Background: an optimization exercise with open tools, aiming at small area. Do not read the settings as production practice. RTL that was checked went through simulation tests only; none was proved equivalent to the original. The series may have gaps, and a smaller design here may also do less where the tests do not look. Function not checked in runs 7 and 8: the RTL went through the layout flow alone.

==> design.v <==
`timescale 1ns / 1ps
module fpu_fa(input a, input b, input c, output s, output co);
    assign s = c ^ (a ^ b);
    assign co = (a & b) | (c & (a ^ b));
endmodule
module fpu_ha(input a, input b, output s, output co);
    assign s = a ^ b;
    assign co = a & b;
endmodule
`timescale 1ns / 1ps
module fpu_unpack(
    input [31:0] a,
    input [31:0] b,
    input [1:0] op,
    output [22:0] f1,
    output [22:0] f2,
    output [7:0] e,
    output [4:0] d,
    output s,
    output sub,
    output is_mul,
    output is_add
    );
    wire sa = a[31];
    wire sb = b[31] ^ (op == 2'b01);
    wire swap = a[30:0] < b[30:0];
    wire [7:0] el = swap ? b[30:23] : a[30:23];
    wire [7:0] es = swap ? a[30:23] : b[30:23];
    assign f1 = swap ? b[22:0] : a[22:0];
    assign f2 = swap ? a[22:0] : b[22:0];
    wire [7:0] diff = el - es;
    assign d = diff[4:0] | {5{|diff[7:5]}};
    wire [7:0] em = a[30:23] + b[30:23] + 8'd129;
    assign is_mul = (op == 2'b10);
    assign is_add = ~op[1];
    assign e = is_mul ? em : el;
    assign s = is_add ? (swap ? sb : sa) : (is_mul & (a[31] ^ b[31]));
    assign sub = is_add & (sa ^ sb);
endmodule
`timescale 1ns / 1ps
`timescale 1ns / 1ps
module fpu_compute(
    input [22:0] f1,
    input [22:0] f2,
    input [4:0] d,
    input is_mul,
    input is_add,
    input sub,
    output [24:0] u
    );
    wire [23:0] onehot;
    genvar k;
    generate for (k = 0; k < 24; k = k + 1) begin : g_dec
        assign onehot[k] = is_add & (d == 5'd23 - k);
    end endgenerate
    wire [23:0] A = ({24{is_mul}} & {1'b1, f1}) | onehot;
    wire [24:0] R = {25{is_add}} & ({2'b01, f1} ^ {25{sub}});
    wire neg0 = f2[1];
    wire one0 = f2[0] ^ 1'b0;
    wire two0 = f2[1] ? (~f2[0] & ~1'b0) : (f2[0] & 1'b0);
    wire pp0_0 = ((one0 & A[0]) | (two0 & 1'b0)) ^ neg0;
    wire pp0_1 = ((one0 & A[1]) | (two0 & A[0])) ^ neg0;
    wire pp0_2 = ((one0 & A[2]) | (two0 & A[1])) ^ neg0;
    wire pp0_3 = ((one0 & A[3]) | (two0 & A[2])) ^ neg0;
    wire pp0_4 = ((one0 & A[4]) | (two0 & A[3])) ^ neg0;
    wire pp0_5 = ((one0 & A[5]) | (two0 & A[4])) ^ neg0;
    wire pp0_6 = ((one0 & A[6]) | (two0 & A[5])) ^ neg0;
    wire pp0_7 = ((one0 & A[7]) | (two0 & A[6])) ^ neg0;
    wire pp0_8 = ((one0 & A[8]) | (two0 & A[7])) ^ neg0;
    wire pp0_9 = ((one0 & A[9]) | (two0 & A[8])) ^ neg0;
    wire pp0_10 = ((one0 & A[10]) | (two0 & A[9])) ^ neg0;
    wire pp0_11 = ((one0 & A[11]) | (two0 & A[10])) ^ neg0;
    wire pp0_12 = ((one0 & A[12]) | (two0 & A[11])) ^ neg0;
    wire pp0_13 = ((one0 & A[13]) | (two0 & A[12])) ^ neg0;
    wire pp0_14 = ((one0 & A[14]) | (two0 & A[13])) ^ neg0;
    wire pp0_15 = ((one0 & A[15]) | (two0 & A[14])) ^ neg0;
    wire pp0_16 = ((one0 & A[16]) | (two0 & A[15])) ^ neg0;
    wire pp0_17 = ((one0 & A[17]) | (two0 & A[16])) ^ neg0;
    wire pp0_18 = ((one0 & A[18]) | (two0 & A[17])) ^ neg0;
    wire pp0_19 = ((one0 & A[19]) | (two0 & A[18])) ^ neg0;
    wire pp0_20 = ((one0 & A[20]) | (two0 & A[19])) ^ neg0;
    wire pp0_21 = ((one0 & A[21]) | (two0 & A[20])) ^ neg0;
    wire pp0_22 = ((one0 & A[22]) | (two0 & A[21])) ^ neg0;
    wire pp0_23 = ((one0 & A[23]) | (two0 & A[22])) ^ neg0;
    wire pp0_24 = ((one0 & 1'b0) | (two0 & A[23])) ^ neg0;
    wire nneg0 = ~neg0;
    wire neg1 = f2[3];
    wire one1 = f2[2] ^ f2[1];
    wire two1 = f2[3] ? (~f2[2] & ~f2[1]) : (f2[2] & f2[1]);
    wire pp1_0 = ((one1 & A[0]) | (two1 & 1'b0)) ^ neg1;
    wire pp1_1 = ((one1 & A[1]) | (two1 & A[0])) ^ neg1;
    wire pp1_2 = ((one1 & A[2]) | (two1 & A[1])) ^ neg1;
    wire pp1_3 = ((one1 & A[3]) | (two1 & A[2])) ^ neg1;
    wire pp1_4 = ((one1 & A[4]) | (two1 & A[3])) ^ neg1;
    wire pp1_5 = ((one1 & A[5]) | (two1 & A[4])) ^ neg1;
    wire pp1_6 = ((one1 & A[6]) | (two1 & A[5])) ^ neg1;
    wire pp1_7 = ((one1 & A[7]) | (two1 & A[6])) ^ neg1;
    wire pp1_8 = ((one1 & A[8]) | (two1 & A[7])) ^ neg1;
    wire pp1_9 = ((one1 & A[9]) | (two1 & A[8])) ^ neg1;
    wire pp1_10 = ((one1 & A[10]) | (two1 & A[9])) ^ neg1;
    wire pp1_11 = ((one1 & A[11]) | (two1 & A[10])) ^ neg1;
    wire pp1_12 = ((one1 & A[12]) | (two1 & A[11])) ^ neg1;
    wire pp1_13 = ((one1 & A[13]) | (two1 & A[12])) ^ neg1;
    wire pp1_14 = ((one1 & A[14]) | (two1 & A[13])) ^ neg1;
    wire pp1_15 = ((one1 & A[15]) | (two1 & A[14])) ^ neg1;
    wire pp1_16 = ((one1 & A[16]) | (two1 & A[15])) ^ neg1;
    wire pp1_17 = ((one1 & A[17]) | (two1 & A[16])) ^ neg1;
    wire pp1_18 = ((one1 & A[18]) | (two1 & A[17])) ^ neg1;
    wire pp1_19 = ((one1 & A[19]) | (two1 & A[18])) ^ neg1;
    wire pp1_20 = ((one1 & A[20]) | (two1 & A[19])) ^ neg1;
    wire pp1_21 = ((one1 & A[21]) | (two1 & A[20])) ^ neg1;
    wire pp1_22 = ((one1 & A[22]) | (two1 & A[21])) ^ neg1;
    wire pp1_23 = ((one1 & A[23]) | (two1 & A[22])) ^ neg1;
    wire pp1_24 = ((one1 & 1'b0) | (two1 & A[23])) ^ neg1;
    wire nneg1 = ~neg1;
    wire neg2 = f2[5];
    wire one2 = f2[4] ^ f2[3];
    wire two2 = f2[5] ? (~f2[4] & ~f2[3]) : (f2[4] & f2[3]);
    wire pp2_0 = ((one2 & A[0]) | (two2 & 1'b0)) ^ neg2;
    wire pp2_1 = ((one2 & A[1]) | (two2 & A[0])) ^ neg2;
    wire pp2_2 = ((one2 & A[2]) | (two2 & A[1])) ^ neg2;
    wire pp2_3 = ((one2 & A[3]) | (two2 & A[2])) ^ neg2;
    wire pp2_4 = ((one2 & A[4]) | (two2 & A[3])) ^ neg2;
    wire pp2_5 = ((one2 & A[5]) | (two2 & A[4])) ^ neg2;
    wire pp2_6 = ((one2 & A[6]) | (two2 & A[5])) ^ neg2;
    wire pp2_7 = ((one2 & A[7]) | (two2 & A[6])) ^ neg2;
    wire pp2_8 = ((one2 & A[8]) | (two2 & A[7])) ^ neg2;
    wire pp2_9 = ((one2 & A[9]) | (two2 & A[8])) ^ neg2;
    wire pp2_10 = ((one2 & A[10]) | (two2 & A[9])) ^ neg2;
    wire pp2_11 = ((one2 & A[11]) | (two2 & A[10])) ^ neg2;
    wire pp2_12 = ((one2 & A[12]) | (two2 & A[11])) ^ neg2;
    wire pp2_13 = ((one2 & A[13]) | (two2 & A[12])) ^ neg2;
    wire pp2_14 = ((one2 & A[14]) | (two2 & A[13])) ^ neg2;
    wire pp2_15 = ((one2 & A[15]) | (two2 & A[14])) ^ neg2;
    wire pp2_16 = ((one2 & A[16]) | (two2 & A[15])) ^ neg2;
    wire pp2_17 = ((one2 & A[17]) | (two2 & A[16])) ^ neg2;
    wire pp2_18 = ((one2 & A[18]) | (two2 & A[17])) ^ neg2;
    wire pp2_19 = ((one2 & A[19]) | (two2 & A[18])) ^ neg2;
    wire pp2_20 = ((one2 & A[20]) | (two2 & A[19])) ^ neg2;
    wire pp2_21 = ((one2 & A[21]) | (two2 & A[20])) ^ neg2;
    wire pp2_22 = ((one2 & A[22]) | (two2 & A[21])) ^ neg2;
    wire pp2_23 = ((one2 & A[23]) | (two2 & A[22])) ^ neg2;
    wire pp2_24 = ((one2 & 1'b0) | (two2 & A[23])) ^ neg2;
    wire nneg2 = ~neg2;
    wire neg3 = f2[7];
    wire one3 = f2[6] ^ f2[5];
    wire two3 = f2[7] ? (~f2[6] & ~f2[5]) : (f2[6] & f2[5]);
    wire pp3_0 = ((one3 & A[0]) | (two3 & 1'b0)) ^ neg3;
    wire pp3_1 = ((one3 & A[1]) | (two3 & A[0])) ^ neg3;
    wire pp3_2 = ((one3 & A[2]) | (two3 & A[1])) ^ neg3;
    wire pp3_3 = ((one3 & A[3]) | (two3 & A[2])) ^ neg3;
    wire pp3_4 = ((one3 & A[4]) | (two3 & A[3])) ^ neg3;
    wire pp3_5 = ((one3 & A[5]) | (two3 & A[4])) ^ neg3;
    wire pp3_6 = ((one3 & A[6]) | (two3 & A[5])) ^ neg3;
    wire pp3_7 = ((one3 & A[7]) | (two3 & A[6])) ^ neg3;
    wire pp3_8 = ((one3 & A[8]) | (two3 & A[7])) ^ neg3;
    wire pp3_9 = ((one3 & A[9]) | (two3 & A[8])) ^ neg3;
    wire pp3_10 = ((one3 & A[10]) | (two3 & A[9])) ^ neg3;
    wire pp3_11 = ((one3 & A[11]) | (two3 & A[10])) ^ neg3;
    wire pp3_12 = ((one3 & A[12]) | (two3 & A[11])) ^ neg3;
    wire pp3_13 = ((one3 & A[13]) | (two3 & A[12])) ^ neg3;
    wire pp3_14 = ((one3 & A[14]) | (two3 & A[13])) ^ neg3;
    wire pp3_15 = ((one3 & A[15]) | (two3 & A[14])) ^ neg3;
    wire pp3_16 = ((one3 & A[16]) | (two3 & A[15])) ^ neg3;
    wire pp3_17 = ((one3 & A[17]) | (two3 & A[16])) ^ neg3;
    wire pp3_18 = ((one3 & A[18]) | (two3 & A[17])) ^ neg3;
    wire pp3_19 = ((one3 & A[19]) | (two3 & A[18])) ^ neg3;
    wire pp3_20 = ((one3 & A[20]) | (two3 & A[19])) ^ neg3;
    wire pp3_21 = ((one3 & A[21]) | (two3 & A[20])) ^ neg3;
    wire pp3_22 = ((one3 & A[22]) | (two3 & A[21])) ^ neg3;
    wire pp3_23 = ((one3 & A[23]) | (two3 & A[22])) ^ neg3;
    wire pp3_24 = ((one3 & 1'b0) | (two3 & A[23])) ^ neg3;
    wire nneg3 = ~neg3;
    wire neg4 = f2[9];
    wire one4 = f2[8] ^ f2[7];
    wire two4 = f2[9] ? (~f2[8] & ~f2[7]) : (f2[8] & f2[7]);
    wire pp4_0 = ((one4 & A[0]) | (two4 & 1'b0)) ^ neg4;
    wire pp4_1 = ((one4 & A[1]) | (two4 & A[0])) ^ neg4;
    wire pp4_2 = ((one4 & A[2]) | (two4 & A[1])) ^ neg4;
    wire pp4_3 = ((one4 & A[3]) | (two4 & A[2])) ^ neg4;
    wire pp4_4 = ((one4 & A[4]) | (two4 & A[3])) ^ neg4;
    wire pp4_5 = ((one4 & A[5]) | (two4 & A[4])) ^ neg4;
    wire pp4_6 = ((one4 & A[6]) | (two4 & A[5])) ^ neg4;
    wire pp4_7 = ((one4 & A[7]) | (two4 & A[6])) ^ neg4;
    wire pp4_8 = ((one4 & A[8]) | (two4 & A[7])) ^ neg4;
    wire pp4_9 = ((one4 & A[9]) | (two4 & A[8])) ^ neg4;
    wire pp4_10 = ((one4 & A[10]) | (two4 & A[9])) ^ neg4;
    wire pp4_11 = ((one4 & A[11]) | (two4 & A[10])) ^ neg4;
    wire pp4_12 = ((one4 & A[12]) | (two4 & A[11])) ^ neg4;
    wire pp4_13 = ((one4 & A[13]) | (two4 & A[12])) ^ neg4;
    wire pp4_14 = ((one4 & A[14]) | (two4 & A[13])) ^ neg4;
    wire pp4_15 = ((one4 & A[15]) | (two4 & A[14])) ^ neg4;
    wire pp4_16 = ((one4 & A[16]) | (two4 & A[15])) ^ neg4;
    wire pp4_17 = ((one4 & A[17]) | (two4 & A[16])) ^ neg4;
    wire pp4_18 = ((one4 & A[18]) | (two4 & A[17])) ^ neg4;
    wire pp4_19 = ((one4 & A[19]) | (two4 & A[18])) ^ neg4;
    wire pp4_20 = ((one4 & A[20]) | (two4 & A[19])) ^ neg4;
    wire pp4_21 = ((one4 & A[21]) | (two4 & A[20])) ^ neg4;
    wire pp4_22 = ((one4 & A[22]) | (two4 & A[21])) ^ neg4;
    wire pp4_23 = ((one4 & A[23]) | (two4 & A[22])) ^ neg4;
    wire pp4_24 = ((one4 & 1'b0) | (two4 & A[23])) ^ neg4;
    wire nneg4 = ~neg4;
    wire neg5 = f2[11];
    wire one5 = f2[10] ^ f2[9];
    wire two5 = f2[11] ? (~f2[10] & ~f2[9]) : (f2[10] & f2[9]);
    wire pp5_0 = ((one5 & A[0]) | (two5 & 1'b0)) ^ neg5;
    wire pp5_1 = ((one5 & A[1]) | (two5 & A[0])) ^ neg5;
    wire pp5_2 = ((one5 & A[2]) | (two5 & A[1])) ^ neg5;
    wire pp5_3 = ((one5 & A[3]) | (two5 & A[2])) ^ neg5;
    wire pp5_4 = ((one5 & A[4]) | (two5 & A[3])) ^ neg5;
    wire pp5_5 = ((one5 & A[5]) | (two5 & A[4])) ^ neg5;
    wire pp5_6 = ((one5 & A[6]) | (two5 & A[5])) ^ neg5;
    wire pp5_7 = ((one5 & A[7]) | (two5 & A[6])) ^ neg5;
    wire pp5_8 = ((one5 & A[8]) | (two5 & A[7])) ^ neg5;
    wire pp5_9 = ((one5 & A[9]) | (two5 & A[8])) ^ neg5;
    wire pp5_10 = ((one5 & A[10]) | (two5 & A[9])) ^ neg5;
    wire pp5_11 = ((one5 & A[11]) | (two5 & A[10])) ^ neg5;
    wire pp5_12 = ((one5 & A[12]) | (two5 & A[11])) ^ neg5;
    wire pp5_13 = ((one5 & A[13]) | (two5 & A[12])) ^ neg5;
    wire pp5_14 = ((one5 & A[14]) | (two5 & A[13])) ^ neg5;
    wire pp5_15 = ((one5 & A[15]) | (two5 & A[14])) ^ neg5;
    wire pp5_16 = ((one5 & A[16]) | (two5 & A[15])) ^ neg5;
    wire pp5_17 = ((one5 & A[17]) | (two5 & A[16])) ^ neg5;
    wire pp5_18 = ((one5 & A[18]) | (two5 & A[17])) ^ neg5;
    wire pp5_19 = ((one5 & A[19]) | (two5 & A[18])) ^ neg5;
    wire pp5_20 = ((one5 & A[20]) | (two5 & A[19])) ^ neg5;
    wire pp5_21 = ((one5 & A[21]) | (two5 & A[20])) ^ neg5;
    wire pp5_22 = ((one5 & A[22]) | (two5 & A[21])) ^ neg5;
    wire pp5_23 = ((one5 & A[23]) | (two5 & A[22])) ^ neg5;
    wire pp5_24 = ((one5 & 1'b0) | (two5 & A[23])) ^ neg5;
    wire nneg5 = ~neg5;
    wire neg6 = f2[13];
    wire one6 = f2[12] ^ f2[11];
    wire two6 = f2[13] ? (~f2[12] & ~f2[11]) : (f2[12] & f2[11]);
    wire pp6_0 = ((one6 & A[0]) | (two6 & 1'b0)) ^ neg6;
    wire pp6_1 = ((one6 & A[1]) | (two6 & A[0])) ^ neg6;
    wire pp6_2 = ((one6 & A[2]) | (two6 & A[1])) ^ neg6;
    wire pp6_3 = ((one6 & A[3]) | (two6 & A[2])) ^ neg6;
    wire pp6_4 = ((one6 & A[4]) | (two6 & A[3])) ^ neg6;
    wire pp6_5 = ((one6 & A[5]) | (two6 & A[4])) ^ neg6;
    wire pp6_6 = ((one6 & A[6]) | (two6 & A[5])) ^ neg6;
    wire pp6_7 = ((one6 & A[7]) | (two6 & A[6])) ^ neg6;
    wire pp6_8 = ((one6 & A[8]) | (two6 & A[7])) ^ neg6;
    wire pp6_9 = ((one6 & A[9]) | (two6 & A[8])) ^ neg6;
    wire pp6_10 = ((one6 & A[10]) | (two6 & A[9])) ^ neg6;
    wire pp6_11 = ((one6 & A[11]) | (two6 & A[10])) ^ neg6;
    wire pp6_12 = ((one6 & A[12]) | (two6 & A[11])) ^ neg6;
    wire pp6_13 = ((one6 & A[13]) | (two6 & A[12])) ^ neg6;
    wire pp6_14 = ((one6 & A[14]) | (two6 & A[13])) ^ neg6;
    wire pp6_15 = ((one6 & A[15]) | (two6 & A[14])) ^ neg6;
    wire pp6_16 = ((one6 & A[16]) | (two6 & A[15])) ^ neg6;
    wire pp6_17 = ((one6 & A[17]) | (two6 & A[16])) ^ neg6;
    wire pp6_18 = ((one6 & A[18]) | (two6 & A[17])) ^ neg6;
    wire pp6_19 = ((one6 & A[19]) | (two6 & A[18])) ^ neg6;
    wire pp6_20 = ((one6 & A[20]) | (two6 & A[19])) ^ neg6;
    wire pp6_21 = ((one6 & A[21]) | (two6 & A[20])) ^ neg6;
    wire pp6_22 = ((one6 & A[22]) | (two6 & A[21])) ^ neg6;
    wire pp6_23 = ((one6 & A[23]) | (two6 & A[22])) ^ neg6;
    wire pp6_24 = ((one6 & 1'b0) | (two6 & A[23])) ^ neg6;
    wire nneg6 = ~neg6;
    wire neg7 = f2[15];
    wire one7 = f2[14] ^ f2[13];
    wire two7 = f2[15] ? (~f2[14] & ~f2[13]) : (f2[14] & f2[13]);
    wire pp7_0 = ((one7 & A[0]) | (two7 & 1'b0)) ^ neg7;
    wire pp7_1 = ((one7 & A[1]) | (two7 & A[0])) ^ neg7;
    wire pp7_2 = ((one7 & A[2]) | (two7 & A[1])) ^ neg7;
    wire pp7_3 = ((one7 & A[3]) | (two7 & A[2])) ^ neg7;
    wire pp7_4 = ((one7 & A[4]) | (two7 & A[3])) ^ neg7;
    wire pp7_5 = ((one7 & A[5]) | (two7 & A[4])) ^ neg7;
    wire pp7_6 = ((one7 & A[6]) | (two7 & A[5])) ^ neg7;
    wire pp7_7 = ((one7 & A[7]) | (two7 & A[6])) ^ neg7;
    wire pp7_8 = ((one7 & A[8]) | (two7 & A[7])) ^ neg7;
    wire pp7_9 = ((one7 & A[9]) | (two7 & A[8])) ^ neg7;
    wire pp7_10 = ((one7 & A[10]) | (two7 & A[9])) ^ neg7;
    wire pp7_11 = ((one7 & A[11]) | (two7 & A[10])) ^ neg7;
    wire pp7_12 = ((one7 & A[12]) | (two7 & A[11])) ^ neg7;
    wire pp7_13 = ((one7 & A[13]) | (two7 & A[12])) ^ neg7;
    wire pp7_14 = ((one7 & A[14]) | (two7 & A[13])) ^ neg7;
    wire pp7_15 = ((one7 & A[15]) | (two7 & A[14])) ^ neg7;
    wire pp7_16 = ((one7 & A[16]) | (two7 & A[15])) ^ neg7;
    wire pp7_17 = ((one7 & A[17]) | (two7 & A[16])) ^ neg7;
    wire pp7_18 = ((one7 & A[18]) | (two7 & A[17])) ^ neg7;
    wire pp7_19 = ((one7 & A[19]) | (two7 & A[18])) ^ neg7;
    wire pp7_20 = ((one7 & A[20]) | (two7 & A[19])) ^ neg7;
    wire pp7_21 = ((one7 & A[21]) | (two7 & A[20])) ^ neg7;
    wire pp7_22 = ((one7 & A[22]) | (two7 & A[21])) ^ neg7;
    wire pp7_23 = ((one7 & A[23]) | (two7 & A[22])) ^ neg7;
    wire pp7_24 = ((one7 & 1'b0) | (two7 & A[23])) ^ neg7;
    wire nneg7 = ~neg7;
    wire neg8 = f2[17];
    wire one8 = f2[16] ^ f2[15];
    wire two8 = f2[17] ? (~f2[16] & ~f2[15]) : (f2[16] & f2[15]);
    wire pp8_0 = ((one8 & A[0]) | (two8 & 1'b0)) ^ neg8;
    wire pp8_1 = ((one8 & A[1]) | (two8 & A[0])) ^ neg8;
    wire pp8_2 = ((one8 & A[2]) | (two8 & A[1])) ^ neg8;
    wire pp8_3 = ((one8 & A[3]) | (two8 & A[2])) ^ neg8;
    wire pp8_4 = ((one8 & A[4]) | (two8 & A[3])) ^ neg8;
    wire pp8_5 = ((one8 & A[5]) | (two8 & A[4])) ^ neg8;
    wire pp8_6 = ((one8 & A[6]) | (two8 & A[5])) ^ neg8;
    wire pp8_7 = ((one8 & A[7]) | (two8 & A[6])) ^ neg8;
    wire pp8_8 = ((one8 & A[8]) | (two8 & A[7])) ^ neg8;
    wire pp8_9 = ((one8 & A[9]) | (two8 & A[8])) ^ neg8;
    wire pp8_10 = ((one8 & A[10]) | (two8 & A[9])) ^ neg8;
    wire pp8_11 = ((one8 & A[11]) | (two8 & A[10])) ^ neg8;
    wire pp8_12 = ((one8 & A[12]) | (two8 & A[11])) ^ neg8;
    wire pp8_13 = ((one8 & A[13]) | (two8 & A[12])) ^ neg8;
    wire pp8_14 = ((one8 & A[14]) | (two8 & A[13])) ^ neg8;
    wire pp8_15 = ((one8 & A[15]) | (two8 & A[14])) ^ neg8;
    wire pp8_16 = ((one8 & A[16]) | (two8 & A[15])) ^ neg8;
    wire pp8_17 = ((one8 & A[17]) | (two8 & A[16])) ^ neg8;
    wire pp8_18 = ((one8 & A[18]) | (two8 & A[17])) ^ neg8;
    wire pp8_19 = ((one8 & A[19]) | (two8 & A[18])) ^ neg8;
    wire pp8_20 = ((one8 & A[20]) | (two8 & A[19])) ^ neg8;
    wire pp8_21 = ((one8 & A[21]) | (two8 & A[20])) ^ neg8;
    wire pp8_22 = ((one8 & A[22]) | (two8 & A[21])) ^ neg8;
    wire pp8_23 = ((one8 & A[23]) | (two8 & A[22])) ^ neg8;
    wire pp8_24 = ((one8 & 1'b0) | (two8 & A[23])) ^ neg8;
    wire nneg8 = ~neg8;
    wire neg9 = f2[19];
    wire one9 = f2[18] ^ f2[17];
    wire two9 = f2[19] ? (~f2[18] & ~f2[17]) : (f2[18] & f2[17]);
    wire pp9_0 = ((one9 & A[0]) | (two9 & 1'b0)) ^ neg9;
    wire pp9_1 = ((one9 & A[1]) | (two9 & A[0])) ^ neg9;
    wire pp9_2 = ((one9 & A[2]) | (two9 & A[1])) ^ neg9;
    wire pp9_3 = ((one9 & A[3]) | (two9 & A[2])) ^ neg9;
    wire pp9_4 = ((one9 & A[4]) | (two9 & A[3])) ^ neg9;
    wire pp9_5 = ((one9 & A[5]) | (two9 & A[4])) ^ neg9;
    wire pp9_6 = ((one9 & A[6]) | (two9 & A[5])) ^ neg9;
    wire pp9_7 = ((one9 & A[7]) | (two9 & A[6])) ^ neg9;
    wire pp9_8 = ((one9 & A[8]) | (two9 & A[7])) ^ neg9;
    wire pp9_9 = ((one9 & A[9]) | (two9 & A[8])) ^ neg9;
    wire pp9_10 = ((one9 & A[10]) | (two9 & A[9])) ^ neg9;
    wire pp9_11 = ((one9 & A[11]) | (two9 & A[10])) ^ neg9;
    wire pp9_12 = ((one9 & A[12]) | (two9 & A[11])) ^ neg9;
    wire pp9_13 = ((one9 & A[13]) | (two9 & A[12])) ^ neg9;
    wire pp9_14 = ((one9 & A[14]) | (two9 & A[13])) ^ neg9;
    wire pp9_15 = ((one9 & A[15]) | (two9 & A[14])) ^ neg9;
    wire pp9_16 = ((one9 & A[16]) | (two9 & A[15])) ^ neg9;
    wire pp9_17 = ((one9 & A[17]) | (two9 & A[16])) ^ neg9;
    wire pp9_18 = ((one9 & A[18]) | (two9 & A[17])) ^ neg9;
    wire pp9_19 = ((one9 & A[19]) | (two9 & A[18])) ^ neg9;
    wire pp9_20 = ((one9 & A[20]) | (two9 & A[19])) ^ neg9;
    wire pp9_21 = ((one9 & A[21]) | (two9 & A[20])) ^ neg9;
    wire pp9_22 = ((one9 & A[22]) | (two9 & A[21])) ^ neg9;
    wire pp9_23 = ((one9 & A[23]) | (two9 & A[22])) ^ neg9;
    wire pp9_24 = ((one9 & 1'b0) | (two9 & A[23])) ^ neg9;
    wire nneg9 = ~neg9;
    wire neg10 = f2[21];
    wire one10 = f2[20] ^ f2[19];
    wire two10 = f2[21] ? (~f2[20] & ~f2[19]) : (f2[20] & f2[19]);
    wire pp10_0 = ((one10 & A[0]) | (two10 & 1'b0)) ^ neg10;
    wire pp10_1 = ((one10 & A[1]) | (two10 & A[0])) ^ neg10;
    wire pp10_2 = ((one10 & A[2]) | (two10 & A[1])) ^ neg10;
    wire pp10_3 = ((one10 & A[3]) | (two10 & A[2])) ^ neg10;
    wire pp10_4 = ((one10 & A[4]) | (two10 & A[3])) ^ neg10;
    wire pp10_5 = ((one10 & A[5]) | (two10 & A[4])) ^ neg10;
    wire pp10_6 = ((one10 & A[6]) | (two10 & A[5])) ^ neg10;
    wire pp10_7 = ((one10 & A[7]) | (two10 & A[6])) ^ neg10;
    wire pp10_8 = ((one10 & A[8]) | (two10 & A[7])) ^ neg10;
    wire pp10_9 = ((one10 & A[9]) | (two10 & A[8])) ^ neg10;
    wire pp10_10 = ((one10 & A[10]) | (two10 & A[9])) ^ neg10;
    wire pp10_11 = ((one10 & A[11]) | (two10 & A[10])) ^ neg10;
    wire pp10_12 = ((one10 & A[12]) | (two10 & A[11])) ^ neg10;
    wire pp10_13 = ((one10 & A[13]) | (two10 & A[12])) ^ neg10;
    wire pp10_14 = ((one10 & A[14]) | (two10 & A[13])) ^ neg10;
    wire pp10_15 = ((one10 & A[15]) | (two10 & A[14])) ^ neg10;
    wire pp10_16 = ((one10 & A[16]) | (two10 & A[15])) ^ neg10;
    wire pp10_17 = ((one10 & A[17]) | (two10 & A[16])) ^ neg10;
    wire pp10_18 = ((one10 & A[18]) | (two10 & A[17])) ^ neg10;
    wire pp10_19 = ((one10 & A[19]) | (two10 & A[18])) ^ neg10;
    wire pp10_20 = ((one10 & A[20]) | (two10 & A[19])) ^ neg10;
    wire pp10_21 = ((one10 & A[21]) | (two10 & A[20])) ^ neg10;
    wire pp10_22 = ((one10 & A[22]) | (two10 & A[21])) ^ neg10;
    wire pp10_23 = ((one10 & A[23]) | (two10 & A[22])) ^ neg10;
    wire pp10_24 = ((one10 & 1'b0) | (two10 & A[23])) ^ neg10;
    wire nneg10 = ~neg10;
    wire neg11 = 1'b1;
    wire one11 = f2[22] ^ f2[21];
    wire two11 = 1'b1 ? (~f2[22] & ~f2[21]) : (f2[22] & f2[21]);
    wire pp11_0 = ((one11 & A[0]) | (two11 & 1'b0)) ^ neg11;
    wire pp11_1 = ((one11 & A[1]) | (two11 & A[0])) ^ neg11;
    wire pp11_2 = ((one11 & A[2]) | (two11 & A[1])) ^ neg11;
    wire pp11_3 = ((one11 & A[3]) | (two11 & A[2])) ^ neg11;
    wire pp11_4 = ((one11 & A[4]) | (two11 & A[3])) ^ neg11;
    wire pp11_5 = ((one11 & A[5]) | (two11 & A[4])) ^ neg11;
    wire pp11_6 = ((one11 & A[6]) | (two11 & A[5])) ^ neg11;
    wire pp11_7 = ((one11 & A[7]) | (two11 & A[6])) ^ neg11;
    wire pp11_8 = ((one11 & A[8]) | (two11 & A[7])) ^ neg11;
    wire pp11_9 = ((one11 & A[9]) | (two11 & A[8])) ^ neg11;
    wire pp11_10 = ((one11 & A[10]) | (two11 & A[9])) ^ neg11;
    wire pp11_11 = ((one11 & A[11]) | (two11 & A[10])) ^ neg11;
    wire pp11_12 = ((one11 & A[12]) | (two11 & A[11])) ^ neg11;
    wire pp11_13 = ((one11 & A[13]) | (two11 & A[12])) ^ neg11;
    wire pp11_14 = ((one11 & A[14]) | (two11 & A[13])) ^ neg11;
    wire pp11_15 = ((one11 & A[15]) | (two11 & A[14])) ^ neg11;
    wire pp11_16 = ((one11 & A[16]) | (two11 & A[15])) ^ neg11;
    wire pp11_17 = ((one11 & A[17]) | (two11 & A[16])) ^ neg11;
    wire pp11_18 = ((one11 & A[18]) | (two11 & A[17])) ^ neg11;
    wire pp11_19 = ((one11 & A[19]) | (two11 & A[18])) ^ neg11;
    wire pp11_20 = ((one11 & A[20]) | (two11 & A[19])) ^ neg11;
    wire pp11_21 = ((one11 & A[21]) | (two11 & A[20])) ^ neg11;
    wire pp11_22 = ((one11 & A[22]) | (two11 & A[21])) ^ neg11;
    wire pp11_23 = ((one11 & A[23]) | (two11 & A[22])) ^ neg11;
    wire pp11_24 = ((one11 & 1'b0) | (two11 & A[23])) ^ neg11;
    wire hs1, hc1;
    fpu_ha ha1 (.a(neg1), .b(pp0_2), .s(hs1), .co(hc1));
    wire hs2, hc2;
    fpu_ha ha2 (.a(pp0_3), .b(pp1_1), .s(hs2), .co(hc2));
    wire fs1, fc1;
    fpu_fa fa1 (.a(neg2), .b(pp0_4), .c(pp1_2), .s(fs1), .co(fc1));
    wire hs3, hc3;
    fpu_ha ha3 (.a(pp2_0), .b(hc2), .s(hs3), .co(hc3));
    wire fs2, fc2;
    fpu_fa fa2 (.a(pp0_5), .b(pp1_3), .c(pp2_1), .s(fs2), .co(fc2));
    wire hs4, hc4;
    fpu_ha ha4 (.a(fc1), .b(hc3), .s(hs4), .co(hc4));
    wire fs3, fc3;
    fpu_fa fa3 (.a(neg3), .b(pp0_6), .c(pp1_4), .s(fs3), .co(fc3));
    wire fs4, fc4;
    fpu_fa fa4 (.a(pp2_2), .b(pp3_0), .c(fc2), .s(fs4), .co(fc4));
    wire hs5, hc5;
    fpu_ha ha5 (.a(fs3), .b(hc4), .s(hs5), .co(hc5));
    wire fs5, fc5;
    fpu_fa fa5 (.a(pp0_7), .b(pp1_5), .c(pp2_3), .s(fs5), .co(fc5));
    wire fs6, fc6;
    fpu_fa fa6 (.a(pp3_1), .b(fc3), .c(fs5), .s(fs6), .co(fc6));
    wire hs6, hc6;
    fpu_ha ha6 (.a(fc4), .b(hc5), .s(hs6), .co(hc6));
    wire fs7, fc7;
    fpu_fa fa7 (.a(neg4), .b(pp0_8), .c(pp1_6), .s(fs7), .co(fc7));
    wire fs8, fc8;
    fpu_fa fa8 (.a(pp2_4), .b(pp3_2), .c(pp4_0), .s(fs8), .co(fc8));
    wire fs9, fc9;
    fpu_fa fa9 (.a(fc5), .b(fs7), .c(fs8), .s(fs9), .co(fc9));
    wire hs7, hc7;
    fpu_ha ha7 (.a(fc6), .b(fs9), .s(hs7), .co(hc7));
    wire fs10, fc10;
    fpu_fa fa10 (.a(pp0_9), .b(pp1_7), .c(pp2_5), .s(fs10), .co(fc10));
    wire fs11, fc11;
    fpu_fa fa11 (.a(pp3_3), .b(pp4_1), .c(fc7), .s(fs11), .co(fc11));
    wire fs12, fc12;
    fpu_fa fa12 (.a(fc8), .b(fs10), .c(fc9), .s(fs12), .co(fc12));
    wire hs8, hc8;
    fpu_ha ha8 (.a(fs11), .b(hc7), .s(hs8), .co(hc8));
    wire fs13, fc13;
    fpu_fa fa13 (.a(neg5), .b(pp0_10), .c(pp1_8), .s(fs13), .co(fc13));
    wire fs14, fc14;
    fpu_fa fa14 (.a(pp2_6), .b(pp3_4), .c(pp4_2), .s(fs14), .co(fc14));
    wire fs15, fc15;
    fpu_fa fa15 (.a(pp5_0), .b(fc10), .c(fs13), .s(fs15), .co(fc15));
    wire fs16, fc16;
    fpu_fa fa16 (.a(fs14), .b(fc11), .c(fs15), .s(fs16), .co(fc16));
    wire hs9, hc9;
    fpu_ha ha9 (.a(fc12), .b(hc8), .s(hs9), .co(hc9));
    wire fs17, fc17;
    fpu_fa fa17 (.a(pp0_11), .b(pp1_9), .c(pp2_7), .s(fs17), .co(fc17));
    wire fs18, fc18;
    fpu_fa fa18 (.a(pp3_5), .b(pp4_3), .c(pp5_1), .s(fs18), .co(fc18));
    wire fs19, fc19;
    fpu_fa fa19 (.a(fc13), .b(fc14), .c(fs17), .s(fs19), .co(fc19));
    wire fs20, fc20;
    fpu_fa fa20 (.a(fs18), .b(fc15), .c(fs19), .s(fs20), .co(fc20));
    wire hs10, hc10;
    fpu_ha ha10 (.a(fc16), .b(fs20), .s(hs10), .co(hc10));
    wire fs21, fc21;
    fpu_fa fa21 (.a(neg6), .b(pp0_12), .c(pp1_10), .s(fs21), .co(fc21));
    wire fs22, fc22;
    fpu_fa fa22 (.a(pp2_8), .b(pp3_6), .c(pp4_4), .s(fs22), .co(fc22));
    wire fs23, fc23;
    fpu_fa fa23 (.a(pp5_2), .b(pp6_0), .c(fc17), .s(fs23), .co(fc23));
    wire fs24, fc24;
    fpu_fa fa24 (.a(fc18), .b(fs21), .c(fs22), .s(fs24), .co(fc24));
    wire fs25, fc25;
    fpu_fa fa25 (.a(fc19), .b(fs23), .c(fs24), .s(fs25), .co(fc25));
    wire hs11, hc11;
    fpu_ha ha11 (.a(fc20), .b(fs25), .s(hs11), .co(hc11));
    wire fs26, fc26;
    fpu_fa fa26 (.a(pp0_13), .b(pp1_11), .c(pp2_9), .s(fs26), .co(fc26));
    wire fs27, fc27;
    fpu_fa fa27 (.a(pp3_7), .b(pp4_5), .c(pp5_3), .s(fs27), .co(fc27));
    wire fs28, fc28;
    fpu_fa fa28 (.a(pp6_1), .b(fc21), .c(fc22), .s(fs28), .co(fc28));
    wire fs29, fc29;
    fpu_fa fa29 (.a(fs26), .b(fs27), .c(fc23), .s(fs29), .co(fc29));
    wire fs30, fc30;
    fpu_fa fa30 (.a(fc24), .b(fs28), .c(fs29), .s(fs30), .co(fc30));
    wire hs12, hc12;
    fpu_ha ha12 (.a(fc25), .b(hc11), .s(hs12), .co(hc12));
    wire fs31, fc31;
    fpu_fa fa31 (.a(neg7), .b(pp0_14), .c(pp1_12), .s(fs31), .co(fc31));
    wire fs32, fc32;
    fpu_fa fa32 (.a(pp2_10), .b(pp3_8), .c(pp4_6), .s(fs32), .co(fc32));
    wire fs33, fc33;
    fpu_fa fa33 (.a(pp5_4), .b(pp6_2), .c(pp7_0), .s(fs33), .co(fc33));
    wire fs34, fc34;
    fpu_fa fa34 (.a(fc26), .b(fc27), .c(fs31), .s(fs34), .co(fc34));
    wire fs35, fc35;
    fpu_fa fa35 (.a(fs32), .b(fs33), .c(fc28), .s(fs35), .co(fc35));
    wire fs36, fc36;
    fpu_fa fa36 (.a(fs34), .b(fc29), .c(fs35), .s(fs36), .co(fc36));
    wire hs13, hc13;
    fpu_ha ha13 (.a(fc30), .b(fs36), .s(hs13), .co(hc13));
    wire fs37, fc37;
    fpu_fa fa37 (.a(pp0_15), .b(pp1_13), .c(pp2_11), .s(fs37), .co(fc37));
    wire fs38, fc38;
    fpu_fa fa38 (.a(pp3_9), .b(pp4_7), .c(pp5_5), .s(fs38), .co(fc38));
    wire fs39, fc39;
    fpu_fa fa39 (.a(pp6_3), .b(pp7_1), .c(fc31), .s(fs39), .co(fc39));
    wire fs40, fc40;
    fpu_fa fa40 (.a(fc32), .b(fc33), .c(fs37), .s(fs40), .co(fc40));
    wire fs41, fc41;
    fpu_fa fa41 (.a(fs38), .b(fc34), .c(fs39), .s(fs41), .co(fc41));
    wire fs42, fc42;
    fpu_fa fa42 (.a(fs40), .b(fc35), .c(fs41), .s(fs42), .co(fc42));
    wire hs14, hc14;
    fpu_ha ha14 (.a(fc36), .b(fs42), .s(hs14), .co(hc14));
    wire fs43, fc43;
    fpu_fa fa43 (.a(neg8), .b(pp0_16), .c(pp1_14), .s(fs43), .co(fc43));
    wire fs44, fc44;
    fpu_fa fa44 (.a(pp2_12), .b(pp3_10), .c(pp4_8), .s(fs44), .co(fc44));
    wire fs45, fc45;
    fpu_fa fa45 (.a(pp5_6), .b(pp6_4), .c(pp7_2), .s(fs45), .co(fc45));
    wire fs46, fc46;
    fpu_fa fa46 (.a(pp8_0), .b(fc37), .c(fc38), .s(fs46), .co(fc46));
    wire fs47, fc47;
    fpu_fa fa47 (.a(fs43), .b(fs44), .c(fs45), .s(fs47), .co(fc47));
    wire fs48, fc48;
    fpu_fa fa48 (.a(fc39), .b(fc40), .c(fs46), .s(fs48), .co(fc48));
    wire fs49, fc49;
    fpu_fa fa49 (.a(fs47), .b(fc41), .c(fs48), .s(fs49), .co(fc49));
    wire hs15, hc15;
    fpu_ha ha15 (.a(fc42), .b(fs49), .s(hs15), .co(hc15));
    wire fs50, fc50;
    fpu_fa fa50 (.a(pp0_17), .b(pp1_15), .c(pp2_13), .s(fs50), .co(fc50));
    wire fs51, fc51;
    fpu_fa fa51 (.a(pp3_11), .b(pp4_9), .c(pp5_7), .s(fs51), .co(fc51));
    wire fs52, fc52;
    fpu_fa fa52 (.a(pp6_5), .b(pp7_3), .c(pp8_1), .s(fs52), .co(fc52));
    wire fs53, fc53;
    fpu_fa fa53 (.a(fc43), .b(fc44), .c(fc45), .s(fs53), .co(fc53));
    wire fs54, fc54;
    fpu_fa fa54 (.a(fs50), .b(fs51), .c(fs52), .s(fs54), .co(fc54));
    wire fs55, fc55;
    fpu_fa fa55 (.a(fc46), .b(fc47), .c(fs53), .s(fs55), .co(fc55));
    wire fs56, fc56;
    fpu_fa fa56 (.a(fs54), .b(fc48), .c(fs55), .s(fs56), .co(fc56));
    wire hs16, hc16;
    fpu_ha ha16 (.a(fc49), .b(fs56), .s(hs16), .co(hc16));
    wire fs57, fc57;
    fpu_fa fa57 (.a(neg9), .b(pp0_18), .c(pp1_16), .s(fs57), .co(fc57));
    wire fs58, fc58;
    fpu_fa fa58 (.a(pp2_14), .b(pp3_12), .c(pp4_10), .s(fs58), .co(fc58));
    wire fs59, fc59;
    fpu_fa fa59 (.a(pp5_8), .b(pp6_6), .c(pp7_4), .s(fs59), .co(fc59));
    wire fs60, fc60;
    fpu_fa fa60 (.a(pp8_2), .b(pp9_0), .c(fc50), .s(fs60), .co(fc60));
    wire fs61, fc61;
    fpu_fa fa61 (.a(fc51), .b(fc52), .c(fs57), .s(fs61), .co(fc61));
    wire fs62, fc62;
    fpu_fa fa62 (.a(fs58), .b(fs59), .c(fc53), .s(fs62), .co(fc62));
    wire fs63, fc63;
    fpu_fa fa63 (.a(fc54), .b(fs60), .c(fs61), .s(fs63), .co(fc63));
    wire fs64, fc64;
    fpu_fa fa64 (.a(fc55), .b(fs62), .c(fs63), .s(fs64), .co(fc64));
    wire hs17, hc17;
    fpu_ha ha17 (.a(fc56), .b(fs64), .s(hs17), .co(hc17));
    wire fs65, fc65;
    fpu_fa fa65 (.a(pp0_19), .b(pp1_17), .c(pp2_15), .s(fs65), .co(fc65));
    wire fs66, fc66;
    fpu_fa fa66 (.a(pp3_13), .b(pp4_11), .c(pp5_9), .s(fs66), .co(fc66));
    wire fs67, fc67;
    fpu_fa fa67 (.a(pp6_7), .b(pp7_5), .c(pp8_3), .s(fs67), .co(fc67));
    wire fs68, fc68;
    fpu_fa fa68 (.a(pp9_1), .b(fc57), .c(fc58), .s(fs68), .co(fc68));
    wire fs69, fc69;
    fpu_fa fa69 (.a(fc59), .b(fs65), .c(fs66), .s(fs69), .co(fc69));
    wire fs70, fc70;
    fpu_fa fa70 (.a(fs67), .b(fc60), .c(fc61), .s(fs70), .co(fc70));
    wire fs71, fc71;
    fpu_fa fa71 (.a(fs68), .b(fs69), .c(fc62), .s(fs71), .co(fc71));
    wire fs72, fc72;
    fpu_fa fa72 (.a(fc63), .b(fs70), .c(fs71), .s(fs72), .co(fc72));
    wire hs18, hc18;
    fpu_ha ha18 (.a(fc64), .b(hc17), .s(hs18), .co(hc18));
    wire fs73, fc73;
    fpu_fa fa73 (.a(neg10), .b(pp0_20), .c(pp1_18), .s(fs73), .co(fc73));
    wire fs74, fc74;
    fpu_fa fa74 (.a(pp2_16), .b(pp3_14), .c(pp4_12), .s(fs74), .co(fc74));
    wire fs75, fc75;
    fpu_fa fa75 (.a(pp5_10), .b(pp6_8), .c(pp7_6), .s(fs75), .co(fc75));
    wire fs76, fc76;
    fpu_fa fa76 (.a(pp8_4), .b(pp9_2), .c(pp10_0), .s(fs76), .co(fc76));
    wire fs77, fc77;
    fpu_fa fa77 (.a(fc65), .b(fc66), .c(fc67), .s(fs77), .co(fc77));
    wire fs78, fc78;
    fpu_fa fa78 (.a(fs73), .b(fs74), .c(fs75), .s(fs78), .co(fc78));
    wire fs79, fc79;
    fpu_fa fa79 (.a(fs76), .b(fc68), .c(fc69), .s(fs79), .co(fc79));
    wire fs80, fc80;
    fpu_fa fa80 (.a(fs77), .b(fs78), .c(fc70), .s(fs80), .co(fc80));
    wire fs81, fc81;
    fpu_fa fa81 (.a(fs79), .b(fc71), .c(fs80), .s(fs81), .co(fc81));
    wire hs19, hc19;
    fpu_ha ha19 (.a(fc72), .b(fs81), .s(hs19), .co(hc19));
    wire fs82, fc82;
    fpu_fa fa82 (.a(pp0_21), .b(pp1_19), .c(pp2_17), .s(fs82), .co(fc82));
    wire fs83, fc83;
    fpu_fa fa83 (.a(pp3_15), .b(pp4_13), .c(pp5_11), .s(fs83), .co(fc83));
    wire fs84, fc84;
    fpu_fa fa84 (.a(pp6_9), .b(pp7_7), .c(pp8_5), .s(fs84), .co(fc84));
    wire fs85, fc85;
    fpu_fa fa85 (.a(pp9_3), .b(pp10_1), .c(fc73), .s(fs85), .co(fc85));
    wire fs86, fc86;
    fpu_fa fa86 (.a(fc74), .b(fc75), .c(fc76), .s(fs86), .co(fc86));
    wire fs87, fc87;
    fpu_fa fa87 (.a(fs82), .b(fs83), .c(fs84), .s(fs87), .co(fc87));
    wire fs88, fc88;
    fpu_fa fa88 (.a(fc77), .b(fc78), .c(fs85), .s(fs88), .co(fc88));
    wire fs89, fc89;
    fpu_fa fa89 (.a(fs86), .b(fs87), .c(fc79), .s(fs89), .co(fc89));
    wire fs90, fc90;
    fpu_fa fa90 (.a(fs88), .b(fc80), .c(fs89), .s(fs90), .co(fc90));
    wire hs20, hc20;
    fpu_ha ha20 (.a(fc81), .b(fs90), .s(hs20), .co(hc20));
    wire w1 = ~(pp0_22 ^ pp1_20);
    wire w2 = pp0_22 | pp1_20;
    wire fs91, fc91;
    fpu_fa fa91 (.a(pp2_18), .b(pp3_16), .c(pp4_14), .s(fs91), .co(fc91));
    wire fs92, fc92;
    fpu_fa fa92 (.a(pp5_12), .b(pp6_10), .c(pp7_8), .s(fs92), .co(fc92));
    wire fs93, fc93;
    fpu_fa fa93 (.a(pp8_6), .b(pp9_4), .c(pp10_2), .s(fs93), .co(fc93));
    wire fs94, fc94;
    fpu_fa fa94 (.a(pp11_0), .b(w1), .c(fc82), .s(fs94), .co(fc94));
    wire fs95, fc95;
    fpu_fa fa95 (.a(fc83), .b(fc84), .c(fs91), .s(fs95), .co(fc95));
    wire fs96, fc96;
    fpu_fa fa96 (.a(fs92), .b(fs93), .c(fc85), .s(fs96), .co(fc96));
    wire fs97, fc97;
    fpu_fa fa97 (.a(fc86), .b(fc87), .c(fs94), .s(fs97), .co(fc97));
    wire fs98, fc98;
    fpu_fa fa98 (.a(fs95), .b(fc88), .c(fs96), .s(fs98), .co(fc98));
    wire fs99, fc99;
    fpu_fa fa99 (.a(fs97), .b(fc89), .c(fs98), .s(fs99), .co(fc99));
    wire hs21, hc21;
    fpu_ha ha21 (.a(fc90), .b(fs99), .s(hs21), .co(hc21));
    wire fs100, fc100;
    fpu_fa fa100 (.a(R[0]), .b(pp0_23), .c(pp1_21), .s(fs100), .co(fc100));
    wire fs101, fc101;
    fpu_fa fa101 (.a(pp2_19), .b(pp3_17), .c(pp4_15), .s(fs101), .co(fc101));
    wire fs102, fc102;
    fpu_fa fa102 (.a(pp5_13), .b(pp6_11), .c(pp7_9), .s(fs102), .co(fc102));
    wire fs103, fc103;
    fpu_fa fa103 (.a(pp8_7), .b(pp9_5), .c(pp10_3), .s(fs103), .co(fc103));
    wire fs104, fc104;
    fpu_fa fa104 (.a(pp11_1), .b(w2), .c(fc91), .s(fs104), .co(fc104));
    wire fs105, fc105;
    fpu_fa fa105 (.a(fc92), .b(fc93), .c(fs100), .s(fs105), .co(fc105));
    wire fs106, fc106;
    fpu_fa fa106 (.a(fs101), .b(fs102), .c(fs103), .s(fs106), .co(fc106));
    wire fs107, fc107;
    fpu_fa fa107 (.a(fc94), .b(fc95), .c(fs104), .s(fs107), .co(fc107));
    wire fs108, fc108;
    fpu_fa fa108 (.a(fs105), .b(fs106), .c(fc96), .s(fs108), .co(fc108));
    wire fs109, fc109;
    fpu_fa fa109 (.a(fc97), .b(fs107), .c(fc98), .s(fs109), .co(fc109));
    wire fs110, fc110;
    fpu_fa fa110 (.a(fs108), .b(fc99), .c(fs109), .s(fs110), .co(fc110));
    wire fs111, fc111;
    fpu_fa fa111 (.a(R[1]), .b(A[0]), .c(pp0_24), .s(fs111), .co(fc111));
    wire fs112, fc112;
    fpu_fa fa112 (.a(pp1_22), .b(pp2_20), .c(pp3_18), .s(fs112), .co(fc112));
    wire fs113, fc113;
    fpu_fa fa113 (.a(pp4_16), .b(pp5_14), .c(pp6_12), .s(fs113), .co(fc113));
    wire fs114, fc114;
    fpu_fa fa114 (.a(pp7_10), .b(pp8_8), .c(pp9_6), .s(fs114), .co(fc114));
    wire fs115, fc115;
    fpu_fa fa115 (.a(pp10_4), .b(pp11_2), .c(fc100), .s(fs115), .co(fc115));
    wire fs116, fc116;
    fpu_fa fa116 (.a(fc101), .b(fc102), .c(fc103), .s(fs116), .co(fc116));
    wire fs117, fc117;
    fpu_fa fa117 (.a(fs111), .b(fs112), .c(fs113), .s(fs117), .co(fc117));
    wire fs118, fc118;
    fpu_fa fa118 (.a(fs114), .b(fc104), .c(fc105), .s(fs118), .co(fc118));
    wire fs119, fc119;
    fpu_fa fa119 (.a(fc106), .b(fs115), .c(fs116), .s(fs119), .co(fc119));
    wire fs120, fc120;
    fpu_fa fa120 (.a(fs117), .b(fc107), .c(fs118), .s(fs120), .co(fc120));
    wire fs121, fc121;
    fpu_fa fa121 (.a(fs119), .b(fc108), .c(fs120), .s(fs121), .co(fc121));
    wire hs22, hc22;
    fpu_ha ha22 (.a(fc109), .b(fs121), .s(hs22), .co(hc22));
    wire w3 = ~(nneg0 ^ R[2]);
    wire w4 = nneg0 | R[2];
    wire fs122, fc122;
    fpu_fa fa122 (.a(A[1]), .b(w3), .c(pp1_23), .s(fs122), .co(fc122));
    wire fs123, fc123;
    fpu_fa fa123 (.a(pp2_21), .b(pp3_19), .c(pp4_17), .s(fs123), .co(fc123));
    wire fs124, fc124;
    fpu_fa fa124 (.a(pp5_15), .b(pp6_13), .c(pp7_11), .s(fs124), .co(fc124));
    wire fs125, fc125;
    fpu_fa fa125 (.a(pp8_9), .b(pp9_7), .c(pp10_5), .s(fs125), .co(fc125));
    wire fs126, fc126;
    fpu_fa fa126 (.a(pp11_3), .b(fc111), .c(fc112), .s(fs126), .co(fc126));
    wire fs127, fc127;
    fpu_fa fa127 (.a(fc113), .b(fc114), .c(fs122), .s(fs127), .co(fc127));
    wire fs128, fc128;
    fpu_fa fa128 (.a(fs123), .b(fs124), .c(fs125), .s(fs128), .co(fc128));
    wire fs129, fc129;
    fpu_fa fa129 (.a(fc115), .b(fc116), .c(fc117), .s(fs129), .co(fc129));
    wire fs130, fc130;
    fpu_fa fa130 (.a(fs126), .b(fs127), .c(fs128), .s(fs130), .co(fc130));
    wire fs131, fc131;
    fpu_fa fa131 (.a(fc118), .b(fc119), .c(fs129), .s(fs131), .co(fc131));
    wire fs132, fc132;
    fpu_fa fa132 (.a(fs130), .b(fc120), .c(fs131), .s(fs132), .co(fc132));
    wire hs23, hc23;
    fpu_ha ha23 (.a(fc121), .b(fs132), .s(hs23), .co(hc23));
    wire w5 = ~(R[3] ^ A[2]);
    wire w6 = R[3] | A[2];
    wire fs133, fc133;
    fpu_fa fa133 (.a(w4), .b(pp1_24), .c(pp2_22), .s(fs133), .co(fc133));
    wire fs134, fc134;
    fpu_fa fa134 (.a(pp3_20), .b(pp4_18), .c(pp5_16), .s(fs134), .co(fc134));
    wire fs135, fc135;
    fpu_fa fa135 (.a(pp6_14), .b(pp7_12), .c(pp8_10), .s(fs135), .co(fc135));
    wire fs136, fc136;
    fpu_fa fa136 (.a(pp9_8), .b(pp10_6), .c(pp11_4), .s(fs136), .co(fc136));
    wire fs137, fc137;
    fpu_fa fa137 (.a(w5), .b(fc122), .c(fc123), .s(fs137), .co(fc137));
    wire fs138, fc138;
    fpu_fa fa138 (.a(fc124), .b(fc125), .c(fs133), .s(fs138), .co(fc138));
    wire fs139, fc139;
    fpu_fa fa139 (.a(fs134), .b(fs135), .c(fs136), .s(fs139), .co(fc139));
    wire fs140, fc140;
    fpu_fa fa140 (.a(fc126), .b(fc127), .c(fc128), .s(fs140), .co(fc140));
    wire fs141, fc141;
    fpu_fa fa141 (.a(fs137), .b(fs138), .c(fs139), .s(fs141), .co(fc141));
    wire fs142, fc142;
    fpu_fa fa142 (.a(fc129), .b(fc130), .c(fs140), .s(fs142), .co(fc142));
    wire fs143, fc143;
    fpu_fa fa143 (.a(fs141), .b(fc131), .c(fs142), .s(fs143), .co(fc143));
    wire hs24, hc24;
    fpu_ha ha24 (.a(fc132), .b(fs143), .s(hs24), .co(hc24));
    wire fs144, fc144;
    fpu_fa fa144 (.a(nneg1), .b(R[4]), .c(A[3]), .s(fs144), .co(fc144));
    wire fs145, fc145;
    fpu_fa fa145 (.a(pp2_23), .b(pp3_21), .c(pp4_19), .s(fs145), .co(fc145));
    wire fs146, fc146;
    fpu_fa fa146 (.a(pp5_17), .b(pp6_15), .c(pp7_13), .s(fs146), .co(fc146));
    wire fs147, fc147;
    fpu_fa fa147 (.a(pp8_11), .b(pp9_9), .c(pp10_7), .s(fs147), .co(fc147));
    wire fs148, fc148;
    fpu_fa fa148 (.a(pp11_5), .b(w6), .c(fs144), .s(fs148), .co(fc148));
    wire fs149, fc149;
    fpu_fa fa149 (.a(fc133), .b(fc134), .c(fc135), .s(fs149), .co(fc149));
    wire fs150, fc150;
    fpu_fa fa150 (.a(fc136), .b(fs145), .c(fs146), .s(fs150), .co(fc150));
    wire fs151, fc151;
    fpu_fa fa151 (.a(fs147), .b(fs148), .c(fc137), .s(fs151), .co(fc151));
    wire fs152, fc152;
    fpu_fa fa152 (.a(fc138), .b(fc139), .c(fs149), .s(fs152), .co(fc152));
    wire fs153, fc153;
    fpu_fa fa153 (.a(fs150), .b(fc140), .c(fs151), .s(fs153), .co(fc153));
    wire fs154, fc154;
    fpu_fa fa154 (.a(fc141), .b(fs152), .c(fs153), .s(fs154), .co(fc154));
    wire fs155, fc155;
    fpu_fa fa155 (.a(fc142), .b(fs154), .c(fc143), .s(fs155), .co(fc155));
    wire w7 = ~(R[5] ^ A[4]);
    wire w8 = R[5] | A[4];
    wire fs156, fc156;
    fpu_fa fa156 (.a(pp2_24), .b(pp3_22), .c(pp4_20), .s(fs156), .co(fc156));
    wire fs157, fc157;
    fpu_fa fa157 (.a(pp5_18), .b(pp6_16), .c(pp7_14), .s(fs157), .co(fc157));
    wire fs158, fc158;
    fpu_fa fa158 (.a(pp8_12), .b(pp9_10), .c(pp10_8), .s(fs158), .co(fc158));
    wire fs159, fc159;
    fpu_fa fa159 (.a(pp11_6), .b(w7), .c(fc144), .s(fs159), .co(fc159));
    wire fs160, fc160;
    fpu_fa fa160 (.a(fc145), .b(fc146), .c(fc147), .s(fs160), .co(fc160));
    wire fs161, fc161;
    fpu_fa fa161 (.a(fs156), .b(fs157), .c(fs158), .s(fs161), .co(fc161));
    wire fs162, fc162;
    fpu_fa fa162 (.a(fc148), .b(fs159), .c(fc149), .s(fs162), .co(fc162));
    wire fs163, fc163;
    fpu_fa fa163 (.a(fc150), .b(fs160), .c(fs161), .s(fs163), .co(fc163));
    wire fs164, fc164;
    fpu_fa fa164 (.a(fc151), .b(fc152), .c(fs162), .s(fs164), .co(fc164));
    wire fs165, fc165;
    fpu_fa fa165 (.a(fs163), .b(fc153), .c(fs164), .s(fs165), .co(fc165));
    wire hs25, hc25;
    fpu_ha ha25 (.a(fc154), .b(fs165), .s(hs25), .co(hc25));
    wire fs166, fc166;
    fpu_fa fa166 (.a(nneg2), .b(R[6]), .c(A[5]), .s(fs166), .co(fc166));
    wire fs167, fc167;
    fpu_fa fa167 (.a(pp3_23), .b(pp4_21), .c(pp5_19), .s(fs167), .co(fc167));
    wire fs168, fc168;
    fpu_fa fa168 (.a(pp6_17), .b(pp7_15), .c(pp8_13), .s(fs168), .co(fc168));
    wire fs169, fc169;
    fpu_fa fa169 (.a(pp9_11), .b(pp10_9), .c(pp11_7), .s(fs169), .co(fc169));
    wire fs170, fc170;
    fpu_fa fa170 (.a(w8), .b(fs166), .c(fc156), .s(fs170), .co(fc170));
    wire fs171, fc171;
    fpu_fa fa171 (.a(fc157), .b(fc158), .c(fs167), .s(fs171), .co(fc171));
    wire fs172, fc172;
    fpu_fa fa172 (.a(fs168), .b(fs169), .c(fc159), .s(fs172), .co(fc172));
    wire fs173, fc173;
    fpu_fa fa173 (.a(fc160), .b(fc161), .c(fs170), .s(fs173), .co(fc173));
    wire fs174, fc174;
    fpu_fa fa174 (.a(fs171), .b(fs172), .c(fc162), .s(fs174), .co(fc174));
    wire fs175, fc175;
    fpu_fa fa175 (.a(fc163), .b(fs173), .c(fc164), .s(fs175), .co(fc175));
    wire fs176, fc176;
    fpu_fa fa176 (.a(fs174), .b(fc165), .c(fs175), .s(fs176), .co(fc176));
    wire w9 = ~(R[7] ^ A[6]);
    wire w10 = R[7] | A[6];
    wire fs177, fc177;
    fpu_fa fa177 (.a(pp3_24), .b(pp4_22), .c(pp5_20), .s(fs177), .co(fc177));
    wire fs178, fc178;
    fpu_fa fa178 (.a(pp6_18), .b(pp7_16), .c(pp8_14), .s(fs178), .co(fc178));
    wire fs179, fc179;
    fpu_fa fa179 (.a(pp9_12), .b(pp10_10), .c(pp11_8), .s(fs179), .co(fc179));
    wire fs180, fc180;
    fpu_fa fa180 (.a(w9), .b(fc166), .c(fc167), .s(fs180), .co(fc180));
    wire fs181, fc181;
    fpu_fa fa181 (.a(fc168), .b(fc169), .c(fs177), .s(fs181), .co(fc181));
    wire fs182, fc182;
    fpu_fa fa182 (.a(fs178), .b(fs179), .c(fc170), .s(fs182), .co(fc182));
    wire fs183, fc183;
    fpu_fa fa183 (.a(fc171), .b(fs180), .c(fs181), .s(fs183), .co(fc183));
    wire fs184, fc184;
    fpu_fa fa184 (.a(fc172), .b(fc173), .c(fs182), .s(fs184), .co(fc184));
    wire fs185, fc185;
    fpu_fa fa185 (.a(fs183), .b(fc174), .c(fs184), .s(fs185), .co(fc185));
    wire hs26, hc26;
    fpu_ha ha26 (.a(fc175), .b(fs185), .s(hs26), .co(hc26));
    wire fs186, fc186;
    fpu_fa fa186 (.a(nneg3), .b(R[8]), .c(A[7]), .s(fs186), .co(fc186));
    wire fs187, fc187;
    fpu_fa fa187 (.a(pp4_23), .b(pp5_21), .c(pp6_19), .s(fs187), .co(fc187));
    wire fs188, fc188;
    fpu_fa fa188 (.a(pp7_17), .b(pp8_15), .c(pp9_13), .s(fs188), .co(fc188));
    wire fs189, fc189;
    fpu_fa fa189 (.a(pp10_11), .b(pp11_9), .c(w10), .s(fs189), .co(fc189));
    wire fs190, fc190;
    fpu_fa fa190 (.a(fs186), .b(fc177), .c(fc178), .s(fs190), .co(fc190));
    wire fs191, fc191;
    fpu_fa fa191 (.a(fc179), .b(fs187), .c(fs188), .s(fs191), .co(fc191));
    wire fs192, fc192;
    fpu_fa fa192 (.a(fs189), .b(fc180), .c(fc181), .s(fs192), .co(fc192));
    wire fs193, fc193;
    fpu_fa fa193 (.a(fs190), .b(fs191), .c(fc182), .s(fs193), .co(fc193));
    wire fs194, fc194;
    fpu_fa fa194 (.a(fc183), .b(fs192), .c(fc184), .s(fs194), .co(fc194));
    wire fs195, fc195;
    fpu_fa fa195 (.a(fs193), .b(fc185), .c(fs194), .s(fs195), .co(fc195));
    wire w11 = ~(R[9] ^ A[8]);
    wire w12 = R[9] | A[8];
    wire fs196, fc196;
    fpu_fa fa196 (.a(pp4_24), .b(pp5_22), .c(pp6_20), .s(fs196), .co(fc196));
    wire fs197, fc197;
    fpu_fa fa197 (.a(pp7_18), .b(pp8_16), .c(pp9_14), .s(fs197), .co(fc197));
    wire fs198, fc198;
    fpu_fa fa198 (.a(pp10_12), .b(pp11_10), .c(w11), .s(fs198), .co(fc198));
    wire fs199, fc199;
    fpu_fa fa199 (.a(fc186), .b(fc187), .c(fc188), .s(fs199), .co(fc199));
    wire fs200, fc200;
    fpu_fa fa200 (.a(fs196), .b(fs197), .c(fc189), .s(fs200), .co(fc200));
    wire fs201, fc201;
    fpu_fa fa201 (.a(fs198), .b(fc190), .c(fc191), .s(fs201), .co(fc201));
    wire fs202, fc202;
    fpu_fa fa202 (.a(fs199), .b(fs200), .c(fc192), .s(fs202), .co(fc202));
    wire fs203, fc203;
    fpu_fa fa203 (.a(fs201), .b(fc193), .c(fs202), .s(fs203), .co(fc203));
    wire hs27, hc27;
    fpu_ha ha27 (.a(fc194), .b(fs203), .s(hs27), .co(hc27));
    wire fs204, fc204;
    fpu_fa fa204 (.a(nneg4), .b(R[10]), .c(A[9]), .s(fs204), .co(fc204));
    wire fs205, fc205;
    fpu_fa fa205 (.a(pp5_23), .b(pp6_21), .c(pp7_19), .s(fs205), .co(fc205));
    wire fs206, fc206;
    fpu_fa fa206 (.a(pp8_17), .b(pp9_15), .c(pp10_13), .s(fs206), .co(fc206));
    wire fs207, fc207;
    fpu_fa fa207 (.a(pp11_11), .b(w12), .c(fs204), .s(fs207), .co(fc207));
    wire fs208, fc208;
    fpu_fa fa208 (.a(fc196), .b(fc197), .c(fs205), .s(fs208), .co(fc208));
    wire fs209, fc209;
    fpu_fa fa209 (.a(fs206), .b(fc198), .c(fs207), .s(fs209), .co(fc209));
    wire fs210, fc210;
    fpu_fa fa210 (.a(fc199), .b(fc200), .c(fs208), .s(fs210), .co(fc210));
    wire fs211, fc211;
    fpu_fa fa211 (.a(fs209), .b(fc201), .c(fs210), .s(fs211), .co(fc211));
    wire fs212, fc212;
    fpu_fa fa212 (.a(fc202), .b(fs211), .c(fc203), .s(fs212), .co(fc212));
    wire w13 = ~(R[11] ^ A[10]);
    wire w14 = R[11] | A[10];
    wire fs213, fc213;
    fpu_fa fa213 (.a(pp5_24), .b(pp6_22), .c(pp7_20), .s(fs213), .co(fc213));
    wire fs214, fc214;
    fpu_fa fa214 (.a(pp8_18), .b(pp9_16), .c(pp10_14), .s(fs214), .co(fc214));
    wire fs215, fc215;
    fpu_fa fa215 (.a(pp11_12), .b(w13), .c(fc204), .s(fs215), .co(fc215));
    wire fs216, fc216;
    fpu_fa fa216 (.a(fc205), .b(fc206), .c(fs213), .s(fs216), .co(fc216));
    wire fs217, fc217;
    fpu_fa fa217 (.a(fs214), .b(fc207), .c(fs215), .s(fs217), .co(fc217));
    wire fs218, fc218;
    fpu_fa fa218 (.a(fc208), .b(fs216), .c(fc209), .s(fs218), .co(fc218));
    wire fs219, fc219;
    fpu_fa fa219 (.a(fs217), .b(fc210), .c(fs218), .s(fs219), .co(fc219));
    wire hs28, hc28;
    fpu_ha ha28 (.a(fc211), .b(fs219), .s(hs28), .co(hc28));
    wire fs220, fc220;
    fpu_fa fa220 (.a(nneg5), .b(R[12]), .c(A[11]), .s(fs220), .co(fc220));
    wire fs221, fc221;
    fpu_fa fa221 (.a(pp6_23), .b(pp7_21), .c(pp8_19), .s(fs221), .co(fc221));
    wire fs222, fc222;
    fpu_fa fa222 (.a(pp9_17), .b(pp10_15), .c(pp11_13), .s(fs222), .co(fc222));
    wire fs223, fc223;
    fpu_fa fa223 (.a(w14), .b(fs220), .c(fc213), .s(fs223), .co(fc223));
    wire fs224, fc224;
    fpu_fa fa224 (.a(fc214), .b(fs221), .c(fs222), .s(fs224), .co(fc224));
    wire fs225, fc225;
    fpu_fa fa225 (.a(fc215), .b(fc216), .c(fs223), .s(fs225), .co(fc225));
    wire fs226, fc226;
    fpu_fa fa226 (.a(fs224), .b(fc217), .c(fs225), .s(fs226), .co(fc226));
    wire fs227, fc227;
    fpu_fa fa227 (.a(fc218), .b(fs226), .c(fc219), .s(fs227), .co(fc227));
    wire w15 = ~(R[13] ^ A[12]);
    wire w16 = R[13] | A[12];
    wire fs228, fc228;
    fpu_fa fa228 (.a(pp6_24), .b(pp7_22), .c(pp8_20), .s(fs228), .co(fc228));
    wire fs229, fc229;
    fpu_fa fa229 (.a(pp9_18), .b(pp10_16), .c(pp11_14), .s(fs229), .co(fc229));
    wire fs230, fc230;
    fpu_fa fa230 (.a(w15), .b(fc220), .c(fc221), .s(fs230), .co(fc230));
    wire fs231, fc231;
    fpu_fa fa231 (.a(fc222), .b(fs228), .c(fs229), .s(fs231), .co(fc231));
    wire fs232, fc232;
    fpu_fa fa232 (.a(fc223), .b(fc224), .c(fs230), .s(fs232), .co(fc232));
    wire fs233, fc233;
    fpu_fa fa233 (.a(fs231), .b(fc225), .c(fs232), .s(fs233), .co(fc233));
    wire hs29, hc29;
    fpu_ha ha29 (.a(fc226), .b(fs233), .s(hs29), .co(hc29));
    wire fs234, fc234;
    fpu_fa fa234 (.a(nneg6), .b(R[14]), .c(A[13]), .s(fs234), .co(fc234));
    wire fs235, fc235;
    fpu_fa fa235 (.a(pp7_23), .b(pp8_21), .c(pp9_19), .s(fs235), .co(fc235));
    wire fs236, fc236;
    fpu_fa fa236 (.a(pp10_17), .b(pp11_15), .c(w16), .s(fs236), .co(fc236));
    wire fs237, fc237;
    fpu_fa fa237 (.a(fs234), .b(fc228), .c(fc229), .s(fs237), .co(fc237));
    wire fs238, fc238;
    fpu_fa fa238 (.a(fs235), .b(fs236), .c(fc230), .s(fs238), .co(fc238));
    wire fs239, fc239;
    fpu_fa fa239 (.a(fc231), .b(fs237), .c(fc232), .s(fs239), .co(fc239));
    wire fs240, fc240;
    fpu_fa fa240 (.a(fs238), .b(fs239), .c(fc233), .s(fs240), .co(fc240));
    wire w17 = ~(R[15] ^ A[14]);
    wire w18 = R[15] | A[14];
    wire fs241, fc241;
    fpu_fa fa241 (.a(pp7_24), .b(pp8_22), .c(pp9_20), .s(fs241), .co(fc241));
    wire fs242, fc242;
    fpu_fa fa242 (.a(pp10_18), .b(pp11_16), .c(w17), .s(fs242), .co(fc242));
    wire fs243, fc243;
    fpu_fa fa243 (.a(fc234), .b(fc235), .c(fs241), .s(fs243), .co(fc243));
    wire fs244, fc244;
    fpu_fa fa244 (.a(fc236), .b(fs242), .c(fc237), .s(fs244), .co(fc244));
    wire fs245, fc245;
    fpu_fa fa245 (.a(fs243), .b(fc238), .c(fs244), .s(fs245), .co(fc245));
    wire hs30, hc30;
    fpu_ha ha30 (.a(fc239), .b(fs245), .s(hs30), .co(hc30));
    wire fs246, fc246;
    fpu_fa fa246 (.a(nneg7), .b(R[16]), .c(A[15]), .s(fs246), .co(fc246));
    wire fs247, fc247;
    fpu_fa fa247 (.a(pp8_23), .b(pp9_21), .c(pp10_19), .s(fs247), .co(fc247));
    wire fs248, fc248;
    fpu_fa fa248 (.a(pp11_17), .b(w18), .c(fs246), .s(fs248), .co(fc248));
    wire fs249, fc249;
    fpu_fa fa249 (.a(fc241), .b(fs247), .c(fc242), .s(fs249), .co(fc249));
    wire fs250, fc250;
    fpu_fa fa250 (.a(fs248), .b(fc243), .c(fs249), .s(fs250), .co(fc250));
    wire fs251, fc251;
    fpu_fa fa251 (.a(fc244), .b(fs250), .c(fc245), .s(fs251), .co(fc251));
    wire w19 = ~(R[17] ^ A[16]);
    wire w20 = R[17] | A[16];
    wire fs252, fc252;
    fpu_fa fa252 (.a(pp8_24), .b(pp9_22), .c(pp10_20), .s(fs252), .co(fc252));
    wire fs253, fc253;
    fpu_fa fa253 (.a(pp11_18), .b(w19), .c(fc246), .s(fs253), .co(fc253));
    wire fs254, fc254;
    fpu_fa fa254 (.a(fc247), .b(fs252), .c(fc248), .s(fs254), .co(fc254));
    wire fs255, fc255;
    fpu_fa fa255 (.a(fs253), .b(fc249), .c(fs254), .s(fs255), .co(fc255));
    wire hs31, hc31;
    fpu_ha ha31 (.a(fc250), .b(fs255), .s(hs31), .co(hc31));
    wire fs256, fc256;
    fpu_fa fa256 (.a(nneg8), .b(R[18]), .c(A[17]), .s(fs256), .co(fc256));
    wire fs257, fc257;
    fpu_fa fa257 (.a(pp9_23), .b(pp10_21), .c(pp11_19), .s(fs257), .co(fc257));
    wire fs258, fc258;
    fpu_fa fa258 (.a(w20), .b(fs256), .c(fc252), .s(fs258), .co(fc258));
    wire fs259, fc259;
    fpu_fa fa259 (.a(fs257), .b(fc253), .c(fs258), .s(fs259), .co(fc259));
    wire fs260, fc260;
    fpu_fa fa260 (.a(fc254), .b(fs259), .c(fc255), .s(fs260), .co(fc260));
    wire w21 = ~(R[19] ^ A[18]);
    wire w22 = R[19] | A[18];
    wire fs261, fc261;
    fpu_fa fa261 (.a(pp9_24), .b(pp10_22), .c(pp11_20), .s(fs261), .co(fc261));
    wire fs262, fc262;
    fpu_fa fa262 (.a(w21), .b(fc256), .c(fc257), .s(fs262), .co(fc262));
    wire fs263, fc263;
    fpu_fa fa263 (.a(fs261), .b(fc258), .c(fs262), .s(fs263), .co(fc263));
    wire hs32, hc32;
    fpu_ha ha32 (.a(fc259), .b(fs263), .s(hs32), .co(hc32));
    wire fs264, fc264;
    fpu_fa fa264 (.a(nneg9), .b(R[20]), .c(A[19]), .s(fs264), .co(fc264));
    wire fs265, fc265;
    fpu_fa fa265 (.a(pp10_23), .b(pp11_21), .c(w22), .s(fs265), .co(fc265));
    wire fs266, fc266;
    fpu_fa fa266 (.a(fs264), .b(fc261), .c(fs265), .s(fs266), .co(fc266));
    wire fs267, fc267;
    fpu_fa fa267 (.a(fc262), .b(fs266), .c(fc263), .s(fs267), .co(fc267));
    wire w23 = ~(R[21] ^ A[20]);
    wire w24 = R[21] | A[20];
    wire fs268, fc268;
    fpu_fa fa268 (.a(pp10_24), .b(pp11_22), .c(w23), .s(fs268), .co(fc268));
    wire fs269, fc269;
    fpu_fa fa269 (.a(fc264), .b(fc265), .c(fs268), .s(fs269), .co(fc269));
    wire hs33, hc33;
    fpu_ha ha33 (.a(fc266), .b(fs269), .s(hs33), .co(hc33));
    wire fs270, fc270;
    fpu_fa fa270 (.a(nneg10), .b(R[22]), .c(A[21]), .s(fs270), .co(fc270));
    wire fs271, fc271;
    fpu_fa fa271 (.a(pp11_23), .b(w24), .c(fs270), .s(fs271), .co(fc271));
    wire fs272, fc272;
    fpu_fa fa272 (.a(fc268), .b(fs271), .c(fc269), .s(fs272), .co(fc272));
    wire w25 = ~(R[23] ^ A[22]);
    wire w26 = R[23] | A[22];
    wire fs273, fc273;
    fpu_fa fa273 (.a(pp11_24), .b(w25), .c(fc270), .s(fs273), .co(fc273));
    wire hs34, hc34;
    fpu_ha ha34 (.a(fc271), .b(fs273), .s(hs34), .co(hc34));
    wire w27 = R[24] ^ A[23];
    wire w28 = w26 ^ w27;
    wire w29 = w28 ^ fc273;
    fpu_cpa cpa (.v({w29, hc34, fc272, hs34, fs272, hc33, fc267, hs33, fs267, hc32, fc260, hs32, fs260, hc31, fc251, hs31, fs251, hc30, fc240, hs30, fs240, hc29, fc227, hs29, fs227, hc28, fc212, hs28, fs212, hc27, fc195, hs27, fs195, hc26, fc176, hs26, fs176, hc25, fc155, hs25, fs155, hc24, hs24, hc23, hs23, hc22, hs22, fc110, fs110, hc21, hs21, hc20, hs20, hc19, hs19, hc18, hs18, fs72, hs17, hc16, hs16, hc15, hs15, hc14, hs14, hc13, hs13, hc12, hs12, fs30, hs11, hc10, hs10, hc9, hs9, fs16, hs8, fs12, hs7, hc6, hs6, fs6, hs5, fs4, hs4, fs2, hs3, fs1, hs2, hc1, hs1, pp1_0, pp0_1, pp0_0, neg0}), .u(u));
endmodule
module fpu_cpa(
    input [94:0] v,
    output [24:0] u
    );
    wire w1 = v[0] & v[1];
    wire w2 = v[0] | v[1];
    wire w3 = v[3] & v[4];
    wire w4 = v[3] | v[4];
    wire w5 = v[5] & v[6];
    wire w6 = v[5] | v[6];
    wire w7 = v[7] & v[8];
    wire w8 = v[7] | v[8];
    wire w9 = v[9] & v[10];
    wire w10 = v[9] | v[10];
    wire w11 = v[11] & v[12];
    wire w12 = v[11] | v[12];
    wire w13 = v[13] & v[14];
    wire w14 = v[13] | v[14];
    wire w15 = v[15] & v[16];
    wire w16 = v[15] | v[16];
    wire w17 = v[17] & v[18];
    wire w18 = v[17] | v[18];
    wire w19 = v[19] & v[20];
    wire w20 = v[19] | v[20];
    wire w21 = v[21] & v[22];
    wire w22 = v[21] | v[22];
    wire w23 = v[23] & v[24];
    wire w24 = v[23] | v[24];
    wire w25 = v[25] & v[26];
    wire w26 = v[25] | v[26];
    wire w27 = v[27] & v[28];
    wire w28 = v[27] | v[28];
    wire w29 = v[29] & v[30];
    wire w30 = v[29] | v[30];
    wire w31 = v[31] & v[32];
    wire w32 = v[31] | v[32];
    wire w33 = v[33] & v[34];
    wire w34 = v[33] | v[34];
    wire w35 = v[35] & v[36];
    wire w36 = v[35] | v[36];
    wire w37 = v[37] & v[38];
    wire w38 = v[37] | v[38];
    wire w39 = v[39] & v[40];
    wire w40 = v[39] | v[40];
    wire w41 = v[41] & v[42];
    wire w42 = v[41] | v[42];
    wire w43 = v[43] & v[44];
    wire w44 = v[43] | v[44];
    wire w45 = 1'b0 | (v[2] & w1);
    wire w46 = v[2] & w2;
    wire w47 = w3 | (w4 & w45);
    wire w48 = w4 & w46;
    wire w49 = w5 | (w6 & w47);
    wire w50 = w6 & w48;
    wire w51 = w7 | (w8 & w49);
    wire w52 = w8 & w50;
    wire w53 = w9 | (w10 & w51);
    wire w54 = w10 & w52;
    wire w55 = w11 | (w12 & w53);
    wire w56 = w12 & w54;
    wire w57 = w15 | (w16 & w13);
    wire w58 = w16 & w14;
    wire w59 = w57 | (w58 & w55);
    wire w60 = w58 & w56;
    wire w61 = w17 | (w18 & w59);
    wire w62 = w18 & w60;
    wire w63 = w21 | (w22 & w19);
    wire w64 = w22 & w20;
    wire w65 = w63 | (w64 & w61);
    wire w66 = w64 & w62;
    wire w67 = w25 | (w26 & w23);
    wire w68 = w26 & w24;
    wire w69 = w67 | (w68 & w65);
    wire w70 = w68 & w66;
    wire w71 = w29 | (w30 & w27);
    wire w72 = w30 & w28;
    wire w73 = w33 | (w34 & w31);
    wire w74 = w34 & w32;
    wire w75 = w71 | (w72 & w69);
    wire w76 = w72 & w70;
    wire w77 = w35 | (w36 & w73);
    wire w78 = w36 & w74;
    wire w79 = w77 | (w78 & w75);
    wire w80 = w78 & w76;
    wire w81 = w39 | (w40 & w37);
    wire w82 = w40 & w38;
    wire w83 = w43 | (w44 & w41);
    wire w84 = w44 & w42;
    wire w85 = w81 | (w82 & w79);
    wire w86 = w82 & w80;
    wire w87 = w83 | (w84 & w85);
    wire w88 = w84 & w86;
    wire hs1, hc1;
    fpu_ha ha1 (.a(v[45]), .b(v[46]), .s(hs1), .co(hc1));
    wire hs2, hc2;
    fpu_ha ha2 (.a(v[47]), .b(v[48]), .s(hs2), .co(hc2));
    wire hs3, hc3;
    fpu_ha ha3 (.a(v[49]), .b(v[50]), .s(hs3), .co(hc3));
    wire hs4, hc4;
    fpu_ha ha4 (.a(v[51]), .b(v[52]), .s(hs4), .co(hc4));
    wire hs5, hc5;
    fpu_ha ha5 (.a(v[53]), .b(v[54]), .s(hs5), .co(hc5));
    wire hs6, hc6;
    fpu_ha ha6 (.a(v[55]), .b(v[56]), .s(hs6), .co(hc6));
    wire hs7, hc7;
    fpu_ha ha7 (.a(v[57]), .b(v[58]), .s(hs7), .co(hc7));
    wire hs8, hc8;
    fpu_ha ha8 (.a(v[59]), .b(v[60]), .s(hs8), .co(hc8));
    wire hs9, hc9;
    fpu_ha ha9 (.a(v[61]), .b(v[62]), .s(hs9), .co(hc9));
    wire hs10, hc10;
    fpu_ha ha10 (.a(v[63]), .b(v[64]), .s(hs10), .co(hc10));
    wire hs11, hc11;
    fpu_ha ha11 (.a(v[65]), .b(v[66]), .s(hs11), .co(hc11));
    wire hs12, hc12;
    fpu_ha ha12 (.a(v[67]), .b(v[68]), .s(hs12), .co(hc12));
    wire hs13, hc13;
    fpu_ha ha13 (.a(v[69]), .b(v[70]), .s(hs13), .co(hc13));
    wire hs14, hc14;
    fpu_ha ha14 (.a(v[71]), .b(v[72]), .s(hs14), .co(hc14));
    wire hs15, hc15;
    fpu_ha ha15 (.a(v[73]), .b(v[74]), .s(hs15), .co(hc15));
    wire hs16, hc16;
    fpu_ha ha16 (.a(v[75]), .b(v[76]), .s(hs16), .co(hc16));
    wire hs17, hc17;
    fpu_ha ha17 (.a(v[77]), .b(v[78]), .s(hs17), .co(hc17));
    wire hs18, hc18;
    fpu_ha ha18 (.a(v[79]), .b(v[80]), .s(hs18), .co(hc18));
    wire hs19, hc19;
    fpu_ha ha19 (.a(v[81]), .b(v[82]), .s(hs19), .co(hc19));
    wire hs20, hc20;
    fpu_ha ha20 (.a(v[83]), .b(v[84]), .s(hs20), .co(hc20));
    wire hs21, hc21;
    fpu_ha ha21 (.a(v[85]), .b(v[86]), .s(hs21), .co(hc21));
    wire hs22, hc22;
    fpu_ha ha22 (.a(v[87]), .b(v[88]), .s(hs22), .co(hc22));
    wire hs23, hc23;
    fpu_ha ha23 (.a(v[89]), .b(v[90]), .s(hs23), .co(hc23));
    wire hs24, hc24;
    fpu_ha ha24 (.a(v[91]), .b(v[92]), .s(hs24), .co(hc24));
    wire w89 = v[93] ^ v[94];
    wire w90 = hc2 | (hs2 & hc1);
    wire w91 = hs2 & hs1;
    wire w92 = hc4 | (hs4 & hc3);
    wire w93 = hs4 & hs3;
    wire w94 = hc6 | (hs6 & hc5);
    wire w95 = hs6 & hs5;
    wire w96 = hc8 | (hs8 & hc7);
    wire w97 = hs8 & hs7;
    wire w98 = hc10 | (hs10 & hc9);
    wire w99 = hs10 & hs9;
    wire w100 = hc12 | (hs12 & hc11);
    wire w101 = hs12 & hs11;
    wire w102 = hc14 | (hs14 & hc13);
    wire w103 = hs14 & hs13;
    wire w104 = hc16 | (hs16 & hc15);
    wire w105 = hs16 & hs15;
    wire w106 = hc18 | (hs18 & hc17);
    wire w107 = hs18 & hs17;
    wire w108 = hc20 | (hs20 & hc19);
    wire w109 = hs20 & hs19;
    wire w110 = hc22 | (hs22 & hc21);
    wire w111 = hs22 & hs21;
    wire w112 = hc24 | (hs24 & hc23);
    wire w113 = hs24 & hs23;
    wire w114 = hc3 | (hs3 & w90);
    wire w115 = hs3 & w91;
    wire w116 = w92 | (w93 & w90);
    wire w117 = w93 & w91;
    wire w118 = hc7 | (hs7 & w94);
    wire w119 = hs7 & w95;
    wire w120 = w96 | (w97 & w94);
    wire w121 = w97 & w95;
    wire w122 = hc11 | (hs11 & w98);
    wire w123 = hs11 & w99;
    wire w124 = w100 | (w101 & w98);
    wire w125 = w101 & w99;
    wire w126 = hc15 | (hs15 & w102);
    wire w127 = hs15 & w103;
    wire w128 = w104 | (w105 & w102);
    wire w129 = w105 & w103;
    wire w130 = hc19 | (hs19 & w106);
    wire w131 = hs19 & w107;
    wire w132 = w108 | (w109 & w106);
    wire w133 = w109 & w107;
    wire w134 = hc23 | (hs23 & w110);
    wire w135 = hs23 & w111;
    wire w136 = w112 | (w113 & w110);
    wire w137 = w113 & w111;
    wire w138 = hc5 | (hs5 & w116);
    wire w139 = hs5 & w117;
    wire w140 = w94 | (w95 & w116);
    wire w141 = w95 & w117;
    wire w142 = w118 | (w119 & w116);
    wire w143 = w119 & w117;
    wire w144 = w120 | (w121 & w116);
    wire w145 = w121 & w117;
    wire w146 = hc13 | (hs13 & w124);
    wire w147 = hs13 & w125;
    wire w148 = w102 | (w103 & w124);
    wire w149 = w103 & w125;
    wire w150 = w126 | (w127 & w124);
    wire w151 = w127 & w125;
    wire w152 = w128 | (w129 & w124);
    wire w153 = w129 & w125;
    wire w154 = hc21 | (hs21 & w132);
    wire w155 = hs21 & w133;
    wire w156 = w110 | (w111 & w132);
    wire w157 = w111 & w133;
    wire w158 = w134 | (w135 & w132);
    wire w159 = w135 & w133;
    wire w160 = w136 | (w137 & w132);
    wire w161 = w137 & w133;
    wire w162 = hc9 | (hs9 & w144);
    wire w163 = hs9 & w145;
    wire w164 = w98 | (w99 & w144);
    wire w165 = w99 & w145;
    wire w166 = w122 | (w123 & w144);
    wire w167 = w123 & w145;
    wire w168 = w124 | (w125 & w144);
    wire w169 = w125 & w145;
    wire w170 = w146 | (w147 & w144);
    wire w171 = w147 & w145;
    wire w172 = w148 | (w149 & w144);
    wire w173 = w149 & w145;
    wire w174 = w150 | (w151 & w144);
    wire w175 = w151 & w145;
    wire w176 = w152 | (w153 & w144);
    wire w177 = w153 & w145;
    wire w178 = 1'b0 | (w89 & w160);
    wire w179 = w89 & w161;
    wire w180 = hc17 | (hs17 & w176);
    wire w181 = hs17 & w177;
    wire w182 = w106 | (w107 & w176);
    wire w183 = w107 & w177;
    wire w184 = w130 | (w131 & w176);
    wire w185 = w131 & w177;
    wire w186 = w132 | (w133 & w176);
    wire w187 = w133 & w177;
    wire w188 = w154 | (w155 & w176);
    wire w189 = w155 & w177;
    wire w190 = w156 | (w157 & w176);
    wire w191 = w157 & w177;
    wire w192 = w158 | (w159 & w176);
    wire w193 = w159 & w177;
    wire w194 = w160 | (w161 & w176);
    wire w195 = w161 & w177;
    wire w196 = w178 | (w179 & w176);
    wire w197 = w179 & w177;
    wire w198 = hc1 | (hs1 & w87);
    wire w199 = w90 | (w91 & w87);
    wire w200 = w114 | (w115 & w87);
    wire w201 = w116 | (w117 & w87);
    wire w202 = w138 | (w139 & w87);
    wire w203 = w140 | (w141 & w87);
    wire w204 = w142 | (w143 & w87);
    wire w205 = w144 | (w145 & w87);
    wire w206 = w162 | (w163 & w87);
    wire w207 = w164 | (w165 & w87);
    wire w208 = w166 | (w167 & w87);
    wire w209 = w168 | (w169 & w87);
    wire w210 = w170 | (w171 & w87);
    wire w211 = w172 | (w173 & w87);
    wire w212 = w174 | (w175 & w87);
    wire w213 = w176 | (w177 & w87);
    wire w214 = w180 | (w181 & w87);
    wire w215 = w182 | (w183 & w87);
    wire w216 = w184 | (w185 & w87);
    wire w217 = w186 | (w187 & w87);
    wire w218 = w188 | (w189 & w87);
    wire w219 = w190 | (w191 & w87);
    wire w220 = w192 | (w193 & w87);
    wire w221 = w194 | (w195 & w87);
    assign u[0] = hs1 ^ w87;
    assign u[1] = hs2 ^ w198;
    assign u[2] = hs3 ^ w199;
    assign u[3] = hs4 ^ w200;
    assign u[4] = hs5 ^ w201;
    assign u[5] = hs6 ^ w202;
    assign u[6] = hs7 ^ w203;
    assign u[7] = hs8 ^ w204;
    assign u[8] = hs9 ^ w205;
    assign u[9] = hs10 ^ w206;
    assign u[10] = hs11 ^ w207;
    assign u[11] = hs12 ^ w208;
    assign u[12] = hs13 ^ w209;
    assign u[13] = hs14 ^ w210;
    assign u[14] = hs15 ^ w211;
    assign u[15] = hs16 ^ w212;
    assign u[16] = hs17 ^ w213;
    assign u[17] = hs18 ^ w214;
    assign u[18] = hs19 ^ w215;
    assign u[19] = hs20 ^ w216;
    assign u[20] = hs21 ^ w217;
    assign u[21] = hs22 ^ w218;
    assign u[22] = hs23 ^ w219;
    assign u[23] = hs24 ^ w220;
    assign u[24] = w89 ^ w221;
endmodule
`timescale 1ns / 1ps
module fpu_normalize(
    input [24:0] u,
    input sub,
    input [7:0] e,
    output [30:0] res
    );
    wire [24:0] x0 = u ^ {25{sub}};
    wire z16 = ~|x0[24:9];
    wire [24:0] x1 = z16 ? {x0[8:0], 16'b0} : x0;
    wire z8 = ~|x1[24:17];
    wire [24:0] x2 = z8 ? {x1[16:0], 8'b0} : x1;
    wire z4 = ~|x2[24:21];
    wire [24:0] x3 = z4 ? {x2[20:0], 4'b0} : x2;
    wire z2 = ~|x3[24:23];
    wire [24:0] x4 = z2 ? {x3[22:0], 2'b0} : x3;
    wire z1 = ~x4[24];
    wire [23:0] x5 = z1 ? {x4[22:0], 1'b0} : x4[23:0];
    wire [7:0] ex = e + 8'd1 - {3'b0, z16, z8, z4, z2, z1};
    assign res = {ex & {8{x4[24] | x4[23]}}, x5[23:1]};
endmodule
`timescale 1ns / 1ps
module fpu_top(
    input clk,
    input [31:0] a,
    input [31:0] b,
    input [1:0] op,
    output [31:0] out
    );
    wire [22:0] f1_S0, f2_S0;
    wire [7:0] e_S0;
    wire [4:0] d_S0;
    wire s_S0, sub_S0, is_mul_S0, is_add_S0;
    fpu_unpack unpack (.a(a), .b(b), .op(op),
                       .f1(f1_S0), .f2(f2_S0), .e(e_S0), .d(d_S0), .s(s_S0),
                       .sub(sub_S0), .is_mul(is_mul_S0), .is_add(is_add_S0));
    reg [22:0] f1_S1, f2_S1;
    reg [7:0] e_S1;
    reg [4:0] d_S1;
    reg s_S1, sub_S1, is_mul_S1, is_add_S1;
    always @ (posedge clk) begin
        f1_S1 <= f1_S0;
        f2_S1 <= f2_S0;
        e_S1 <= e_S0;
        d_S1 <= d_S0;
        s_S1 <= s_S0;
        sub_S1 <= sub_S0;
        is_mul_S1 <= is_mul_S0;
        is_add_S1 <= is_add_S0;
    end
    wire [24:0] u_S1;
    fpu_compute compute (.f1(f1_S1), .f2(f2_S1), .d(d_S1), .is_mul(is_mul_S1),
                         .is_add(is_add_S1), .sub(sub_S1), .u(u_S1));
    reg [24:0] u_S2;
    reg [7:0] e_S2;
    reg s_S2, sub_S2;
    always @ (posedge clk) begin
        u_S2 <= u_S1;
        e_S2 <= e_S1;
        s_S2 <= s_S1;
        sub_S2 <= sub_S1;
    end
    wire [30:0] res_S2;
    fpu_normalize normalize (.u(u_S2), .sub(sub_S2), .e(e_S2), .res(res_S2));
    reg [31:0] r3, r4, r5;
    always @ (posedge clk) begin
        r3 <= {s_S2, res_S2};
        r4 <= r3;
        r5 <= r4;
    end
    assign out = r5;
endmodule
==> flow/run.sh <==
#!/bin/bash
# Standard ORFS layout with two changes:
#  - synthesis runs flow/synth.tcl: the standard flow's synthesis script, except that the
#    final ABC mapping of the modules outside the multiplier stage uses an
#    area-oriented ABC script (flow/area.abc);
#  - the input and output ports are buffered with sky130_fd_sc_hd__buf_1
#    instead of the delay buffer that buffer_ports picks by default.
# make's full output goes to flow.log (ORFS's per-step logs are in orfs/logs).
bash standard.sh SYNTH_SCRIPT=$PWD/flow/synth.tcl "BUFFER_PORTS_ARGS=-buffer_cell sky130_fd_sc_hd__buf_1" finish > flow.log 2>&1
==> flow/area.abc <==
strash
dch
map -a
topo
stime -c
==> flow/synth.tcl <==
# The standard flow's synthesis script (synth_recipe.tcl), with one change: the final ABC
# mapping of the modules outside the multiplier stage (fpu_compute) uses an
# area-oriented ABC script (area.abc, next to this file) instead of ORFS's
# speed script. Everything else, registers included, is as in synth_recipe.tcl.
proc synth {args} { yosys synth -nofsm -noshare {*}$args }
set my_area_abc [file join [file dirname [file normalize [info script]]] area.abc]
set my_speed_modules {fpu_cpa}
set my_area_modules {fpu_compute fpu_top fpu_unpack fpu_normalize fpu_fa fpu_ha}
proc abc {args} {
  set i [lsearch -exact $args -script]
  set area_args [lreplace $args [expr {$i + 1}] [expr {$i + 1}] $::my_area_abc]
  if {[llength $::my_speed_modules]} { yosys abc {*}$args {*}$::my_speed_modules }
  if {[llength $::my_area_modules]} { yosys abc {*}$area_args {*}$::my_area_modules }
}
# full and half adder cells are taken only from the adder modules
proc extract_fa {args} { yosys extract_fa {*}$args fpu_fa fpu_ha }
source $::env(SCRIPTS_DIR)/synth.tcl
# left out here: clear keep_hierarchy, flatten, clean up, hide names made inside functions, write 1_2_yosys.v
==> standard.sh <==
#!/bin/bash
# synth_recipe.tcl (not shown) runs the flow's synth.tcl, then flattens the netlist and writes it again
# the make line also repeats each setting of config.mk as NAME=value (left out here)
make -C /OpenROAD-flow-scripts/flow DESIGN_CONFIG=/design/flow/config.mk WORK_HOME=/design/flow/orfs CLKGATE_MAP_FILE= SYNTH_SCRIPT=/design/flow/synth_recipe.tcl "${@:-finish}"
==> config.mk <==
export PLATFORM = sky130hd
export DESIGN_NAME = fpu_top
export DESIGN_NICKNAME = fpu_top
export VERILOG_FILES = /design/flow/design.v
export SDC_FILE = /design/flow/constraint.sdc
export NUM_CORES = 4
export LEC_CHECK = 0
export CAP_MARGIN = 20
export CORE_MARGIN = 2
export CORE_UTILIZATION = 40
export SLEW_MARGIN = 20
export SYNTH_HIERARCHICAL = 1
export SYNTH_MINIMUM_KEEP_SIZE = 0
==> constraint.sdc <==
create_clock -name core_clock -period 7.5 [get_ports {clk}]
set_input_delay 1.5000 -clock core_clock [delete_from_list [all_inputs] [get_ports {clk}]]
set_output_delay 1.5000 -clock core_clock [all_outputs]
set_load 0.01 [all_outputs]
### Critical path on the layout, run 1

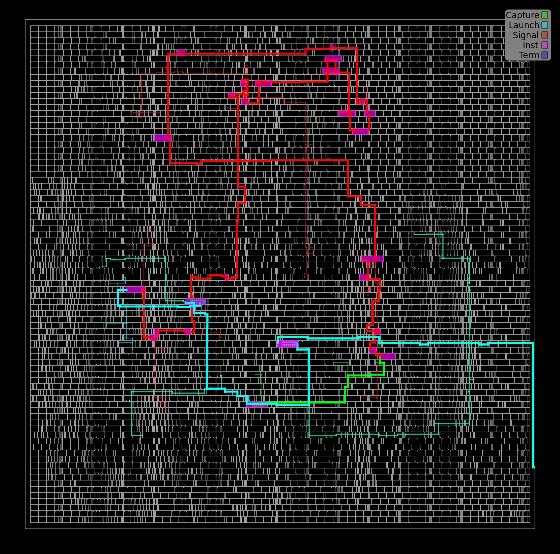
post-route core utilization: 45.58%
Total Negative Setup Slacks: 0 ps
post-layout worst setup margin: 303.6 ps
non-filler instance count after layout: 3178
post-layout min period: 7196 ps

### Met4 routing, run 1

(2 px per um)
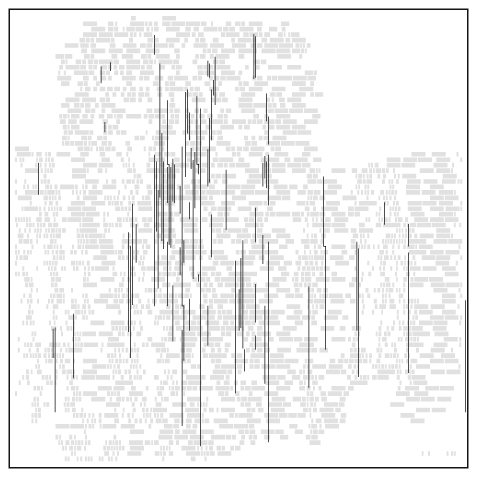
wire length on this layer = 2550 um
longest straight run = 169 um
nets with wire on the layer = 49

==> flow_results.xml, run 1 <==
<?xml version="1.0" encoding="UTF-8"?>
<metrics>
  <group name="yosys">
    <metric name="post_synth_num_cell_types" unit="">65</metric>
    <metric name="ys_top_cells_by_area" unit="">sky130_fd_sc_hd__fa_1, sky130_fd_sc_hd__dfxtp_1, sky130_fd_sc_hd__xor2_1</metric>
    <metric name="synth-adder-area-share" unit="%">30.75</metric>
    <metric name="synth.ff_latch_count" unit="">194</metric>
    <metric name="ys_top_cells_by_count" unit="">sky130_fd_sc_hd__xor2_1, sky130_fd_sc_hd__o22ai_1, sky130_fd_sc_hd__fa_1, sky130_fd_sc_hd__nand2_1, sky130_fd_sc_hd__nor2_1</metric>
    <metric name="post_synth_xor_area_fraction" unit="%">14.68</metric>
    <metric name="synth_top_family_by_area" unit="">adder cells</metric>
    <metric name="synthesis.area" unit="um2">20170</metric>
    <metric name="avgSynthCellArea" unit="um2">8.842</metric>
    <metric name="post_synth_mux_area_share" unit="%">0.2978</metric>
  </group>
  <group name="clock_tree">
    <metric name="clock_tree_from_tritoncts" unit="">yes</metric>
    <metric name="root_buffer" unit="">sky130_fd_sc_hd__clkbuf_16</metric>
    <metric name="cts_setup_buffers" unit="">0</metric>
    <metric name="ctsHoldBuffers" unit="">0</metric>
    <metric name="ctsLongestPathBuffers" unit="">2</metric>
    <metric name="clkTransAtPathRegs" unit="ps">80</metric>
  </group>
  <group name="sta">
    <metric name="hold_ws" unit="ps">327.2</metric>
    <metric name="hold_viol_final" unit="">0</metric>
    <metric name="max_slew.worst_pin.slew" unit="ps">1189</metric>
    <metric name="timing.max_slew.rel_slack" unit="%">20.51</metric>
    <metric name="setup_viols_final" unit="">0</metric>
    <metric name="worst_clock_skew" unit="ps">14.52</metric>
    <metric name="rsz0062_at_grt" unit="">no</metric>
    <metric name="fmax" unit="MHz">139.0</metric>
    <metric name="final.period_utilization" unit="%">95.95</metric>
  </group>
  <group name="critical_path">
    <metric name="worst-path-max-fanout" unit="">12</metric>
    <metric name="required" unit="ps">7840</metric>
    <metric name="cp_slowest_cell" unit="">sky130_fd_sc_hd__a31oi_4</metric>
    <metric name="cp-start-kind" unit="">register</metric>
    <metric name="timing_worst_setup_path_type" unit="">register to register</metric>
  </group>
  <group name="global_route">
    <metric name="antenna_found_initial" unit="">1</metric>
    <metric name="grt_overflow_total" unit="">0</metric>
    <metric name="grt_util_all_layers" unit="%">25.07</metric>
    <metric name="grt_first_pass_wirelength" unit="mm">102.5</metric>
  </group>
  <group name="routing">
    <metric name="drt.antenna.violating_nets" unit="">0</metric>
    <metric name="dr.max_layer_used" unit="">met4</metric>
    <metric name="viasPerCell" unit="">5.724</metric>
    <metric name="wl_met1" unit="mm">26.71</metric>
    <metric name="wl_met3" unit="mm">6.264</metric>
    <metric name="wl_met2" unit="mm">30.45</metric>
  </group>
  <group name="die">
    <metric name="number_of_cell_rows" unit="">82</metric>
    <metric name="floorplan.io_pins" unit="">99</metric>
    <metric name="fp.dieArea" unit="um2">52240</metric>
    <metric name="overall_die_height" unit="um">228.6</metric>
    <metric name="area_of_the_placeable_core" unit="um2">49970</metric>
  </group>
  <group name="worst_hold_path">
    <metric name="worstHoldPathType" unit="">register to register</metric>
  </group>
  <group name="placed_design">
    <metric name="hpwlAfterDp" unit="mm">49.96</metric>
    <metric name="place.port_buffers" unit="">98</metric>
  </group>
  <group name="outcome">
    <metric name="run_status" unit="">finished clean</metric>
  </group>
  <group name="cells_and_area">
    <metric name="filler_cell_count" unit="">4878</metric>
    <metric name="antenna_cells_inserted" unit="">0</metric>
  </group>
</metrics>
### Met2 routing, run 1

(1.5 px per um)
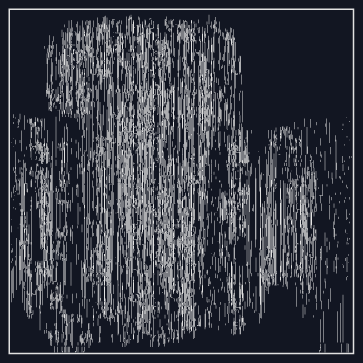
wire length on this layer = 30.5 mm
main direction = vertical
share of all routed wire = 46%
nets with wire on the layer = 2342
met2 track utilization from global routing: 40.80%
routed wire length: 65.98 mm
overall via count from detail_route: 18190

run 1: cell families (layout without fill, tap and decap cells):
| kind of cell | after synthesis | after routing |
|---|---|---|
| AO/OA/AOI/OAI | 676 | 676 |
| XOR/XNOR | 338 | 338 |
| flip-flops | 194 | 194 |
| buffers and inverters | 205 | 430 |
| adder cells (fa/ha/maj) | 332 | 332 |
| multiplexers | 6 | 6 |
| AND/OR/NAND/NOR | 530 | 530 |
run 1: metrics by stage:
step                      cells  instance area [um2]
after floorplan            2281                20170
after global placement     3146                22120
after detailed placement   3146                22120
after CTS                  3178                22770
after global routing       3178                22770
final                      3178                22770
run 1: Yosys stat by module (local to each module, per instance):
module         cell area [um2]  times used
fpu_cpa                   1290           1
fpu_compute               5480           1
fpu_fa                   20.02         273
fpu_unpack                1739           1
fpu_normalize             1585           1
fpu_top                   3884           1
fpu_ha                   12.51          58
run 1: worst paths after layout:
path,start,endpoint,depth (start not counted)
hold / removal,r3[18],r4[18],0
hold reg to reg,r3[18],r4[18],0
setup / recovery,is_add_S1,u_S2[13],23
setup reg to reg,is_add_S1,u_S2[13],23
run 1: per-layer routing:
layer	track usage (%)	up-vias
met2	40.80	944
li1	-	8382
met4	10.29	0
met1	31.92	8684
met3	6.100	180
met5	0	-
run 1: area by class of cell:
class / instances / share of cell area [%]
Sequential cell: 194 / 17.05
Tap cell: 672 / 3.692
Clock buffer: 17 / 1.868
Multi-Input combinational cell: 1882 / 68.20
Timing Repair Buffer: 193 / 4.802
Clock inverter: 15 / 1.005
Inverter: 205 / 3.379
run 1: critical path, delay by kind of cell, from the launching register on:
| kind | cells | cell delay, ps |
|---|---|---|
| fa+ha+maj | 6 | 2570 |
| compound gates | 9 | 2100 |
| buf+inv | 4 | 1170 |
| simple gates | 3 | 750 |
| flops | 1 | 330 |
| xor+xnor | 1 | 130 |
run 1: flip-flops by register name (all words and copies together), names as in the netlist, 8 cells and up:
name and cells:
r4 32, r3 32, f2_S1 23, r5 32, u_S2 25, f1_S1 23
e_S2 8, e_S1 8
run 1: placed cells by master (no fill, tap or decap), types with 7 or more instances in the layout:
cell | Yosys | layout
sky130_fd_sc_hd__xor2_1 | 317 | 317
sky130_fd_sc_hd__nor3_1 | 21 | 21
sky130_fd_sc_hd__o21ai_1 | 4 | 14
sky130_fd_sc_hd__o22ai_1 | 275 | 275
sky130_fd_sc_hd__o31ai_1 | 15 | 15
sky130_fd_sc_hd__o21bai_1 | 10 | 10
sky130_fd_sc_hd__dfxtp_1 | 194 | 194
sky130_fd_sc_hd__xnor2_1 | 21 | 21
sky130_fd_sc_hd__a22oi_1 | 25 | 25
sky130_fd_sc_hd__fa_1 | 273 | 273
sky130_fd_sc_hd__buf_1 | 0 | 98
sky130_fd_sc_hd__nand3_1 | 15 | 15
sky130_fd_sc_hd__clkinv_1 | 193 | 192
sky130_fd_sc_hd__nor2_1 | 197 | 194
sky130_fd_sc_hd__nor4_1 | 8 | 8
sky130_fd_sc_hd__nand2_1 | 256 | 255
sky130_fd_sc_hd__buf_4 | 0 | 94
sky130_fd_sc_hd__a31oi_1 | 15 | 15
sky130_fd_sc_hd__o21ai_0 | 178 | 168
sky130_fd_sc_hd__clkbuf_16 | 0 | 17
sky130_fd_sc_hd__o211ai_1 | 7 | 7
sky130_fd_sc_hd__inv_1 | 12 | 12
sky130_fd_sc_hd__ha_1 | 58 | 58
sky130_fd_sc_hd__a21oi_1 | 95 | 94
run 1: timing repair:
action,CTS,global route
setup endpoints to repair,0,7
resized for setup,0,2
hold endpoints to repair,0,0
==> run 2, diff against run 1 <==
--- a/config.mk
+++ b/config.mk
@@ -8,6 +8,8 @@
 export CAP_MARGIN = 20
 export CORE_MARGIN = 2
 export CORE_UTILIZATION = 40
+export CTS_CLUSTER_DIAMETER = 200
+export CTS_CLUSTER_SIZE = 40
 export SLEW_MARGIN = 20
 export SYNTH_HIERARCHICAL = 1
 export SYNTH_MINIMUM_KEEP_SIZE = 0
==> flow_results.xml, run 2 <==
<?xml version="1.0" encoding="UTF-8"?>
<metrics>
  <group name="cells_and_area">
    <metric name="filler_cell_count" unit="">4878</metric>
    <metric name="largestRegisters" unit="">r3 x32, r4 x32, r5 x32</metric>
    <metric name="most_frequent_standard_cell_in_the_layout_excluding_fill_and_tap_cells" unit="">sky130_fd_sc_hd__xor2_1</metric>
    <metric name="design.final.nets" unit="">2891</metric>
    <metric name="areaGrowthSynthToFinish" unit="%">12.90</metric>
    <metric name="drive_above_1_share" unit="%">6.105</metric>
    <metric name="combined_area_of_the_multi_input_logic_cells" unit="um2">15530</metric>
    <metric name="antenna_cells_inserted" unit="">0</metric>
    <metric name="layout_common_cells" unit="">sky130_fd_sc_hd__xor2_1, sky130_fd_sc_hd__o22ai_1, sky130_fd_sc_hd__fa_1, sky130_fd_sc_hd__nand2_1</metric>
    <metric name="layout.area.seq" unit="um2">3884</metric>
    <metric name="layoutNonFillerInstCount" unit="">3178</metric>
  </group>
  <group name="clock_tree">
    <metric name="cts_num_sinks" unit="">194</metric>
    <metric name="htree_num_levels" unit="">4</metric>
    <metric name="num_cts_buffers" unit="">17</metric>
    <metric name="clkTransAtPathRegs" unit="ps">80</metric>
    <metric name="clock_tree_from_tritoncts" unit="">yes</metric>
    <metric name="root_buffer" unit="">sky130_fd_sc_hd__clkbuf_16</metric>
    <metric name="clkLatencyLatePin" unit="ps">470</metric>
    <metric name="ctsHoldBuffers" unit="">0</metric>
    <metric name="ctsLongestPathBuffers" unit="">2</metric>
  </group>
  <group name="critical_path">
    <metric name="critical_path.startpoint" unit="">is_add_S1</metric>
    <metric name="worst_r2r_startpoint" unit="">is_add_S1</metric>
    <metric name="cp-start-kind" unit="">register</metric>
    <metric name="end_kind" unit="">register</metric>
    <metric name="critical_path_arrival" unit="ps">7530</metric>
    <metric name="required" unit="ps">7840</metric>
    <metric name="rrSetupSlack" unit="ps">300</metric>
    <metric name="worst-path-max-fanout" unit="">12</metric>
    <metric name="timing_worst_setup_path_type" unit="">register to register</metric>
  </group>
  <group name="yosys">
    <metric name="ys_top_cells_by_count" unit="">sky130_fd_sc_hd__xor2_1, sky130_fd_sc_hd__o22ai_1, sky130_fd_sc_hd__fa_1, sky130_fd_sc_hd__nand2_1, sky130_fd_sc_hd__nor2_1</metric>
    <metric name="synthesis.area" unit="um2">20170</metric>
    <metric name="synth.largest_area_cell" unit="">sky130_fd_sc_hd__fa_1</metric>
    <metric name="synthArstFlopShare" unit="%">0</metric>
    <metric name="gate_count_after_technology_mapping" unit="">2281</metric>
    <metric name="number_of_flops_mapped_to_enable_cells_by_yosys" unit="">0</metric>
    <metric name="synth_fp_nets" unit="">2679</metric>
    <metric name="synth.most_common_cell" unit="">sky130_fd_sc_hd__xor2_1</metric>
    <metric name="post_synth_num_cell_types" unit="">65</metric>
    <metric name="yosysWarnings" unit="">7</metric>
    <metric name="synth-seq-area-share" unit="%">19.26</metric>
    <metric name="synth_ff_type" unit="">sky130_fd_sc_hd__dfxtp_1</metric>
    <metric name="avgSynthCellArea" unit="um2">8.842</metric>
    <metric name="synth.ff_latch_count" unit="">194</metric>
    <metric name="synth_largest_type_area_fraction" unit="%">27.10</metric>
    <metric name="ys_top_cells_by_area" unit="">sky130_fd_sc_hd__fa_1, sky130_fd_sc_hd__dfxtp_1, sky130_fd_sc_hd__xor2_1</metric>
  </group>
  <group name="global_route">
    <metric name="grt_util_all_layers" unit="%">25.07</metric>
    <metric name="gr-usage-met2" unit="%">40.80</metric>
    <metric name="pin_count_of_the_biggest_net_entering_global_routing" unit="">69</metric>
    <metric name="via_count_of_the_first_global_routing_pass" unit="">18340</metric>
    <metric name="gr-max-usage-layer" unit="">met2</metric>
    <metric name="antenna_found_initial" unit="">1</metric>
    <metric name="grt_first_pass_wirelength" unit="mm">102.5</metric>
    <metric name="grt_overflow_total" unit="">0</metric>
  </group>
  <group name="sta">
    <metric name="final.period_utilization" unit="%">95.95</metric>
    <metric name="hold_viol_final" unit="">0</metric>
    <metric name="rsz0062_at_grt" unit="">no</metric>
    <metric name="timing.max_slew.rel_slack" unit="%">20.51</metric>
    <metric name="setup_viols_final" unit="">0</metric>
    <metric name="hold_ws" unit="ps">327.2</metric>
    <metric name="max_slew.worst_pin.slew" unit="ps">1189</metric>
    <metric name="final.min_clock_period" unit="ps">7196</metric>
    <metric name="worst_clock_skew" unit="ps">14.52</metric>
    <metric name="final.setup.tns" unit="ps">0</metric>
    <metric name="slew_violations" unit="">0</metric>
    <metric name="fmax" unit="MHz">139.0</metric>
  </group>
  <group name="die">
    <metric name="area_of_the_placeable_core" unit="um2">49970</metric>
    <metric name="fp.dieArea" unit="um2">52240</metric>
    <metric name="number_of_cell_rows" unit="">82</metric>
    <metric name="floorplan.io_pins" unit="">99</metric>
    <metric name="die-width" unit="um">228.6</metric>
    <metric name="overall_die_height" unit="um">228.6</metric>
    <metric name="starting_density_of_the_core" unit="%">40.37</metric>
  </group>
  <group name="routing">
    <metric name="wirelength" unit="mm">65.98</metric>
    <metric name="drt.antenna.violating_nets" unit="">0</metric>
    <metric name="routed-via-count" unit="">18190</metric>
    <metric name="drtIter0Drc" unit="">1742</metric>
    <metric name="route.detailed.wl_per_inst" unit="um">20.76</metric>
    <metric name="route.detailed.drc" unit="">0</metric>
    <metric name="detail_route.first_pass.iterations" unit="">7</metric>
    <metric name="viasPerCell" unit="">5.724</metric>
  </group>
  <group name="placed_design">
    <metric name="placed_cells" unit="">3146</metric>
    <metric name="place.port_buffers" unit="">98</metric>
    <metric name="hpwlAfterDp" unit="mm">49.96</metric>
    <metric name="gpl.final_weighted_congestion" unit="">0.9493</metric>
  </group>
  <group name="worst_hold_path">
    <metric name="worstHoldPathType" unit="">register to register</metric>
    <metric name="holdCritStartpoint" unit="">r3[18]</metric>
  </group>
  <group name="outcome">
    <metric name="run_status" unit="">finished clean</metric>
  </group>
  <group name="run">
    <metric name="drv.max_cap_violation_count" unit="">0</metric>
  </group>
</metrics>
-- run 2: cell counts after synthesis --
Identical to the previous run, type by type.
-- run 2: per-stage QoR --
stage / cell area (um2) / utilization (%) / setup WS (ps)
floorplan: 20170 / - / 11.87
global placement: 22120 / 44.26 / 393.8
detailed placement: 22120 / 44.26 / 318.9
CTS: 22770 / 45.57 / 301.1
global route: 22770 / 45.58 / 19.36
finish: 22770 / 45.58 / 303.6
-- run 2: final timing paths --
path,endpoint,cells past startpoint
worst max register to register,u_S2[13],23
worst max-delay path,u_S2[13],23
worst min register to register,r4[18],0
worst min-delay path,r4[18],0
-- run 2: what timing repair did --
action / in CTS / in global routing
buffers inserted: 0 / 0
setup endpoints to repair: 0 / 7
resized for setup: 0 / 2
-- run 2: logic make-up (layout without fill, tap and decap cells) --
family | count (synthesis) | after routing | share of synthesized area (%)
compound gates | 676 | 676 | 20.48
simple gates | 530 | 530 | 10.73
xor+xnor | 338 | 338 | 14.68
fa+ha+maj | 332 | 332 | 30.75
buf+inv | 205 | 430 | 3.815
flops | 194 | 194 | 19.26
mux | 6 | 6 | 0.2978
-- run 2: cell type report --
type | instances | share of cell area [%]
Tap cell | 672 | 3.692
Multi-Input combinational cell | 1882 | 68.20
Clock inverter | 15 | 1.005
Inverter | 205 | 3.379
Timing Repair Buffer | 193 | 4.802
Sequential cell | 194 | 17.05
Clock buffer | 17 | 1.868
-- run 2: worst max-delay path: stages (launching register included) --
cell and delay [ps]:
sky130_fd_sc_hd__dfxtp_1 330, sky130_fd_sc_hd__clkinv_1 200, sky130_fd_sc_hd__nor2_2 340, sky130_fd_sc_hd__nand2_1 80
sky130_fd_sc_hd__o21ai_0 90, sky130_fd_sc_hd__buf_4 180, sky130_fd_sc_hd__clkinv_1 420, sky130_fd_sc_hd__buf_4 370
sky130_fd_sc_hd__o22ai_1 240, sky130_fd_sc_hd__xor2_1 130, sky130_fd_sc_hd__fa_1 470, sky130_fd_sc_hd__fa_1 460
sky130_fd_sc_hd__fa_1 420, sky130_fd_sc_hd__fa_1 420, sky130_fd_sc_hd__fa_1 470, sky130_fd_sc_hd__ha_1 330
sky130_fd_sc_hd__o22ai_1 140, sky130_fd_sc_hd__nor2_1 330, sky130_fd_sc_hd__o2111ai_1 290, sky130_fd_sc_hd__a31oi_4 510
sky130_fd_sc_hd__o2111ai_4 190, sky130_fd_sc_hd__a21boi_2 300, sky130_fd_sc_hd__o21a_1 230, sky130_fd_sc_hd__o211ai_1 110
-- run 2: modules after synthesis, one instance, submodules excluded, a selection --
module	flops+latches	copies in the design
fpu_normalize	0	1
fpu_top	194	1
fpu_unpack	0	1
fpu_ha	0	58
fpu_fa	0	273
fpu_cpa	0	1
-- run 2: layer usage --
layer  up-vias  part of all wire, %
met1      8684                   40
met5         -                    0
met2       944                   46
li1       8382                    -
met3       180                  9.5
met4         0                  3.9
### Met3 routing, run 2

(2 px per um)
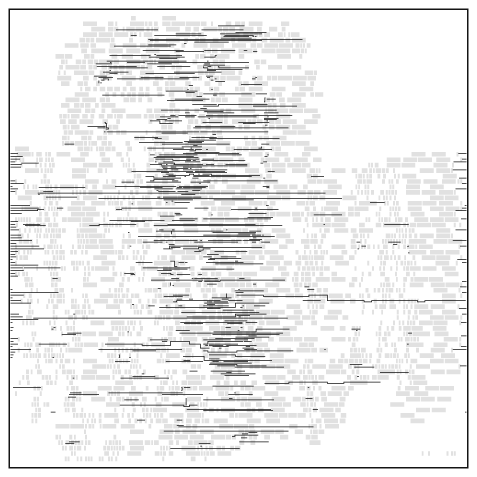
nets with wire on the layer = 293
share of all routed wire = 9.5%
main direction = horizontal
longest straight run = 144 um
wire length on this layer = 6260 um
met3 track demand over resource: 6.100%

### M1 wires, run 2

(2 px per um)
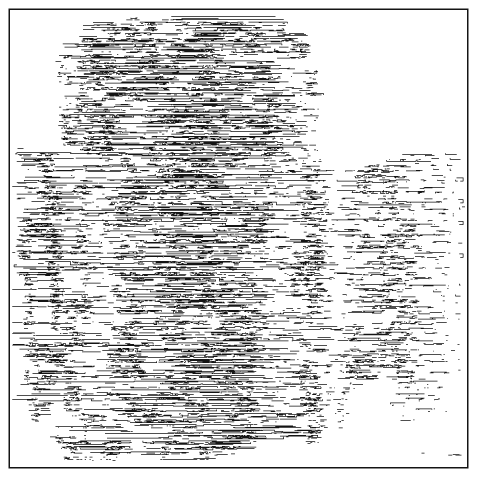
nets with wire on the layer = 2646
main direction = horizontal
met1 track utilization from global routing: 31.92%

==> run 3, diff against run 2 <==
--- a/flow/run.sh
+++ b/flow/run.sh
@@ -6,4 +6,4 @@
 #  - the input and output ports are buffered with sky130_fd_sc_hd__buf_1
 #    instead of the delay buffer that buffer_ports picks by default.
 # make's full output goes to flow.log (ORFS's per-step logs are in orfs/logs).
-bash standard.sh SYNTH_SCRIPT=$PWD/flow/synth.tcl "BUFFER_PORTS_ARGS=-buffer_cell sky130_fd_sc_hd__buf_1" finish > flow.log 2>&1
+bash standard.sh SYNTH_SCRIPT=$PWD/flow/synth.tcl "BUFFER_PORTS_ARGS=-buffer_cell sky130_fd_sc_hd__buf_1" GPL_KEEP_OVERFLOW=0 finish > flow.log 2>&1
--- a/config.mk
+++ b/config.mk
@@ -8,8 +8,6 @@
 export CAP_MARGIN = 20
 export CORE_MARGIN = 2
 export CORE_UTILIZATION = 40
-export CTS_CLUSTER_DIAMETER = 200
-export CTS_CLUSTER_SIZE = 40
 export SLEW_MARGIN = 20
 export SYNTH_HIERARCHICAL = 1
 export SYNTH_MINIMUM_KEEP_SIZE = 0
==> flow_results.xml, run 3 <==
<?xml version="1.0" encoding="UTF-8"?>
<metrics>
  <group name="yosys">
    <metric name="number_of_flops_mapped_to_enable_cells_by_yosys" unit="">0</metric>
    <metric name="avgSynthCellArea" unit="um2">8.842</metric>
    <metric name="synth.most_common_cell" unit="">sky130_fd_sc_hd__xor2_1</metric>
    <metric name="gate_count_after_technology_mapping" unit="">2281</metric>
    <metric name="synth.ff_latch_count" unit="">194</metric>
    <metric name="synth_largest_type_area_fraction" unit="%">27.10</metric>
    <metric name="synthArstFlopShare" unit="%">0</metric>
    <metric name="synth-seq-area-share" unit="%">19.26</metric>
    <metric name="synthesis.area" unit="um2">20170</metric>
    <metric name="yosysWarnings" unit="">7</metric>
    <metric name="synth.largest_area_cell" unit="">sky130_fd_sc_hd__fa_1</metric>
    <metric name="synth_ff_type" unit="">sky130_fd_sc_hd__dfxtp_1</metric>
  </group>
  <group name="clock_tree">
    <metric name="clkLatencyLatePin" unit="ps">470</metric>
    <metric name="ctsHoldBuffers" unit="">0</metric>
    <metric name="htree_num_levels" unit="">4</metric>
    <metric name="ctsLongestPathBuffers" unit="">2</metric>
    <metric name="num_cts_buffers" unit="">17</metric>
    <metric name="clock_tree_from_tritoncts" unit="">yes</metric>
  </group>
  <group name="routing">
    <metric name="drt.antenna.violating_nets" unit="">0</metric>
    <metric name="routed-via-count" unit="">18290</metric>
    <metric name="drtIter0Drc" unit="">1788</metric>
    <metric name="detail_route.first_pass.iterations" unit="">6</metric>
    <metric name="wirelength" unit="mm">66.74</metric>
    <metric name="route.detailed.wl_per_inst" unit="um">21.23</metric>
    <metric name="route.detailed.drc" unit="">0</metric>
  </group>
  <group name="die">
    <metric name="number_of_cell_rows" unit="">82</metric>
    <metric name="floorplan.io_pins" unit="">99</metric>
    <metric name="overall_die_height" unit="um">228.6</metric>
    <metric name="die-width" unit="um">228.6</metric>
  </group>
  <group name="cells_and_area">
    <metric name="filler_cell_count" unit="">4812</metric>
    <metric name="finish.utilization" unit="%">46.46</metric>
    <metric name="design.final.nets" unit="">2855</metric>
  </group>
  <group name="critical_path">
    <metric name="cp_slowest_cell" unit="">sky130_fd_sc_hd__a21oi_4</metric>
    <metric name="path_common_cell" unit="">sky130_fd_sc_hd__fa_1</metric>
    <metric name="timing.critical_path.slowest_cell_delay" unit="ps">570</metric>
    <metric name="timing_worst_setup_path_type" unit="">register to register</metric>
    <metric name="cp_num_buf_inv" unit="">4</metric>
    <metric name="crit_path_cells" unit="">inv_4, nor2_4, buf_4, buf_4, a21oi_4, clkinv_1, a21oi_1, fa_1, fa_1, fa_1, fa_1, fa_1, ha_1, ha_1, o21ai_0, o21ai_0, nor4b_1, o31a_1, o21ai_1, o211ai_1, or4_1, o311ai_1</metric>
    <metric name="cp-start-kind" unit="">register</metric>
    <metric name="cpLargestDelayFamily" unit="">adder cells</metric>
    <metric name="timing.reg2reg.worst_path_depth" unit="">22</metric>
  </group>
  <group name="sta">
    <metric name="hold_viol_final" unit="">0</metric>
    <metric name="final.period_utilization" unit="%">95.96</metric>
    <metric name="fmax" unit="MHz">138.9</metric>
    <metric name="setup_viols_final" unit="">0</metric>
    <metric name="max_slew.worst_pin.slew" unit="ps">1215</metric>
    <metric name="rsz0062_at_grt" unit="">no</metric>
    <metric name="worst_clock_skew" unit="ps">17.59</metric>
  </group>
  <group name="global_route">
    <metric name="grt_overflow_total" unit="">0</metric>
    <metric name="via_count_of_the_first_global_routing_pass" unit="">18190</metric>
    <metric name="pin_count_of_the_biggest_net_entering_global_routing" unit="">84</metric>
  </group>
  <group name="placed_design">
    <metric name="place.port_buffers" unit="">98</metric>
  </group>
  <group name="worst_hold_path">
    <metric name="worstHoldPathType" unit="">register to register</metric>
  </group>
  <group name="outcome">
    <metric name="run_status" unit="">finished clean</metric>
  </group>
</metrics>
==> run 3: cell types whose count changed in the layout (fill, tap and decap cells not counted), moves of 6 or more <==
cell                       before  now
sky130_fd_sc_hd__clkinv_4       0   20
sky130_fd_sc_hd__buf_4         94   16
sky130_fd_sc_hd__buf_6          0    6
sky130_fd_sc_hd__buf_12         1    8
sky130_fd_sc_hd__o21ai_0      168  145
sky130_fd_sc_hd__o21ai_4        0   10
sky130_fd_sc_hd__clkinv_2       0   13
sky130_fd_sc_hd__buf_16         0   13
sky130_fd_sc_hd__dfxtp_2        0   13
sky130_fd_sc_hd__clkinv_1     192  168
sky130_fd_sc_hd__dfxtp_1      194  180
sky130_fd_sc_hd__o21ai_2        2   15
==> run 3: kinds of logic after synthesis <==
group / count (synthesis) / share of synthesized area, %
AOI/OAI and AO/OA: 676 / 20.48
and+or+nand+nor: 530 / 10.73
xor gates and xnor gates: 338 / 14.68
adders and majority gates: 332 / 30.75
buffers and inverters: 205 / 3.815
DFF: 194 / 19.26
muxes: 6 / 0.2978
==> run 3: path summary, 6_finish.rpt <==
| path | endpoint | slack (ps) | startpoint |
|---|---|---|---|
| hold reg to reg | r4[18] | 320 | r3[18] |
| setup reg to reg | u_S2[23] | 300 | is_add_S1 |
| setup / recovery | u_S2[23] | 300 | is_add_S1 |
| hold / removal | r4[18] | 320 | r3[18] |
==> run 3: worst reg2reg max path, cell delays in order, from the launching register on <==
cell and delay [ps]:
sky130_fd_sc_hd__dfxtp_2 420, sky130_fd_sc_hd__inv_4 210, sky130_fd_sc_hd__nor2_4 70, sky130_fd_sc_hd__buf_4 150, sky130_fd_sc_hd__buf_4 130, sky130_fd_sc_hd__a21oi_4 570
sky130_fd_sc_hd__clkinv_1 490, sky130_fd_sc_hd__a21oi_1 310, sky130_fd_sc_hd__fa_1 500, sky130_fd_sc_hd__fa_1 480, sky130_fd_sc_hd__fa_1 460, sky130_fd_sc_hd__fa_1 520
sky130_fd_sc_hd__fa_1 420, sky130_fd_sc_hd__ha_1 290, sky130_fd_sc_hd__ha_1 360, sky130_fd_sc_hd__o21ai_0 230, sky130_fd_sc_hd__o21ai_0 130, sky130_fd_sc_hd__nor4b_1 180
sky130_fd_sc_hd__o31a_1 310, sky130_fd_sc_hd__o21ai_1 140, sky130_fd_sc_hd__o211ai_1 170, sky130_fd_sc_hd__or4_1 430, sky130_fd_sc_hd__o311ai_1 100
==> run 3: repair_timing <==
| item | CTS | global route |
|---|---|---|
| gates cloned | 11 | 1 |
| pin swaps | 1 | 0 |
| resized for setup | 86 | 12 |
| setup buffers | 16 | 2 |
| setup endpoints to repair | 25 | 26 |
==> run 3: area by class of cell <==
class / count / area [um2] / share of cell area [%]
diodes: 1 / 2.502 / 0.01078
multi-input cells: 1882 / 15760 / 67.88
inverters: 205 / 880.8 / 3.794
flip-flops and latches: 194 / 3904 / 16.82
clock inverters: 15 / 209.0 / 0.9001
repair buffers: 145 / 1134 / 4.883
clock buffers: 17 / 425.4 / 1.832
well taps: 672 / 840.8 / 3.622
repair inverters: 12 / 61.31 / 0.2641
==> run 3: modules after synthesis (local to each module, per instance) <==
module,flip-flops and latches,cells,times used,area (um2)
fpu_top,194,194,1,3884
fpu_normalize,0,329,1,1585
fpu_fa,0,1,273,20.02
fpu_cpa,0,201,1,1290
fpu_unpack,0,373,1,1739
fpu_compute,0,853,1,5480
fpu_ha,0,1,58,12.51
==> run 3: per-layer routing <==
layer	share of wire, %	up-vias	global-route usage [%]
met5	0	-	0
met4	4.9	0	11.68
met3	9.9	244	6.138
met2	46	1005	41.46
met1	39	8715	31.13
li1	-	8322	-
==> run 3: through the flow <==
step	hold WS (ps)	cell area, um2	TNS, ps
floorplan	309.6	20170	0
global placement	310.4	21380	-86890
detailed placement	312.1	22130	-36230
CTS	322.7	23110	0
global route	324.6	23210	0
finish	317.4	23210	0
### M1 wires, run 3

(2 px per um)
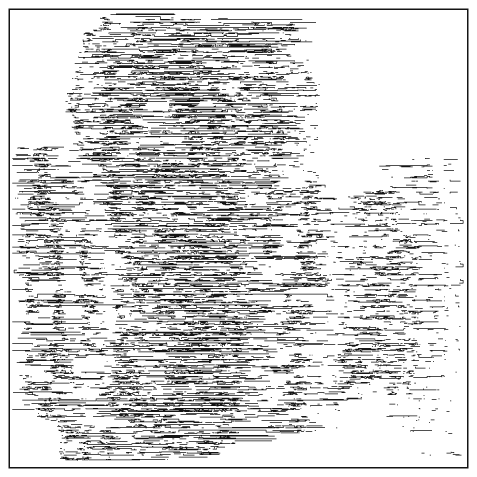
longest straight run = 52.0 um
nets with wire on the layer = 2621
wire length on this layer = 26.2 mm
main direction = horizontal
share of all routed wire = 39%

### Critical path on the layout, run 3

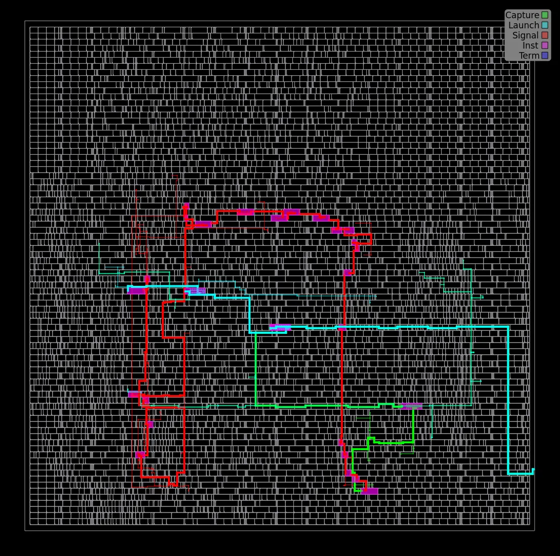
post-layout worst setup margin: 302.9 ps
non-filler instance count after layout: 3143
post-layout min period: 7197 ps

--- run 4: outline of the changes from run 3 ---
design.v: 1420 -> 1398 lines; modules unchanged: 6
  fpu_compute: edited, 1008 -> 986 lines
--- a/flow/run.sh
+++ b/flow/run.sh
@@ -7,3 +7,3 @@
 #    instead of the delay buffer that buffer_ports picks by default.
 # make's full output goes to flow.log (ORFS's per-step logs are in orfs/logs).
-bash standard.sh SYNTH_SCRIPT=$PWD/flow/synth.tcl "BUFFER_PORTS_ARGS=-buffer_cell sky130_fd_sc_hd__buf_1" GPL_KEEP_OVERFLOW=0 finish > flow.log 2>&1
+bash standard.sh SYNTH_SCRIPT=$PWD/flow/synth.tcl "BUFFER_PORTS_ARGS=-buffer_cell sky130_fd_sc_hd__buf_1" finish > flow.log 2>&1
==> flow/area.abc (replaced) <==
strash
dch -f
amap
==> flow_results.xml, run 4 <==
<?xml version="1.0" encoding="UTF-8"?>
<metrics>
  <group name="yosys">
    <metric name="synth_fp_nets" unit="">2778</metric>
    <metric name="synthesis.area" unit="um2">19550</metric>
    <metric name="number_of_flops_mapped_to_enable_cells_by_yosys" unit="">0</metric>
    <metric name="synthArstFlopShare" unit="%">0</metric>
    <metric name="synth.most_common_cell" unit="">sky130_fd_sc_hd__nand2_1</metric>
    <metric name="synth_largest_type_area_fraction" unit="%">25.80</metric>
    <metric name="post_synth_num_cell_types" unit="">70</metric>
    <metric name="gate_count_after_technology_mapping" unit="">2402</metric>
    <metric name="ys_top_cells_by_count" unit="">sky130_fd_sc_hd__nand2_1, sky130_fd_sc_hd__o21ai_0, sky130_fd_sc_hd__o22ai_1, sky130_fd_sc_hd__fa_1, sky130_fd_sc_hd__nor2_1</metric>
  </group>
  <group name="critical_path">
    <metric name="timing.critical_path.slowest_cell_delay" unit="ps">600</metric>
    <metric name="timing.reg2reg.worst_path_depth" unit="">21</metric>
    <metric name="cpLargestDelayFamily" unit="">adder cells</metric>
    <metric name="crit_path_cells" unit="">clkinv_4, nor2_1, buf_4, clkinv_1, buf_4, o21ai_0, fa_1, fa_1, fa_1, fa_1, fa_1, fa_1, ha_1, a211oi_1, o21ai_1, o211a_1, o31a_1, o21ai_1, o211ai_1, or4_1, o311ai_1</metric>
    <metric name="required" unit="ps">7850</metric>
    <metric name="rr_endpoint" unit="">u_S2[23]</metric>
    <metric name="cp-start-kind" unit="">register</metric>
    <metric name="critical_path_arrival" unit="ps">7550</metric>
    <metric name="path_common_cell" unit="">sky130_fd_sc_hd__fa_1</metric>
    <metric name="worst-path-max-fanout" unit="">61</metric>
    <metric name="timing_worst_setup_path_type" unit="">register to register</metric>
    <metric name="rrSetupSlack" unit="ps">310</metric>
  </group>
  <group name="clock_tree">
    <metric name="num_cts_buffers" unit="">17</metric>
    <metric name="ctsHoldBuffers" unit="">0</metric>
    <metric name="clock_tree_from_tritoncts" unit="">yes</metric>
    <metric name="ctsLongestPathBuffers" unit="">2</metric>
  </group>
  <group name="sta">
    <metric name="slew_violations" unit="">0</metric>
    <metric name="hold_ws" unit="ps">323.8</metric>
    <metric name="hold_viol_final" unit="">0</metric>
    <metric name="setup_viols_final" unit="">0</metric>
    <metric name="setup_ws" unit="ps">306.6</metric>
    <metric name="timing.max_slew.rel_slack" unit="%">33.46</metric>
    <metric name="final.setup.tns" unit="ps">0</metric>
    <metric name="final.min_clock_period" unit="ps">7193</metric>
    <metric name="rsz0062_at_grt" unit="">no</metric>
  </group>
  <group name="global_route">
    <metric name="antenna_found_initial" unit="">1</metric>
    <metric name="grt_first_pass_wirelength" unit="mm">106.2</metric>
    <metric name="grt_overflow_total" unit="">0</metric>
    <metric name="grt_util_all_layers" unit="%">27.03</metric>
    <metric name="via_count_of_the_first_global_routing_pass" unit="">18560</metric>
  </group>
  <group name="routing">
    <metric name="route.detailed.wl_per_inst" unit="um">21.15</metric>
    <metric name="wirelength" unit="mm">68.84</metric>
    <metric name="drtIter0Drc" unit="">2135</metric>
    <metric name="routed-via-count" unit="">19800</metric>
    <metric name="drt.antenna.violating_nets" unit="">0</metric>
  </group>
  <group name="cells_and_area">
    <metric name="drive_above_1_share" unit="%">6.077</metric>
    <metric name="areaGrowthSynthToFinish" unit="%">13.37</metric>
    <metric name="layout_common_cells" unit="">sky130_fd_sc_hd__nand2_1, sky130_fd_sc_hd__o21ai_0, sky130_fd_sc_hd__o22ai_1, sky130_fd_sc_hd__fa_1, sky130_fd_sc_hd__nor2_1</metric>
    <metric name="largestRegisters" unit="">r3 x32, r4 x32, r5 x32</metric>
  </group>
  <group name="outcome">
    <metric name="run_status" unit="">finished clean</metric>
  </group>
  <group name="die">
    <metric name="overall_die_height" unit="um">225.1</metric>
    <metric name="fp.dieArea" unit="um2">50670</metric>
    <metric name="number_of_cell_rows" unit="">81</metric>
    <metric name="die-width" unit="um">225.1</metric>
    <metric name="starting_density_of_the_core" unit="%">40.28</metric>
    <metric name="area_of_the_placeable_core" unit="um2">48550</metric>
  </group>
  <group name="placed_design">
    <metric name="hpwlAfterDp" unit="mm">53.34</metric>
    <metric name="place.port_buffers" unit="">98</metric>
  </group>
  <group name="run">
    <metric name="drv.max_cap_violation_count" unit="">0</metric>
  </group>
</metrics>
## run 4: layout make-up
cell class	instances	area (um2)
Tap cell	622	778.2
Fill cell	4763	26380
Sequential cell	194	3889
Timing Repair Buffer	198	1119
Multi-Input combinational cell	2066	15180
Inverter	143	544.3
Clock inverter	15	230.2
Clock buffer	17	425.4
## run 4: kinds of logic (layout without fill, tap and decap cells)
group	after synthesis	in the layout	synth area share (%)
and+or+nand+nor	713	713	14.80
DFF	194	194	19.86
AOI/OAI and AO/OA	1023	1024	32.22
buffers and inverters	143	373	2.745
adders and majority gates	310	310	29.51
xor gates and xnor gates	17	17	0.7615
muxes	2	2	0.1024
## run 4: worst max path at each step
stage,from,to,depth (start not counted)
finish,is_mul_S1,u_S2[23],21
global route,sub_S2,r3[29],25
CTS,is_mul_S1,u_S2[23],21
detailed placement,is_mul_S1,u_S2[23],21
global placement,d_S1[0],u_S2[18],23
floorplan,sub_S2,r3[29],26
## run 4: modules after synthesis (local to each module, per instance)
module         copies in the design  cells  cell area [um2]  flip-flops and latches
fpu_compute                       1   1112             5553                       0
fpu_top                           1    194             3884                     194
fpu_unpack                        1    333             1643                       0
fpu_normalize                     1    253             1425                       0
fpu_cpa                           1    201             1290                       0
fpu_fa                          252      1            20.02                       0
fpu_ha                           57      1            12.51                       0
## run 4: routing by layer
layer  up-vias  routed length, um  global-route usage, %
met4         0               2910                  11.62
met5         -                  0                      0
met2      1054              29470                  40.71
met1      9241              29800                  37.76
li1       9361                  -                      -
met3       145               6663                  5.280
## run 4: metrics by stage
stage | instance area [um2] | std cells
final | 22170 | 3255
after global placement | 21490 | 3222
after CTS | 22150 | 3254
after global routing | 22170 | 3255
after detailed placement | 21500 | 3222
after floorplan | 19600 | 2402
### Met4 routing, run 4

(2 px per um)
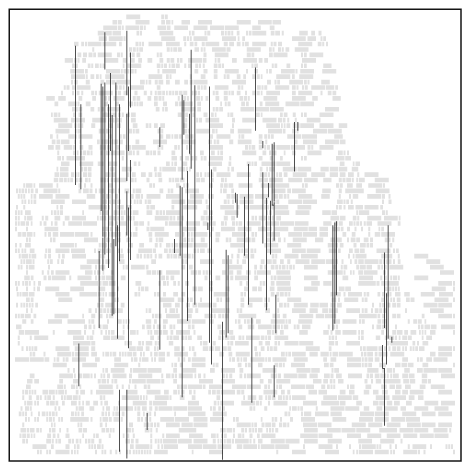
share of all routed wire = 4.2%
longest straight run = 128 um
main direction = vertical
wire length on this layer = 2910 um

### Met2 routing, run 4

(1.5 px per um)
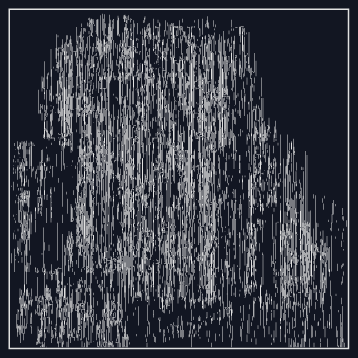
wire length on this layer = 29.5 mm
longest straight run = 105 um
main direction = vertical

==> run 5, diff against run 4 <==
--- a/config.mk
+++ b/config.mk
@@ -8,6 +8,7 @@
 export CAP_MARGIN = 20
 export CORE_MARGIN = 2
 export CORE_UTILIZATION = 40
+export PLACE_DENSITY = 0.75
 export SLEW_MARGIN = 20
 export SYNTH_HIERARCHICAL = 1
 export SYNTH_MINIMUM_KEEP_SIZE = 0
==> flow_results.xml, run 5 <==
<?xml version="1.0" encoding="UTF-8"?>
<metrics>
  <group name="die">
    <metric name="starting_density_of_the_core" unit="%">40.28</metric>
    <metric name="fp.dieArea" unit="um2">50670</metric>
    <metric name="die-width" unit="um">225.1</metric>
    <metric name="number_of_cell_rows" unit="">81</metric>
    <metric name="overall_die_height" unit="um">225.1</metric>
    <metric name="area_of_the_placeable_core" unit="um2">48550</metric>
  </group>
  <group name="yosys">
    <metric name="ys_top_cells_by_area" unit="">sky130_fd_sc_hd__fa_1, sky130_fd_sc_hd__dfxtp_1, sky130_fd_sc_hd__o21ai_0</metric>
    <metric name="synth-seq-area-share" unit="%">19.86</metric>
    <metric name="synthArstFlopShare" unit="%">0</metric>
    <metric name="yosysWarnings" unit="">7</metric>
    <metric name="post_synth_num_cell_types" unit="">70</metric>
    <metric name="synth.largest_area_cell" unit="">sky130_fd_sc_hd__fa_1</metric>
    <metric name="number_of_flops_mapped_to_enable_cells_by_yosys" unit="">0</metric>
    <metric name="gate_count_after_technology_mapping" unit="">2402</metric>
    <metric name="avgSynthCellArea" unit="um2">8.140</metric>
    <metric name="synthesis.area" unit="um2">19550</metric>
    <metric name="synth_ff_type" unit="">sky130_fd_sc_hd__dfxtp_1</metric>
    <metric name="synth.ff_latch_count" unit="">194</metric>
    <metric name="ys_top_cells_by_count" unit="">sky130_fd_sc_hd__nand2_1, sky130_fd_sc_hd__o21ai_0, sky130_fd_sc_hd__o22ai_1, sky130_fd_sc_hd__fa_1, sky130_fd_sc_hd__nor2_1</metric>
    <metric name="synth_fp_nets" unit="">2778</metric>
  </group>
  <group name="placed_design">
    <metric name="place.port_buffers" unit="">98</metric>
    <metric name="gpl.final_weighted_congestion" unit="">1.038</metric>
  </group>
  <group name="clock_tree">
    <metric name="clock_tree_from_tritoncts" unit="">yes</metric>
    <metric name="cts_num_sinks" unit="">194</metric>
    <metric name="htree_num_levels" unit="">4</metric>
    <metric name="root_buffer" unit="">sky130_fd_sc_hd__clkbuf_16</metric>
    <metric name="num_cts_buffers" unit="">17</metric>
    <metric name="clkTransAtPathRegs" unit="ps">90</metric>
    <metric name="ctsLongestPathBuffers" unit="">2</metric>
  </group>
  <group name="cells_and_area">
    <metric name="filler_cell_count" unit="">4651</metric>
    <metric name="antenna_cells_inserted" unit="">0</metric>
    <metric name="most_frequent_standard_cell_in_the_layout_excluding_fill_and_tap_cells" unit="">sky130_fd_sc_hd__nand2_1</metric>
    <metric name="layout_common_cells" unit="">sky130_fd_sc_hd__nand2_1, sky130_fd_sc_hd__o21ai_0, sky130_fd_sc_hd__o22ai_1, sky130_fd_sc_hd__fa_1, sky130_fd_sc_hd__nor2_1</metric>
  </group>
  <group name="routing">
    <metric name="detail_route.first_pass.iterations" unit="">7</metric>
    <metric name="drtIter0Drc" unit="">2389</metric>
    <metric name="route.detailed.wl_per_inst" unit="um">20.48</metric>
    <metric name="drt.antenna.violating_nets" unit="">0</metric>
    <metric name="viasPerCell" unit="">6.206</metric>
    <metric name="route.detailed.drc" unit="">0</metric>
  </group>
  <group name="critical_path">
    <metric name="end_kind" unit="">register</metric>
    <metric name="worst_r2r_startpoint" unit="">is_mul_S1</metric>
    <metric name="rr_endpoint" unit="">u_S2[23]</metric>
    <metric name="rrSetupSlack" unit="ps">320</metric>
    <metric name="timing.reg2reg.worst_path_depth" unit="">20</metric>
  </group>
  <group name="outcome">
    <metric name="run_status" unit="">finished clean</metric>
  </group>
  <group name="worst_hold_path">
    <metric name="min_delay_path_depth" unit="">0</metric>
    <metric name="holdCritStartpoint" unit="">e_S1[4]</metric>
    <metric name="min_to" unit="">e_S2[4]</metric>
    <metric name="worstHoldPathType" unit="">register to register</metric>
  </group>
  <group name="global_route">
    <metric name="grt_overflow_total" unit="">0</metric>
    <metric name="grt_util_all_layers" unit="%">26.09</metric>
    <metric name="antenna_found_initial" unit="">0</metric>
    <metric name="grt_first_pass_wirelength" unit="mm">104.3</metric>
    <metric name="via_count_of_the_first_global_routing_pass" unit="">19240</metric>
    <metric name="pin_count_of_the_biggest_net_entering_global_routing" unit="">51</metric>
  </group>
  <group name="sta">
    <metric name="worst_clock_skew" unit="ps">17.25</metric>
    <metric name="final.min_clock_period" unit="ps">7183</metric>
    <metric name="rsz0062_at_grt" unit="">no</metric>
    <metric name="final.setup.tns" unit="ps">0</metric>
    <metric name="slew_violations" unit="">0</metric>
    <metric name="setup_viols_final" unit="">0</metric>
    <metric name="max_slew.worst_pin.slew" unit="ps">1126</metric>
  </group>
  <group name="run">
    <metric name="drv.max_cap_violation_count" unit="">0</metric>
  </group>
</metrics>
run 5: cell counts after synthesis:
Identical to the previous run, type by type.
run 5: layout make-up:
class                           instances  area, um2  area share [%]
Clock buffer                           17      425.4           1.926
Clock inverter                         15      205.2          0.9289
Inverter                              143      544.3           2.464
Multi-Input combinational cell       2066      15180           68.71
Sequential cell                       194       3886           17.59
Tap cell                              622      778.2           3.523
Timing Repair Buffer                  192       1074           4.860
run 5: critical path, stage by stage (launching register included):
cell and delay [ps]:
sky130_fd_sc_hd__dfxtp_2 340, sky130_fd_sc_hd__clkinv_4 200, sky130_fd_sc_hd__buf_4 320, sky130_fd_sc_hd__a22o_1 940, sky130_fd_sc_hd__o22ai_1 220, sky130_fd_sc_hd__nand2_1 120, sky130_fd_sc_hd__o21ai_0 190, sky130_fd_sc_hd__fa_1 500
sky130_fd_sc_hd__fa_1 450, sky130_fd_sc_hd__fa_1 440, sky130_fd_sc_hd__fa_1 440, sky130_fd_sc_hd__fa_1 440, sky130_fd_sc_hd__fa_1 470, sky130_fd_sc_hd__ha_1 360, sky130_fd_sc_hd__and4_1 290, sky130_fd_sc_hd__nand2_1 90
sky130_fd_sc_hd__nor3_1 500, sky130_fd_sc_hd__o211ai_2 160, sky130_fd_sc_hd__o211ai_1 240, sky130_fd_sc_hd__nor2_1 130, sky130_fd_sc_hd__o311ai_1 230
run 5: how the worst max path moves through the flow:
| stage | slack [ps] | start | to |
|---|---|---|---|
| after floorplan | 110 | sub_S2 | r3[29] |
| after global placement | 390 | is_mul_S1 | u_S2[23] |
| after detailed placement | 440 | is_mul_S1 | u_S2[23] |
| after CTS | 410 | is_mul_S1 | u_S2[23] |
| after global routing | 40 | is_mul_S1 | u_S2[23] |
| final | 320 | is_mul_S1 | u_S2[23] |
run 5: Yosys stat by module, one instance, submodules excluded:
| module | cell area (um2) | copies in the design | flops+latches | cells inside |
|---|---|---|---|---|
| fpu_compute | 5553 | 1 | 0 | 1112 |
| fpu_cpa | 1290 | 1 | 0 | 201 |
| fpu_fa | 20.02 | 252 | 0 | 1 |
| fpu_normalize | 1425 | 1 | 0 | 253 |
| fpu_unpack | 1643 | 1 | 0 | 333 |
| fpu_top | 3884 | 1 | 194 | 194 |
| fpu_ha | 12.51 | 57 | 0 | 1 |
run 5: logic make-up (layout without fill, tap and decap cells):
kind of cell               count (synthesis)  count (layout)  share of synthesized area [%]
muxes                                      2               2                         0.1024
adders and majority gates                310             310                          29.51
AOI/OAI and AO/OA                       1023            1024                          32.22
DFF                                      194             194                          19.86
buffers and inverters                    143             367                          2.745
and+or+nand+nor                          713             713                          14.80
xor gates and xnor gates                  17              17                         0.7615
run 5: per-stage QoR:
stage	hold slack [ps]	cells	worst slack (ps)	utilization (%)	instance area [um2]
detailed placement	312.1	3216	435.1	44.18	21450
global route	330.0	3249	41.02	45.50	22090
CTS	321.7	3248	406.0	45.48	22080
floorplan	309.6	2402	106.9	-	19600
finish	319.8	3249	317.1	45.50	22090
global placement	310.1	3216	389.6	44.18	21450
run 5: metal layers:
layer / global-route usage [%] / share of wire [%] / up-vias
li1: - / - / 9348
met4: 13.33 / 5.4 / 0
met5: 0 / 0 / -
met2: 38.92 / 43 / 1299
met1: 34.59 / 40 / 9269
met3: 7.223 / 12 / 247
run 5: what timing repair did:
action                     in CTS  in global routing
setup buffers                   0                  0
gates resized for setup         0                  1
hold buffers                    0                  0
setup endpoints to repair       0                  2
### Met4 routing, run 5

(2 px per um)
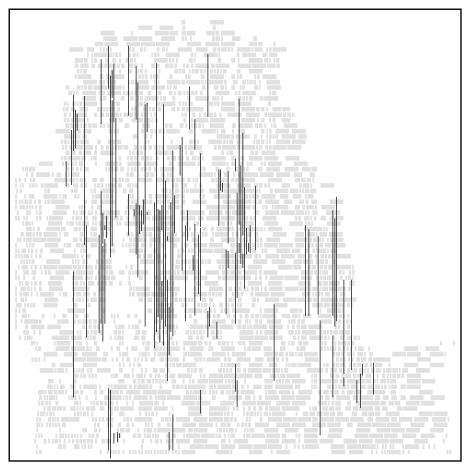
share of all routed wire = 5.4%
wire length on this layer = 3600 um
nets with wire on the layer = 87
main direction = vertical
overall via count from detail_route: 20160
routed wire length: 66.53 mm

### M1 wires, run 5

(2 px per um)
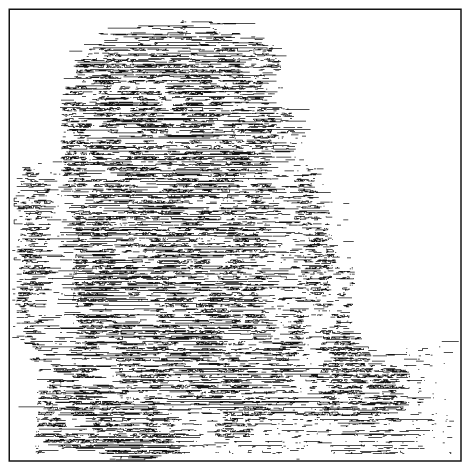
met1 track utilization from global routing: 34.59%

==> run 6, diff against run 5 <==
==> flow/area.abc (replaced) <==
strash
dch
map -a
topo
stime -c
--- a/config.mk
+++ b/config.mk
@@ -8,7 +8,6 @@
 export CAP_MARGIN = 20
 export CORE_MARGIN = 2
 export CORE_UTILIZATION = 40
-export PLACE_DENSITY = 0.75
 export SLEW_MARGIN = 20
 export SYNTH_HIERARCHICAL = 1
 export SYNTH_MINIMUM_KEEP_SIZE = 0
==> flow_results.xml, run 6 <==
<?xml version="1.0" encoding="UTF-8"?>
<metrics>
  <group name="clock_tree">
    <metric name="cts_num_sinks" unit="">194</metric>
    <metric name="post_cts_resize_count" unit="">0</metric>
    <metric name="clock_tree_from_tritoncts" unit="">yes</metric>
    <metric name="ctsLongestPathBuffers" unit="">2</metric>
    <metric name="clkTransAtPathRegs" unit="ps">100</metric>
    <metric name="clkLatencyLatePin" unit="ps">460</metric>
    <metric name="root_buffer" unit="">sky130_fd_sc_hd__clkbuf_16</metric>
    <metric name="ctsHoldBuffers" unit="">0</metric>
    <metric name="htree_num_levels" unit="">4</metric>
  </group>
  <group name="yosys">
    <metric name="synth.largest_area_cell" unit="">sky130_fd_sc_hd__fa_1</metric>
    <metric name="synthArstFlopShare" unit="%">0</metric>
    <metric name="synth_largest_type_area_fraction" unit="%">25.36</metric>
    <metric name="ys_top_cells_by_area" unit="">sky130_fd_sc_hd__fa_1, sky130_fd_sc_hd__dfxtp_1, sky130_fd_sc_hd__xor2_1</metric>
    <metric name="number_of_flops_mapped_to_enable_cells_by_yosys" unit="">0</metric>
    <metric name="gate_count_after_technology_mapping" unit="">2270</metric>
    <metric name="synth_ff_type" unit="">sky130_fd_sc_hd__dfxtp_1</metric>
    <metric name="yosysWarnings" unit="">7</metric>
    <metric name="synth_fp_nets" unit="">2646</metric>
    <metric name="ys_top_cells_by_count" unit="">sky130_fd_sc_hd__xor2_1, sky130_fd_sc_hd__o22ai_1, sky130_fd_sc_hd__nand2_1, sky130_fd_sc_hd__fa_1, sky130_fd_sc_hd__nor2_1</metric>
    <metric name="synth.ff_latch_count" unit="">194</metric>
  </group>
  <group name="sta">
    <metric name="final.setup.tns" unit="ps">0</metric>
    <metric name="final.min_clock_period" unit="ps">7112</metric>
    <metric name="final.period_utilization" unit="%">94.83</metric>
    <metric name="fmax" unit="MHz">140.6</metric>
    <metric name="slew_violations" unit="">0</metric>
    <metric name="rsz0062_at_grt" unit="">no</metric>
    <metric name="setup_viols_final" unit="">0</metric>
    <metric name="worst_clock_skew" unit="ps">22.03</metric>
  </group>
  <group name="critical_path">
    <metric name="worst_r2r_startpoint" unit="">is_add_S1</metric>
    <metric name="timing_worst_setup_path_type" unit="">register to register</metric>
    <metric name="required" unit="ps">7850</metric>
    <metric name="end_kind" unit="">register</metric>
    <metric name="critical_path_arrival" unit="ps">7460</metric>
    <metric name="worst-path-max-fanout" unit="">13</metric>
    <metric name="timing.reg2reg.worst_path_depth" unit="">22</metric>
    <metric name="cp-start-kind" unit="">register</metric>
  </group>
  <group name="outcome">
    <metric name="run_status" unit="">finished clean</metric>
  </group>
  <group name="placed_design">
    <metric name="placedInstanceArea" unit="um2">21910</metric>
    <metric name="placed_cells" unit="">3124</metric>
    <metric name="hpwlAfterDp" unit="mm">48.67</metric>
  </group>
  <group name="die">
    <metric name="starting_density_of_the_core" unit="%">40.55</metric>
    <metric name="area_of_the_placeable_core" unit="um2">49050</metric>
    <metric name="overall_die_height" unit="um">227.0</metric>
    <metric name="floorplan.io_pins" unit="">99</metric>
    <metric name="fp.dieArea" unit="um2">51520</metric>
  </group>
  <group name="global_route">
    <metric name="grt_overflow_total" unit="">0</metric>
    <metric name="pin_count_of_the_biggest_net_entering_global_routing" unit="">93</metric>
  </group>
  <group name="routing">
    <metric name="detail_route.first_pass.iterations" unit="">5</metric>
    <metric name="route.detailed.drc" unit="">0</metric>
    <metric name="route.detailed.wl_per_inst" unit="um">19.88</metric>
    <metric name="drt.antenna.violating_nets" unit="">0</metric>
    <metric name="viasPerCell" unit="">5.761</metric>
    <metric name="drtIter0Drc" unit="">1701</metric>
  </group>
  <group name="cells_and_area">
    <metric name="finish.utilization" unit="%">46.00</metric>
    <metric name="antenna_cells_inserted" unit="">0</metric>
    <metric name="final_design_area_no_fill" unit="um2">22560</metric>
    <metric name="filler_cell_count" unit="">4855</metric>
    <metric name="most_frequent_standard_cell_in_the_layout_excluding_fill_and_tap_cells" unit="">sky130_fd_sc_hd__xor2_1</metric>
    <metric name="areaGrowthSynthToFinish" unit="%">13.44</metric>
    <metric name="layoutNonFillerInstCount" unit="">3156</metric>
    <metric name="design.final.nets" unit="">2855</metric>
  </group>
  <group name="worst_hold_path">
    <metric name="min_to" unit="">r5[27]</metric>
    <metric name="min_delay_path_depth" unit="">0</metric>
  </group>
  <group name="run">
    <metric name="drv.max_cap_violation_count" unit="">0</metric>
  </group>
</metrics>
==> run 6: critical path: stages, from the launching register on <==
cell and delay [ps]:
sky130_fd_sc_hd__dfxtp_1 350, sky130_fd_sc_hd__clkinv_1 110, sky130_fd_sc_hd__nor2_1 310, sky130_fd_sc_hd__nand2_1 110, sky130_fd_sc_hd__o21ai_0 280, sky130_fd_sc_hd__nand2_1 470
sky130_fd_sc_hd__o22ai_1 360, sky130_fd_sc_hd__xor2_1 230, sky130_fd_sc_hd__fa_1 460, sky130_fd_sc_hd__fa_1 400, sky130_fd_sc_hd__fa_1 490, sky130_fd_sc_hd__fa_1 500
sky130_fd_sc_hd__fa_1 400, sky130_fd_sc_hd__fa_1 410, sky130_fd_sc_hd__ha_1 370, sky130_fd_sc_hd__a211oi_2 250, sky130_fd_sc_hd__o21ai_0 150, sky130_fd_sc_hd__nor4b_1 170
sky130_fd_sc_hd__o31a_1 310, sky130_fd_sc_hd__o21ai_1 150, sky130_fd_sc_hd__o211ai_1 170, sky130_fd_sc_hd__or4_1 430, sky130_fd_sc_hd__o311ai_1 100
==> run 6: how the worst max path moves through the flow <==
stage	cells past startpoint	slack [ps]	startpoint	endpoint
2_1_floorplan	28	10	sub_S2	r3[30]
4_1_cts	25	280	d_S1[0]	u_S2[23]
6_report	22	390	is_add_S1	u_S2[23]
3_3_place_gp	25	360	d_S1[0]	u_S2[23]
3_5_place_dp	25	300	d_S1[0]	u_S2[23]
5_1_grt	22	10	is_add_S1	u_S2[23]
==> run 6: cell type report <==
| type | count | area (um2) | share of cell area (%) |
|---|---|---|---|
| inverters | 194 | 740.7 | 3.283 |
| well taps | 664 | 830.8 | 3.682 |
| multi-input cells | 1882 | 15420 | 68.34 |
| clock inverters | 14 | 187.7 | 0.8318 |
| flip-flops and latches | 194 | 3887 | 17.23 |
| repair buffers | 190 | 1059 | 4.691 |
| clock buffers | 18 | 439.2 | 1.946 |
==> run 6: cell families (layout without fill, tap and decap cells) <==
| kind of cell | count (synthesis) | in the layout | share of synthesized area (%) |
|---|---|---|---|
| AND/OR/NAND/NOR | 550 | 550 | 11.24 |
| XOR/XNOR | 360 | 360 | 15.85 |
| adder cells (fa/ha/maj) | 310 | 310 | 29.01 |
| buffers and inverters | 194 | 416 | 3.661 |
| flip-flops | 194 | 194 | 19.53 |
| multiplexers | 7 | 7 | 0.3523 |
| AO/OA/AOI/OAI | 655 | 655 | 20.36 |
==> run 6: metal layers <==
layer / vias up / track usage, % / wire length, um
li1: 8371 / - / -
met5: - / 0 / 0
met2: 919 / 37.89 / 27230
met4: 0 / 8.834 / 2355
met1: 8725 / 33.56 / 27110
met3: 166 / 5.614 / 6041
==> run 6: modules after synthesis (local to each module, per instance) <==
module,cells,times used,area [um2]
fpu_compute,864,1,5633
fpu_cpa,201,1,1290
fpu_fa,1,252,20.02
fpu_ha,1,57,12.51
fpu_normalize,329,1,1585
fpu_top,194,1,3884
fpu_unpack,373,1,1739
==> run 6: metrics by stage <==
| step | worst slack [ps] | hold WS (ps) |
|---|---|---|
| global route | 13.50 | 317.7 |
| detailed placement | 299.7 | 312.1 |
| finish | 388.0 | 319.0 |
| CTS | 276.8 | 318.4 |
| global placement | 356.3 | 309.7 |
| floorplan | 11.87 | 309.6 |
### Met3 routing, run 6

(2 px per um)
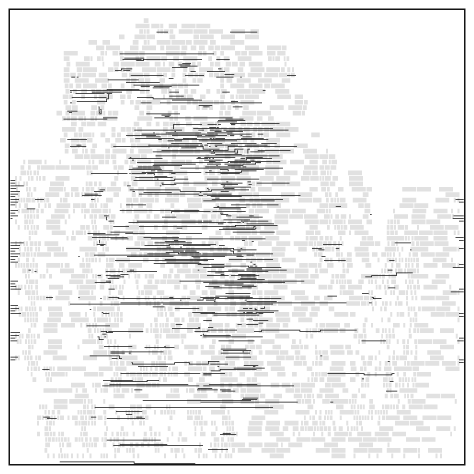
overall via count from detail_route: 18180
met3 track demand over resource: 5.614%

### Met4 routing, run 6

(2 px per um)
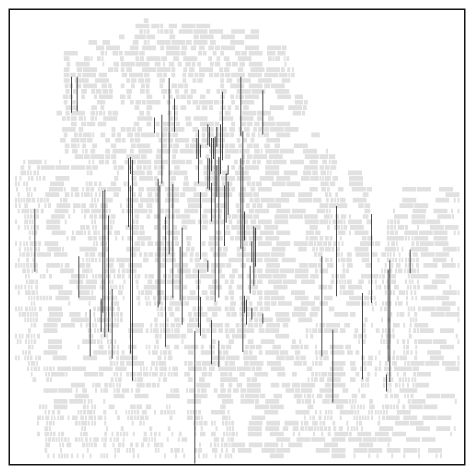
longest straight run = 110 um
main direction = vertical
wire length on this layer = 2360 um
nets with wire on the layer = 56
share of all routed wire = 3.8%
routed wire length: 62.74 mm

==> run 7, diff against run 6 <==
--- a/design.v
+++ b/design.v
@@ -12,8 +12,8 @@
     input [31:0] a,
     input [31:0] b,
     input [1:0] op,
-    output [22:0] f1,
-    output [22:0] f2,
+    output [22:0] f1n,
+    output [22:0] f2n,
     output [7:0] e,
     output [4:0] d,
     output s,
@@ -26,8 +26,8 @@
     wire swap = a[30:0] < b[30:0];
     wire [7:0] el = swap ? b[30:23] : a[30:23];
     wire [7:0] es = swap ? a[30:23] : b[30:23];
-    assign f1 = swap ? b[22:0] : a[22:0];
-    assign f2 = swap ? a[22:0] : b[22:0];
+    assign f1n = ~(swap ? b[22:0] : a[22:0]);
+    assign f2n = ~(swap ? a[22:0] : b[22:0]);
     wire [7:0] diff = el - es;
     assign d = diff[4:0] | {5{|diff[7:5]}};
     wire [7:0] em = a[30:23] + b[30:23] + 8'd129;
@@ -40,14 +40,16 @@
 `timescale 1ns / 1ps
 `timescale 1ns / 1ps
 module fpu_compute(
-    input [22:0] f1,
-    input [22:0] f2,
+    input [22:0] f1n,
+    input [22:0] f2n,
     input [4:0] d,
     input is_mul,
     input is_add,
     input sub,
     output [24:0] u
     );
+    wire [22:0] f2 = ~f2n;
+    wire [22:0] f1 = ~f1n;
     wire [23:0] onehot;
     genvar k;
     generate for (k = 0; k < 24; k = k + 1) begin : g_dec
@@ -1353,20 +1355,20 @@
     input [1:0] op,
     output [31:0] out
     );
-    wire [22:0] f1_S0, f2_S0;
+    wire [22:0] f1n_S0, f2n_S0;
     wire [7:0] e_S0;
     wire [4:0] d_S0;
     wire s_S0, sub_S0, is_mul_S0, is_add_S0;
     fpu_unpack unpack (.a(a), .b(b), .op(op),
-                       .f1(f1_S0), .f2(f2_S0), .e(e_S0), .d(d_S0), .s(s_S0),
+                       .f1n(f1n_S0), .f2n(f2n_S0), .e(e_S0), .d(d_S0), .s(s_S0),
                        .sub(sub_S0), .is_mul(is_mul_S0), .is_add(is_add_S0));
-    reg [22:0] f1_S1, f2_S1;
+    reg [22:0] f1n_S1, f2n_S1;
     reg [7:0] e_S1;
     reg [4:0] d_S1;
     reg s_S1, sub_S1, is_mul_S1, is_add_S1;
     always @ (posedge clk) begin
-        f1_S1 <= f1_S0;
-        f2_S1 <= f2_S0;
+        f1n_S1 <= f1n_S0;
+        f2n_S1 <= f2n_S0;
         e_S1 <= e_S0;
         d_S1 <= d_S0;
         s_S1 <= s_S0;
@@ -1375,7 +1377,7 @@
         is_add_S1 <= is_add_S0;
     end
     wire [24:0] u_S1;
-    fpu_compute compute (.f1(f1_S1), .f2(f2_S1), .d(d_S1), .is_mul(is_mul_S1),
+    fpu_compute compute (.f1n(f1n_S1), .f2n(f2n_S1), .d(d_S1), .is_mul(is_mul_S1),
                          .is_add(is_add_S1), .sub(sub_S1), .u(u_S1));
     reg [24:0] u_S2;
     reg [7:0] e_S2;
==> flow/area.abc (replaced) <==
strash
dch -f
amap
==> flow_results.xml, run 7 <==
<?xml version="1.0" encoding="UTF-8"?>
<metrics>
  <group name="outcome">
    <metric name="run_status" unit="">finished clean</metric>
  </group>
  <group name="global_route">
    <metric name="grt_util_all_layers" unit="%">27.05</metric>
    <metric name="grt_overflow_total" unit="">0</metric>
  </group>
  <group name="die">
    <metric name="number_of_cell_rows" unit="">80</metric>
    <metric name="fp.dieArea" unit="um2">50080</metric>
  </group>
  <group name="routing">
    <metric name="drt.antenna.violating_nets" unit="">0</metric>
    <metric name="viasPerCell" unit="">6.074</metric>
    <metric name="wl_met2" unit="mm">28.77</metric>
    <metric name="detail_route.first_pass.iterations" unit="">6</metric>
    <metric name="route.detailed.wl_per_inst" unit="um">21.39</metric>
    <metric name="wl_met1" unit="mm">29.63</metric>
  </group>
  <group name="sta">
    <metric name="max_slew.worst_pin.slew" unit="ps">977.1</metric>
    <metric name="final.period_utilization" unit="%">95.37</metric>
    <metric name="setup_viols_final" unit="">0</metric>
    <metric name="slew_violations" unit="">0</metric>
    <metric name="fmax" unit="MHz">139.8</metric>
  </group>
  <group name="yosys">
    <metric name="synth-seq-area-share" unit="%">20.10</metric>
    <metric name="synth.largest_area_cell" unit="">sky130_fd_sc_hd__fa_1</metric>
    <metric name="avgSynthCellArea" unit="um2">8.258</metric>
    <metric name="synth.ff_latch_count" unit="">194</metric>
    <metric name="number_of_flops_mapped_to_enable_cells_by_yosys" unit="">0</metric>
    <metric name="ys_top_cells_by_count" unit="">sky130_fd_sc_hd__o21ai_0, sky130_fd_sc_hd__nand2_1, sky130_fd_sc_hd__o22ai_1, sky130_fd_sc_hd__fa_1, sky130_fd_sc_hd__dfxtp_1</metric>
    <metric name="gate_count_after_technology_mapping" unit="">2340</metric>
    <metric name="synth_fp_nets" unit="">2716</metric>
  </group>
  <group name="critical_path">
    <metric name="cp-start-kind" unit="">register</metric>
    <metric name="worst-path-max-fanout" unit="">7</metric>
    <metric name="critical_path_arrival" unit="ps">7500</metric>
    <metric name="critical_path.startpoint" unit="">f1n_S1[13]</metric>
    <metric name="required" unit="ps">7850</metric>
    <metric name="end_kind" unit="">register</metric>
    <metric name="path_common_cell" unit="">sky130_fd_sc_hd__fa_1</metric>
    <metric name="rr_endpoint" unit="">u_S2[23]</metric>
    <metric name="cp_num_buf_inv" unit="">2</metric>
    <metric name="timing_worst_setup_path_type" unit="">register to register</metric>
    <metric name="crit_path_cells" unit="">clkinv_1, o21ai_0, o311ai_2, buf_4, o22ai_1, nand2_1, o21ai_0, fa_1, fa_1, fa_1, fa_1, fa_1, fa_1, ha_1, a211oi_2, o21ai_0, nor4b_1, o31a_1, o21ai_1, o211ai_1, or4_1, o311ai_1</metric>
    <metric name="timing.reg2reg.worst_path_depth" unit="">22</metric>
    <metric name="timing.critical_path.slowest_cell_delay" unit="ps">500</metric>
  </group>
  <group name="cells_and_area">
    <metric name="antenna_cells_inserted" unit="">0</metric>
    <metric name="areaGrowthSynthToFinish" unit="%">14.21</metric>
    <metric name="combined_area_of_the_multi_input_logic_cells" unit="um2">15140</metric>
    <metric name="layout_common_cells" unit="">sky130_fd_sc_hd__o21ai_0, sky130_fd_sc_hd__nand2_1, sky130_fd_sc_hd__o22ai_1, sky130_fd_sc_hd__fa_1, sky130_fd_sc_hd__dfxtp_1</metric>
    <metric name="largestRegisters" unit="">r3 x32, r4 x32, r5 x32</metric>
  </group>
  <group name="placed_design">
    <metric name="gpl.final_weighted_congestion" unit="">0.9641</metric>
    <metric name="hpwlAfterDp" unit="mm">53.07</metric>
  </group>
  <group name="clock_tree">
    <metric name="cts_num_sinks" unit="">194</metric>
    <metric name="htree_num_levels" unit="">4</metric>
    <metric name="ctsHoldBuffers" unit="">0</metric>
  </group>
  <group name="worst_hold_path">
    <metric name="worstHoldPathType" unit="">register to register</metric>
  </group>
</metrics>
run 7: cell families (layout without fill, tap and decap cells):
logic type,Yosys count,count (layout),share of synthesized area [%]
AO/OA/AOI/OAI,1039,1040,32.93
AND/OR/NAND/NOR,656,656,13.88
adder cells (fa/ha/maj),310,310,29.86
flip-flops,194,194,20.10
buffers and inverters,122,354,2.370
XOR/XNOR,17,17,0.7705
multiplexers,2,2,0.1036
run 7: per-module statistics from Yosys (local to each module, per instance):
module         area [um2]  cells inside  flops+latches
fpu_fa              20.02             1              0
fpu_top              3884           194            194
fpu_compute          5441          1094              0
fpu_unpack           1525           289              0
fpu_ha              12.51             1              0
fpu_normalize        1425           253              0
fpu_cpa              1290           201              0
run 7: layout make-up:
class                      count  share of cell area, %
multi-input combinational   2025                  68.62
sequential                   194                  17.62
timing repair buffer         200                  5.193
tap                          615                  3.487
inverter                     122                  2.149
clock buffer                  17                  1.928
clock inverter                15                  1.004
run 7: worst register-to-register path, cell delays in order (launching register included):
cell and delay [ps]:
sky130_fd_sc_hd__dfxtp_1 460, sky130_fd_sc_hd__clkinv_1 230, sky130_fd_sc_hd__o21ai_0 500, sky130_fd_sc_hd__o311ai_2 460, sky130_fd_sc_hd__buf_4 300, sky130_fd_sc_hd__o22ai_1 140, sky130_fd_sc_hd__nand2_1 70, sky130_fd_sc_hd__o21ai_0 120
sky130_fd_sc_hd__fa_1 490, sky130_fd_sc_hd__fa_1 420, sky130_fd_sc_hd__fa_1 470, sky130_fd_sc_hd__fa_1 490, sky130_fd_sc_hd__fa_1 410, sky130_fd_sc_hd__fa_1 410, sky130_fd_sc_hd__ha_1 370, sky130_fd_sc_hd__a211oi_2 270
sky130_fd_sc_hd__o21ai_0 150, sky130_fd_sc_hd__nor4b_1 170, sky130_fd_sc_hd__o31a_1 290, sky130_fd_sc_hd__o21ai_1 130, sky130_fd_sc_hd__o211ai_1 180, sky130_fd_sc_hd__or4_1 440, sky130_fd_sc_hd__o311ai_1 100
run 7: worst max path at each step:
stage | endpoint | slack, ps | cells after the start
2_1_floorplan | u_S2[23] | 20 | 22
3_3_place_gp | u_S2[23] | 390 | 22
3_5_place_dp | u_S2[23] | 350 | 22
4_1_cts | u_S2[23] | 320 | 22
5_1_grt | u_S2[23] | 20 | 23
6_report | u_S2[23] | 350 | 22
run 7: stage by stage:
step | instances | area [um2] | hold WS, ps
floorplan | 2340 | 19480 | 309.6
global placement | 3155 | 21390 | 309.7
detailed placement | 3155 | 21390 | 312.1
CTS | 3187 | 22040 | 326.5
global route | 3188 | 22070 | 323.4
finish | 3188 | 22070 | 322.3
run 7: layer usage:
layer | up-vias | global-route usage [%]
li1 | 9234 | -
met1 | 8940 | 38.20
met2 | 1054 | 40.63
met3 | 137 | 5.548
met4 | 0 | 10.56
met5 | - | 0
### Met3 routing, run 7

(2 px per um)
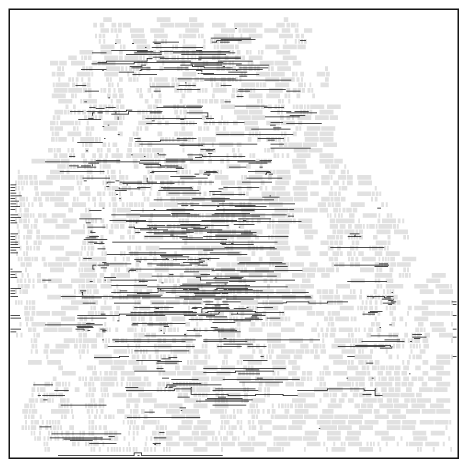
met3 track demand over resource: 5.548%
routed wire length: 68.19 mm
overall via count from detail_route: 19370

### Critical path on the layout, run 7

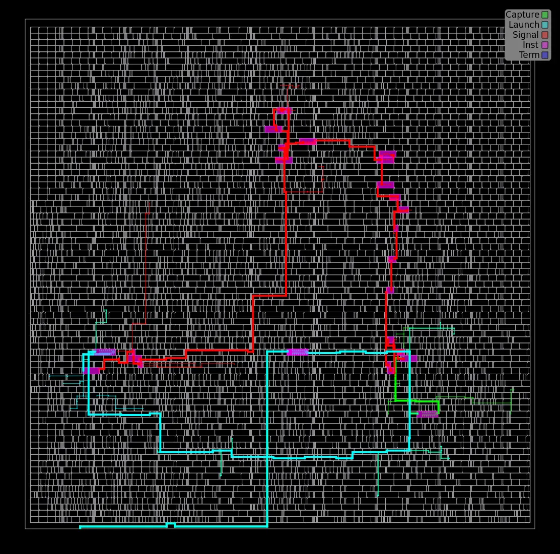
post-layout min period: 7152 ps
post-layout worst setup margin: 347.5 ps
post-route core utilization: 46.22%

==> run 8, diff against run 7 <==
--- a/config.mk
+++ b/config.mk
@@ -8,6 +8,7 @@
 export CAP_MARGIN = 20
 export CORE_MARGIN = 2
 export CORE_UTILIZATION = 40
+export PLACE_DENSITY = 0.75
 export SLEW_MARGIN = 20
 export SYNTH_HIERARCHICAL = 1
 export SYNTH_MINIMUM_KEEP_SIZE = 0
==> flow_results.xml, run 8 <==
<?xml version="1.0" encoding="UTF-8"?>
<metrics>
  <group name="global_route">
    <metric name="grt_util_met1" unit="%">34.79</metric>
    <metric name="pin_count_of_the_biggest_net_entering_global_routing" unit="">52</metric>
    <metric name="gr-max-usage-layer" unit="">met2</metric>
    <metric name="grt_util_all_layers" unit="%">25.89</metric>
    <metric name="antenna_found_initial" unit="">0</metric>
    <metric name="via_count_of_the_first_global_routing_pass" unit="">18720</metric>
    <metric name="global_route.usage.met3" unit="%">6.676</metric>
    <metric name="grt_overflow_total" unit="">0</metric>
    <metric name="grt_first_pass_wirelength" unit="mm">102.9</metric>
  </group>
  <group name="die">
    <metric name="area_of_the_placeable_core" unit="um2">47750</metric>
    <metric name="starting_density_of_the_core" unit="%">40.47</metric>
    <metric name="overall_die_height" unit="um">223.8</metric>
    <metric name="die-width" unit="um">223.8</metric>
    <metric name="floorplan.io_pins" unit="">99</metric>
    <metric name="number_of_cell_rows" unit="">80</metric>
    <metric name="fp.dieArea" unit="um2">50080</metric>
  </group>
  <group name="routing">
    <metric name="drt.antenna.violating_nets" unit="">0</metric>
    <metric name="route.detailed.drc" unit="">0</metric>
    <metric name="drtIter0Drc" unit="">2412</metric>
    <metric name="route.detailed.wl_per_inst" unit="um">20.63</metric>
    <metric name="viasPerCell" unit="">6.214</metric>
    <metric name="detail_route.first_pass.iterations" unit="">6</metric>
  </group>
  <group name="yosys">
    <metric name="synthesis.area" unit="um2">19320</metric>
    <metric name="synth_fp_nets" unit="">2716</metric>
    <metric name="synth-seq-area-share" unit="%">20.10</metric>
    <metric name="synth.most_common_cell" unit="">sky130_fd_sc_hd__o21ai_0</metric>
    <metric name="post_synth_num_cell_types" unit="">72</metric>
    <metric name="ys_top_cells_by_area" unit="">sky130_fd_sc_hd__fa_1, sky130_fd_sc_hd__dfxtp_1, sky130_fd_sc_hd__o22ai_1</metric>
    <metric name="yosysWarnings" unit="">7</metric>
    <metric name="synthArstFlopShare" unit="%">0</metric>
    <metric name="synth_largest_type_area_fraction" unit="%">26.11</metric>
    <metric name="synth.ff_latch_count" unit="">194</metric>
    <metric name="synth_ff_type" unit="">sky130_fd_sc_hd__dfxtp_1</metric>
    <metric name="gate_count_after_technology_mapping" unit="">2340</metric>
    <metric name="synth.largest_area_cell" unit="">sky130_fd_sc_hd__fa_1</metric>
    <metric name="number_of_flops_mapped_to_enable_cells_by_yosys" unit="">0</metric>
    <metric name="avgSynthCellArea" unit="um2">8.258</metric>
  </group>
  <group name="clock_tree">
    <metric name="num_cts_buffers" unit="">17</metric>
    <metric name="cts_num_sinks" unit="">194</metric>
    <metric name="ctsLongestPathBuffers" unit="">2</metric>
    <metric name="root_buffer" unit="">sky130_fd_sc_hd__clkbuf_16</metric>
    <metric name="clkTransAtPathRegs" unit="ps">80</metric>
    <metric name="htree_num_levels" unit="">4</metric>
    <metric name="clock_tree_from_tritoncts" unit="">yes</metric>
    <metric name="clkLatencyLatePin" unit="ps">450</metric>
  </group>
  <group name="critical_path">
    <metric name="required" unit="ps">7860</metric>
    <metric name="worst-path-max-fanout" unit="">39</metric>
    <metric name="cp-start-kind" unit="">register</metric>
    <metric name="critical_path_arrival" unit="ps">7490</metric>
    <metric name="path_common_cell" unit="">sky130_fd_sc_hd__fa_1</metric>
    <metric name="timing.critical_path.slowest_cell_delay" unit="ps">540</metric>
    <metric name="crit_path_cells" unit="">clkinv_4, buf_4, nor2_1, buf_4, clkinv_2, o21ai_4, buf_4, o22ai_1, o21ai_0, fa_1, fa_1, fa_1, fa_1, fa_1, ha_1, or3_1, o211a_1, o31a_1, nor2_2, a21oi_1, or4_1, o311ai_1</metric>
    <metric name="timing_worst_setup_path_type" unit="">register to register</metric>
    <metric name="cp_slowest_cell" unit="">sky130_fd_sc_hd__fa_1</metric>
    <metric name="end_kind" unit="">register</metric>
    <metric name="cpLargestDelayFamily" unit="">adder cells</metric>
    <metric name="cp_num_buf_inv" unit="">5</metric>
  </group>
  <group name="cells_and_area">
    <metric name="layout_common_cells" unit="">sky130_fd_sc_hd__o21ai_0, sky130_fd_sc_hd__nand2_1, sky130_fd_sc_hd__o22ai_1, sky130_fd_sc_hd__fa_1, sky130_fd_sc_hd__dfxtp_1</metric>
    <metric name="most_frequent_standard_cell_in_the_layout_excluding_fill_and_tap_cells" unit="">sky130_fd_sc_hd__o21ai_0</metric>
    <metric name="filler_cell_count" unit="">4599</metric>
    <metric name="areaGrowthSynthToFinish" unit="%">13.76</metric>
    <metric name="largestRegisters" unit="">r3 x32, r4 x32, r5 x32</metric>
    <metric name="design.final.nets" unit="">2931</metric>
    <metric name="antenna_cells_inserted" unit="">0</metric>
    <metric name="drive_above_1_share" unit="%">6.698</metric>
  </group>
  <group name="sta">
    <metric name="final.setup.tns" unit="ps">0</metric>
    <metric name="setup_viols_final" unit="">0</metric>
    <metric name="fmax" unit="MHz">140.3</metric>
    <metric name="max_slew.worst_pin.slew" unit="ps">1114</metric>
    <metric name="timing.max_slew.rel_slack" unit="%">25.64</metric>
    <metric name="rsz0062_at_grt" unit="">no</metric>
    <metric name="hold_viol_final" unit="">0</metric>
    <metric name="final.period_utilization" unit="%">95.05</metric>
    <metric name="worst_clock_skew" unit="ps">14.63</metric>
    <metric name="slew_violations" unit="">0</metric>
  </group>
  <group name="run">
    <metric name="drv.max_cap_violation_count" unit="">0</metric>
  </group>
  <group name="placed_design">
    <metric name="place.port_buffers" unit="">98</metric>
    <metric name="gpl.final_weighted_congestion" unit="">1.020</metric>
    <metric name="placed_cells" unit="">3148</metric>
    <metric name="hpwlAfterDp" unit="mm">50.53</metric>
  </group>
  <group name="worst_hold_path">
    <metric name="worstHoldPathType" unit="">register to register</metric>
  </group>
  <group name="outcome">
    <metric name="run_status" unit="">finished clean</metric>
  </group>
</metrics>
==> run 8: logic make-up after synthesis <==
kind of cell / count (synthesis) / share of synthesized area (%)
compound gates: 1039 / 32.93
simple gates: 656 / 13.88
fa+ha+maj: 310 / 29.86
flops: 194 / 20.10
buf+inv: 122 / 2.370
xor+xnor: 17 / 0.7705
mux: 2 / 0.1036
==> run 8: through the flow <==
stage / util (%) / setup WS (ps) / cell area [um2] / hold slack (ps)
after floorplan: - / 15.04 / 19480 / 309.6
after global placement: 44.67 / 422.2 / 21330 / 309.8
after detailed placement: 44.67 / 318.6 / 21330 / 312.1
after CTS: 45.97 / 233.0 / 21950 / 324.1
after global routing: 46.04 / 15.37 / 21980 / 325.8
final: 46.04 / 371.2 / 21980 / 321.1
==> run 8: final timing paths <==
path / from / endpoint / slack, ps / cells past startpoint
max reg2reg: is_mul_S1 / u_S2[18] / 370 / 22
min: e_S1[2] / e_S2[2] / 320 / 0
max: is_mul_S1 / u_S2[18] / 370 / 22
min reg2reg: e_S1[2] / e_S2[2] / 320 / 0
==> run 8: cell type report <==
cell class                 instances  area (um2)  area share (%)
sequential                       194        3887           17.68
inverter                         122       475.5           2.163
tap                              615       769.5           3.500
timing repair buffer             195        1096           4.986
multi-input combinational       2025       15130           68.84
clock buffer                      17       425.4           1.935
clock inverter                    15       195.2          0.8879
==> run 8: what timing repair did <==
item	in CTS	in global routing
gates resized for setup	0	3
hold buffers	0	0
endpoints found under the setup margin	0	11
buffers inserted	0	2
==> run 8: routing by layer <==
layer,part of all wire (%),up-vias
met5,0,-
met4,5.0,0
met3,12,216
met2,43,1280
met1,40,9055
li1,-,9228
==> run 8: Yosys stat by module, one instance, submodules excluded <==
module / times used / flops+latches
fpu_compute: 1 / 0
fpu_top: 1 / 194
fpu_unpack: 1 / 0
fpu_normalize: 1 / 0
fpu_cpa: 1 / 0
fpu_fa: 252 / 0
fpu_ha: 57 / 0
### Critical path on the layout, run 8

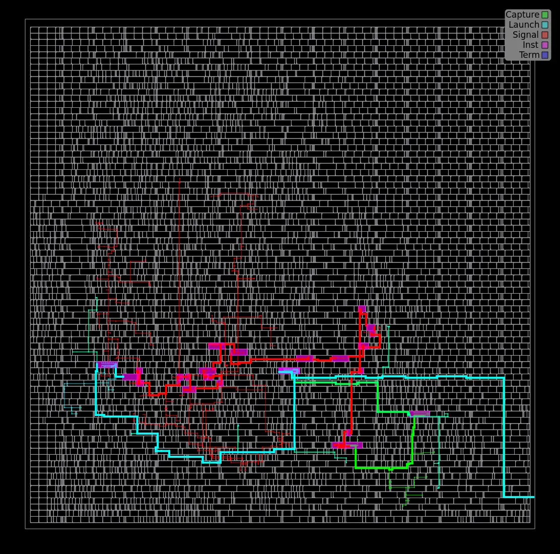
post-route core utilization: 46.04%
post-layout min period: 7129 ps
non-filler instance count after layout: 3183

### Met2 routing, run 8

(1.5 px per um)
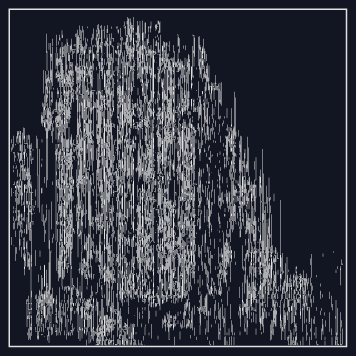
longest straight run = 98.0 um
main direction = vertical
share of all routed wire = 43%
overall via count from detail_route: 19780
met2 track utilization from global routing: 38.90%
routed wire length: 65.67 mm

==> run 9, diff against run 8 <==
--- a/design.v
+++ b/design.v
@@ -12,8 +12,8 @@
     input [31:0] a,
     input [31:0] b,
     input [1:0] op,
-    output [22:0] f1n,
-    output [22:0] f2n,
+    output [22:0] f1,
+    output [22:0] f2,
     output [7:0] e,
     output [4:0] d,
     output s,
@@ -26,8 +26,8 @@
     wire swap = a[30:0] < b[30:0];
     wire [7:0] el = swap ? b[30:23] : a[30:23];
     wire [7:0] es = swap ? a[30:23] : b[30:23];
-    assign f1n = ~(swap ? b[22:0] : a[22:0]);
-    assign f2n = ~(swap ? a[22:0] : b[22:0]);
+    assign f1 = swap ? b[22:0] : a[22:0];
+    assign f2 = swap ? a[22:0] : b[22:0];
     wire [7:0] diff = el - es;
     assign d = diff[4:0] | {5{|diff[7:5]}};
     wire [7:0] em = a[30:23] + b[30:23] + 8'd129;
@@ -40,16 +40,14 @@
 `timescale 1ns / 1ps
 `timescale 1ns / 1ps
 module fpu_compute(
-    input [22:0] f1n,
-    input [22:0] f2n,
+    input [22:0] f1,
+    input [22:0] f2,
     input [4:0] d,
     input is_mul,
     input is_add,
     input sub,
     output [24:0] u
     );
-    wire [22:0] f2 = ~f2n;
-    wire [22:0] f1 = ~f1n;
     wire [23:0] onehot;
     genvar k;
     generate for (k = 0; k < 24; k = k + 1) begin : g_dec
@@ -1355,20 +1353,20 @@
     input [1:0] op,
     output [31:0] out
     );
-    wire [22:0] f1n_S0, f2n_S0;
+    wire [22:0] f1_S0, f2_S0;
     wire [7:0] e_S0;
     wire [4:0] d_S0;
     wire s_S0, sub_S0, is_mul_S0, is_add_S0;
     fpu_unpack unpack (.a(a), .b(b), .op(op),
-                       .f1n(f1n_S0), .f2n(f2n_S0), .e(e_S0), .d(d_S0), .s(s_S0),
+                       .f1(f1_S0), .f2(f2_S0), .e(e_S0), .d(d_S0), .s(s_S0),
                        .sub(sub_S0), .is_mul(is_mul_S0), .is_add(is_add_S0));
-    reg [22:0] f1n_S1, f2n_S1;
+    reg [22:0] f1_S1, f2_S1;
     reg [7:0] e_S1;
     reg [4:0] d_S1;
     reg s_S1, sub_S1, is_mul_S1, is_add_S1;
     always @ (posedge clk) begin
-        f1n_S1 <= f1n_S0;
-        f2n_S1 <= f2n_S0;
+        f1_S1 <= f1_S0;
+        f2_S1 <= f2_S0;
         e_S1 <= e_S0;
         d_S1 <= d_S0;
         s_S1 <= s_S0;
@@ -1377,7 +1375,7 @@
         is_add_S1 <= is_add_S0;
     end
     wire [24:0] u_S1;
-    fpu_compute compute (.f1n(f1n_S1), .f2n(f2n_S1), .d(d_S1), .is_mul(is_mul_S1),
+    fpu_compute compute (.f1(f1_S1), .f2(f2_S1), .d(d_S1), .is_mul(is_mul_S1),
                          .is_add(is_add_S1), .sub(sub_S1), .u(u_S1));
     reg [24:0] u_S2;
     reg [7:0] e_S2;
==> flow/cpa.abc (new file) <==
&get -n
&st
&dch
&nf
&put
buffer -c
topo
stime -c
upsize -c
dnsize -c
==> flow/synth.tcl (replaced) <==
# The standard flow's synthesis script (synth_recipe.tcl) with two changes:
#  - the final ABC mapping uses ORFS's speed script only for the final adder
#    of the multiplier (fpu_cpa); the other modules are mapped with the
#    area-oriented scripts named below (files next to this one);
#  - full and half adder cells are extracted only in the adder cell modules
#    fpu_fa and fpu_ha (elsewhere ABC maps the logic).
# Everything else, registers included, is as in synth_recipe.tcl.
proc synth {args} { yosys synth -nofsm -noshare {*}$args }
set my_here [file dirname [file normalize [info script]]]
set my_abc_map [list \
  [list {fpu_cpa} cpa.abc] \
  [list {fpu_compute fpu_top fpu_unpack fpu_normalize fpu_fa fpu_ha} area.abc]]
proc abc {args} {
  foreach m $::my_abc_map {
    lassign $m mods script
    set a $args
    if {$script ne ""} {
      set i [lsearch -exact $a -script]
      set a [lreplace $a [expr {$i + 1}] [expr {$i + 1}] [file join $::my_here $script]]
    }
    yosys abc {*}$a {*}$mods
  }
}
proc extract_fa {args} { yosys extract_fa {*}$args fpu_fa fpu_ha }
source $::env(SCRIPTS_DIR)/synth.tcl
# left out here: clear keep_hierarchy, flatten, clean up, hide names made inside functions, write 1_2_yosys.v
--- a/config.mk
+++ b/config.mk
@@ -8,7 +8,6 @@
 export CAP_MARGIN = 20
 export CORE_MARGIN = 2
 export CORE_UTILIZATION = 40
-export PLACE_DENSITY = 0.75
 export SLEW_MARGIN = 20
 export SYNTH_HIERARCHICAL = 1
 export SYNTH_MINIMUM_KEEP_SIZE = 0
==> flow_results.xml, run 9 <==
<?xml version="1.0" encoding="UTF-8"?>
<metrics>
  <group name="outcome">
    <metric name="run_status" unit="">finished clean</metric>
  </group>
  <group name="clock_tree">
    <metric name="root_buffer" unit="">sky130_fd_sc_hd__clkbuf_16</metric>
    <metric name="clkLatencyLatePin" unit="ps">470</metric>
    <metric name="cts_num_sinks" unit="">194</metric>
    <metric name="htree_num_levels" unit="">4</metric>
    <metric name="ctsLongestPathBuffers" unit="">2</metric>
    <metric name="clock_tree_from_tritoncts" unit="">yes</metric>
    <metric name="num_cts_buffers" unit="">17</metric>
  </group>
  <group name="cells_and_area">
    <metric name="largestRegisters" unit="">r3 x32, r4 x32, r5 x32</metric>
    <metric name="layout.area.seq" unit="um2">3891</metric>
    <metric name="layout_common_cells" unit="">sky130_fd_sc_hd__nand2_1, sky130_fd_sc_hd__o21ai_0, sky130_fd_sc_hd__o22ai_1, sky130_fd_sc_hd__fa_1, sky130_fd_sc_hd__nor2_1</metric>
    <metric name="filler_cell_count" unit="">4689</metric>
    <metric name="combined_area_of_the_multi_input_logic_cells" unit="um2">15040</metric>
    <metric name="antenna_cells_inserted" unit="">0</metric>
    <metric name="drive_above_1_share" unit="%">7.438</metric>
    <metric name="areaGrowthSynthToFinish" unit="%">14.87</metric>
    <metric name="most_frequent_standard_cell_in_the_layout_excluding_fill_and_tap_cells" unit="">sky130_fd_sc_hd__nand2_1</metric>
  </group>
  <group name="critical_path">
    <metric name="timing.critical_path.slowest_cell_delay" unit="ps">550</metric>
    <metric name="timing_worst_setup_path_type" unit="">register to register</metric>
    <metric name="end_kind" unit="">register</metric>
    <metric name="rr_endpoint" unit="">u_S2[24]</metric>
    <metric name="cp-start-kind" unit="">register</metric>
    <metric name="worst_r2r_startpoint" unit="">is_mul_S1</metric>
    <metric name="rrSetupSlack" unit="ps">300</metric>
    <metric name="required" unit="ps">7830</metric>
    <metric name="cpLargestDelayFamily" unit="">adder cells</metric>
    <metric name="cp_slowest_cell" unit="">sky130_fd_sc_hd__clkinv_1</metric>
    <metric name="cp_num_buf_inv" unit="">3</metric>
  </group>
  <group name="die">
    <metric name="die-width" unit="um">224.0</metric>
    <metric name="floorplan.io_pins" unit="">99</metric>
    <metric name="starting_density_of_the_core" unit="%">40.56</metric>
    <metric name="overall_die_height" unit="um">224.0</metric>
    <metric name="area_of_the_placeable_core" unit="um2">47750</metric>
  </group>
  <group name="placed_design">
    <metric name="place.port_buffers" unit="">98</metric>
    <metric name="place_worst_setup_slack" unit="ps">204.3</metric>
    <metric name="hpwlAfterDp" unit="mm">52.97</metric>
    <metric name="gpl.final_weighted_congestion" unit="">0.9969</metric>
  </group>
  <group name="sta">
    <metric name="timing.max_slew.rel_slack" unit="%">41.44</metric>
    <metric name="worst_clock_skew" unit="ps">27.47</metric>
    <metric name="rsz0062_at_grt" unit="">yes</metric>
    <metric name="setup_viols_final" unit="">0</metric>
    <metric name="final.min_clock_period" unit="ps">7202</metric>
    <metric name="hold_viol_final" unit="">0</metric>
    <metric name="final.setup.tns" unit="ps">0</metric>
    <metric name="max_slew.worst_pin.slew" unit="ps">869.2</metric>
    <metric name="final.period_utilization" unit="%">96.03</metric>
    <metric name="fmax" unit="MHz">138.8</metric>
  </group>
  <group name="yosys">
    <metric name="synthesis.area" unit="um2">19370</metric>
    <metric name="yosysWarnings" unit="">7</metric>
    <metric name="avgSynthCellArea" unit="um2">8.144</metric>
    <metric name="synthArstFlopShare" unit="%">0</metric>
    <metric name="post_synth_num_cell_types" unit="">60</metric>
    <metric name="synth-seq-area-share" unit="%">20.05</metric>
    <metric name="number_of_flops_mapped_to_enable_cells_by_yosys" unit="">0</metric>
    <metric name="synth.ff_latch_count" unit="">194</metric>
    <metric name="synth_largest_type_area_fraction" unit="%">26.05</metric>
    <metric name="gate_count_after_technology_mapping" unit="">2378</metric>
    <metric name="ys_top_cells_by_area" unit="">sky130_fd_sc_hd__fa_1, sky130_fd_sc_hd__dfxtp_1, sky130_fd_sc_hd__o21ai_0</metric>
    <metric name="synth.most_common_cell" unit="">sky130_fd_sc_hd__nand2_1</metric>
    <metric name="synth.largest_area_cell" unit="">sky130_fd_sc_hd__fa_1</metric>
  </group>
  <group name="global_route">
    <metric name="via_count_of_the_first_global_routing_pass" unit="">17970</metric>
    <metric name="antenna_found_initial" unit="">1</metric>
    <metric name="grt_first_pass_wirelength" unit="mm">104.0</metric>
  </group>
  <group name="routing">
    <metric name="detail_route.first_pass.iterations" unit="">8</metric>
    <metric name="drt.antenna.violating_nets" unit="">0</metric>
    <metric name="route.detailed.drc" unit="">0</metric>
    <metric name="routed-via-count" unit="">19370</metric>
    <metric name="drtIter0Drc" unit="">2353</metric>
  </group>
  <group name="run">
    <metric name="drv.max_cap_violation_count" unit="">0</metric>
  </group>
  <group name="worst_hold_path">
    <metric name="holdCritStartpoint" unit="">r4[30]</metric>
    <metric name="min_to" unit="">r5[30]</metric>
    <metric name="worstHoldPathType" unit="">register to register</metric>
  </group>
</metrics>
run 9: cell types whose count changed after synthesis, moves of 7 or more:
cell	delta
sky130_fd_sc_hd__o22a_1	+14
sky130_fd_sc_hd__a21oi_1	+31
sky130_fd_sc_hd__clkinv_1	+21
sky130_fd_sc_hd__o21ai_0	-14
sky130_fd_sc_hd__nand2_1	+9
sky130_fd_sc_hd__o22ai_1	-52
sky130_fd_sc_hd__xnor2_1	+7
sky130_fd_sc_hd__nand3_1	+11
sky130_fd_sc_hd__nor2_1	+38
sky130_fd_sc_hd__a222oi_1	+9
run 9: per-module statistics from Yosys, one instance, submodules excluded:
module	area, um2	flip-flops and latches	times used	cells
fpu_normalize	1425	0	1	253
fpu_cpa	1105	0	1	177
fpu_compute	5553	0	1	1112
fpu_ha	12.51	0	57	1
fpu_fa	20.02	0	252	1
fpu_unpack	1643	0	1	333
fpu_top	3884	194	1	194
run 9: worst max-delay path by stage:
stage / slack [ps] / to / cells past startpoint / start
finish: 300 / u_S2[24] / 27 / is_mul_S1
global route: -140 / u_S2[24] / 28 / d_S1[2]
detailed placement: 200 / u_S2[24] / 29 / d_S1[1]
floorplan: 90 / u_S2[24] / 28 / is_mul_S1
CTS: 140 / u_S2[24] / 29 / d_S1[1]
global placement: 170 / u_S2[24] / 29 / d_S1[2]
run 9: layout make-up:
type                            count  share of cell area (%)
Clock buffer                       17                   1.912
Clock inverter                     15                   1.024
Inverter                          137                   2.413
Multi-Input combinational cell   2046                   67.62
Sequential cell                   194                   17.49
Tap cell                          615                   3.459
Timing Repair Buffer              226                   6.085
run 9: worst reg2reg max path: cells and delay by family, from the launching register on:
| kind | cells | cell delay (ps) |
|---|---|---|
| simple gates | 5 | 610 |
| fa+ha+maj | 7 | 2860 |
| flops | 1 | 470 |
| buf+inv | 3 | 1130 |
| xor+xnor | 1 | 90 |
| compound gates | 11 | 1910 |
run 9: cells by family (layout without fill, tap and decap cells):
family,Yosys count,after routing,synth area share (%)
AOI/OAI and AO/OA,1014,1015,31.90
and+or+nand+nor,696,696,14.35
adders and majority gates,309,309,29.73
DFF,194,194,20.05
buffers and inverters,139,395,2.791
xor gates and xnor gates,26,26,1.176
run 9: per-layer routing:
metal,part of all wire (%),GRT usage [%],vias to the layer above,routed length [um]
met3,9.6,5.679,88,6436
met2,43,40.47,924,28860
met5,0,0,-,0
met4,2.4,6.581,0,1606
met1,45,38.51,9060,29870
li1,-,-,9296,-
run 9: timing repair:
| item | CTS | global route |
|---|---|---|
| resized for setup | 0 | 25 |
| endpoints found under the setup margin | 0 | 12 |
| buffers inserted | 0 | 2 |
run 9: stage by stage:
| stage | instances | instance area [um2] | util (%) | hold slack [ps] |
|---|---|---|---|---|
| 2_1_floorplan | 2378 | 19420 | - | 309.6 |
| 3_3_place_gp | 3215 | 21500 | 45.04 | 309.5 |
| 3_5_place_dp | 3215 | 21500 | 45.04 | 312.1 |
| 4_1_cts | 3247 | 22160 | 46.41 | 320.8 |
| 5_1_grt | 3250 | 22250 | 46.60 | 324.2 |
| 6_report | 3250 | 22250 | 46.60 | 318.9 |
### Met3 routing, run 9

(2 px per um)
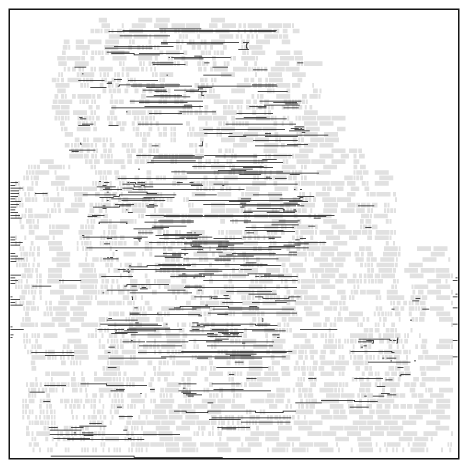
nets with wire on the layer = 329
wire length on this layer = 6440 um
main direction = horizontal
share of all routed wire = 9.6%

### Met4 routing, run 9

(2 px per um)
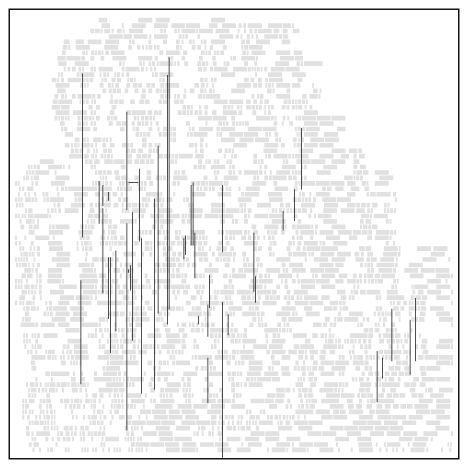
wire length on this layer = 1610 um
nets with wire on the layer = 41
main direction = vertical
share of all routed wire = 2.4%
longest straight run = 126 um

==> run 10: too many edits to list; what changed since run 9 <==
design.v: 1398 -> 1394 lines; modules unchanged: 3
  fpu_unpack: edited, 29 -> 29 lines
  fpu_compute: edited, 986 -> 982 lines
  fpu_cpa: edited, 299 -> 299 lines
  fpu_top: edited, 50 -> 50 lines
==> module fpu_top as of run 10 <==
module fpu_top(
    input clk,
    input [31:0] a,
    input [31:0] b,
    input [1:0] op,
    output [31:0] out
    );
    wire [22:0] f1n_S0, f2n_S0;
    wire [7:0] e_S0;
    wire [4:0] d_S0;
    wire s_S0, sub_S0, is_mul_S0, is_add_S0;
    fpu_unpack unpack (.a(a), .b(b), .op(op),
                       .f1n(f1n_S0), .f2n(f2n_S0), .e(e_S0), .d(d_S0), .s(s_S0),
                       .sub(sub_S0), .is_mul(is_mul_S0), .is_add(is_add_S0));
    reg [22:0] f1n_S1, f2n_S1;
    reg [7:0] e_S1;
    reg [4:0] d_S1;
    reg s_S1, sub_S1, is_mul_S1, is_add_S1;
    always @ (posedge clk) begin
        f1n_S1 <= f1n_S0;
        f2n_S1 <= f2n_S0;
        e_S1 <= e_S0;
        d_S1 <= d_S0;
        s_S1 <= s_S0;
        sub_S1 <= sub_S0;
        is_mul_S1 <= is_mul_S0;
        is_add_S1 <= is_add_S0;
    end
    wire [24:0] u_S1;
    fpu_compute compute (.f1n(f1n_S1), .f2n(f2n_S1), .d(d_S1), .is_mul(is_mul_S1),
                         .is_add(is_add_S1), .sub(sub_S1), .u(u_S1));
    reg [24:0] u_S2;
    reg [7:0] e_S2;
    reg s_S2, sub_S2;
    always @ (posedge clk) begin
        u_S2 <= u_S1;
        e_S2 <= e_S1;
        s_S2 <= s_S1;
        sub_S2 <= sub_S1;
    end
    wire [30:0] res_S2;
    fpu_normalize normalize (.u(u_S2), .sub(sub_S2), .e(e_S2), .res(res_S2));
    reg [31:0] r3, r4, r5;
    always @ (posedge clk) begin
        r3 <= {s_S2, res_S2};
        r4 <= r3;
        r5 <= r4;
    end
    assign out = r5;
endmodule
==> module fpu_unpack as of run 10 <==
module fpu_unpack(
    input [31:0] a,
    input [31:0] b,
    input [1:0] op,
    output [22:0] f1n,
    output [22:0] f2n,
    output [7:0] e,
    output [4:0] d,
    output s,
    output sub,
    output is_mul,
    output is_add
    );
    wire sa = a[31];
    wire sb = b[31] ^ (op == 2'b01);
    wire swap = a[30:0] < b[30:0];
    wire [7:0] el = swap ? b[30:23] : a[30:23];
    wire [7:0] es = swap ? a[30:23] : b[30:23];
    assign f1n = ~(swap ? b[22:0] : a[22:0]);
    assign f2n = ~(swap ? a[22:0] : b[22:0]);
    wire [7:0] diff = el - es;
    assign d = diff[4:0] | {5{|diff[7:5]}};
    wire [7:0] em = a[30:23] + b[30:23] + 8'd129;
    assign is_mul = (op == 2'b10);
    assign is_add = ~op[1];
    assign e = is_mul ? em : el;
    assign s = is_add ? (swap ? sb : sa) : (is_mul & (a[31] ^ b[31]));
    assign sub = is_add & (sa ^ sb);
endmodule
==> module fpu_cpa as of run 10 <==
module fpu_cpa(
    input [94:0] v,
    output [24:0] u
    );
    wire w1 = v[0] & v[1];
    wire w2 = v[0] | v[1];
    wire w3 = v[3] & v[4];
    wire w4 = v[3] | v[4];
    wire w5 = v[5] & v[6];
    wire w6 = v[5] | v[6];
    wire w7 = v[7] & v[8];
    wire w8 = v[7] | v[8];
    wire w9 = v[9] & v[10];
    wire w10 = v[9] | v[10];
    wire w11 = v[11] & v[12];
    wire w12 = v[11] | v[12];
    wire w13 = v[13] & v[14];
    wire w14 = v[13] | v[14];
    wire w15 = v[15] & v[16];
    wire w16 = v[15] | v[16];
    wire w17 = v[17] & v[18];
    wire w18 = v[17] | v[18];
    wire w19 = v[19] & v[20];
    wire w20 = v[19] | v[20];
    wire w21 = v[21] & v[22];
    wire w22 = v[21] | v[22];
    wire w23 = v[23] & v[24];
    wire w24 = v[23] | v[24];
    wire w25 = v[25] & v[26];
    wire w26 = v[25] | v[26];
    wire w27 = v[27] & v[28];
    wire w28 = v[27] | v[28];
    wire w29 = v[29] & v[30];
    wire w30 = v[29] | v[30];
    wire w31 = v[31] & v[32];
    wire w32 = v[31] | v[32];
    wire w33 = v[33] & v[34];
    wire w34 = v[33] | v[34];
    wire w35 = v[35] & v[36];
    wire w36 = v[35] | v[36];
    wire w37 = v[37] & v[38];
    wire w38 = v[37] | v[38];
    wire w39 = v[39] & v[40];
    wire w40 = v[39] | v[40];
    wire w41 = v[41] & v[42];
    wire w42 = v[41] | v[42];
    wire w43 = v[43] & v[44];
    wire w44 = v[43] | v[44];
    wire w45 = 1'b0 | (v[2] & w1);
    wire w46 = v[2] & w2;
    wire w47 = w3 | (w4 & w45);
    wire w48 = w4 & w46;
    wire w49 = w5 | (w6 & w47);
    wire w50 = w6 & w48;
    wire w51 = w7 | (w8 & w49);
    wire w52 = w8 & w50;
    wire w53 = w11 | (w12 & w9);
    wire w54 = w12 & w10;
    wire w55 = w53 | (w54 & w51);
    wire w56 = w54 & w52;
    wire w57 = w15 | (w16 & w13);
    wire w58 = w16 & w14;
    wire w59 = w19 | (w20 & w17);
    wire w60 = w20 & w18;
    wire w61 = w57 | (w58 & w55);
    wire w62 = w58 & w56;
    wire w63 = w59 | (w60 & w61);
    wire w64 = w60 & w62;
    wire w65 = w23 | (w24 & w21);
    wire w66 = w24 & w22;
    wire w67 = w27 | (w28 & w25);
    wire w68 = w28 & w26;
    wire w69 = w31 | (w32 & w29);
    wire w70 = w32 & w30;
    wire w71 = w65 | (w66 & w63);
    wire w72 = w66 & w64;
    wire w73 = w69 | (w70 & w67);
    wire w74 = w70 & w68;
    wire w75 = w35 | (w36 & w33);
    wire w76 = w36 & w34;
    wire w77 = w73 | (w74 & w71);
    wire w78 = w74 & w72;
    wire w79 = w39 | (w40 & w37);
    wire w80 = w40 & w38;
    wire w81 = w43 | (w44 & w41);
    wire w82 = w44 & w42;
    wire w83 = w75 | (w76 & w77);
    wire w84 = w76 & w78;
    wire w85 = w81 | (w82 & w79);
    wire w86 = w82 & w80;
    wire w87 = w85 | (w86 & w83);
    wire w88 = w86 & w84;
    wire hs1, hc1;
    fpu_ha ha1 (.a(v[45]), .b(v[46]), .s(hs1), .co(hc1));
    wire hs2, hc2;
    fpu_ha ha2 (.a(v[47]), .b(v[48]), .s(hs2), .co(hc2));
    wire hs3, hc3;
    fpu_ha ha3 (.a(v[49]), .b(v[50]), .s(hs3), .co(hc3));
    wire hs4, hc4;
    fpu_ha ha4 (.a(v[51]), .b(v[52]), .s(hs4), .co(hc4));
    wire hs5, hc5;
    fpu_ha ha5 (.a(v[53]), .b(v[54]), .s(hs5), .co(hc5));
    wire hs6, hc6;
    fpu_ha ha6 (.a(v[55]), .b(v[56]), .s(hs6), .co(hc6));
    wire hs7, hc7;
    fpu_ha ha7 (.a(v[57]), .b(v[58]), .s(hs7), .co(hc7));
    wire hs8, hc8;
    fpu_ha ha8 (.a(v[59]), .b(v[60]), .s(hs8), .co(hc8));
    wire hs9, hc9;
    fpu_ha ha9 (.a(v[61]), .b(v[62]), .s(hs9), .co(hc9));
    wire hs10, hc10;
    fpu_ha ha10 (.a(v[63]), .b(v[64]), .s(hs10), .co(hc10));
    wire hs11, hc11;
    fpu_ha ha11 (.a(v[65]), .b(v[66]), .s(hs11), .co(hc11));
    wire hs12, hc12;
    fpu_ha ha12 (.a(v[67]), .b(v[68]), .s(hs12), .co(hc12));
    wire hs13, hc13;
    fpu_ha ha13 (.a(v[69]), .b(v[70]), .s(hs13), .co(hc13));
    wire hs14, hc14;
    fpu_ha ha14 (.a(v[71]), .b(v[72]), .s(hs14), .co(hc14));
    wire hs15, hc15;
    fpu_ha ha15 (.a(v[73]), .b(v[74]), .s(hs15), .co(hc15));
    wire hs16, hc16;
    fpu_ha ha16 (.a(v[75]), .b(v[76]), .s(hs16), .co(hc16));
    wire hs17, hc17;
    fpu_ha ha17 (.a(v[77]), .b(v[78]), .s(hs17), .co(hc17));
    wire hs18, hc18;
    fpu_ha ha18 (.a(v[79]), .b(v[80]), .s(hs18), .co(hc18));
    wire hs19, hc19;
    fpu_ha ha19 (.a(v[81]), .b(v[82]), .s(hs19), .co(hc19));
    wire hs20, hc20;
    fpu_ha ha20 (.a(v[83]), .b(v[84]), .s(hs20), .co(hc20));
    wire hs21, hc21;
    fpu_ha ha21 (.a(v[85]), .b(v[86]), .s(hs21), .co(hc21));
    wire hs22, hc22;
    fpu_ha ha22 (.a(v[87]), .b(v[88]), .s(hs22), .co(hc22));
    wire hs23, hc23;
    fpu_ha ha23 (.a(v[89]), .b(v[90]), .s(hs23), .co(hc23));
    wire hs24, hc24;
    fpu_ha ha24 (.a(v[91]), .b(v[92]), .s(hs24), .co(hc24));
    wire w89 = v[93] ^ v[94];
    wire w90 = hc2 | (hs2 & hc1);
    wire w91 = hs2 & hs1;
    wire w92 = hc4 | (hs4 & hc3);
    wire w93 = hs4 & hs3;
    wire w94 = hc6 | (hs6 & hc5);
    wire w95 = hs6 & hs5;
    wire w96 = hc8 | (hs8 & hc7);
    wire w97 = hs8 & hs7;
    wire w98 = hc10 | (hs10 & hc9);
    wire w99 = hs10 & hs9;
    wire w100 = hc12 | (hs12 & hc11);
    wire w101 = hs12 & hs11;
    wire w102 = hc14 | (hs14 & hc13);
    wire w103 = hs14 & hs13;
    wire w104 = hc16 | (hs16 & hc15);
    wire w105 = hs16 & hs15;
    wire w106 = hc18 | (hs18 & hc17);
    wire w107 = hs18 & hs17;
    wire w108 = hc20 | (hs20 & hc19);
    wire w109 = hs20 & hs19;
    wire w110 = hc22 | (hs22 & hc21);
    wire w111 = hs22 & hs21;
    wire w112 = hc24 | (hs24 & hc23);
    wire w113 = hs24 & hs23;
    wire w114 = hc3 | (hs3 & w90);
    wire w115 = hs3 & w91;
    wire w116 = w92 | (w93 & w90);
    wire w117 = w93 & w91;
    wire w118 = hc7 | (hs7 & w94);
    wire w119 = hs7 & w95;
    wire w120 = w96 | (w97 & w94);
    wire w121 = w97 & w95;
    wire w122 = hc11 | (hs11 & w98);
    wire w123 = hs11 & w99;
    wire w124 = w100 | (w101 & w98);
    wire w125 = w101 & w99;
    wire w126 = hc15 | (hs15 & w102);
    wire w127 = hs15 & w103;
    wire w128 = w104 | (w105 & w102);
    wire w129 = w105 & w103;
    wire w130 = hc19 | (hs19 & w106);
    wire w131 = hs19 & w107;
    wire w132 = w108 | (w109 & w106);
    wire w133 = w109 & w107;
    wire w134 = hc23 | (hs23 & w110);
    wire w135 = hs23 & w111;
    wire w136 = w112 | (w113 & w110);
    wire w137 = w113 & w111;
    wire w138 = hc5 | (hs5 & w116);
    wire w139 = hs5 & w117;
    wire w140 = w94 | (w95 & w116);
    wire w141 = w95 & w117;
    wire w142 = w118 | (w119 & w116);
    wire w143 = w119 & w117;
    wire w144 = w120 | (w121 & w116);
    wire w145 = w121 & w117;
    wire w146 = hc13 | (hs13 & w124);
    wire w147 = hs13 & w125;
    wire w148 = w102 | (w103 & w124);
    wire w149 = w103 & w125;
    wire w150 = w126 | (w127 & w124);
    wire w151 = w127 & w125;
    wire w152 = w128 | (w129 & w124);
    wire w153 = w129 & w125;
    wire w154 = hc21 | (hs21 & w132);
    wire w155 = hs21 & w133;
    wire w156 = w110 | (w111 & w132);
    wire w157 = w111 & w133;
    wire w158 = w134 | (w135 & w132);
    wire w159 = w135 & w133;
    wire w160 = w136 | (w137 & w132);
    wire w161 = w137 & w133;
    wire w162 = hc9 | (hs9 & w144);
    wire w163 = hs9 & w145;
    wire w164 = w98 | (w99 & w144);
    wire w165 = w99 & w145;
    wire w166 = w122 | (w123 & w144);
    wire w167 = w123 & w145;
    wire w168 = w124 | (w125 & w144);
    wire w169 = w125 & w145;
    wire w170 = w146 | (w147 & w144);
    wire w171 = w147 & w145;
    wire w172 = w148 | (w149 & w144);
    wire w173 = w149 & w145;
    wire w174 = w150 | (w151 & w144);
    wire w175 = w151 & w145;
    wire w176 = w152 | (w153 & w144);
    wire w177 = w153 & w145;
    wire w178 = 1'b0 | (w89 & w160);
    wire w179 = w89 & w161;
    wire w180 = hc17 | (hs17 & w176);
    wire w181 = hs17 & w177;
    wire w182 = w106 | (w107 & w176);
    wire w183 = w107 & w177;
    wire w184 = w130 | (w131 & w176);
    wire w185 = w131 & w177;
    wire w186 = w132 | (w133 & w176);
    wire w187 = w133 & w177;
    wire w188 = w154 | (w155 & w176);
    wire w189 = w155 & w177;
    wire w190 = w156 | (w157 & w176);
    wire w191 = w157 & w177;
    wire w192 = w158 | (w159 & w176);
    wire w193 = w159 & w177;
    wire w194 = w160 | (w161 & w176);
    wire w195 = w161 & w177;
    wire w196 = w178 | (w179 & w176);
    wire w197 = w179 & w177;
    wire w198 = hc1 | (hs1 & w87);
    wire w199 = w90 | (w91 & w87);
    wire w200 = w114 | (w115 & w87);
    wire w201 = w116 | (w117 & w87);
    wire w202 = w138 | (w139 & w87);
    wire w203 = w140 | (w141 & w87);
    wire w204 = w142 | (w143 & w87);
    wire w205 = w144 | (w145 & w87);
    wire w206 = w162 | (w163 & w87);
    wire w207 = w164 | (w165 & w87);
    wire w208 = w166 | (w167 & w87);
    wire w209 = w168 | (w169 & w87);
    wire w210 = w170 | (w171 & w87);
    wire w211 = w172 | (w173 & w87);
    wire w212 = w174 | (w175 & w87);
    wire w213 = w176 | (w177 & w87);
    wire w214 = w180 | (w181 & w87);
    wire w215 = w182 | (w183 & w87);
    wire w216 = w184 | (w185 & w87);
    wire w217 = w186 | (w187 & w87);
    wire w218 = w188 | (w189 & w87);
    wire w219 = w190 | (w191 & w87);
    wire w220 = w192 | (w193 & w87);
    wire w221 = w194 | (w195 & w87);
    assign u[0] = hs1 ^ w87;
    assign u[1] = hs2 ^ w198;
    assign u[2] = hs3 ^ w199;
    assign u[3] = hs4 ^ w200;
    assign u[4] = hs5 ^ w201;
    assign u[5] = hs6 ^ w202;
    assign u[6] = hs7 ^ w203;
    assign u[7] = hs8 ^ w204;
    assign u[8] = hs9 ^ w205;
    assign u[9] = hs10 ^ w206;
    assign u[10] = hs11 ^ w207;
    assign u[11] = hs12 ^ w208;
    assign u[12] = hs13 ^ w209;
    assign u[13] = hs14 ^ w210;
    assign u[14] = hs15 ^ w211;
    assign u[15] = hs16 ^ w212;
    assign u[16] = hs17 ^ w213;
    assign u[17] = hs18 ^ w214;
    assign u[18] = hs19 ^ w215;
    assign u[19] = hs20 ^ w216;
    assign u[20] = hs21 ^ w217;
    assign u[21] = hs22 ^ w218;
    assign u[22] = hs23 ^ w219;
    assign u[23] = hs24 ^ w220;
    assign u[24] = w89 ^ w221;
endmodule
==> flow/synth.tcl (replaced) <==
# The standard flow's synthesis script (synth_recipe.tcl), with one change: the final ABC
# mapping of the modules outside the multiplier stage (fpu_compute) uses an
# area-oriented ABC script (area.abc, next to this file) instead of ORFS's
# speed script. Everything else, registers included, is as in synth_recipe.tcl.
proc synth {args} { yosys synth -nofsm -noshare {*}$args }
set my_area_abc [file join [file dirname [file normalize [info script]]] area.abc]
set my_speed_modules {fpu_cpa}
set my_area_modules {fpu_compute fpu_top fpu_unpack fpu_normalize fpu_fa fpu_ha}
proc abc {args} {
  set i [lsearch -exact $args -script]
  set area_args [lreplace $args [expr {$i + 1}] [expr {$i + 1}] $::my_area_abc]
  if {[llength $::my_speed_modules]} { yosys abc {*}$args {*}$::my_speed_modules }
  if {[llength $::my_area_modules]} { yosys abc {*}$area_args {*}$::my_area_modules }
}
# full and half adder cells are taken only from the adder modules
proc extract_fa {args} { yosys extract_fa {*}$args fpu_fa fpu_ha }
source $::env(SCRIPTS_DIR)/synth.tcl
# left out here: clear keep_hierarchy, flatten, clean up, hide names made inside functions, write 1_2_yosys.v
--- a/config.mk
+++ b/config.mk
@@ -9,4 +9,5 @@
 export CORE_MARGIN = 2
 export CORE_UTILIZATION = 40
+export PLACE_DENSITY = 0.75
 export SLEW_MARGIN = 20
 export SYNTH_HIERARCHICAL = 1
removed: flow/cpa.abc
==> flow_results.xml, run 10 <==
<?xml version="1.0" encoding="UTF-8"?>
<metrics>
  <group name="outcome">
    <metric name="run_status" unit="">finished clean</metric>
  </group>
  <group name="cells_and_area">
    <metric name="layout.area.seq" unit="um2">3887</metric>
    <metric name="antenna_cells_inserted" unit="">0</metric>
    <metric name="largestRegisters" unit="">r3 x32, r4 x32, r5 x32</metric>
    <metric name="areaGrowthSynthToFinish" unit="%">14.03</metric>
    <metric name="filler_cell_count" unit="">4506</metric>
    <metric name="drive_above_1_share" unit="%">6.324</metric>
    <metric name="combined_area_of_the_multi_input_logic_cells" unit="um2">14990</metric>
    <metric name="most_frequent_standard_cell_in_the_layout_excluding_fill_and_tap_cells" unit="">sky130_fd_sc_hd__o21ai_0</metric>
    <metric name="final_design_area_no_fill" unit="um2">21900</metric>
    <metric name="layout_common_cells" unit="">sky130_fd_sc_hd__o21ai_0, sky130_fd_sc_hd__nand2_1, sky130_fd_sc_hd__o22ai_1, sky130_fd_sc_hd__fa_1, sky130_fd_sc_hd__dfxtp_1</metric>
  </group>
  <group name="global_route">
    <metric name="grt_overflow_total" unit="">0</metric>
    <metric name="pin_count_of_the_biggest_net_entering_global_routing" unit="">51</metric>
    <metric name="antenna_found_initial" unit="">0</metric>
    <metric name="grt_first_pass_wirelength" unit="mm">103.2</metric>
    <metric name="grt_util_all_layers" unit="%">26.30</metric>
    <metric name="via_count_of_the_first_global_routing_pass" unit="">18830</metric>
  </group>
  <group name="yosys">
    <metric name="synth.ff_latch_count" unit="">194</metric>
    <metric name="ys_top_cells_by_count" unit="">sky130_fd_sc_hd__o21ai_0, sky130_fd_sc_hd__nand2_1, sky130_fd_sc_hd__o22ai_1, sky130_fd_sc_hd__fa_1, sky130_fd_sc_hd__dfxtp_1</metric>
    <metric name="yosys.area_share.simple" unit="%">13.46</metric>
    <metric name="synth.largest_area_cell" unit="">sky130_fd_sc_hd__fa_1</metric>
    <metric name="synth_ff_type" unit="">sky130_fd_sc_hd__dfxtp_1</metric>
    <metric name="number_of_flops_mapped_to_enable_cells_by_yosys" unit="">0</metric>
    <metric name="synth_fp_nets" unit="">2691</metric>
    <metric name="synth-adder-area-share" unit="%">30.27</metric>
    <metric name="ys_top_cells_by_area" unit="">sky130_fd_sc_hd__fa_1, sky130_fd_sc_hd__dfxtp_1, sky130_fd_sc_hd__o22ai_1</metric>
    <metric name="post_synth_num_cell_types" unit="">63</metric>
    <metric name="post_synth_mux_area_share" unit="%">0.05211</metric>
    <metric name="synth_compound_area_share" unit="%">32.45</metric>
    <metric name="synthArstFlopShare" unit="%">0</metric>
    <metric name="synth.most_common_cell" unit="">sky130_fd_sc_hd__o21ai_0</metric>
    <metric name="gate_count_after_technology_mapping" unit="">2315</metric>
    <metric name="yosysWarnings" unit="">7</metric>
    <metric name="synth_top_family_by_area" unit="">compound AO/OA/AOI/OAI gates</metric>
    <metric name="synth-seq-area-share" unit="%">20.22</metric>
    <metric name="post_synth_xor_area_fraction" unit="%">1.049</metric>
    <metric name="avgSynthCellArea" unit="um2">8.298</metric>
    <metric name="synthesis.area" unit="um2">19210</metric>
  </group>
  <group name="die">
    <metric name="floorplan.io_pins" unit="">99</metric>
    <metric name="number_of_cell_rows" unit="">80</metric>
    <metric name="area_of_the_placeable_core" unit="um2">47550</metric>
    <metric name="fp.dieArea" unit="um2">49790</metric>
    <metric name="overall_die_height" unit="um">223.1</metric>
    <metric name="starting_density_of_the_core" unit="%">40.40</metric>
  </group>
  <group name="sta">
    <metric name="final.min_clock_period" unit="ps">7114</metric>
    <metric name="slew_violations" unit="">0</metric>
    <metric name="max_slew.worst_pin.slew" unit="ps">1184</metric>
    <metric name="rsz0062_at_grt" unit="">no</metric>
    <metric name="fmax" unit="MHz">140.6</metric>
    <metric name="worst_clock_skew" unit="ps">22.61</metric>
    <metric name="final.period_utilization" unit="%">94.85</metric>
    <metric name="setup_viols_final" unit="">0</metric>
    <metric name="final.setup.tns" unit="ps">0</metric>
  </group>
  <group name="critical_path">
    <metric name="cp_num_buf_inv" unit="">2</metric>
    <metric name="cp_slowest_cell" unit="">sky130_fd_sc_hd__clkinv_1</metric>
    <metric name="timing.critical_path.slowest_cell_delay" unit="ps">780</metric>
    <metric name="cp-start-kind" unit="">register</metric>
    <metric name="required" unit="ps">7840</metric>
    <metric name="cpLargestDelayFamily" unit="">adder cells</metric>
    <metric name="end_kind" unit="">register</metric>
    <metric name="critical_path_arrival" unit="ps">7460</metric>
    <metric name="timing_worst_setup_path_type" unit="">register to register</metric>
    <metric name="path_common_cell" unit="">sky130_fd_sc_hd__fa_1</metric>
  </group>
  <group name="clock_tree">
    <metric name="clkLatencyLatePin" unit="ps">470</metric>
    <metric name="cts_num_sinks" unit="">194</metric>
    <metric name="ctsLongestPathBuffers" unit="">2</metric>
    <metric name="clkTransAtPathRegs" unit="ps">90</metric>
    <metric name="htree_num_levels" unit="">4</metric>
    <metric name="num_cts_buffers" unit="">17</metric>
    <metric name="clock_tree_from_tritoncts" unit="">yes</metric>
    <metric name="root_buffer" unit="">sky130_fd_sc_hd__clkbuf_16</metric>
  </group>
  <group name="routing">
    <metric name="drtIter0Drc" unit="">2426</metric>
    <metric name="dr.max_layer_used" unit="">met4</metric>
    <metric name="route.detailed.wl_per_inst" unit="um">21.00</metric>
    <metric name="drt.antenna.violating_nets" unit="">0</metric>
    <metric name="wl_met2" unit="mm">28.78</metric>
    <metric name="viasPerCell" unit="">6.199</metric>
    <metric name="detail_route.first_pass.iterations" unit="">8</metric>
    <metric name="wl_met1" unit="mm">26.60</metric>
    <metric name="wl_met3" unit="mm">8.116</metric>
    <metric name="route.detailed.drc" unit="">0</metric>
  </group>
  <group name="worst_hold_path">
    <metric name="worstHoldPathType" unit="">register to register</metric>
  </group>
  <group name="placed_design">
    <metric name="place.port_buffers" unit="">98</metric>
    <metric name="placedInstanceArea" unit="um2">21210</metric>
    <metric name="hpwlAfterDp" unit="mm">49.41</metric>
    <metric name="gpl.final_weighted_congestion" unit="">1.030</metric>
  </group>
</metrics>
run 10: changes by cell type after synthesis, sizes merged, moves of 8 or more:
cell	change
a21oi	-43
o22ai	+38
nor2	-33
nand2	-22
clkinv	-14
o311ai	+11
o32ai	+11
o22a	-9
a222oi	-8
run 10: metal layers:
metal | track usage, % | vias to the layer above
met5 | 0 | -
met4 | 12.02 | 0
met3 | 7.599 | 211
met2 | 40.08 | 1266
met1 | 34.56 | 9018
li1 | - | 9099
run 10: area by class of cell:
| cell class | instances | area share (%) |
|---|---|---|
| multi-input cells | 1994 | 68.44 |
| clock inverters | 15 | 1.034 |
| flip-flops and latches | 194 | 17.75 |
| clock buffers | 17 | 1.942 |
| repair buffers | 198 | 5.107 |
| well taps | 615 | 3.513 |
| inverters | 128 | 2.222 |
run 10: worst register-to-register path: cells and delay by family (launching register included):
family	cells	cell delay, ps
flops	1	380
simple gates	4	870
fa+ha+maj	6	2850
xor+xnor	1	130
buf+inv	2	1050
compound gates	6	1740
run 10: through the flow:
stage	std cells	hold WS [ps]	setup slack [ps]	utilization (%)
finish	3161	325.7	385.9	46.07
global route	3161	330.4	24.65	46.07
CTS	3159	326.2	244.1	45.98
detailed placement	3127	312.1	305.7	44.61
global placement	3127	310.0	339.7	44.61
floorplan	2315	309.6	48.55	-
run 10: timing repair:
| item | CTS | global route |
|---|---|---|
| endpoints found under the hold margin | 0 | 0 |
| buffers inserted | 0 | 1 |
| setup endpoints to repair | 0 | 13 |
| resized for setup | 0 | 6 |
| hold buffers | 0 | 0 |
run 10: final timing paths:
path	startpoint	cells past startpoint	slack (ps)	end
worst max-delay path	is_mul_S1	19	390	u_S2[21]
worst min-delay path	r4[31]	0	330	r5[31]
worst max register to register	is_mul_S1	19	390	u_S2[21]
worst min register to register	r4[31]	0	330	r5[31]
run 10: Yosys stat by module, one instance, submodules excluded:
module | flip-flops and latches | cells inside
fpu_compute | 0 | 1099
fpu_normalize | 0 | 253
fpu_top | 194 | 194
fpu_unpack | 0 | 289
fpu_ha | 0 | 1
fpu_cpa | 0 | 171
fpu_fa | 0 | 1
run 10: logic make-up (layout without fill, tap and decap cells):
group | count (synthesis) | in the layout
adders and majority gates | 310 | 310
AOI/OAI and AO/OA | 1017 | 1018
and+or+nand+nor | 642 | 642
xor gates and xnor gates | 23 | 23
DFF | 194 | 194
muxes | 1 | 1
buffers and inverters | 128 | 358
### Met4 routing, run 10

(2 px per um)
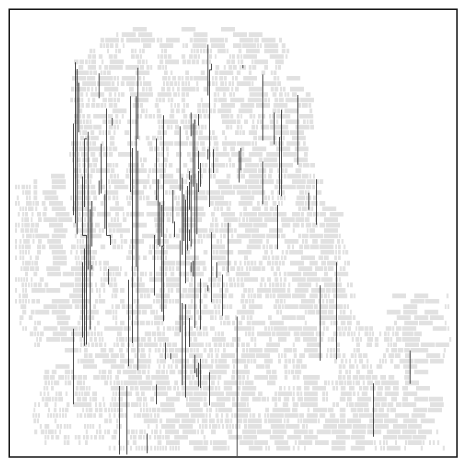
wire length on this layer = 2910 um
longest straight run = 110 um

### M1 wires, run 10

(2 px per um)
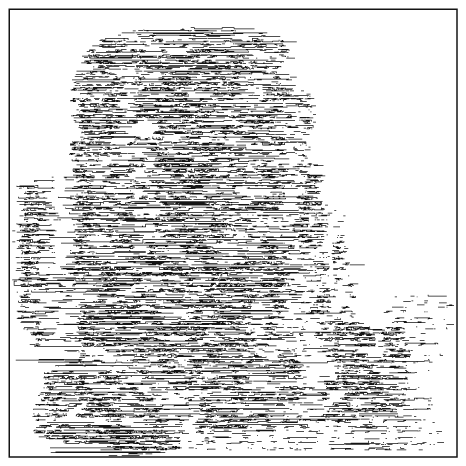
main direction = horizontal
longest straight run = 61.2 um
met1 track utilization from global routing: 34.56%
routed wire length: 66.39 mm
overall via count from detail_route: 19590

==> run 11, diff against run 10 <==
--- a/config.mk
+++ b/config.mk
@@ -8,7 +8,7 @@
 export CAP_MARGIN = 20
 export CORE_MARGIN = 2
 export CORE_UTILIZATION = 40
-export PLACE_DENSITY = 0.75
+export PLACE_DENSITY = 0.9
 export SLEW_MARGIN = 20
 export SYNTH_HIERARCHICAL = 1
 export SYNTH_MINIMUM_KEEP_SIZE = 0
==> flow_results.xml, run 11 <==
<?xml version="1.0" encoding="UTF-8"?>
<metrics>
  <group name="yosys">
    <metric name="synthesis.area" unit="um2">19210</metric>
    <metric name="synth-seq-area-share" unit="%">20.22</metric>
    <metric name="synth_ff_type" unit="">sky130_fd_sc_hd__dfxtp_1</metric>
    <metric name="number_of_flops_mapped_to_enable_cells_by_yosys" unit="">0</metric>
    <metric name="synth_fp_nets" unit="">2691</metric>
    <metric name="avgSynthCellArea" unit="um2">8.298</metric>
    <metric name="ys_top_cells_by_area" unit="">sky130_fd_sc_hd__fa_1, sky130_fd_sc_hd__dfxtp_1, sky130_fd_sc_hd__o22ai_1</metric>
    <metric name="post_synth_num_cell_types" unit="">63</metric>
    <metric name="synth.ff_latch_count" unit="">194</metric>
    <metric name="synthArstFlopShare" unit="%">0</metric>
    <metric name="synth_largest_type_area_fraction" unit="%">26.89</metric>
  </group>
  <group name="die">
    <metric name="number_of_cell_rows" unit="">80</metric>
    <metric name="starting_density_of_the_core" unit="%">40.40</metric>
    <metric name="area_of_the_placeable_core" unit="um2">47550</metric>
    <metric name="die-width" unit="um">223.1</metric>
  </group>
  <group name="sta">
    <metric name="rsz0062_at_grt" unit="">yes</metric>
    <metric name="final.setup.tns" unit="ps">0</metric>
    <metric name="hold_viol_final" unit="">0</metric>
    <metric name="setup_ws" unit="ps">444.5</metric>
    <metric name="worst_clock_skew" unit="ps">19.07</metric>
    <metric name="final.period_utilization" unit="%">94.07</metric>
  </group>
  <group name="worst_hold_path">
    <metric name="min_to" unit="">r5[27]</metric>
    <metric name="holdCritStartpoint" unit="">r4[27]</metric>
    <metric name="min_delay_path_depth" unit="">0</metric>
  </group>
  <group name="clock_tree">
    <metric name="clkLatencyLatePin" unit="ps">460</metric>
    <metric name="clkTransAtPathRegs" unit="ps">80</metric>
    <metric name="htree_num_levels" unit="">4</metric>
    <metric name="ctsLongestPathBuffers" unit="">2</metric>
    <metric name="cts_setup_buffers" unit="">0</metric>
    <metric name="root_buffer" unit="">sky130_fd_sc_hd__clkbuf_16</metric>
  </group>
  <group name="placed_design">
    <metric name="gpl.final_weighted_congestion" unit="">1.020</metric>
    <metric name="hpwlAfterDp" unit="mm">47.21</metric>
    <metric name="place.port_buffers" unit="">98</metric>
  </group>
  <group name="routing">
    <metric name="route.detailed.drc" unit="">0</metric>
    <metric name="route.detailed.wl_per_inst" unit="um">19.93</metric>
    <metric name="detail_route.first_pass.iterations" unit="">6</metric>
  </group>
  <group name="cells_and_area">
    <metric name="most_frequent_standard_cell_in_the_layout_excluding_fill_and_tap_cells" unit="">sky130_fd_sc_hd__o21ai_0</metric>
    <metric name="layout_common_cells" unit="">sky130_fd_sc_hd__o21ai_0, sky130_fd_sc_hd__nand2_1, sky130_fd_sc_hd__o22ai_1, sky130_fd_sc_hd__fa_1, sky130_fd_sc_hd__dfxtp_1</metric>
    <metric name="drive_above_1_share" unit="%">5.919</metric>
    <metric name="areaGrowthSynthToFinish" unit="%">13.52</metric>
  </group>
  <group name="run">
    <metric name="drv.max_cap_violation_count" unit="">0</metric>
  </group>
  <group name="outcome">
    <metric name="run_status" unit="">finished clean</metric>
  </group>
  <group name="critical_path">
    <metric name="cp_slowest_cell" unit="">sky130_fd_sc_hd__o32a_1</metric>
    <metric name="cp-start-kind" unit="">register</metric>
    <metric name="timing_worst_setup_path_type" unit="">register to register</metric>
    <metric name="worst_r2r_startpoint" unit="">is_mul_S1</metric>
    <metric name="cpLargestDelayFamily" unit="">adder cells</metric>
    <metric name="required" unit="ps">7840</metric>
    <metric name="critical_path.startpoint" unit="">is_mul_S1</metric>
    <metric name="cp_num_buf_inv" unit="">3</metric>
    <metric name="critical_path_arrival" unit="ps">7390</metric>
    <metric name="timing.critical_path.slowest_cell_delay" unit="ps">690</metric>
    <metric name="rr_endpoint" unit="">u_S2[18]</metric>
  </group>
  <group name="global_route">
    <metric name="via_count_of_the_first_global_routing_pass" unit="">18880</metric>
    <metric name="grt_overflow_total" unit="">0</metric>
    <metric name="grt_first_pass_wirelength" unit="mm">100.6</metric>
    <metric name="antenna_found_initial" unit="">1</metric>
    <metric name="pin_count_of_the_biggest_net_entering_global_routing" unit="">62</metric>
  </group>
</metrics>
==> run 11: cell counts after synthesis <==
No cell type changed its count.
==> run 11: final cells by class <==
| type | count | area (um2) |
|---|---|---|
| clock buffers | 17 | 425.4 |
| clock inverters | 15 | 197.7 |
| repair buffers | 187 | 1052 |
| flip-flops and latches | 194 | 3887 |
| fillers | 4296 | 25740 |
| well taps | 615 | 769.5 |
| inverters | 128 | 499.2 |
| multi-input cells | 1993 | 14980 |
==> run 11: how the worst max path moves through the flow <==
stage	to	cells past startpoint
after detailed placement	u_S2[18]	22
after floorplan	u_S2[18]	21
after CTS	u_S2[18]	22
after global routing	u_S2[18]	24
final	u_S2[18]	21
after global placement	u_S2[18]	22
==> run 11: metrics by stage <==
| step | hold WS, ps | cell area, um2 | std cells |
|---|---|---|---|
| 3_5_place_dp | 312.1 | 21150 | 3117 |
| 6_report | 325.6 | 21810 | 3149 |
| 4_1_cts | 327.8 | 21770 | 3149 |
| 2_1_floorplan | 309.6 | 19260 | 2315 |
| 3_3_place_gp | 310.2 | 21150 | 3117 |
| 5_1_grt | 332.7 | 21810 | 3149 |
==> run 11: repair_timing <==
item / CTS / global route
setup endpoints to repair: 0 / 9
hold buffers: 0 / 0
resized for setup: 0 / 10
==> run 11: logic make-up (layout without fill, tap and decap cells) <==
kind of cell	count (synthesis)	count (layout)	synth area share (%)
flip-flops	194	194	20.22
AND/OR/NAND/NOR	642	642	13.46
multiplexers	1	1	0.05211
buffers and inverters	128	347	2.501
AO/OA/AOI/OAI	1017	1017	32.45
XOR/XNOR	23	23	1.049
adder cells (fa/ha/maj)	310	310	30.27
==> run 11: modules after synthesis (local to each module, per instance) <==
module	cells	area, um2	times used	flip-flops and latches
fpu_compute	1099	5514	1	0
fpu_top	194	3884	1	194
fpu_unpack	289	1525	1	0
fpu_normalize	253	1425	1	0
fpu_cpa	171	1059	1	0
fpu_fa	1	20.02	258	0
fpu_ha	1	12.51	51	0
==> run 11: per-layer routing <==
layer  wire length [um]  track usage, %  up-vias
met2              27590           39.18     1401
met4               3036           10.82        0
met3               8200           7.639      253
met5                  0               0        -
li1                   -               -     9077
met1              23950           32.19     9125
### Critical path on the layout, run 11

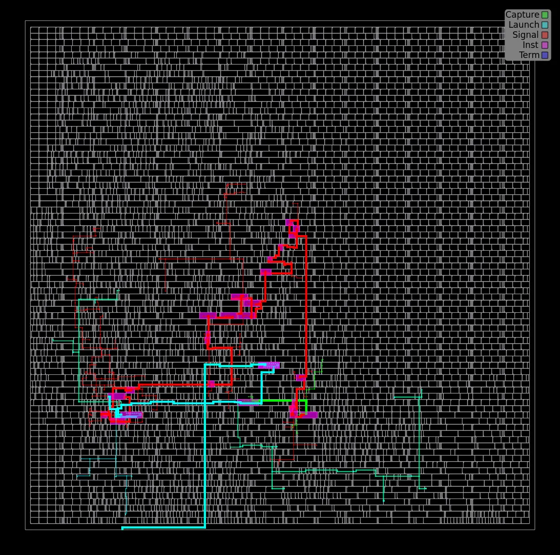
post-route core utilization: 45.87%
non-filler instance count after layout: 3149

### Met2 routing, run 11

(1.5 px per um)
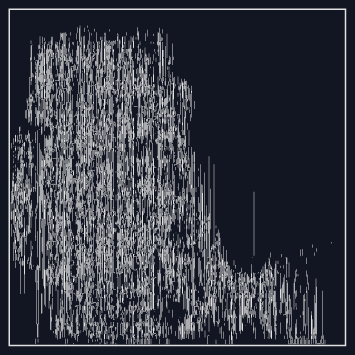
routed wire length: 62.77 mm
overall via count from detail_route: 19860
met2 track utilization from global routing: 39.18%

==> run 12, diff against run 11 <==
==> flow/area2.abc (new file) <==
strash
dc2
dch -f
amap
==> flow/synth.tcl (replaced) <==
# The standard flow's synthesis script (synth_recipe.tcl) with two changes:
#  - the final ABC mapping uses ORFS's speed script only for the final adder
#    of the multiplier (fpu_cpa); the other modules are mapped with the
#    area-oriented ABC scripts named below (files next to this one);
#  - full and half adder cells are extracted only in the adder cell modules
#    fpu_fa and fpu_ha (elsewhere ABC maps the logic).
# Everything else, registers included, is as in synth_recipe.tcl.
proc synth {args} { yosys synth -nofsm -noshare {*}$args }
set my_here [file dirname [file normalize [info script]]]
set my_abc_map [list \
  [list {fpu_cpa} {}] \
  [list {fpu_compute fpu_top fpu_fa fpu_ha} area.abc] \
  [list {fpu_unpack fpu_normalize} area2.abc]]
proc abc {args} {
  foreach m $::my_abc_map {
    lassign $m mods script
    set a $args
    if {$script ne ""} {
      set i [lsearch -exact $a -script]
      set a [lreplace $a [expr {$i + 1}] [expr {$i + 1}] [file join $::my_here $script]]
    }
    yosys abc {*}$a {*}$mods
  }
}
proc extract_fa {args} { yosys extract_fa {*}$args fpu_fa fpu_ha }
source $::env(SCRIPTS_DIR)/synth.tcl
# left out here: clear keep_hierarchy, flatten, clean up, hide names made inside functions, write 1_2_yosys.v
==> flow_results.xml, run 12 <==
<?xml version="1.0" encoding="UTF-8"?>
<metrics>
  <group name="yosys">
    <metric name="synthArstFlopShare" unit="%">0</metric>
    <metric name="synth_ff_type" unit="">sky130_fd_sc_hd__dfxtp_1</metric>
    <metric name="synth.ff_latch_count" unit="">194</metric>
    <metric name="ys_top_cells_by_count" unit="">sky130_fd_sc_hd__o21ai_0, sky130_fd_sc_hd__o22ai_1, sky130_fd_sc_hd__nand2_1, sky130_fd_sc_hd__fa_1, sky130_fd_sc_hd__nor2_1</metric>
    <metric name="synthesis.area" unit="um2">19080</metric>
    <metric name="post_synth_num_cell_types" unit="">60</metric>
    <metric name="gate_count_after_technology_mapping" unit="">2289</metric>
    <metric name="synth-seq-area-share" unit="%">20.35</metric>
    <metric name="synth.most_common_cell" unit="">sky130_fd_sc_hd__o21ai_0</metric>
    <metric name="synth_largest_type_area_fraction" unit="%">27.07</metric>
    <metric name="yosysWarnings" unit="">7</metric>
    <metric name="number_of_flops_mapped_to_enable_cells_by_yosys" unit="">0</metric>
    <metric name="avgSynthCellArea" unit="um2">8.336</metric>
    <metric name="synth.largest_area_cell" unit="">sky130_fd_sc_hd__fa_1</metric>
    <metric name="synth_fp_nets" unit="">2665</metric>
  </group>
  <group name="global_route">
    <metric name="via_count_of_the_first_global_routing_pass" unit="">18440</metric>
    <metric name="antenna_found_initial" unit="">0</metric>
    <metric name="grt_overflow_total" unit="">0</metric>
    <metric name="grt_util_all_layers" unit="%">24.28</metric>
    <metric name="pin_count_of_the_biggest_net_entering_global_routing" unit="">51</metric>
  </group>
  <group name="sta">
    <metric name="rsz0062_at_grt" unit="">no</metric>
    <metric name="max_slew.worst_pin.slew" unit="ps">1083</metric>
    <metric name="fmax" unit="MHz">139.7</metric>
    <metric name="final.period_utilization" unit="%">95.44</metric>
    <metric name="final.min_clock_period" unit="ps">7158</metric>
    <metric name="slew_violations" unit="">0</metric>
    <metric name="hold_viol_final" unit="">0</metric>
    <metric name="timing.max_slew.rel_slack" unit="%">27.73</metric>
    <metric name="worst_clock_skew" unit="ps">14.91</metric>
  </group>
  <group name="critical_path">
    <metric name="timing_worst_setup_path_type" unit="">register to register</metric>
    <metric name="required" unit="ps">7890</metric>
    <metric name="end_kind" unit="">register</metric>
    <metric name="critical_path_arrival" unit="ps">7550</metric>
    <metric name="cp-start-kind" unit="">register</metric>
  </group>
  <group name="clock_tree">
    <metric name="htree_num_levels" unit="">4</metric>
    <metric name="ctsLongestPathBuffers" unit="">2</metric>
    <metric name="cts_num_sinks" unit="">194</metric>
    <metric name="clkLatencyLatePin" unit="ps">460</metric>
    <metric name="num_cts_buffers" unit="">17</metric>
    <metric name="clkTransAtPathRegs" unit="ps">90</metric>
    <metric name="clock_tree_from_tritoncts" unit="">yes</metric>
  </group>
  <group name="die">
    <metric name="floorplan.io_pins" unit="">99</metric>
    <metric name="starting_density_of_the_core" unit="%">40.22</metric>
    <metric name="number_of_cell_rows" unit="">80</metric>
    <metric name="area_of_the_placeable_core" unit="um2">47450</metric>
    <metric name="overall_die_height" unit="um">222.4</metric>
    <metric name="fp.dieArea" unit="um2">49470</metric>
    <metric name="die-width" unit="um">222.4</metric>
  </group>
  <group name="routing">
    <metric name="detail_route.first_pass.iterations" unit="">10</metric>
    <metric name="viasPerCell" unit="">6.257</metric>
  </group>
  <group name="cells_and_area">
    <metric name="design.final.nets" unit="">2881</metric>
    <metric name="layout_common_cells" unit="">sky130_fd_sc_hd__o21ai_0, sky130_fd_sc_hd__o22ai_1, sky130_fd_sc_hd__nand2_1, sky130_fd_sc_hd__fa_1, sky130_fd_sc_hd__nor2_1</metric>
    <metric name="drive_above_1_share" unit="%">6.235</metric>
    <metric name="layoutNonFillerInstCount" unit="">3133</metric>
    <metric name="largestRegisters" unit="">r3 x32, r4 x32, r5 x32</metric>
    <metric name="areaGrowthSynthToFinish" unit="%">13.86</metric>
  </group>
  <group name="placed_design">
    <metric name="gpl.final_weighted_congestion" unit="">0.9814</metric>
    <metric name="place.port_buffers" unit="">98</metric>
  </group>
  <group name="run">
    <metric name="drv.max_cap_violation_count" unit="">0</metric>
  </group>
  <group name="worst_hold_path">
    <metric name="worstHoldPathType" unit="">register to register</metric>
  </group>
  <group name="outcome">
    <metric name="run_status" unit="">finished clean</metric>
  </group>
</metrics>
## run 12: changes by cell type after synthesis, sizes merged, moves of 9 or more
cell / previous run / this run
o21ai: 397 / 376
nand2: 378 / 335
o22a: 58 / 47
o22ai: 348 / 362
nor2: 184 / 206
nor3: 12 / 21
clkinv: 117 / 106
o221ai: 13 / 3
## run 12: Yosys stat by module (local to each module, per instance), excerpt
module / flops+latches / cells
fpu_normalize: 0 / 232
fpu_unpack: 0 / 284
fpu_ha: 0 / 1
fpu_cpa: 0 / 171
fpu_compute: 0 / 1099
fpu_top: 194 / 194
## run 12: area by class of cell
type,instances,area [um2]
clock inverter,15,220.2
tap,615,769.5
fill,4468,25720
clock buffer,17,425.4
sequential,194,3884
multi-input combinational,1978,14870
timing repair buffer,197,1111
inverter,117,451.7
## run 12: path summary, 6_finish.rpt
kind	start	to	slack, ps	cells after the start
min	r3[23]	r4[23]	320	0
max reg2reg	d_S1[1]	u_S2[18]	340	23
max	d_S1[1]	u_S2[18]	340	23
min reg2reg	r3[23]	r4[23]	320	0
## run 12: cell families (layout without fill, tap and decap cells)
kind of cell	count (synthesis)	after routing	share of synthesized area (%)
compound gates	990	990	31.58
mux	1	1	0.05246
flops	194	194	20.35
simple gates	654	654	14.19
xor+xnor	23	23	1.056
buf+inv	117	346	2.301
fa+ha+maj	310	310	30.47
## run 12: metal layers
layer  up-vias  track usage (%)  share of wire, %
li1       9016                -                 -
met1      8956            30.89                38
met2      1386            39.22                44
met3       244            6.043                13
met4         0            10.59               4.7
met5         -                0                 0
## run 12: worst max-delay path: stages, from the launching register on
cell	delay, ps
sky130_fd_sc_hd__dfxtp_1	400
sky130_fd_sc_hd__clkinv_1	200
sky130_fd_sc_hd__nor2_1	210
sky130_fd_sc_hd__nand3_1	120
sky130_fd_sc_hd__o21ai_0	450
sky130_fd_sc_hd__o311ai_2	400
sky130_fd_sc_hd__buf_4	290
sky130_fd_sc_hd__o22ai_1	140
sky130_fd_sc_hd__o21ai_0	130
sky130_fd_sc_hd__fa_1	490
sky130_fd_sc_hd__fa_1	450
sky130_fd_sc_hd__fa_1	440
sky130_fd_sc_hd__fa_1	560
sky130_fd_sc_hd__fa_1	410
sky130_fd_sc_hd__ha_1	340
sky130_fd_sc_hd__a21oi_1	210
sky130_fd_sc_hd__o21ai_1	80
sky130_fd_sc_hd__a21oi_1	230
sky130_fd_sc_hd__a211oi_1	170
sky130_fd_sc_hd__nor3_2	450
sky130_fd_sc_hd__o221a_2	380
sky130_fd_sc_hd__o2111ai_1	180
sky130_fd_sc_hd__a21oi_1	200
sky130_fd_sc_hd__xnor2_1	130
## run 12: what timing repair did
| item | 4_1_cts | 5_1_grt |
|---|---|---|
| buffers inserted | 0 | 0 |
| hold buffers | 0 | 0 |
| resized for setup | 0 | 4 |
| endpoints found under the setup margin | 0 | 6 |
## run 12: through the flow
stage | hold slack, ps | area (um2) | worst slack, ps | utilization, %
final | 318.7 | 21730 | 341.9 | 45.79
after global routing | 327.5 | 21730 | 21.76 | 45.79
after CTS | 320.2 | 21710 | 112.2 | 45.75
after detailed placement | 312.1 | 21060 | 342.3 | 44.39
after global placement | 309.6 | 21060 | 459.7 | 44.39
after floorplan | 309.6 | 19110 | 48.55 | -
### M1 wires, run 12

(2 px per um)
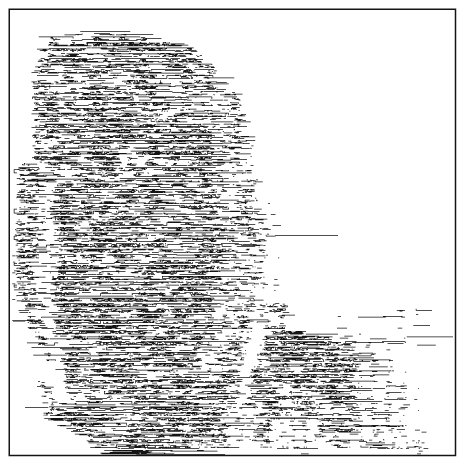
wire length on this layer = 23.5 mm
share of all routed wire = 38%
met1 track utilization from global routing: 30.89%
routed wire length: 61.43 mm

### Met4 routing, run 12

(2 px per um)
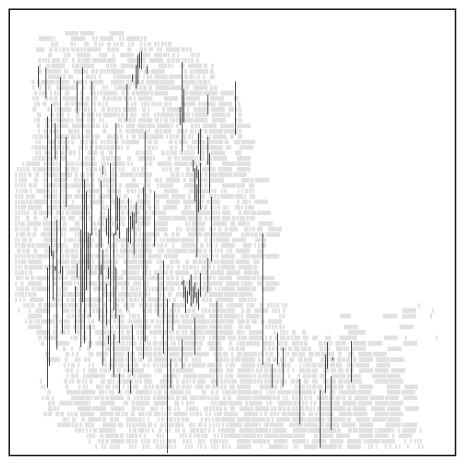
overall via count from detail_route: 19600

==> run 13, diff against run 12 <==
--- a/config.mk
+++ b/config.mk
@@ -8,7 +8,7 @@
 export CAP_MARGIN = 20
 export CORE_MARGIN = 2
 export CORE_UTILIZATION = 40
-export PLACE_DENSITY = 0.9
+export PLACE_DENSITY = 0.95
 export SLEW_MARGIN = 20
 export SYNTH_HIERARCHICAL = 1
 export SYNTH_MINIMUM_KEEP_SIZE = 0
==> flow_results.xml, run 13 <==
<?xml version="1.0" encoding="UTF-8"?>
<metrics>
  <group name="yosys">
    <metric name="gate_count_after_technology_mapping" unit="">2289</metric>
    <metric name="synth.ff_latch_count" unit="">194</metric>
    <metric name="synth_ff_type" unit="">sky130_fd_sc_hd__dfxtp_1</metric>
    <metric name="synthesis.area" unit="um2">19080</metric>
    <metric name="number_of_flops_mapped_to_enable_cells_by_yosys" unit="">0</metric>
    <metric name="avgSynthCellArea" unit="um2">8.336</metric>
    <metric name="synth.most_common_cell" unit="">sky130_fd_sc_hd__o21ai_0</metric>
    <metric name="synth_largest_type_area_fraction" unit="%">27.07</metric>
    <metric name="ys_top_cells_by_area" unit="">sky130_fd_sc_hd__fa_1, sky130_fd_sc_hd__dfxtp_1, sky130_fd_sc_hd__o22ai_1</metric>
    <metric name="synthArstFlopShare" unit="%">0</metric>
    <metric name="post_synth_num_cell_types" unit="">60</metric>
    <metric name="synth.largest_area_cell" unit="">sky130_fd_sc_hd__fa_1</metric>
    <metric name="yosysWarnings" unit="">7</metric>
    <metric name="synth_fp_nets" unit="">2665</metric>
    <metric name="synth-seq-area-share" unit="%">20.35</metric>
  </group>
  <group name="clock_tree">
    <metric name="clkTransAtPathRegs" unit="ps">80</metric>
    <metric name="cts_num_sinks" unit="">194</metric>
    <metric name="cts_setup_buffers" unit="">0</metric>
    <metric name="root_buffer" unit="">sky130_fd_sc_hd__clkbuf_16</metric>
    <metric name="clock_tree_from_tritoncts" unit="">yes</metric>
    <metric name="num_cts_buffers" unit="">17</metric>
    <metric name="clkLatencyLatePin" unit="ps">460</metric>
    <metric name="htree_num_levels" unit="">4</metric>
    <metric name="ctsLongestPathBuffers" unit="">2</metric>
  </group>
  <group name="cells_and_area">
    <metric name="antenna_cells_inserted" unit="">0</metric>
    <metric name="areaGrowthSynthToFinish" unit="%">13.72</metric>
    <metric name="drive_above_1_share" unit="%">6.135</metric>
    <metric name="layout.area.seq" unit="um2">3884</metric>
    <metric name="filler_cell_count" unit="">4428</metric>
    <metric name="combined_area_of_the_multi_input_logic_cells" unit="um2">14920</metric>
    <metric name="finish.utilization" unit="%">45.74</metric>
    <metric name="most_frequent_standard_cell_in_the_layout_excluding_fill_and_tap_cells" unit="">sky130_fd_sc_hd__o21ai_0</metric>
    <metric name="design.final.nets" unit="">2873</metric>
    <metric name="largestRegisters" unit="">r3 x32, r4 x32, r5 x32</metric>
  </group>
  <group name="placed_design">
    <metric name="gpl.final_weighted_congestion" unit="">1.017</metric>
    <metric name="place.port_buffers" unit="">98</metric>
    <metric name="hpwlAfterDp" unit="mm">47.87</metric>
    <metric name="place_worst_setup_slack" unit="ps">154.0</metric>
  </group>
  <group name="sta">
    <metric name="setup_viols_final" unit="">0</metric>
    <metric name="slew_violations" unit="">0</metric>
    <metric name="worst_clock_skew" unit="ps">14.62</metric>
    <metric name="max_slew.worst_pin.slew" unit="ps">1038</metric>
    <metric name="setup_ws" unit="ps">195.0</metric>
    <metric name="fmax" unit="MHz">136.9</metric>
    <metric name="hold_viol_final" unit="">0</metric>
    <metric name="timing.max_slew.rel_slack" unit="%">30.71</metric>
    <metric name="final.min_clock_period" unit="ps">7305</metric>
  </group>
  <group name="run">
    <metric name="drv.max_cap_violation_count" unit="">0</metric>
  </group>
  <group name="global_route">
    <metric name="antenna_found_initial" unit="">0</metric>
    <metric name="grt_util_all_layers" unit="%">25.97</metric>
    <metric name="pin_count_of_the_biggest_net_entering_global_routing" unit="">74</metric>
    <metric name="grt_overflow_total" unit="">0</metric>
    <metric name="grt_first_pass_wirelength" unit="mm">102.5</metric>
  </group>
  <group name="critical_path">
    <metric name="timing_worst_setup_path_type" unit="">register to register</metric>
    <metric name="path_common_cell" unit="">sky130_fd_sc_hd__fa_1</metric>
    <metric name="cp_slowest_cell" unit="">sky130_fd_sc_hd__clkinv_1</metric>
    <metric name="end_kind" unit="">register</metric>
    <metric name="required" unit="ps">7850</metric>
    <metric name="cp-start-kind" unit="">register</metric>
    <metric name="critical_path_arrival" unit="ps">7660</metric>
    <metric name="crit_path_cells" unit="">clkinv_4, nor2_1, clkinv_1, buf_4, nand2_1, o21ai_0, fa_1, fa_1, fa_1, fa_1, fa_1, ha_1, nand3_1, nor3_1, o211ai_1, a311oi_2, nor3_2, o221a_2, o211ai_1, a21oi_1, xnor2_1</metric>
  </group>
  <group name="die">
    <metric name="overall_die_height" unit="um">222.4</metric>
    <metric name="die-width" unit="um">222.4</metric>
    <metric name="number_of_cell_rows" unit="">80</metric>
    <metric name="area_of_the_placeable_core" unit="um2">47450</metric>
    <metric name="starting_density_of_the_core" unit="%">40.22</metric>
    <metric name="floorplan.io_pins" unit="">99</metric>
    <metric name="fp.dieArea" unit="um2">49470</metric>
  </group>
  <group name="routing">
    <metric name="route.detailed.drc" unit="">0</metric>
    <metric name="route.detailed.wl_per_inst" unit="um">20.79</metric>
    <metric name="routed-via-count" unit="">19960</metric>
    <metric name="viasPerCell" unit="">6.387</metric>
    <metric name="detail_route.first_pass.iterations" unit="">8</metric>
    <metric name="drt.antenna.violating_nets" unit="">0</metric>
  </group>
  <group name="outcome">
    <metric name="run_status" unit="">finished clean</metric>
  </group>
  <group name="worst_hold_path">
    <metric name="worstHoldPathType" unit="">register to register</metric>
  </group>
</metrics>
-- run 13: kinds of logic (layout without fill, tap and decap cells) --
kind of cell	Yosys count	in the layout	synth area share, %
and+or+nand+nor	654	654	14.19
xor gates and xnor gates	23	23	1.056
buffers and inverters	117	338	2.301
DFF	194	194	20.35
adders and majority gates	310	310	30.47
muxes	1	1	0.05246
AOI/OAI and AO/OA	990	990	31.58
-- run 13: worst paths after layout --
check,cells past startpoint,slack [ps],start,endpoint
min,0,320,r3[24],r4[24]
max,21,200,is_mul_S1,u_S2[21]
max reg2reg,21,200,is_mul_S1,u_S2[21]
min reg2reg,0,320,r3[24],r4[24]
-- run 13: cell type report --
class | count | share of cell area (%)
Multi-Input combinational cell | 1978 | 68.76
Sequential cell | 194 | 17.90
Timing Repair Buffer | 189 | 4.901
Tap cell | 615 | 3.546
Inverter | 117 | 2.099
Clock buffer | 18 | 1.978
Clock inverter | 14 | 0.8187
-- run 13: worst max-delay path: cells and delay by family, from the launching register on --
kind,cells,cell delay (ps)
adders and majority gates,6,2770
and+or+nand+nor,5,1090
xor gates and xnor gates,1,150
buffers and inverters,3,1330
DFF,1,400
AOI/OAI and AO/OA,6,1460
-- run 13: what timing repair did --
item	4_1_cts	5_1_grt
gates resized for setup	0	14
endpoints found under the setup margin	0	11
endpoints found under the hold margin	0	0
hold buffers	0	0
-- run 13: Yosys stat by module (local to each module, per instance) --
| module | copies in the design | cells |
|---|---|---|
| fpu_compute | 1 | 1099 |
| fpu_cpa | 1 | 171 |
| fpu_normalize | 1 | 232 |
| fpu_fa | 258 | 1 |
| fpu_unpack | 1 | 284 |
| fpu_top | 1 | 194 |
| fpu_ha | 51 | 1 |
-- run 13: stage by stage --
step	instance area, um2	std cells	hold slack [ps]	TNS [ps]
global placement	21010	3092	310.0	0
CTS	21620	3124	323.3	0
global route	21700	3125	317.2	-3.147
floorplan	19110	2289	309.6	0
finish	21700	3125	320.2	0
detailed placement	21010	3092	312.1	0
-- run 13: layer usage --
layer | track usage (%) | vias up | wire length (um)
met4 | 15.18 | 0 | 4364
met2 | 40.26 | 1556 | 28320
met1 | 31.62 | 9069 | 23420
met5 | 0 | - | 0
li1 | - | 8986 | -
met3 | 8.543 | 347 | 8873
### Met3 routing, run 13

(2 px per um)
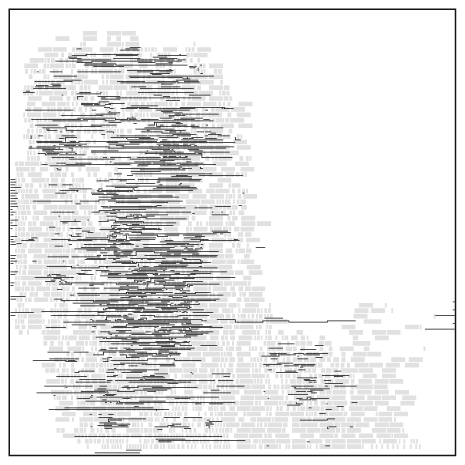
met3 track demand over resource: 8.543%
routed wire length: 64.98 mm

### M1 wires, run 13

(2 px per um)
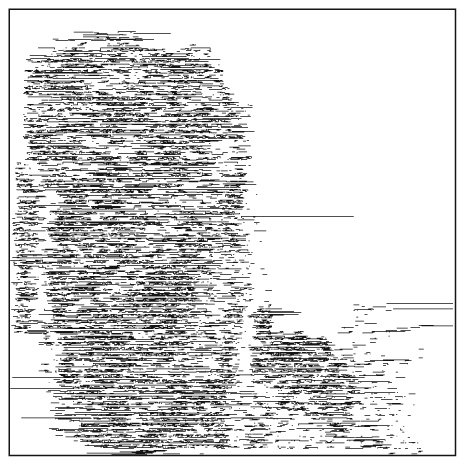
nets with wire on the layer = 2680
main direction = horizontal
share of all routed wire = 36%

==> run 14, diff against run 13 <==
==> flow/run.sh (replaced) <==
#!/bin/bash
# Standard ORFS layout (standard.sh) with two changes:
#  - synthesis runs flow/synth.tcl: the standard flow's synthesis script, except that the
#    final ABC mapping uses area-oriented ABC scripts (flow/area.abc,
#    flow/area2.abc) for every module but the multiplier's final adder, and
#    full/half adder cells are extracted only in the adder cell modules;
#  - the input and output ports are buffered with sky130_fd_sc_hd__buf_1
#    instead of the delay buffer that buffer_ports picks by default.
# make's full output goes to flow.log (ORFS's per-step logs are in orfs/logs).
bash standard.sh SYNTH_SCRIPT=$PWD/flow/synth.tcl "BUFFER_PORTS_ARGS=-buffer_cell sky130_fd_sc_hd__buf_1" finish > flow.log 2>&1
--- a/config.mk
+++ b/config.mk
@@ -8,7 +8,8 @@
 export CAP_MARGIN = 20
 export CORE_MARGIN = 2
 export CORE_UTILIZATION = 40
-export PLACE_DENSITY = 0.95
+export GPL_ROUTABILITY_DRIVEN = 0
+export PLACE_DENSITY = 0.9
 export SLEW_MARGIN = 20
 export SYNTH_HIERARCHICAL = 1
 export SYNTH_MINIMUM_KEEP_SIZE = 0
==> flow_results.xml, run 14 <==
<?xml version="1.0" encoding="UTF-8"?>
<metrics>
  <group name="outcome">
    <metric name="run_status" unit="">finished clean</metric>
  </group>
  <group name="placed_design">
    <metric name="place_worst_setup_slack" unit="ps">69.30</metric>
    <metric name="hpwlAfterDp" unit="mm">45.61</metric>
    <metric name="place.port_buffers" unit="">98</metric>
  </group>
  <group name="sta">
    <metric name="worst_clock_skew" unit="ps">18.55</metric>
    <metric name="fmax" unit="MHz">140.7</metric>
    <metric name="final.setup.tns" unit="ps">0</metric>
    <metric name="max_slew.worst_pin.slew" unit="ps">1121</metric>
    <metric name="setup_viols_final" unit="">0</metric>
    <metric name="rsz0062_at_grt" unit="">no</metric>
    <metric name="final.period_utilization" unit="%">94.76</metric>
    <metric name="final.min_clock_period" unit="ps">7107</metric>
    <metric name="setup_ws" unit="ps">393.0</metric>
    <metric name="hold_ws" unit="ps">328.6</metric>
    <metric name="slew_violations" unit="">0</metric>
    <metric name="timing.max_slew.rel_slack" unit="%">25.16</metric>
  </group>
  <group name="critical_path">
    <metric name="worst-path-max-fanout" unit="">14</metric>
    <metric name="cp_num_buf_inv" unit="">2</metric>
    <metric name="required" unit="ps">7870</metric>
    <metric name="crit_path_cells" unit="">clkinv_1, nand4_1, o32a_1, buf_4, o22ai_1, o21ai_0, fa_1, fa_1, fa_1, fa_1, fa_1, ha_1, nand3_1, nor3_1, o211ai_1, a311oi_2, nor3_2, o221a_4, o2111ai_1, a21oi_1, xnor2_1</metric>
    <metric name="critical_path_arrival" unit="ps">7480</metric>
    <metric name="path_common_cell" unit="">sky130_fd_sc_hd__fa_1</metric>
    <metric name="cpLargestDelayFamily" unit="">adder cells</metric>
    <metric name="timing_worst_setup_path_type" unit="">register to register</metric>
    <metric name="cp_slowest_cell" unit="">sky130_fd_sc_hd__o32a_1</metric>
    <metric name="timing.critical_path.slowest_cell_delay" unit="ps">570</metric>
    <metric name="end_kind" unit="">register</metric>
    <metric name="cp-start-kind" unit="">register</metric>
    <metric name="rrSetupSlack" unit="ps">390</metric>
  </group>
  <group name="run">
    <metric name="drv.max_cap_violation_count" unit="">0</metric>
  </group>
  <group name="yosys">
    <metric name="synth_fp_nets" unit="">2665</metric>
    <metric name="synthArstFlopShare" unit="%">0</metric>
    <metric name="synth.largest_area_cell" unit="">sky130_fd_sc_hd__fa_1</metric>
    <metric name="synth_largest_type_area_fraction" unit="%">27.07</metric>
    <metric name="synthesis.area" unit="um2">19080</metric>
    <metric name="post_synth_num_cell_types" unit="">60</metric>
    <metric name="yosysWarnings" unit="">7</metric>
    <metric name="avgSynthCellArea" unit="um2">8.336</metric>
    <metric name="ys_top_cells_by_count" unit="">sky130_fd_sc_hd__o21ai_0, sky130_fd_sc_hd__o22ai_1, sky130_fd_sc_hd__nand2_1, sky130_fd_sc_hd__fa_1, sky130_fd_sc_hd__nor2_1</metric>
    <metric name="synth.ff_latch_count" unit="">194</metric>
    <metric name="synth-seq-area-share" unit="%">20.35</metric>
    <metric name="number_of_flops_mapped_to_enable_cells_by_yosys" unit="">0</metric>
    <metric name="gate_count_after_technology_mapping" unit="">2289</metric>
    <metric name="ys_top_cells_by_area" unit="">sky130_fd_sc_hd__fa_1, sky130_fd_sc_hd__dfxtp_1, sky130_fd_sc_hd__o22ai_1</metric>
    <metric name="synth.most_common_cell" unit="">sky130_fd_sc_hd__o21ai_0</metric>
    <metric name="synth_ff_type" unit="">sky130_fd_sc_hd__dfxtp_1</metric>
  </group>
  <group name="cells_and_area">
    <metric name="drive_above_1_share" unit="%">6.135</metric>
    <metric name="layout_common_cells" unit="">sky130_fd_sc_hd__o21ai_0, sky130_fd_sc_hd__o22ai_1, sky130_fd_sc_hd__nand2_1, sky130_fd_sc_hd__fa_1, sky130_fd_sc_hd__nor2_1</metric>
    <metric name="most_frequent_standard_cell_in_the_layout_excluding_fill_and_tap_cells" unit="">sky130_fd_sc_hd__o21ai_0</metric>
    <metric name="largestRegisters" unit="">r3 x32, r4 x32, r5 x32</metric>
    <metric name="design.final.nets" unit="">2873</metric>
    <metric name="finish.utilization" unit="%">45.79</metric>
    <metric name="areaGrowthSynthToFinish" unit="%">13.85</metric>
    <metric name="combined_area_of_the_multi_input_logic_cells" unit="um2">14890</metric>
    <metric name="filler_cell_count" unit="">4399</metric>
    <metric name="layout.area.seq" unit="um2">3885</metric>
  </group>
  <group name="die">
    <metric name="overall_die_height" unit="um">222.4</metric>
    <metric name="die-width" unit="um">222.4</metric>
    <metric name="floorplan.io_pins" unit="">99</metric>
    <metric name="number_of_cell_rows" unit="">80</metric>
    <metric name="starting_density_of_the_core" unit="%">40.22</metric>
    <metric name="area_of_the_placeable_core" unit="um2">47450</metric>
    <metric name="fp.dieArea" unit="um2">49470</metric>
  </group>
  <group name="routing">
    <metric name="route.detailed.wl_per_inst" unit="um">19.74</metric>
    <metric name="route.detailed.drc" unit="">0</metric>
    <metric name="viasPerCell" unit="">6.396</metric>
    <metric name="detail_route.first_pass.iterations" unit="">8</metric>
  </group>
  <group name="global_route">
    <metric name="via_count_of_the_first_global_routing_pass" unit="">18380</metric>
    <metric name="pin_count_of_the_biggest_net_entering_global_routing" unit="">57</metric>
    <metric name="grt_util_all_layers" unit="%">24.18</metric>
    <metric name="grt_overflow_total" unit="">0</metric>
    <metric name="antenna_found_initial" unit="">0</metric>
    <metric name="grt_first_pass_wirelength" unit="mm">96.52</metric>
  </group>
  <group name="clock_tree">
    <metric name="root_buffer" unit="">sky130_fd_sc_hd__clkbuf_16</metric>
    <metric name="clkTransAtPathRegs" unit="ps">90</metric>
    <metric name="clkLatencyLatePin" unit="ps">470</metric>
    <metric name="ctsLongestPathBuffers" unit="">2</metric>
    <metric name="ctsHoldBuffers" unit="">0</metric>
    <metric name="clock_tree_from_tritoncts" unit="">yes</metric>
    <metric name="cts_setup_buffers" unit="">0</metric>
    <metric name="htree_num_levels" unit="">4</metric>
    <metric name="num_cts_buffers" unit="">17</metric>
    <metric name="cts_num_sinks" unit="">194</metric>
  </group>
</metrics>
-- run 14: per-module statistics from Yosys, one instance, submodules excluded --
| module | times used | area [um2] | flip-flops and latches | cells inside |
|---|---|---|---|---|
| fpu_top | 1 | 3884 | 194 | 194 |
| fpu_compute | 1 | 5514 | 0 | 1099 |
| fpu_fa | 258 | 20.02 | 0 | 1 |
| fpu_ha | 51 | 12.51 | 0 | 1 |
| fpu_unpack | 1 | 1480 | 0 | 284 |
| fpu_cpa | 1 | 1059 | 0 | 171 |
| fpu_normalize | 1 | 1343 | 0 | 232 |
-- run 14: through the flow --
step | instance area, um2 | instances
detailed placement | 21020 | 3093
global placement | 21010 | 3092
finish | 21730 | 3125
CTS | 21670 | 3125
floorplan | 19110 | 2289
global route | 21730 | 3125
-- run 14: routing by layer --
layer / share of wire, % / global-route usage [%] / vias to the layer above
met1: 37 / 30.06 / 9117
met3: 14 / 7.696 / 343
met5: 0 / 0 / -
met4: 5.9 / 11.93 / 0
met2: 43 / 37.97 / 1543
li1: - / - / 8984
-- run 14: timing repair --
item                       CTS  global route
setup endpoints to repair    1            12
pin swaps                    0             1
gates resized for setup      1            16
-- run 14: final timing paths --
path | start | endpoint | cells past startpoint
worst max register to register | d_S1[2] | u_S2[18] | 21
worst min-delay path | e_S1[3] | e_S2[3] | 0
worst max-delay path | d_S1[2] | u_S2[18] | 21
worst min register to register | e_S1[3] | e_S2[3] | 0
-- run 14: layout make-up --
class	instances	area share (%)
Tap cell	615	3.542
Clock buffer	17	1.958
Multi-Input combinational cell	1978	68.52
Inverter	117	2.154
Clock inverter	15	1.037
Timing Repair Buffer	189	4.912
Sequential cell	194	17.88
-- run 14: cell families (layout without fill, tap and decap cells) --
| family | after synthesis | in the layout | synth area share, % |
|---|---|---|---|
| flops | 194 | 194 | 20.35 |
| fa+ha+maj | 310 | 310 | 30.47 |
| xor+xnor | 23 | 23 | 1.056 |
| buf+inv | 117 | 338 | 2.301 |
| compound gates | 990 | 990 | 31.58 |
| mux | 1 | 1 | 0.05246 |
| simple gates | 654 | 654 | 14.19 |
### M1 wires, run 14

(2 px per um)
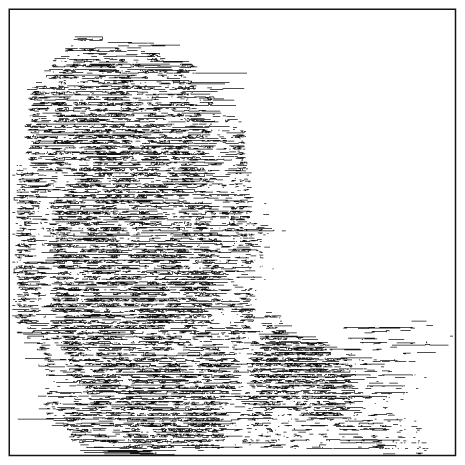
main direction = horizontal
wire length on this layer = 22.6 mm
nets with wire on the layer = 2662
overall via count from detail_route: 19990
routed wire length: 61.68 mm

### Met4 routing, run 14

(2 px per um)
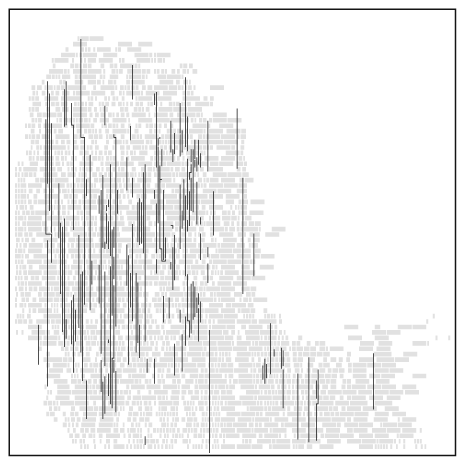


==> layout pictures side by side <==
Met3 routing.
(2 px per um)
picture 1
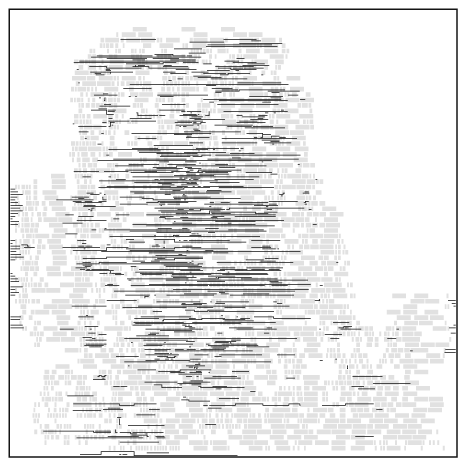
picture 2
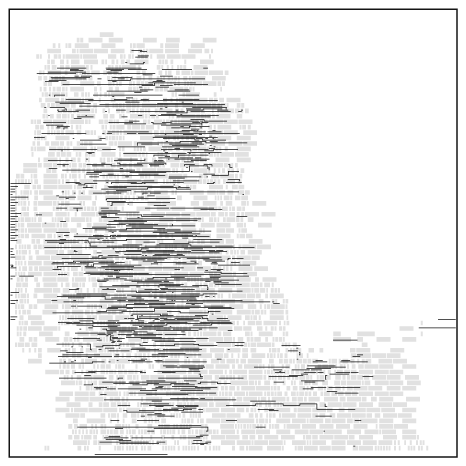
Picture 1 is run 10.
Picture 2 is run 11.

Key to picture 1:
longest straight run = 99.4 um
wire length on this layer = 8120 um
nets with wire on the layer = 343
share of all routed wire = 12%

## what the ideal ports hide
The flow's constraints put no driver on any port. The routed layouts listed below were extracted and timed again, unchanged, in two steps. Step 1: set_driving_cell puts a clkbuf_16 on clk and a buf_2 on each other input, an assumption about the parent block. Step 2, shift: input delay + t, output delay - t, t = (earliest + latest rising clock arrival at the registers) / 2. This alone moves slack from input paths to output paths. Slacks: ideal / step 1 / step 2; pairs: ideal / step 1.
run	t, ns	setup slack, ns	pins driven straight from the clock port
run 1	0.512	0.304 / 0.304 / 0.304	1
run 2	0.512	0.304 / 0.304 / 0.304	1
run 3	0.518	0.303 / 0.303 / 0.303	1
run 4	0.496	0.307 / 0.307 / 0.307	1
run 5	0.501	0.317 / 0.317 / 0.317	1
run 6	0.497	0.388 / 0.388 / 0.388	1
run 7	0.493	0.348 / 0.348 / 0.348	1
run 8	0.493	0.371 / 0.371 / 0.371	1
run 9	0.510	0.298 / 0.298 / 0.298	1
run 10	0.504	0.386 / 0.386 / 0.386	1
run 11	0.502	0.444 / 0.444 / 0.444	1
run 12	0.508	0.342 / 0.342 / 0.342	1
run 13	0.500	0.195 / 0.195 / 0.195	1
run 14	0.508	0.393 / 0.393 / 0.393	1
After both steps every run listed still meets setup and hold.
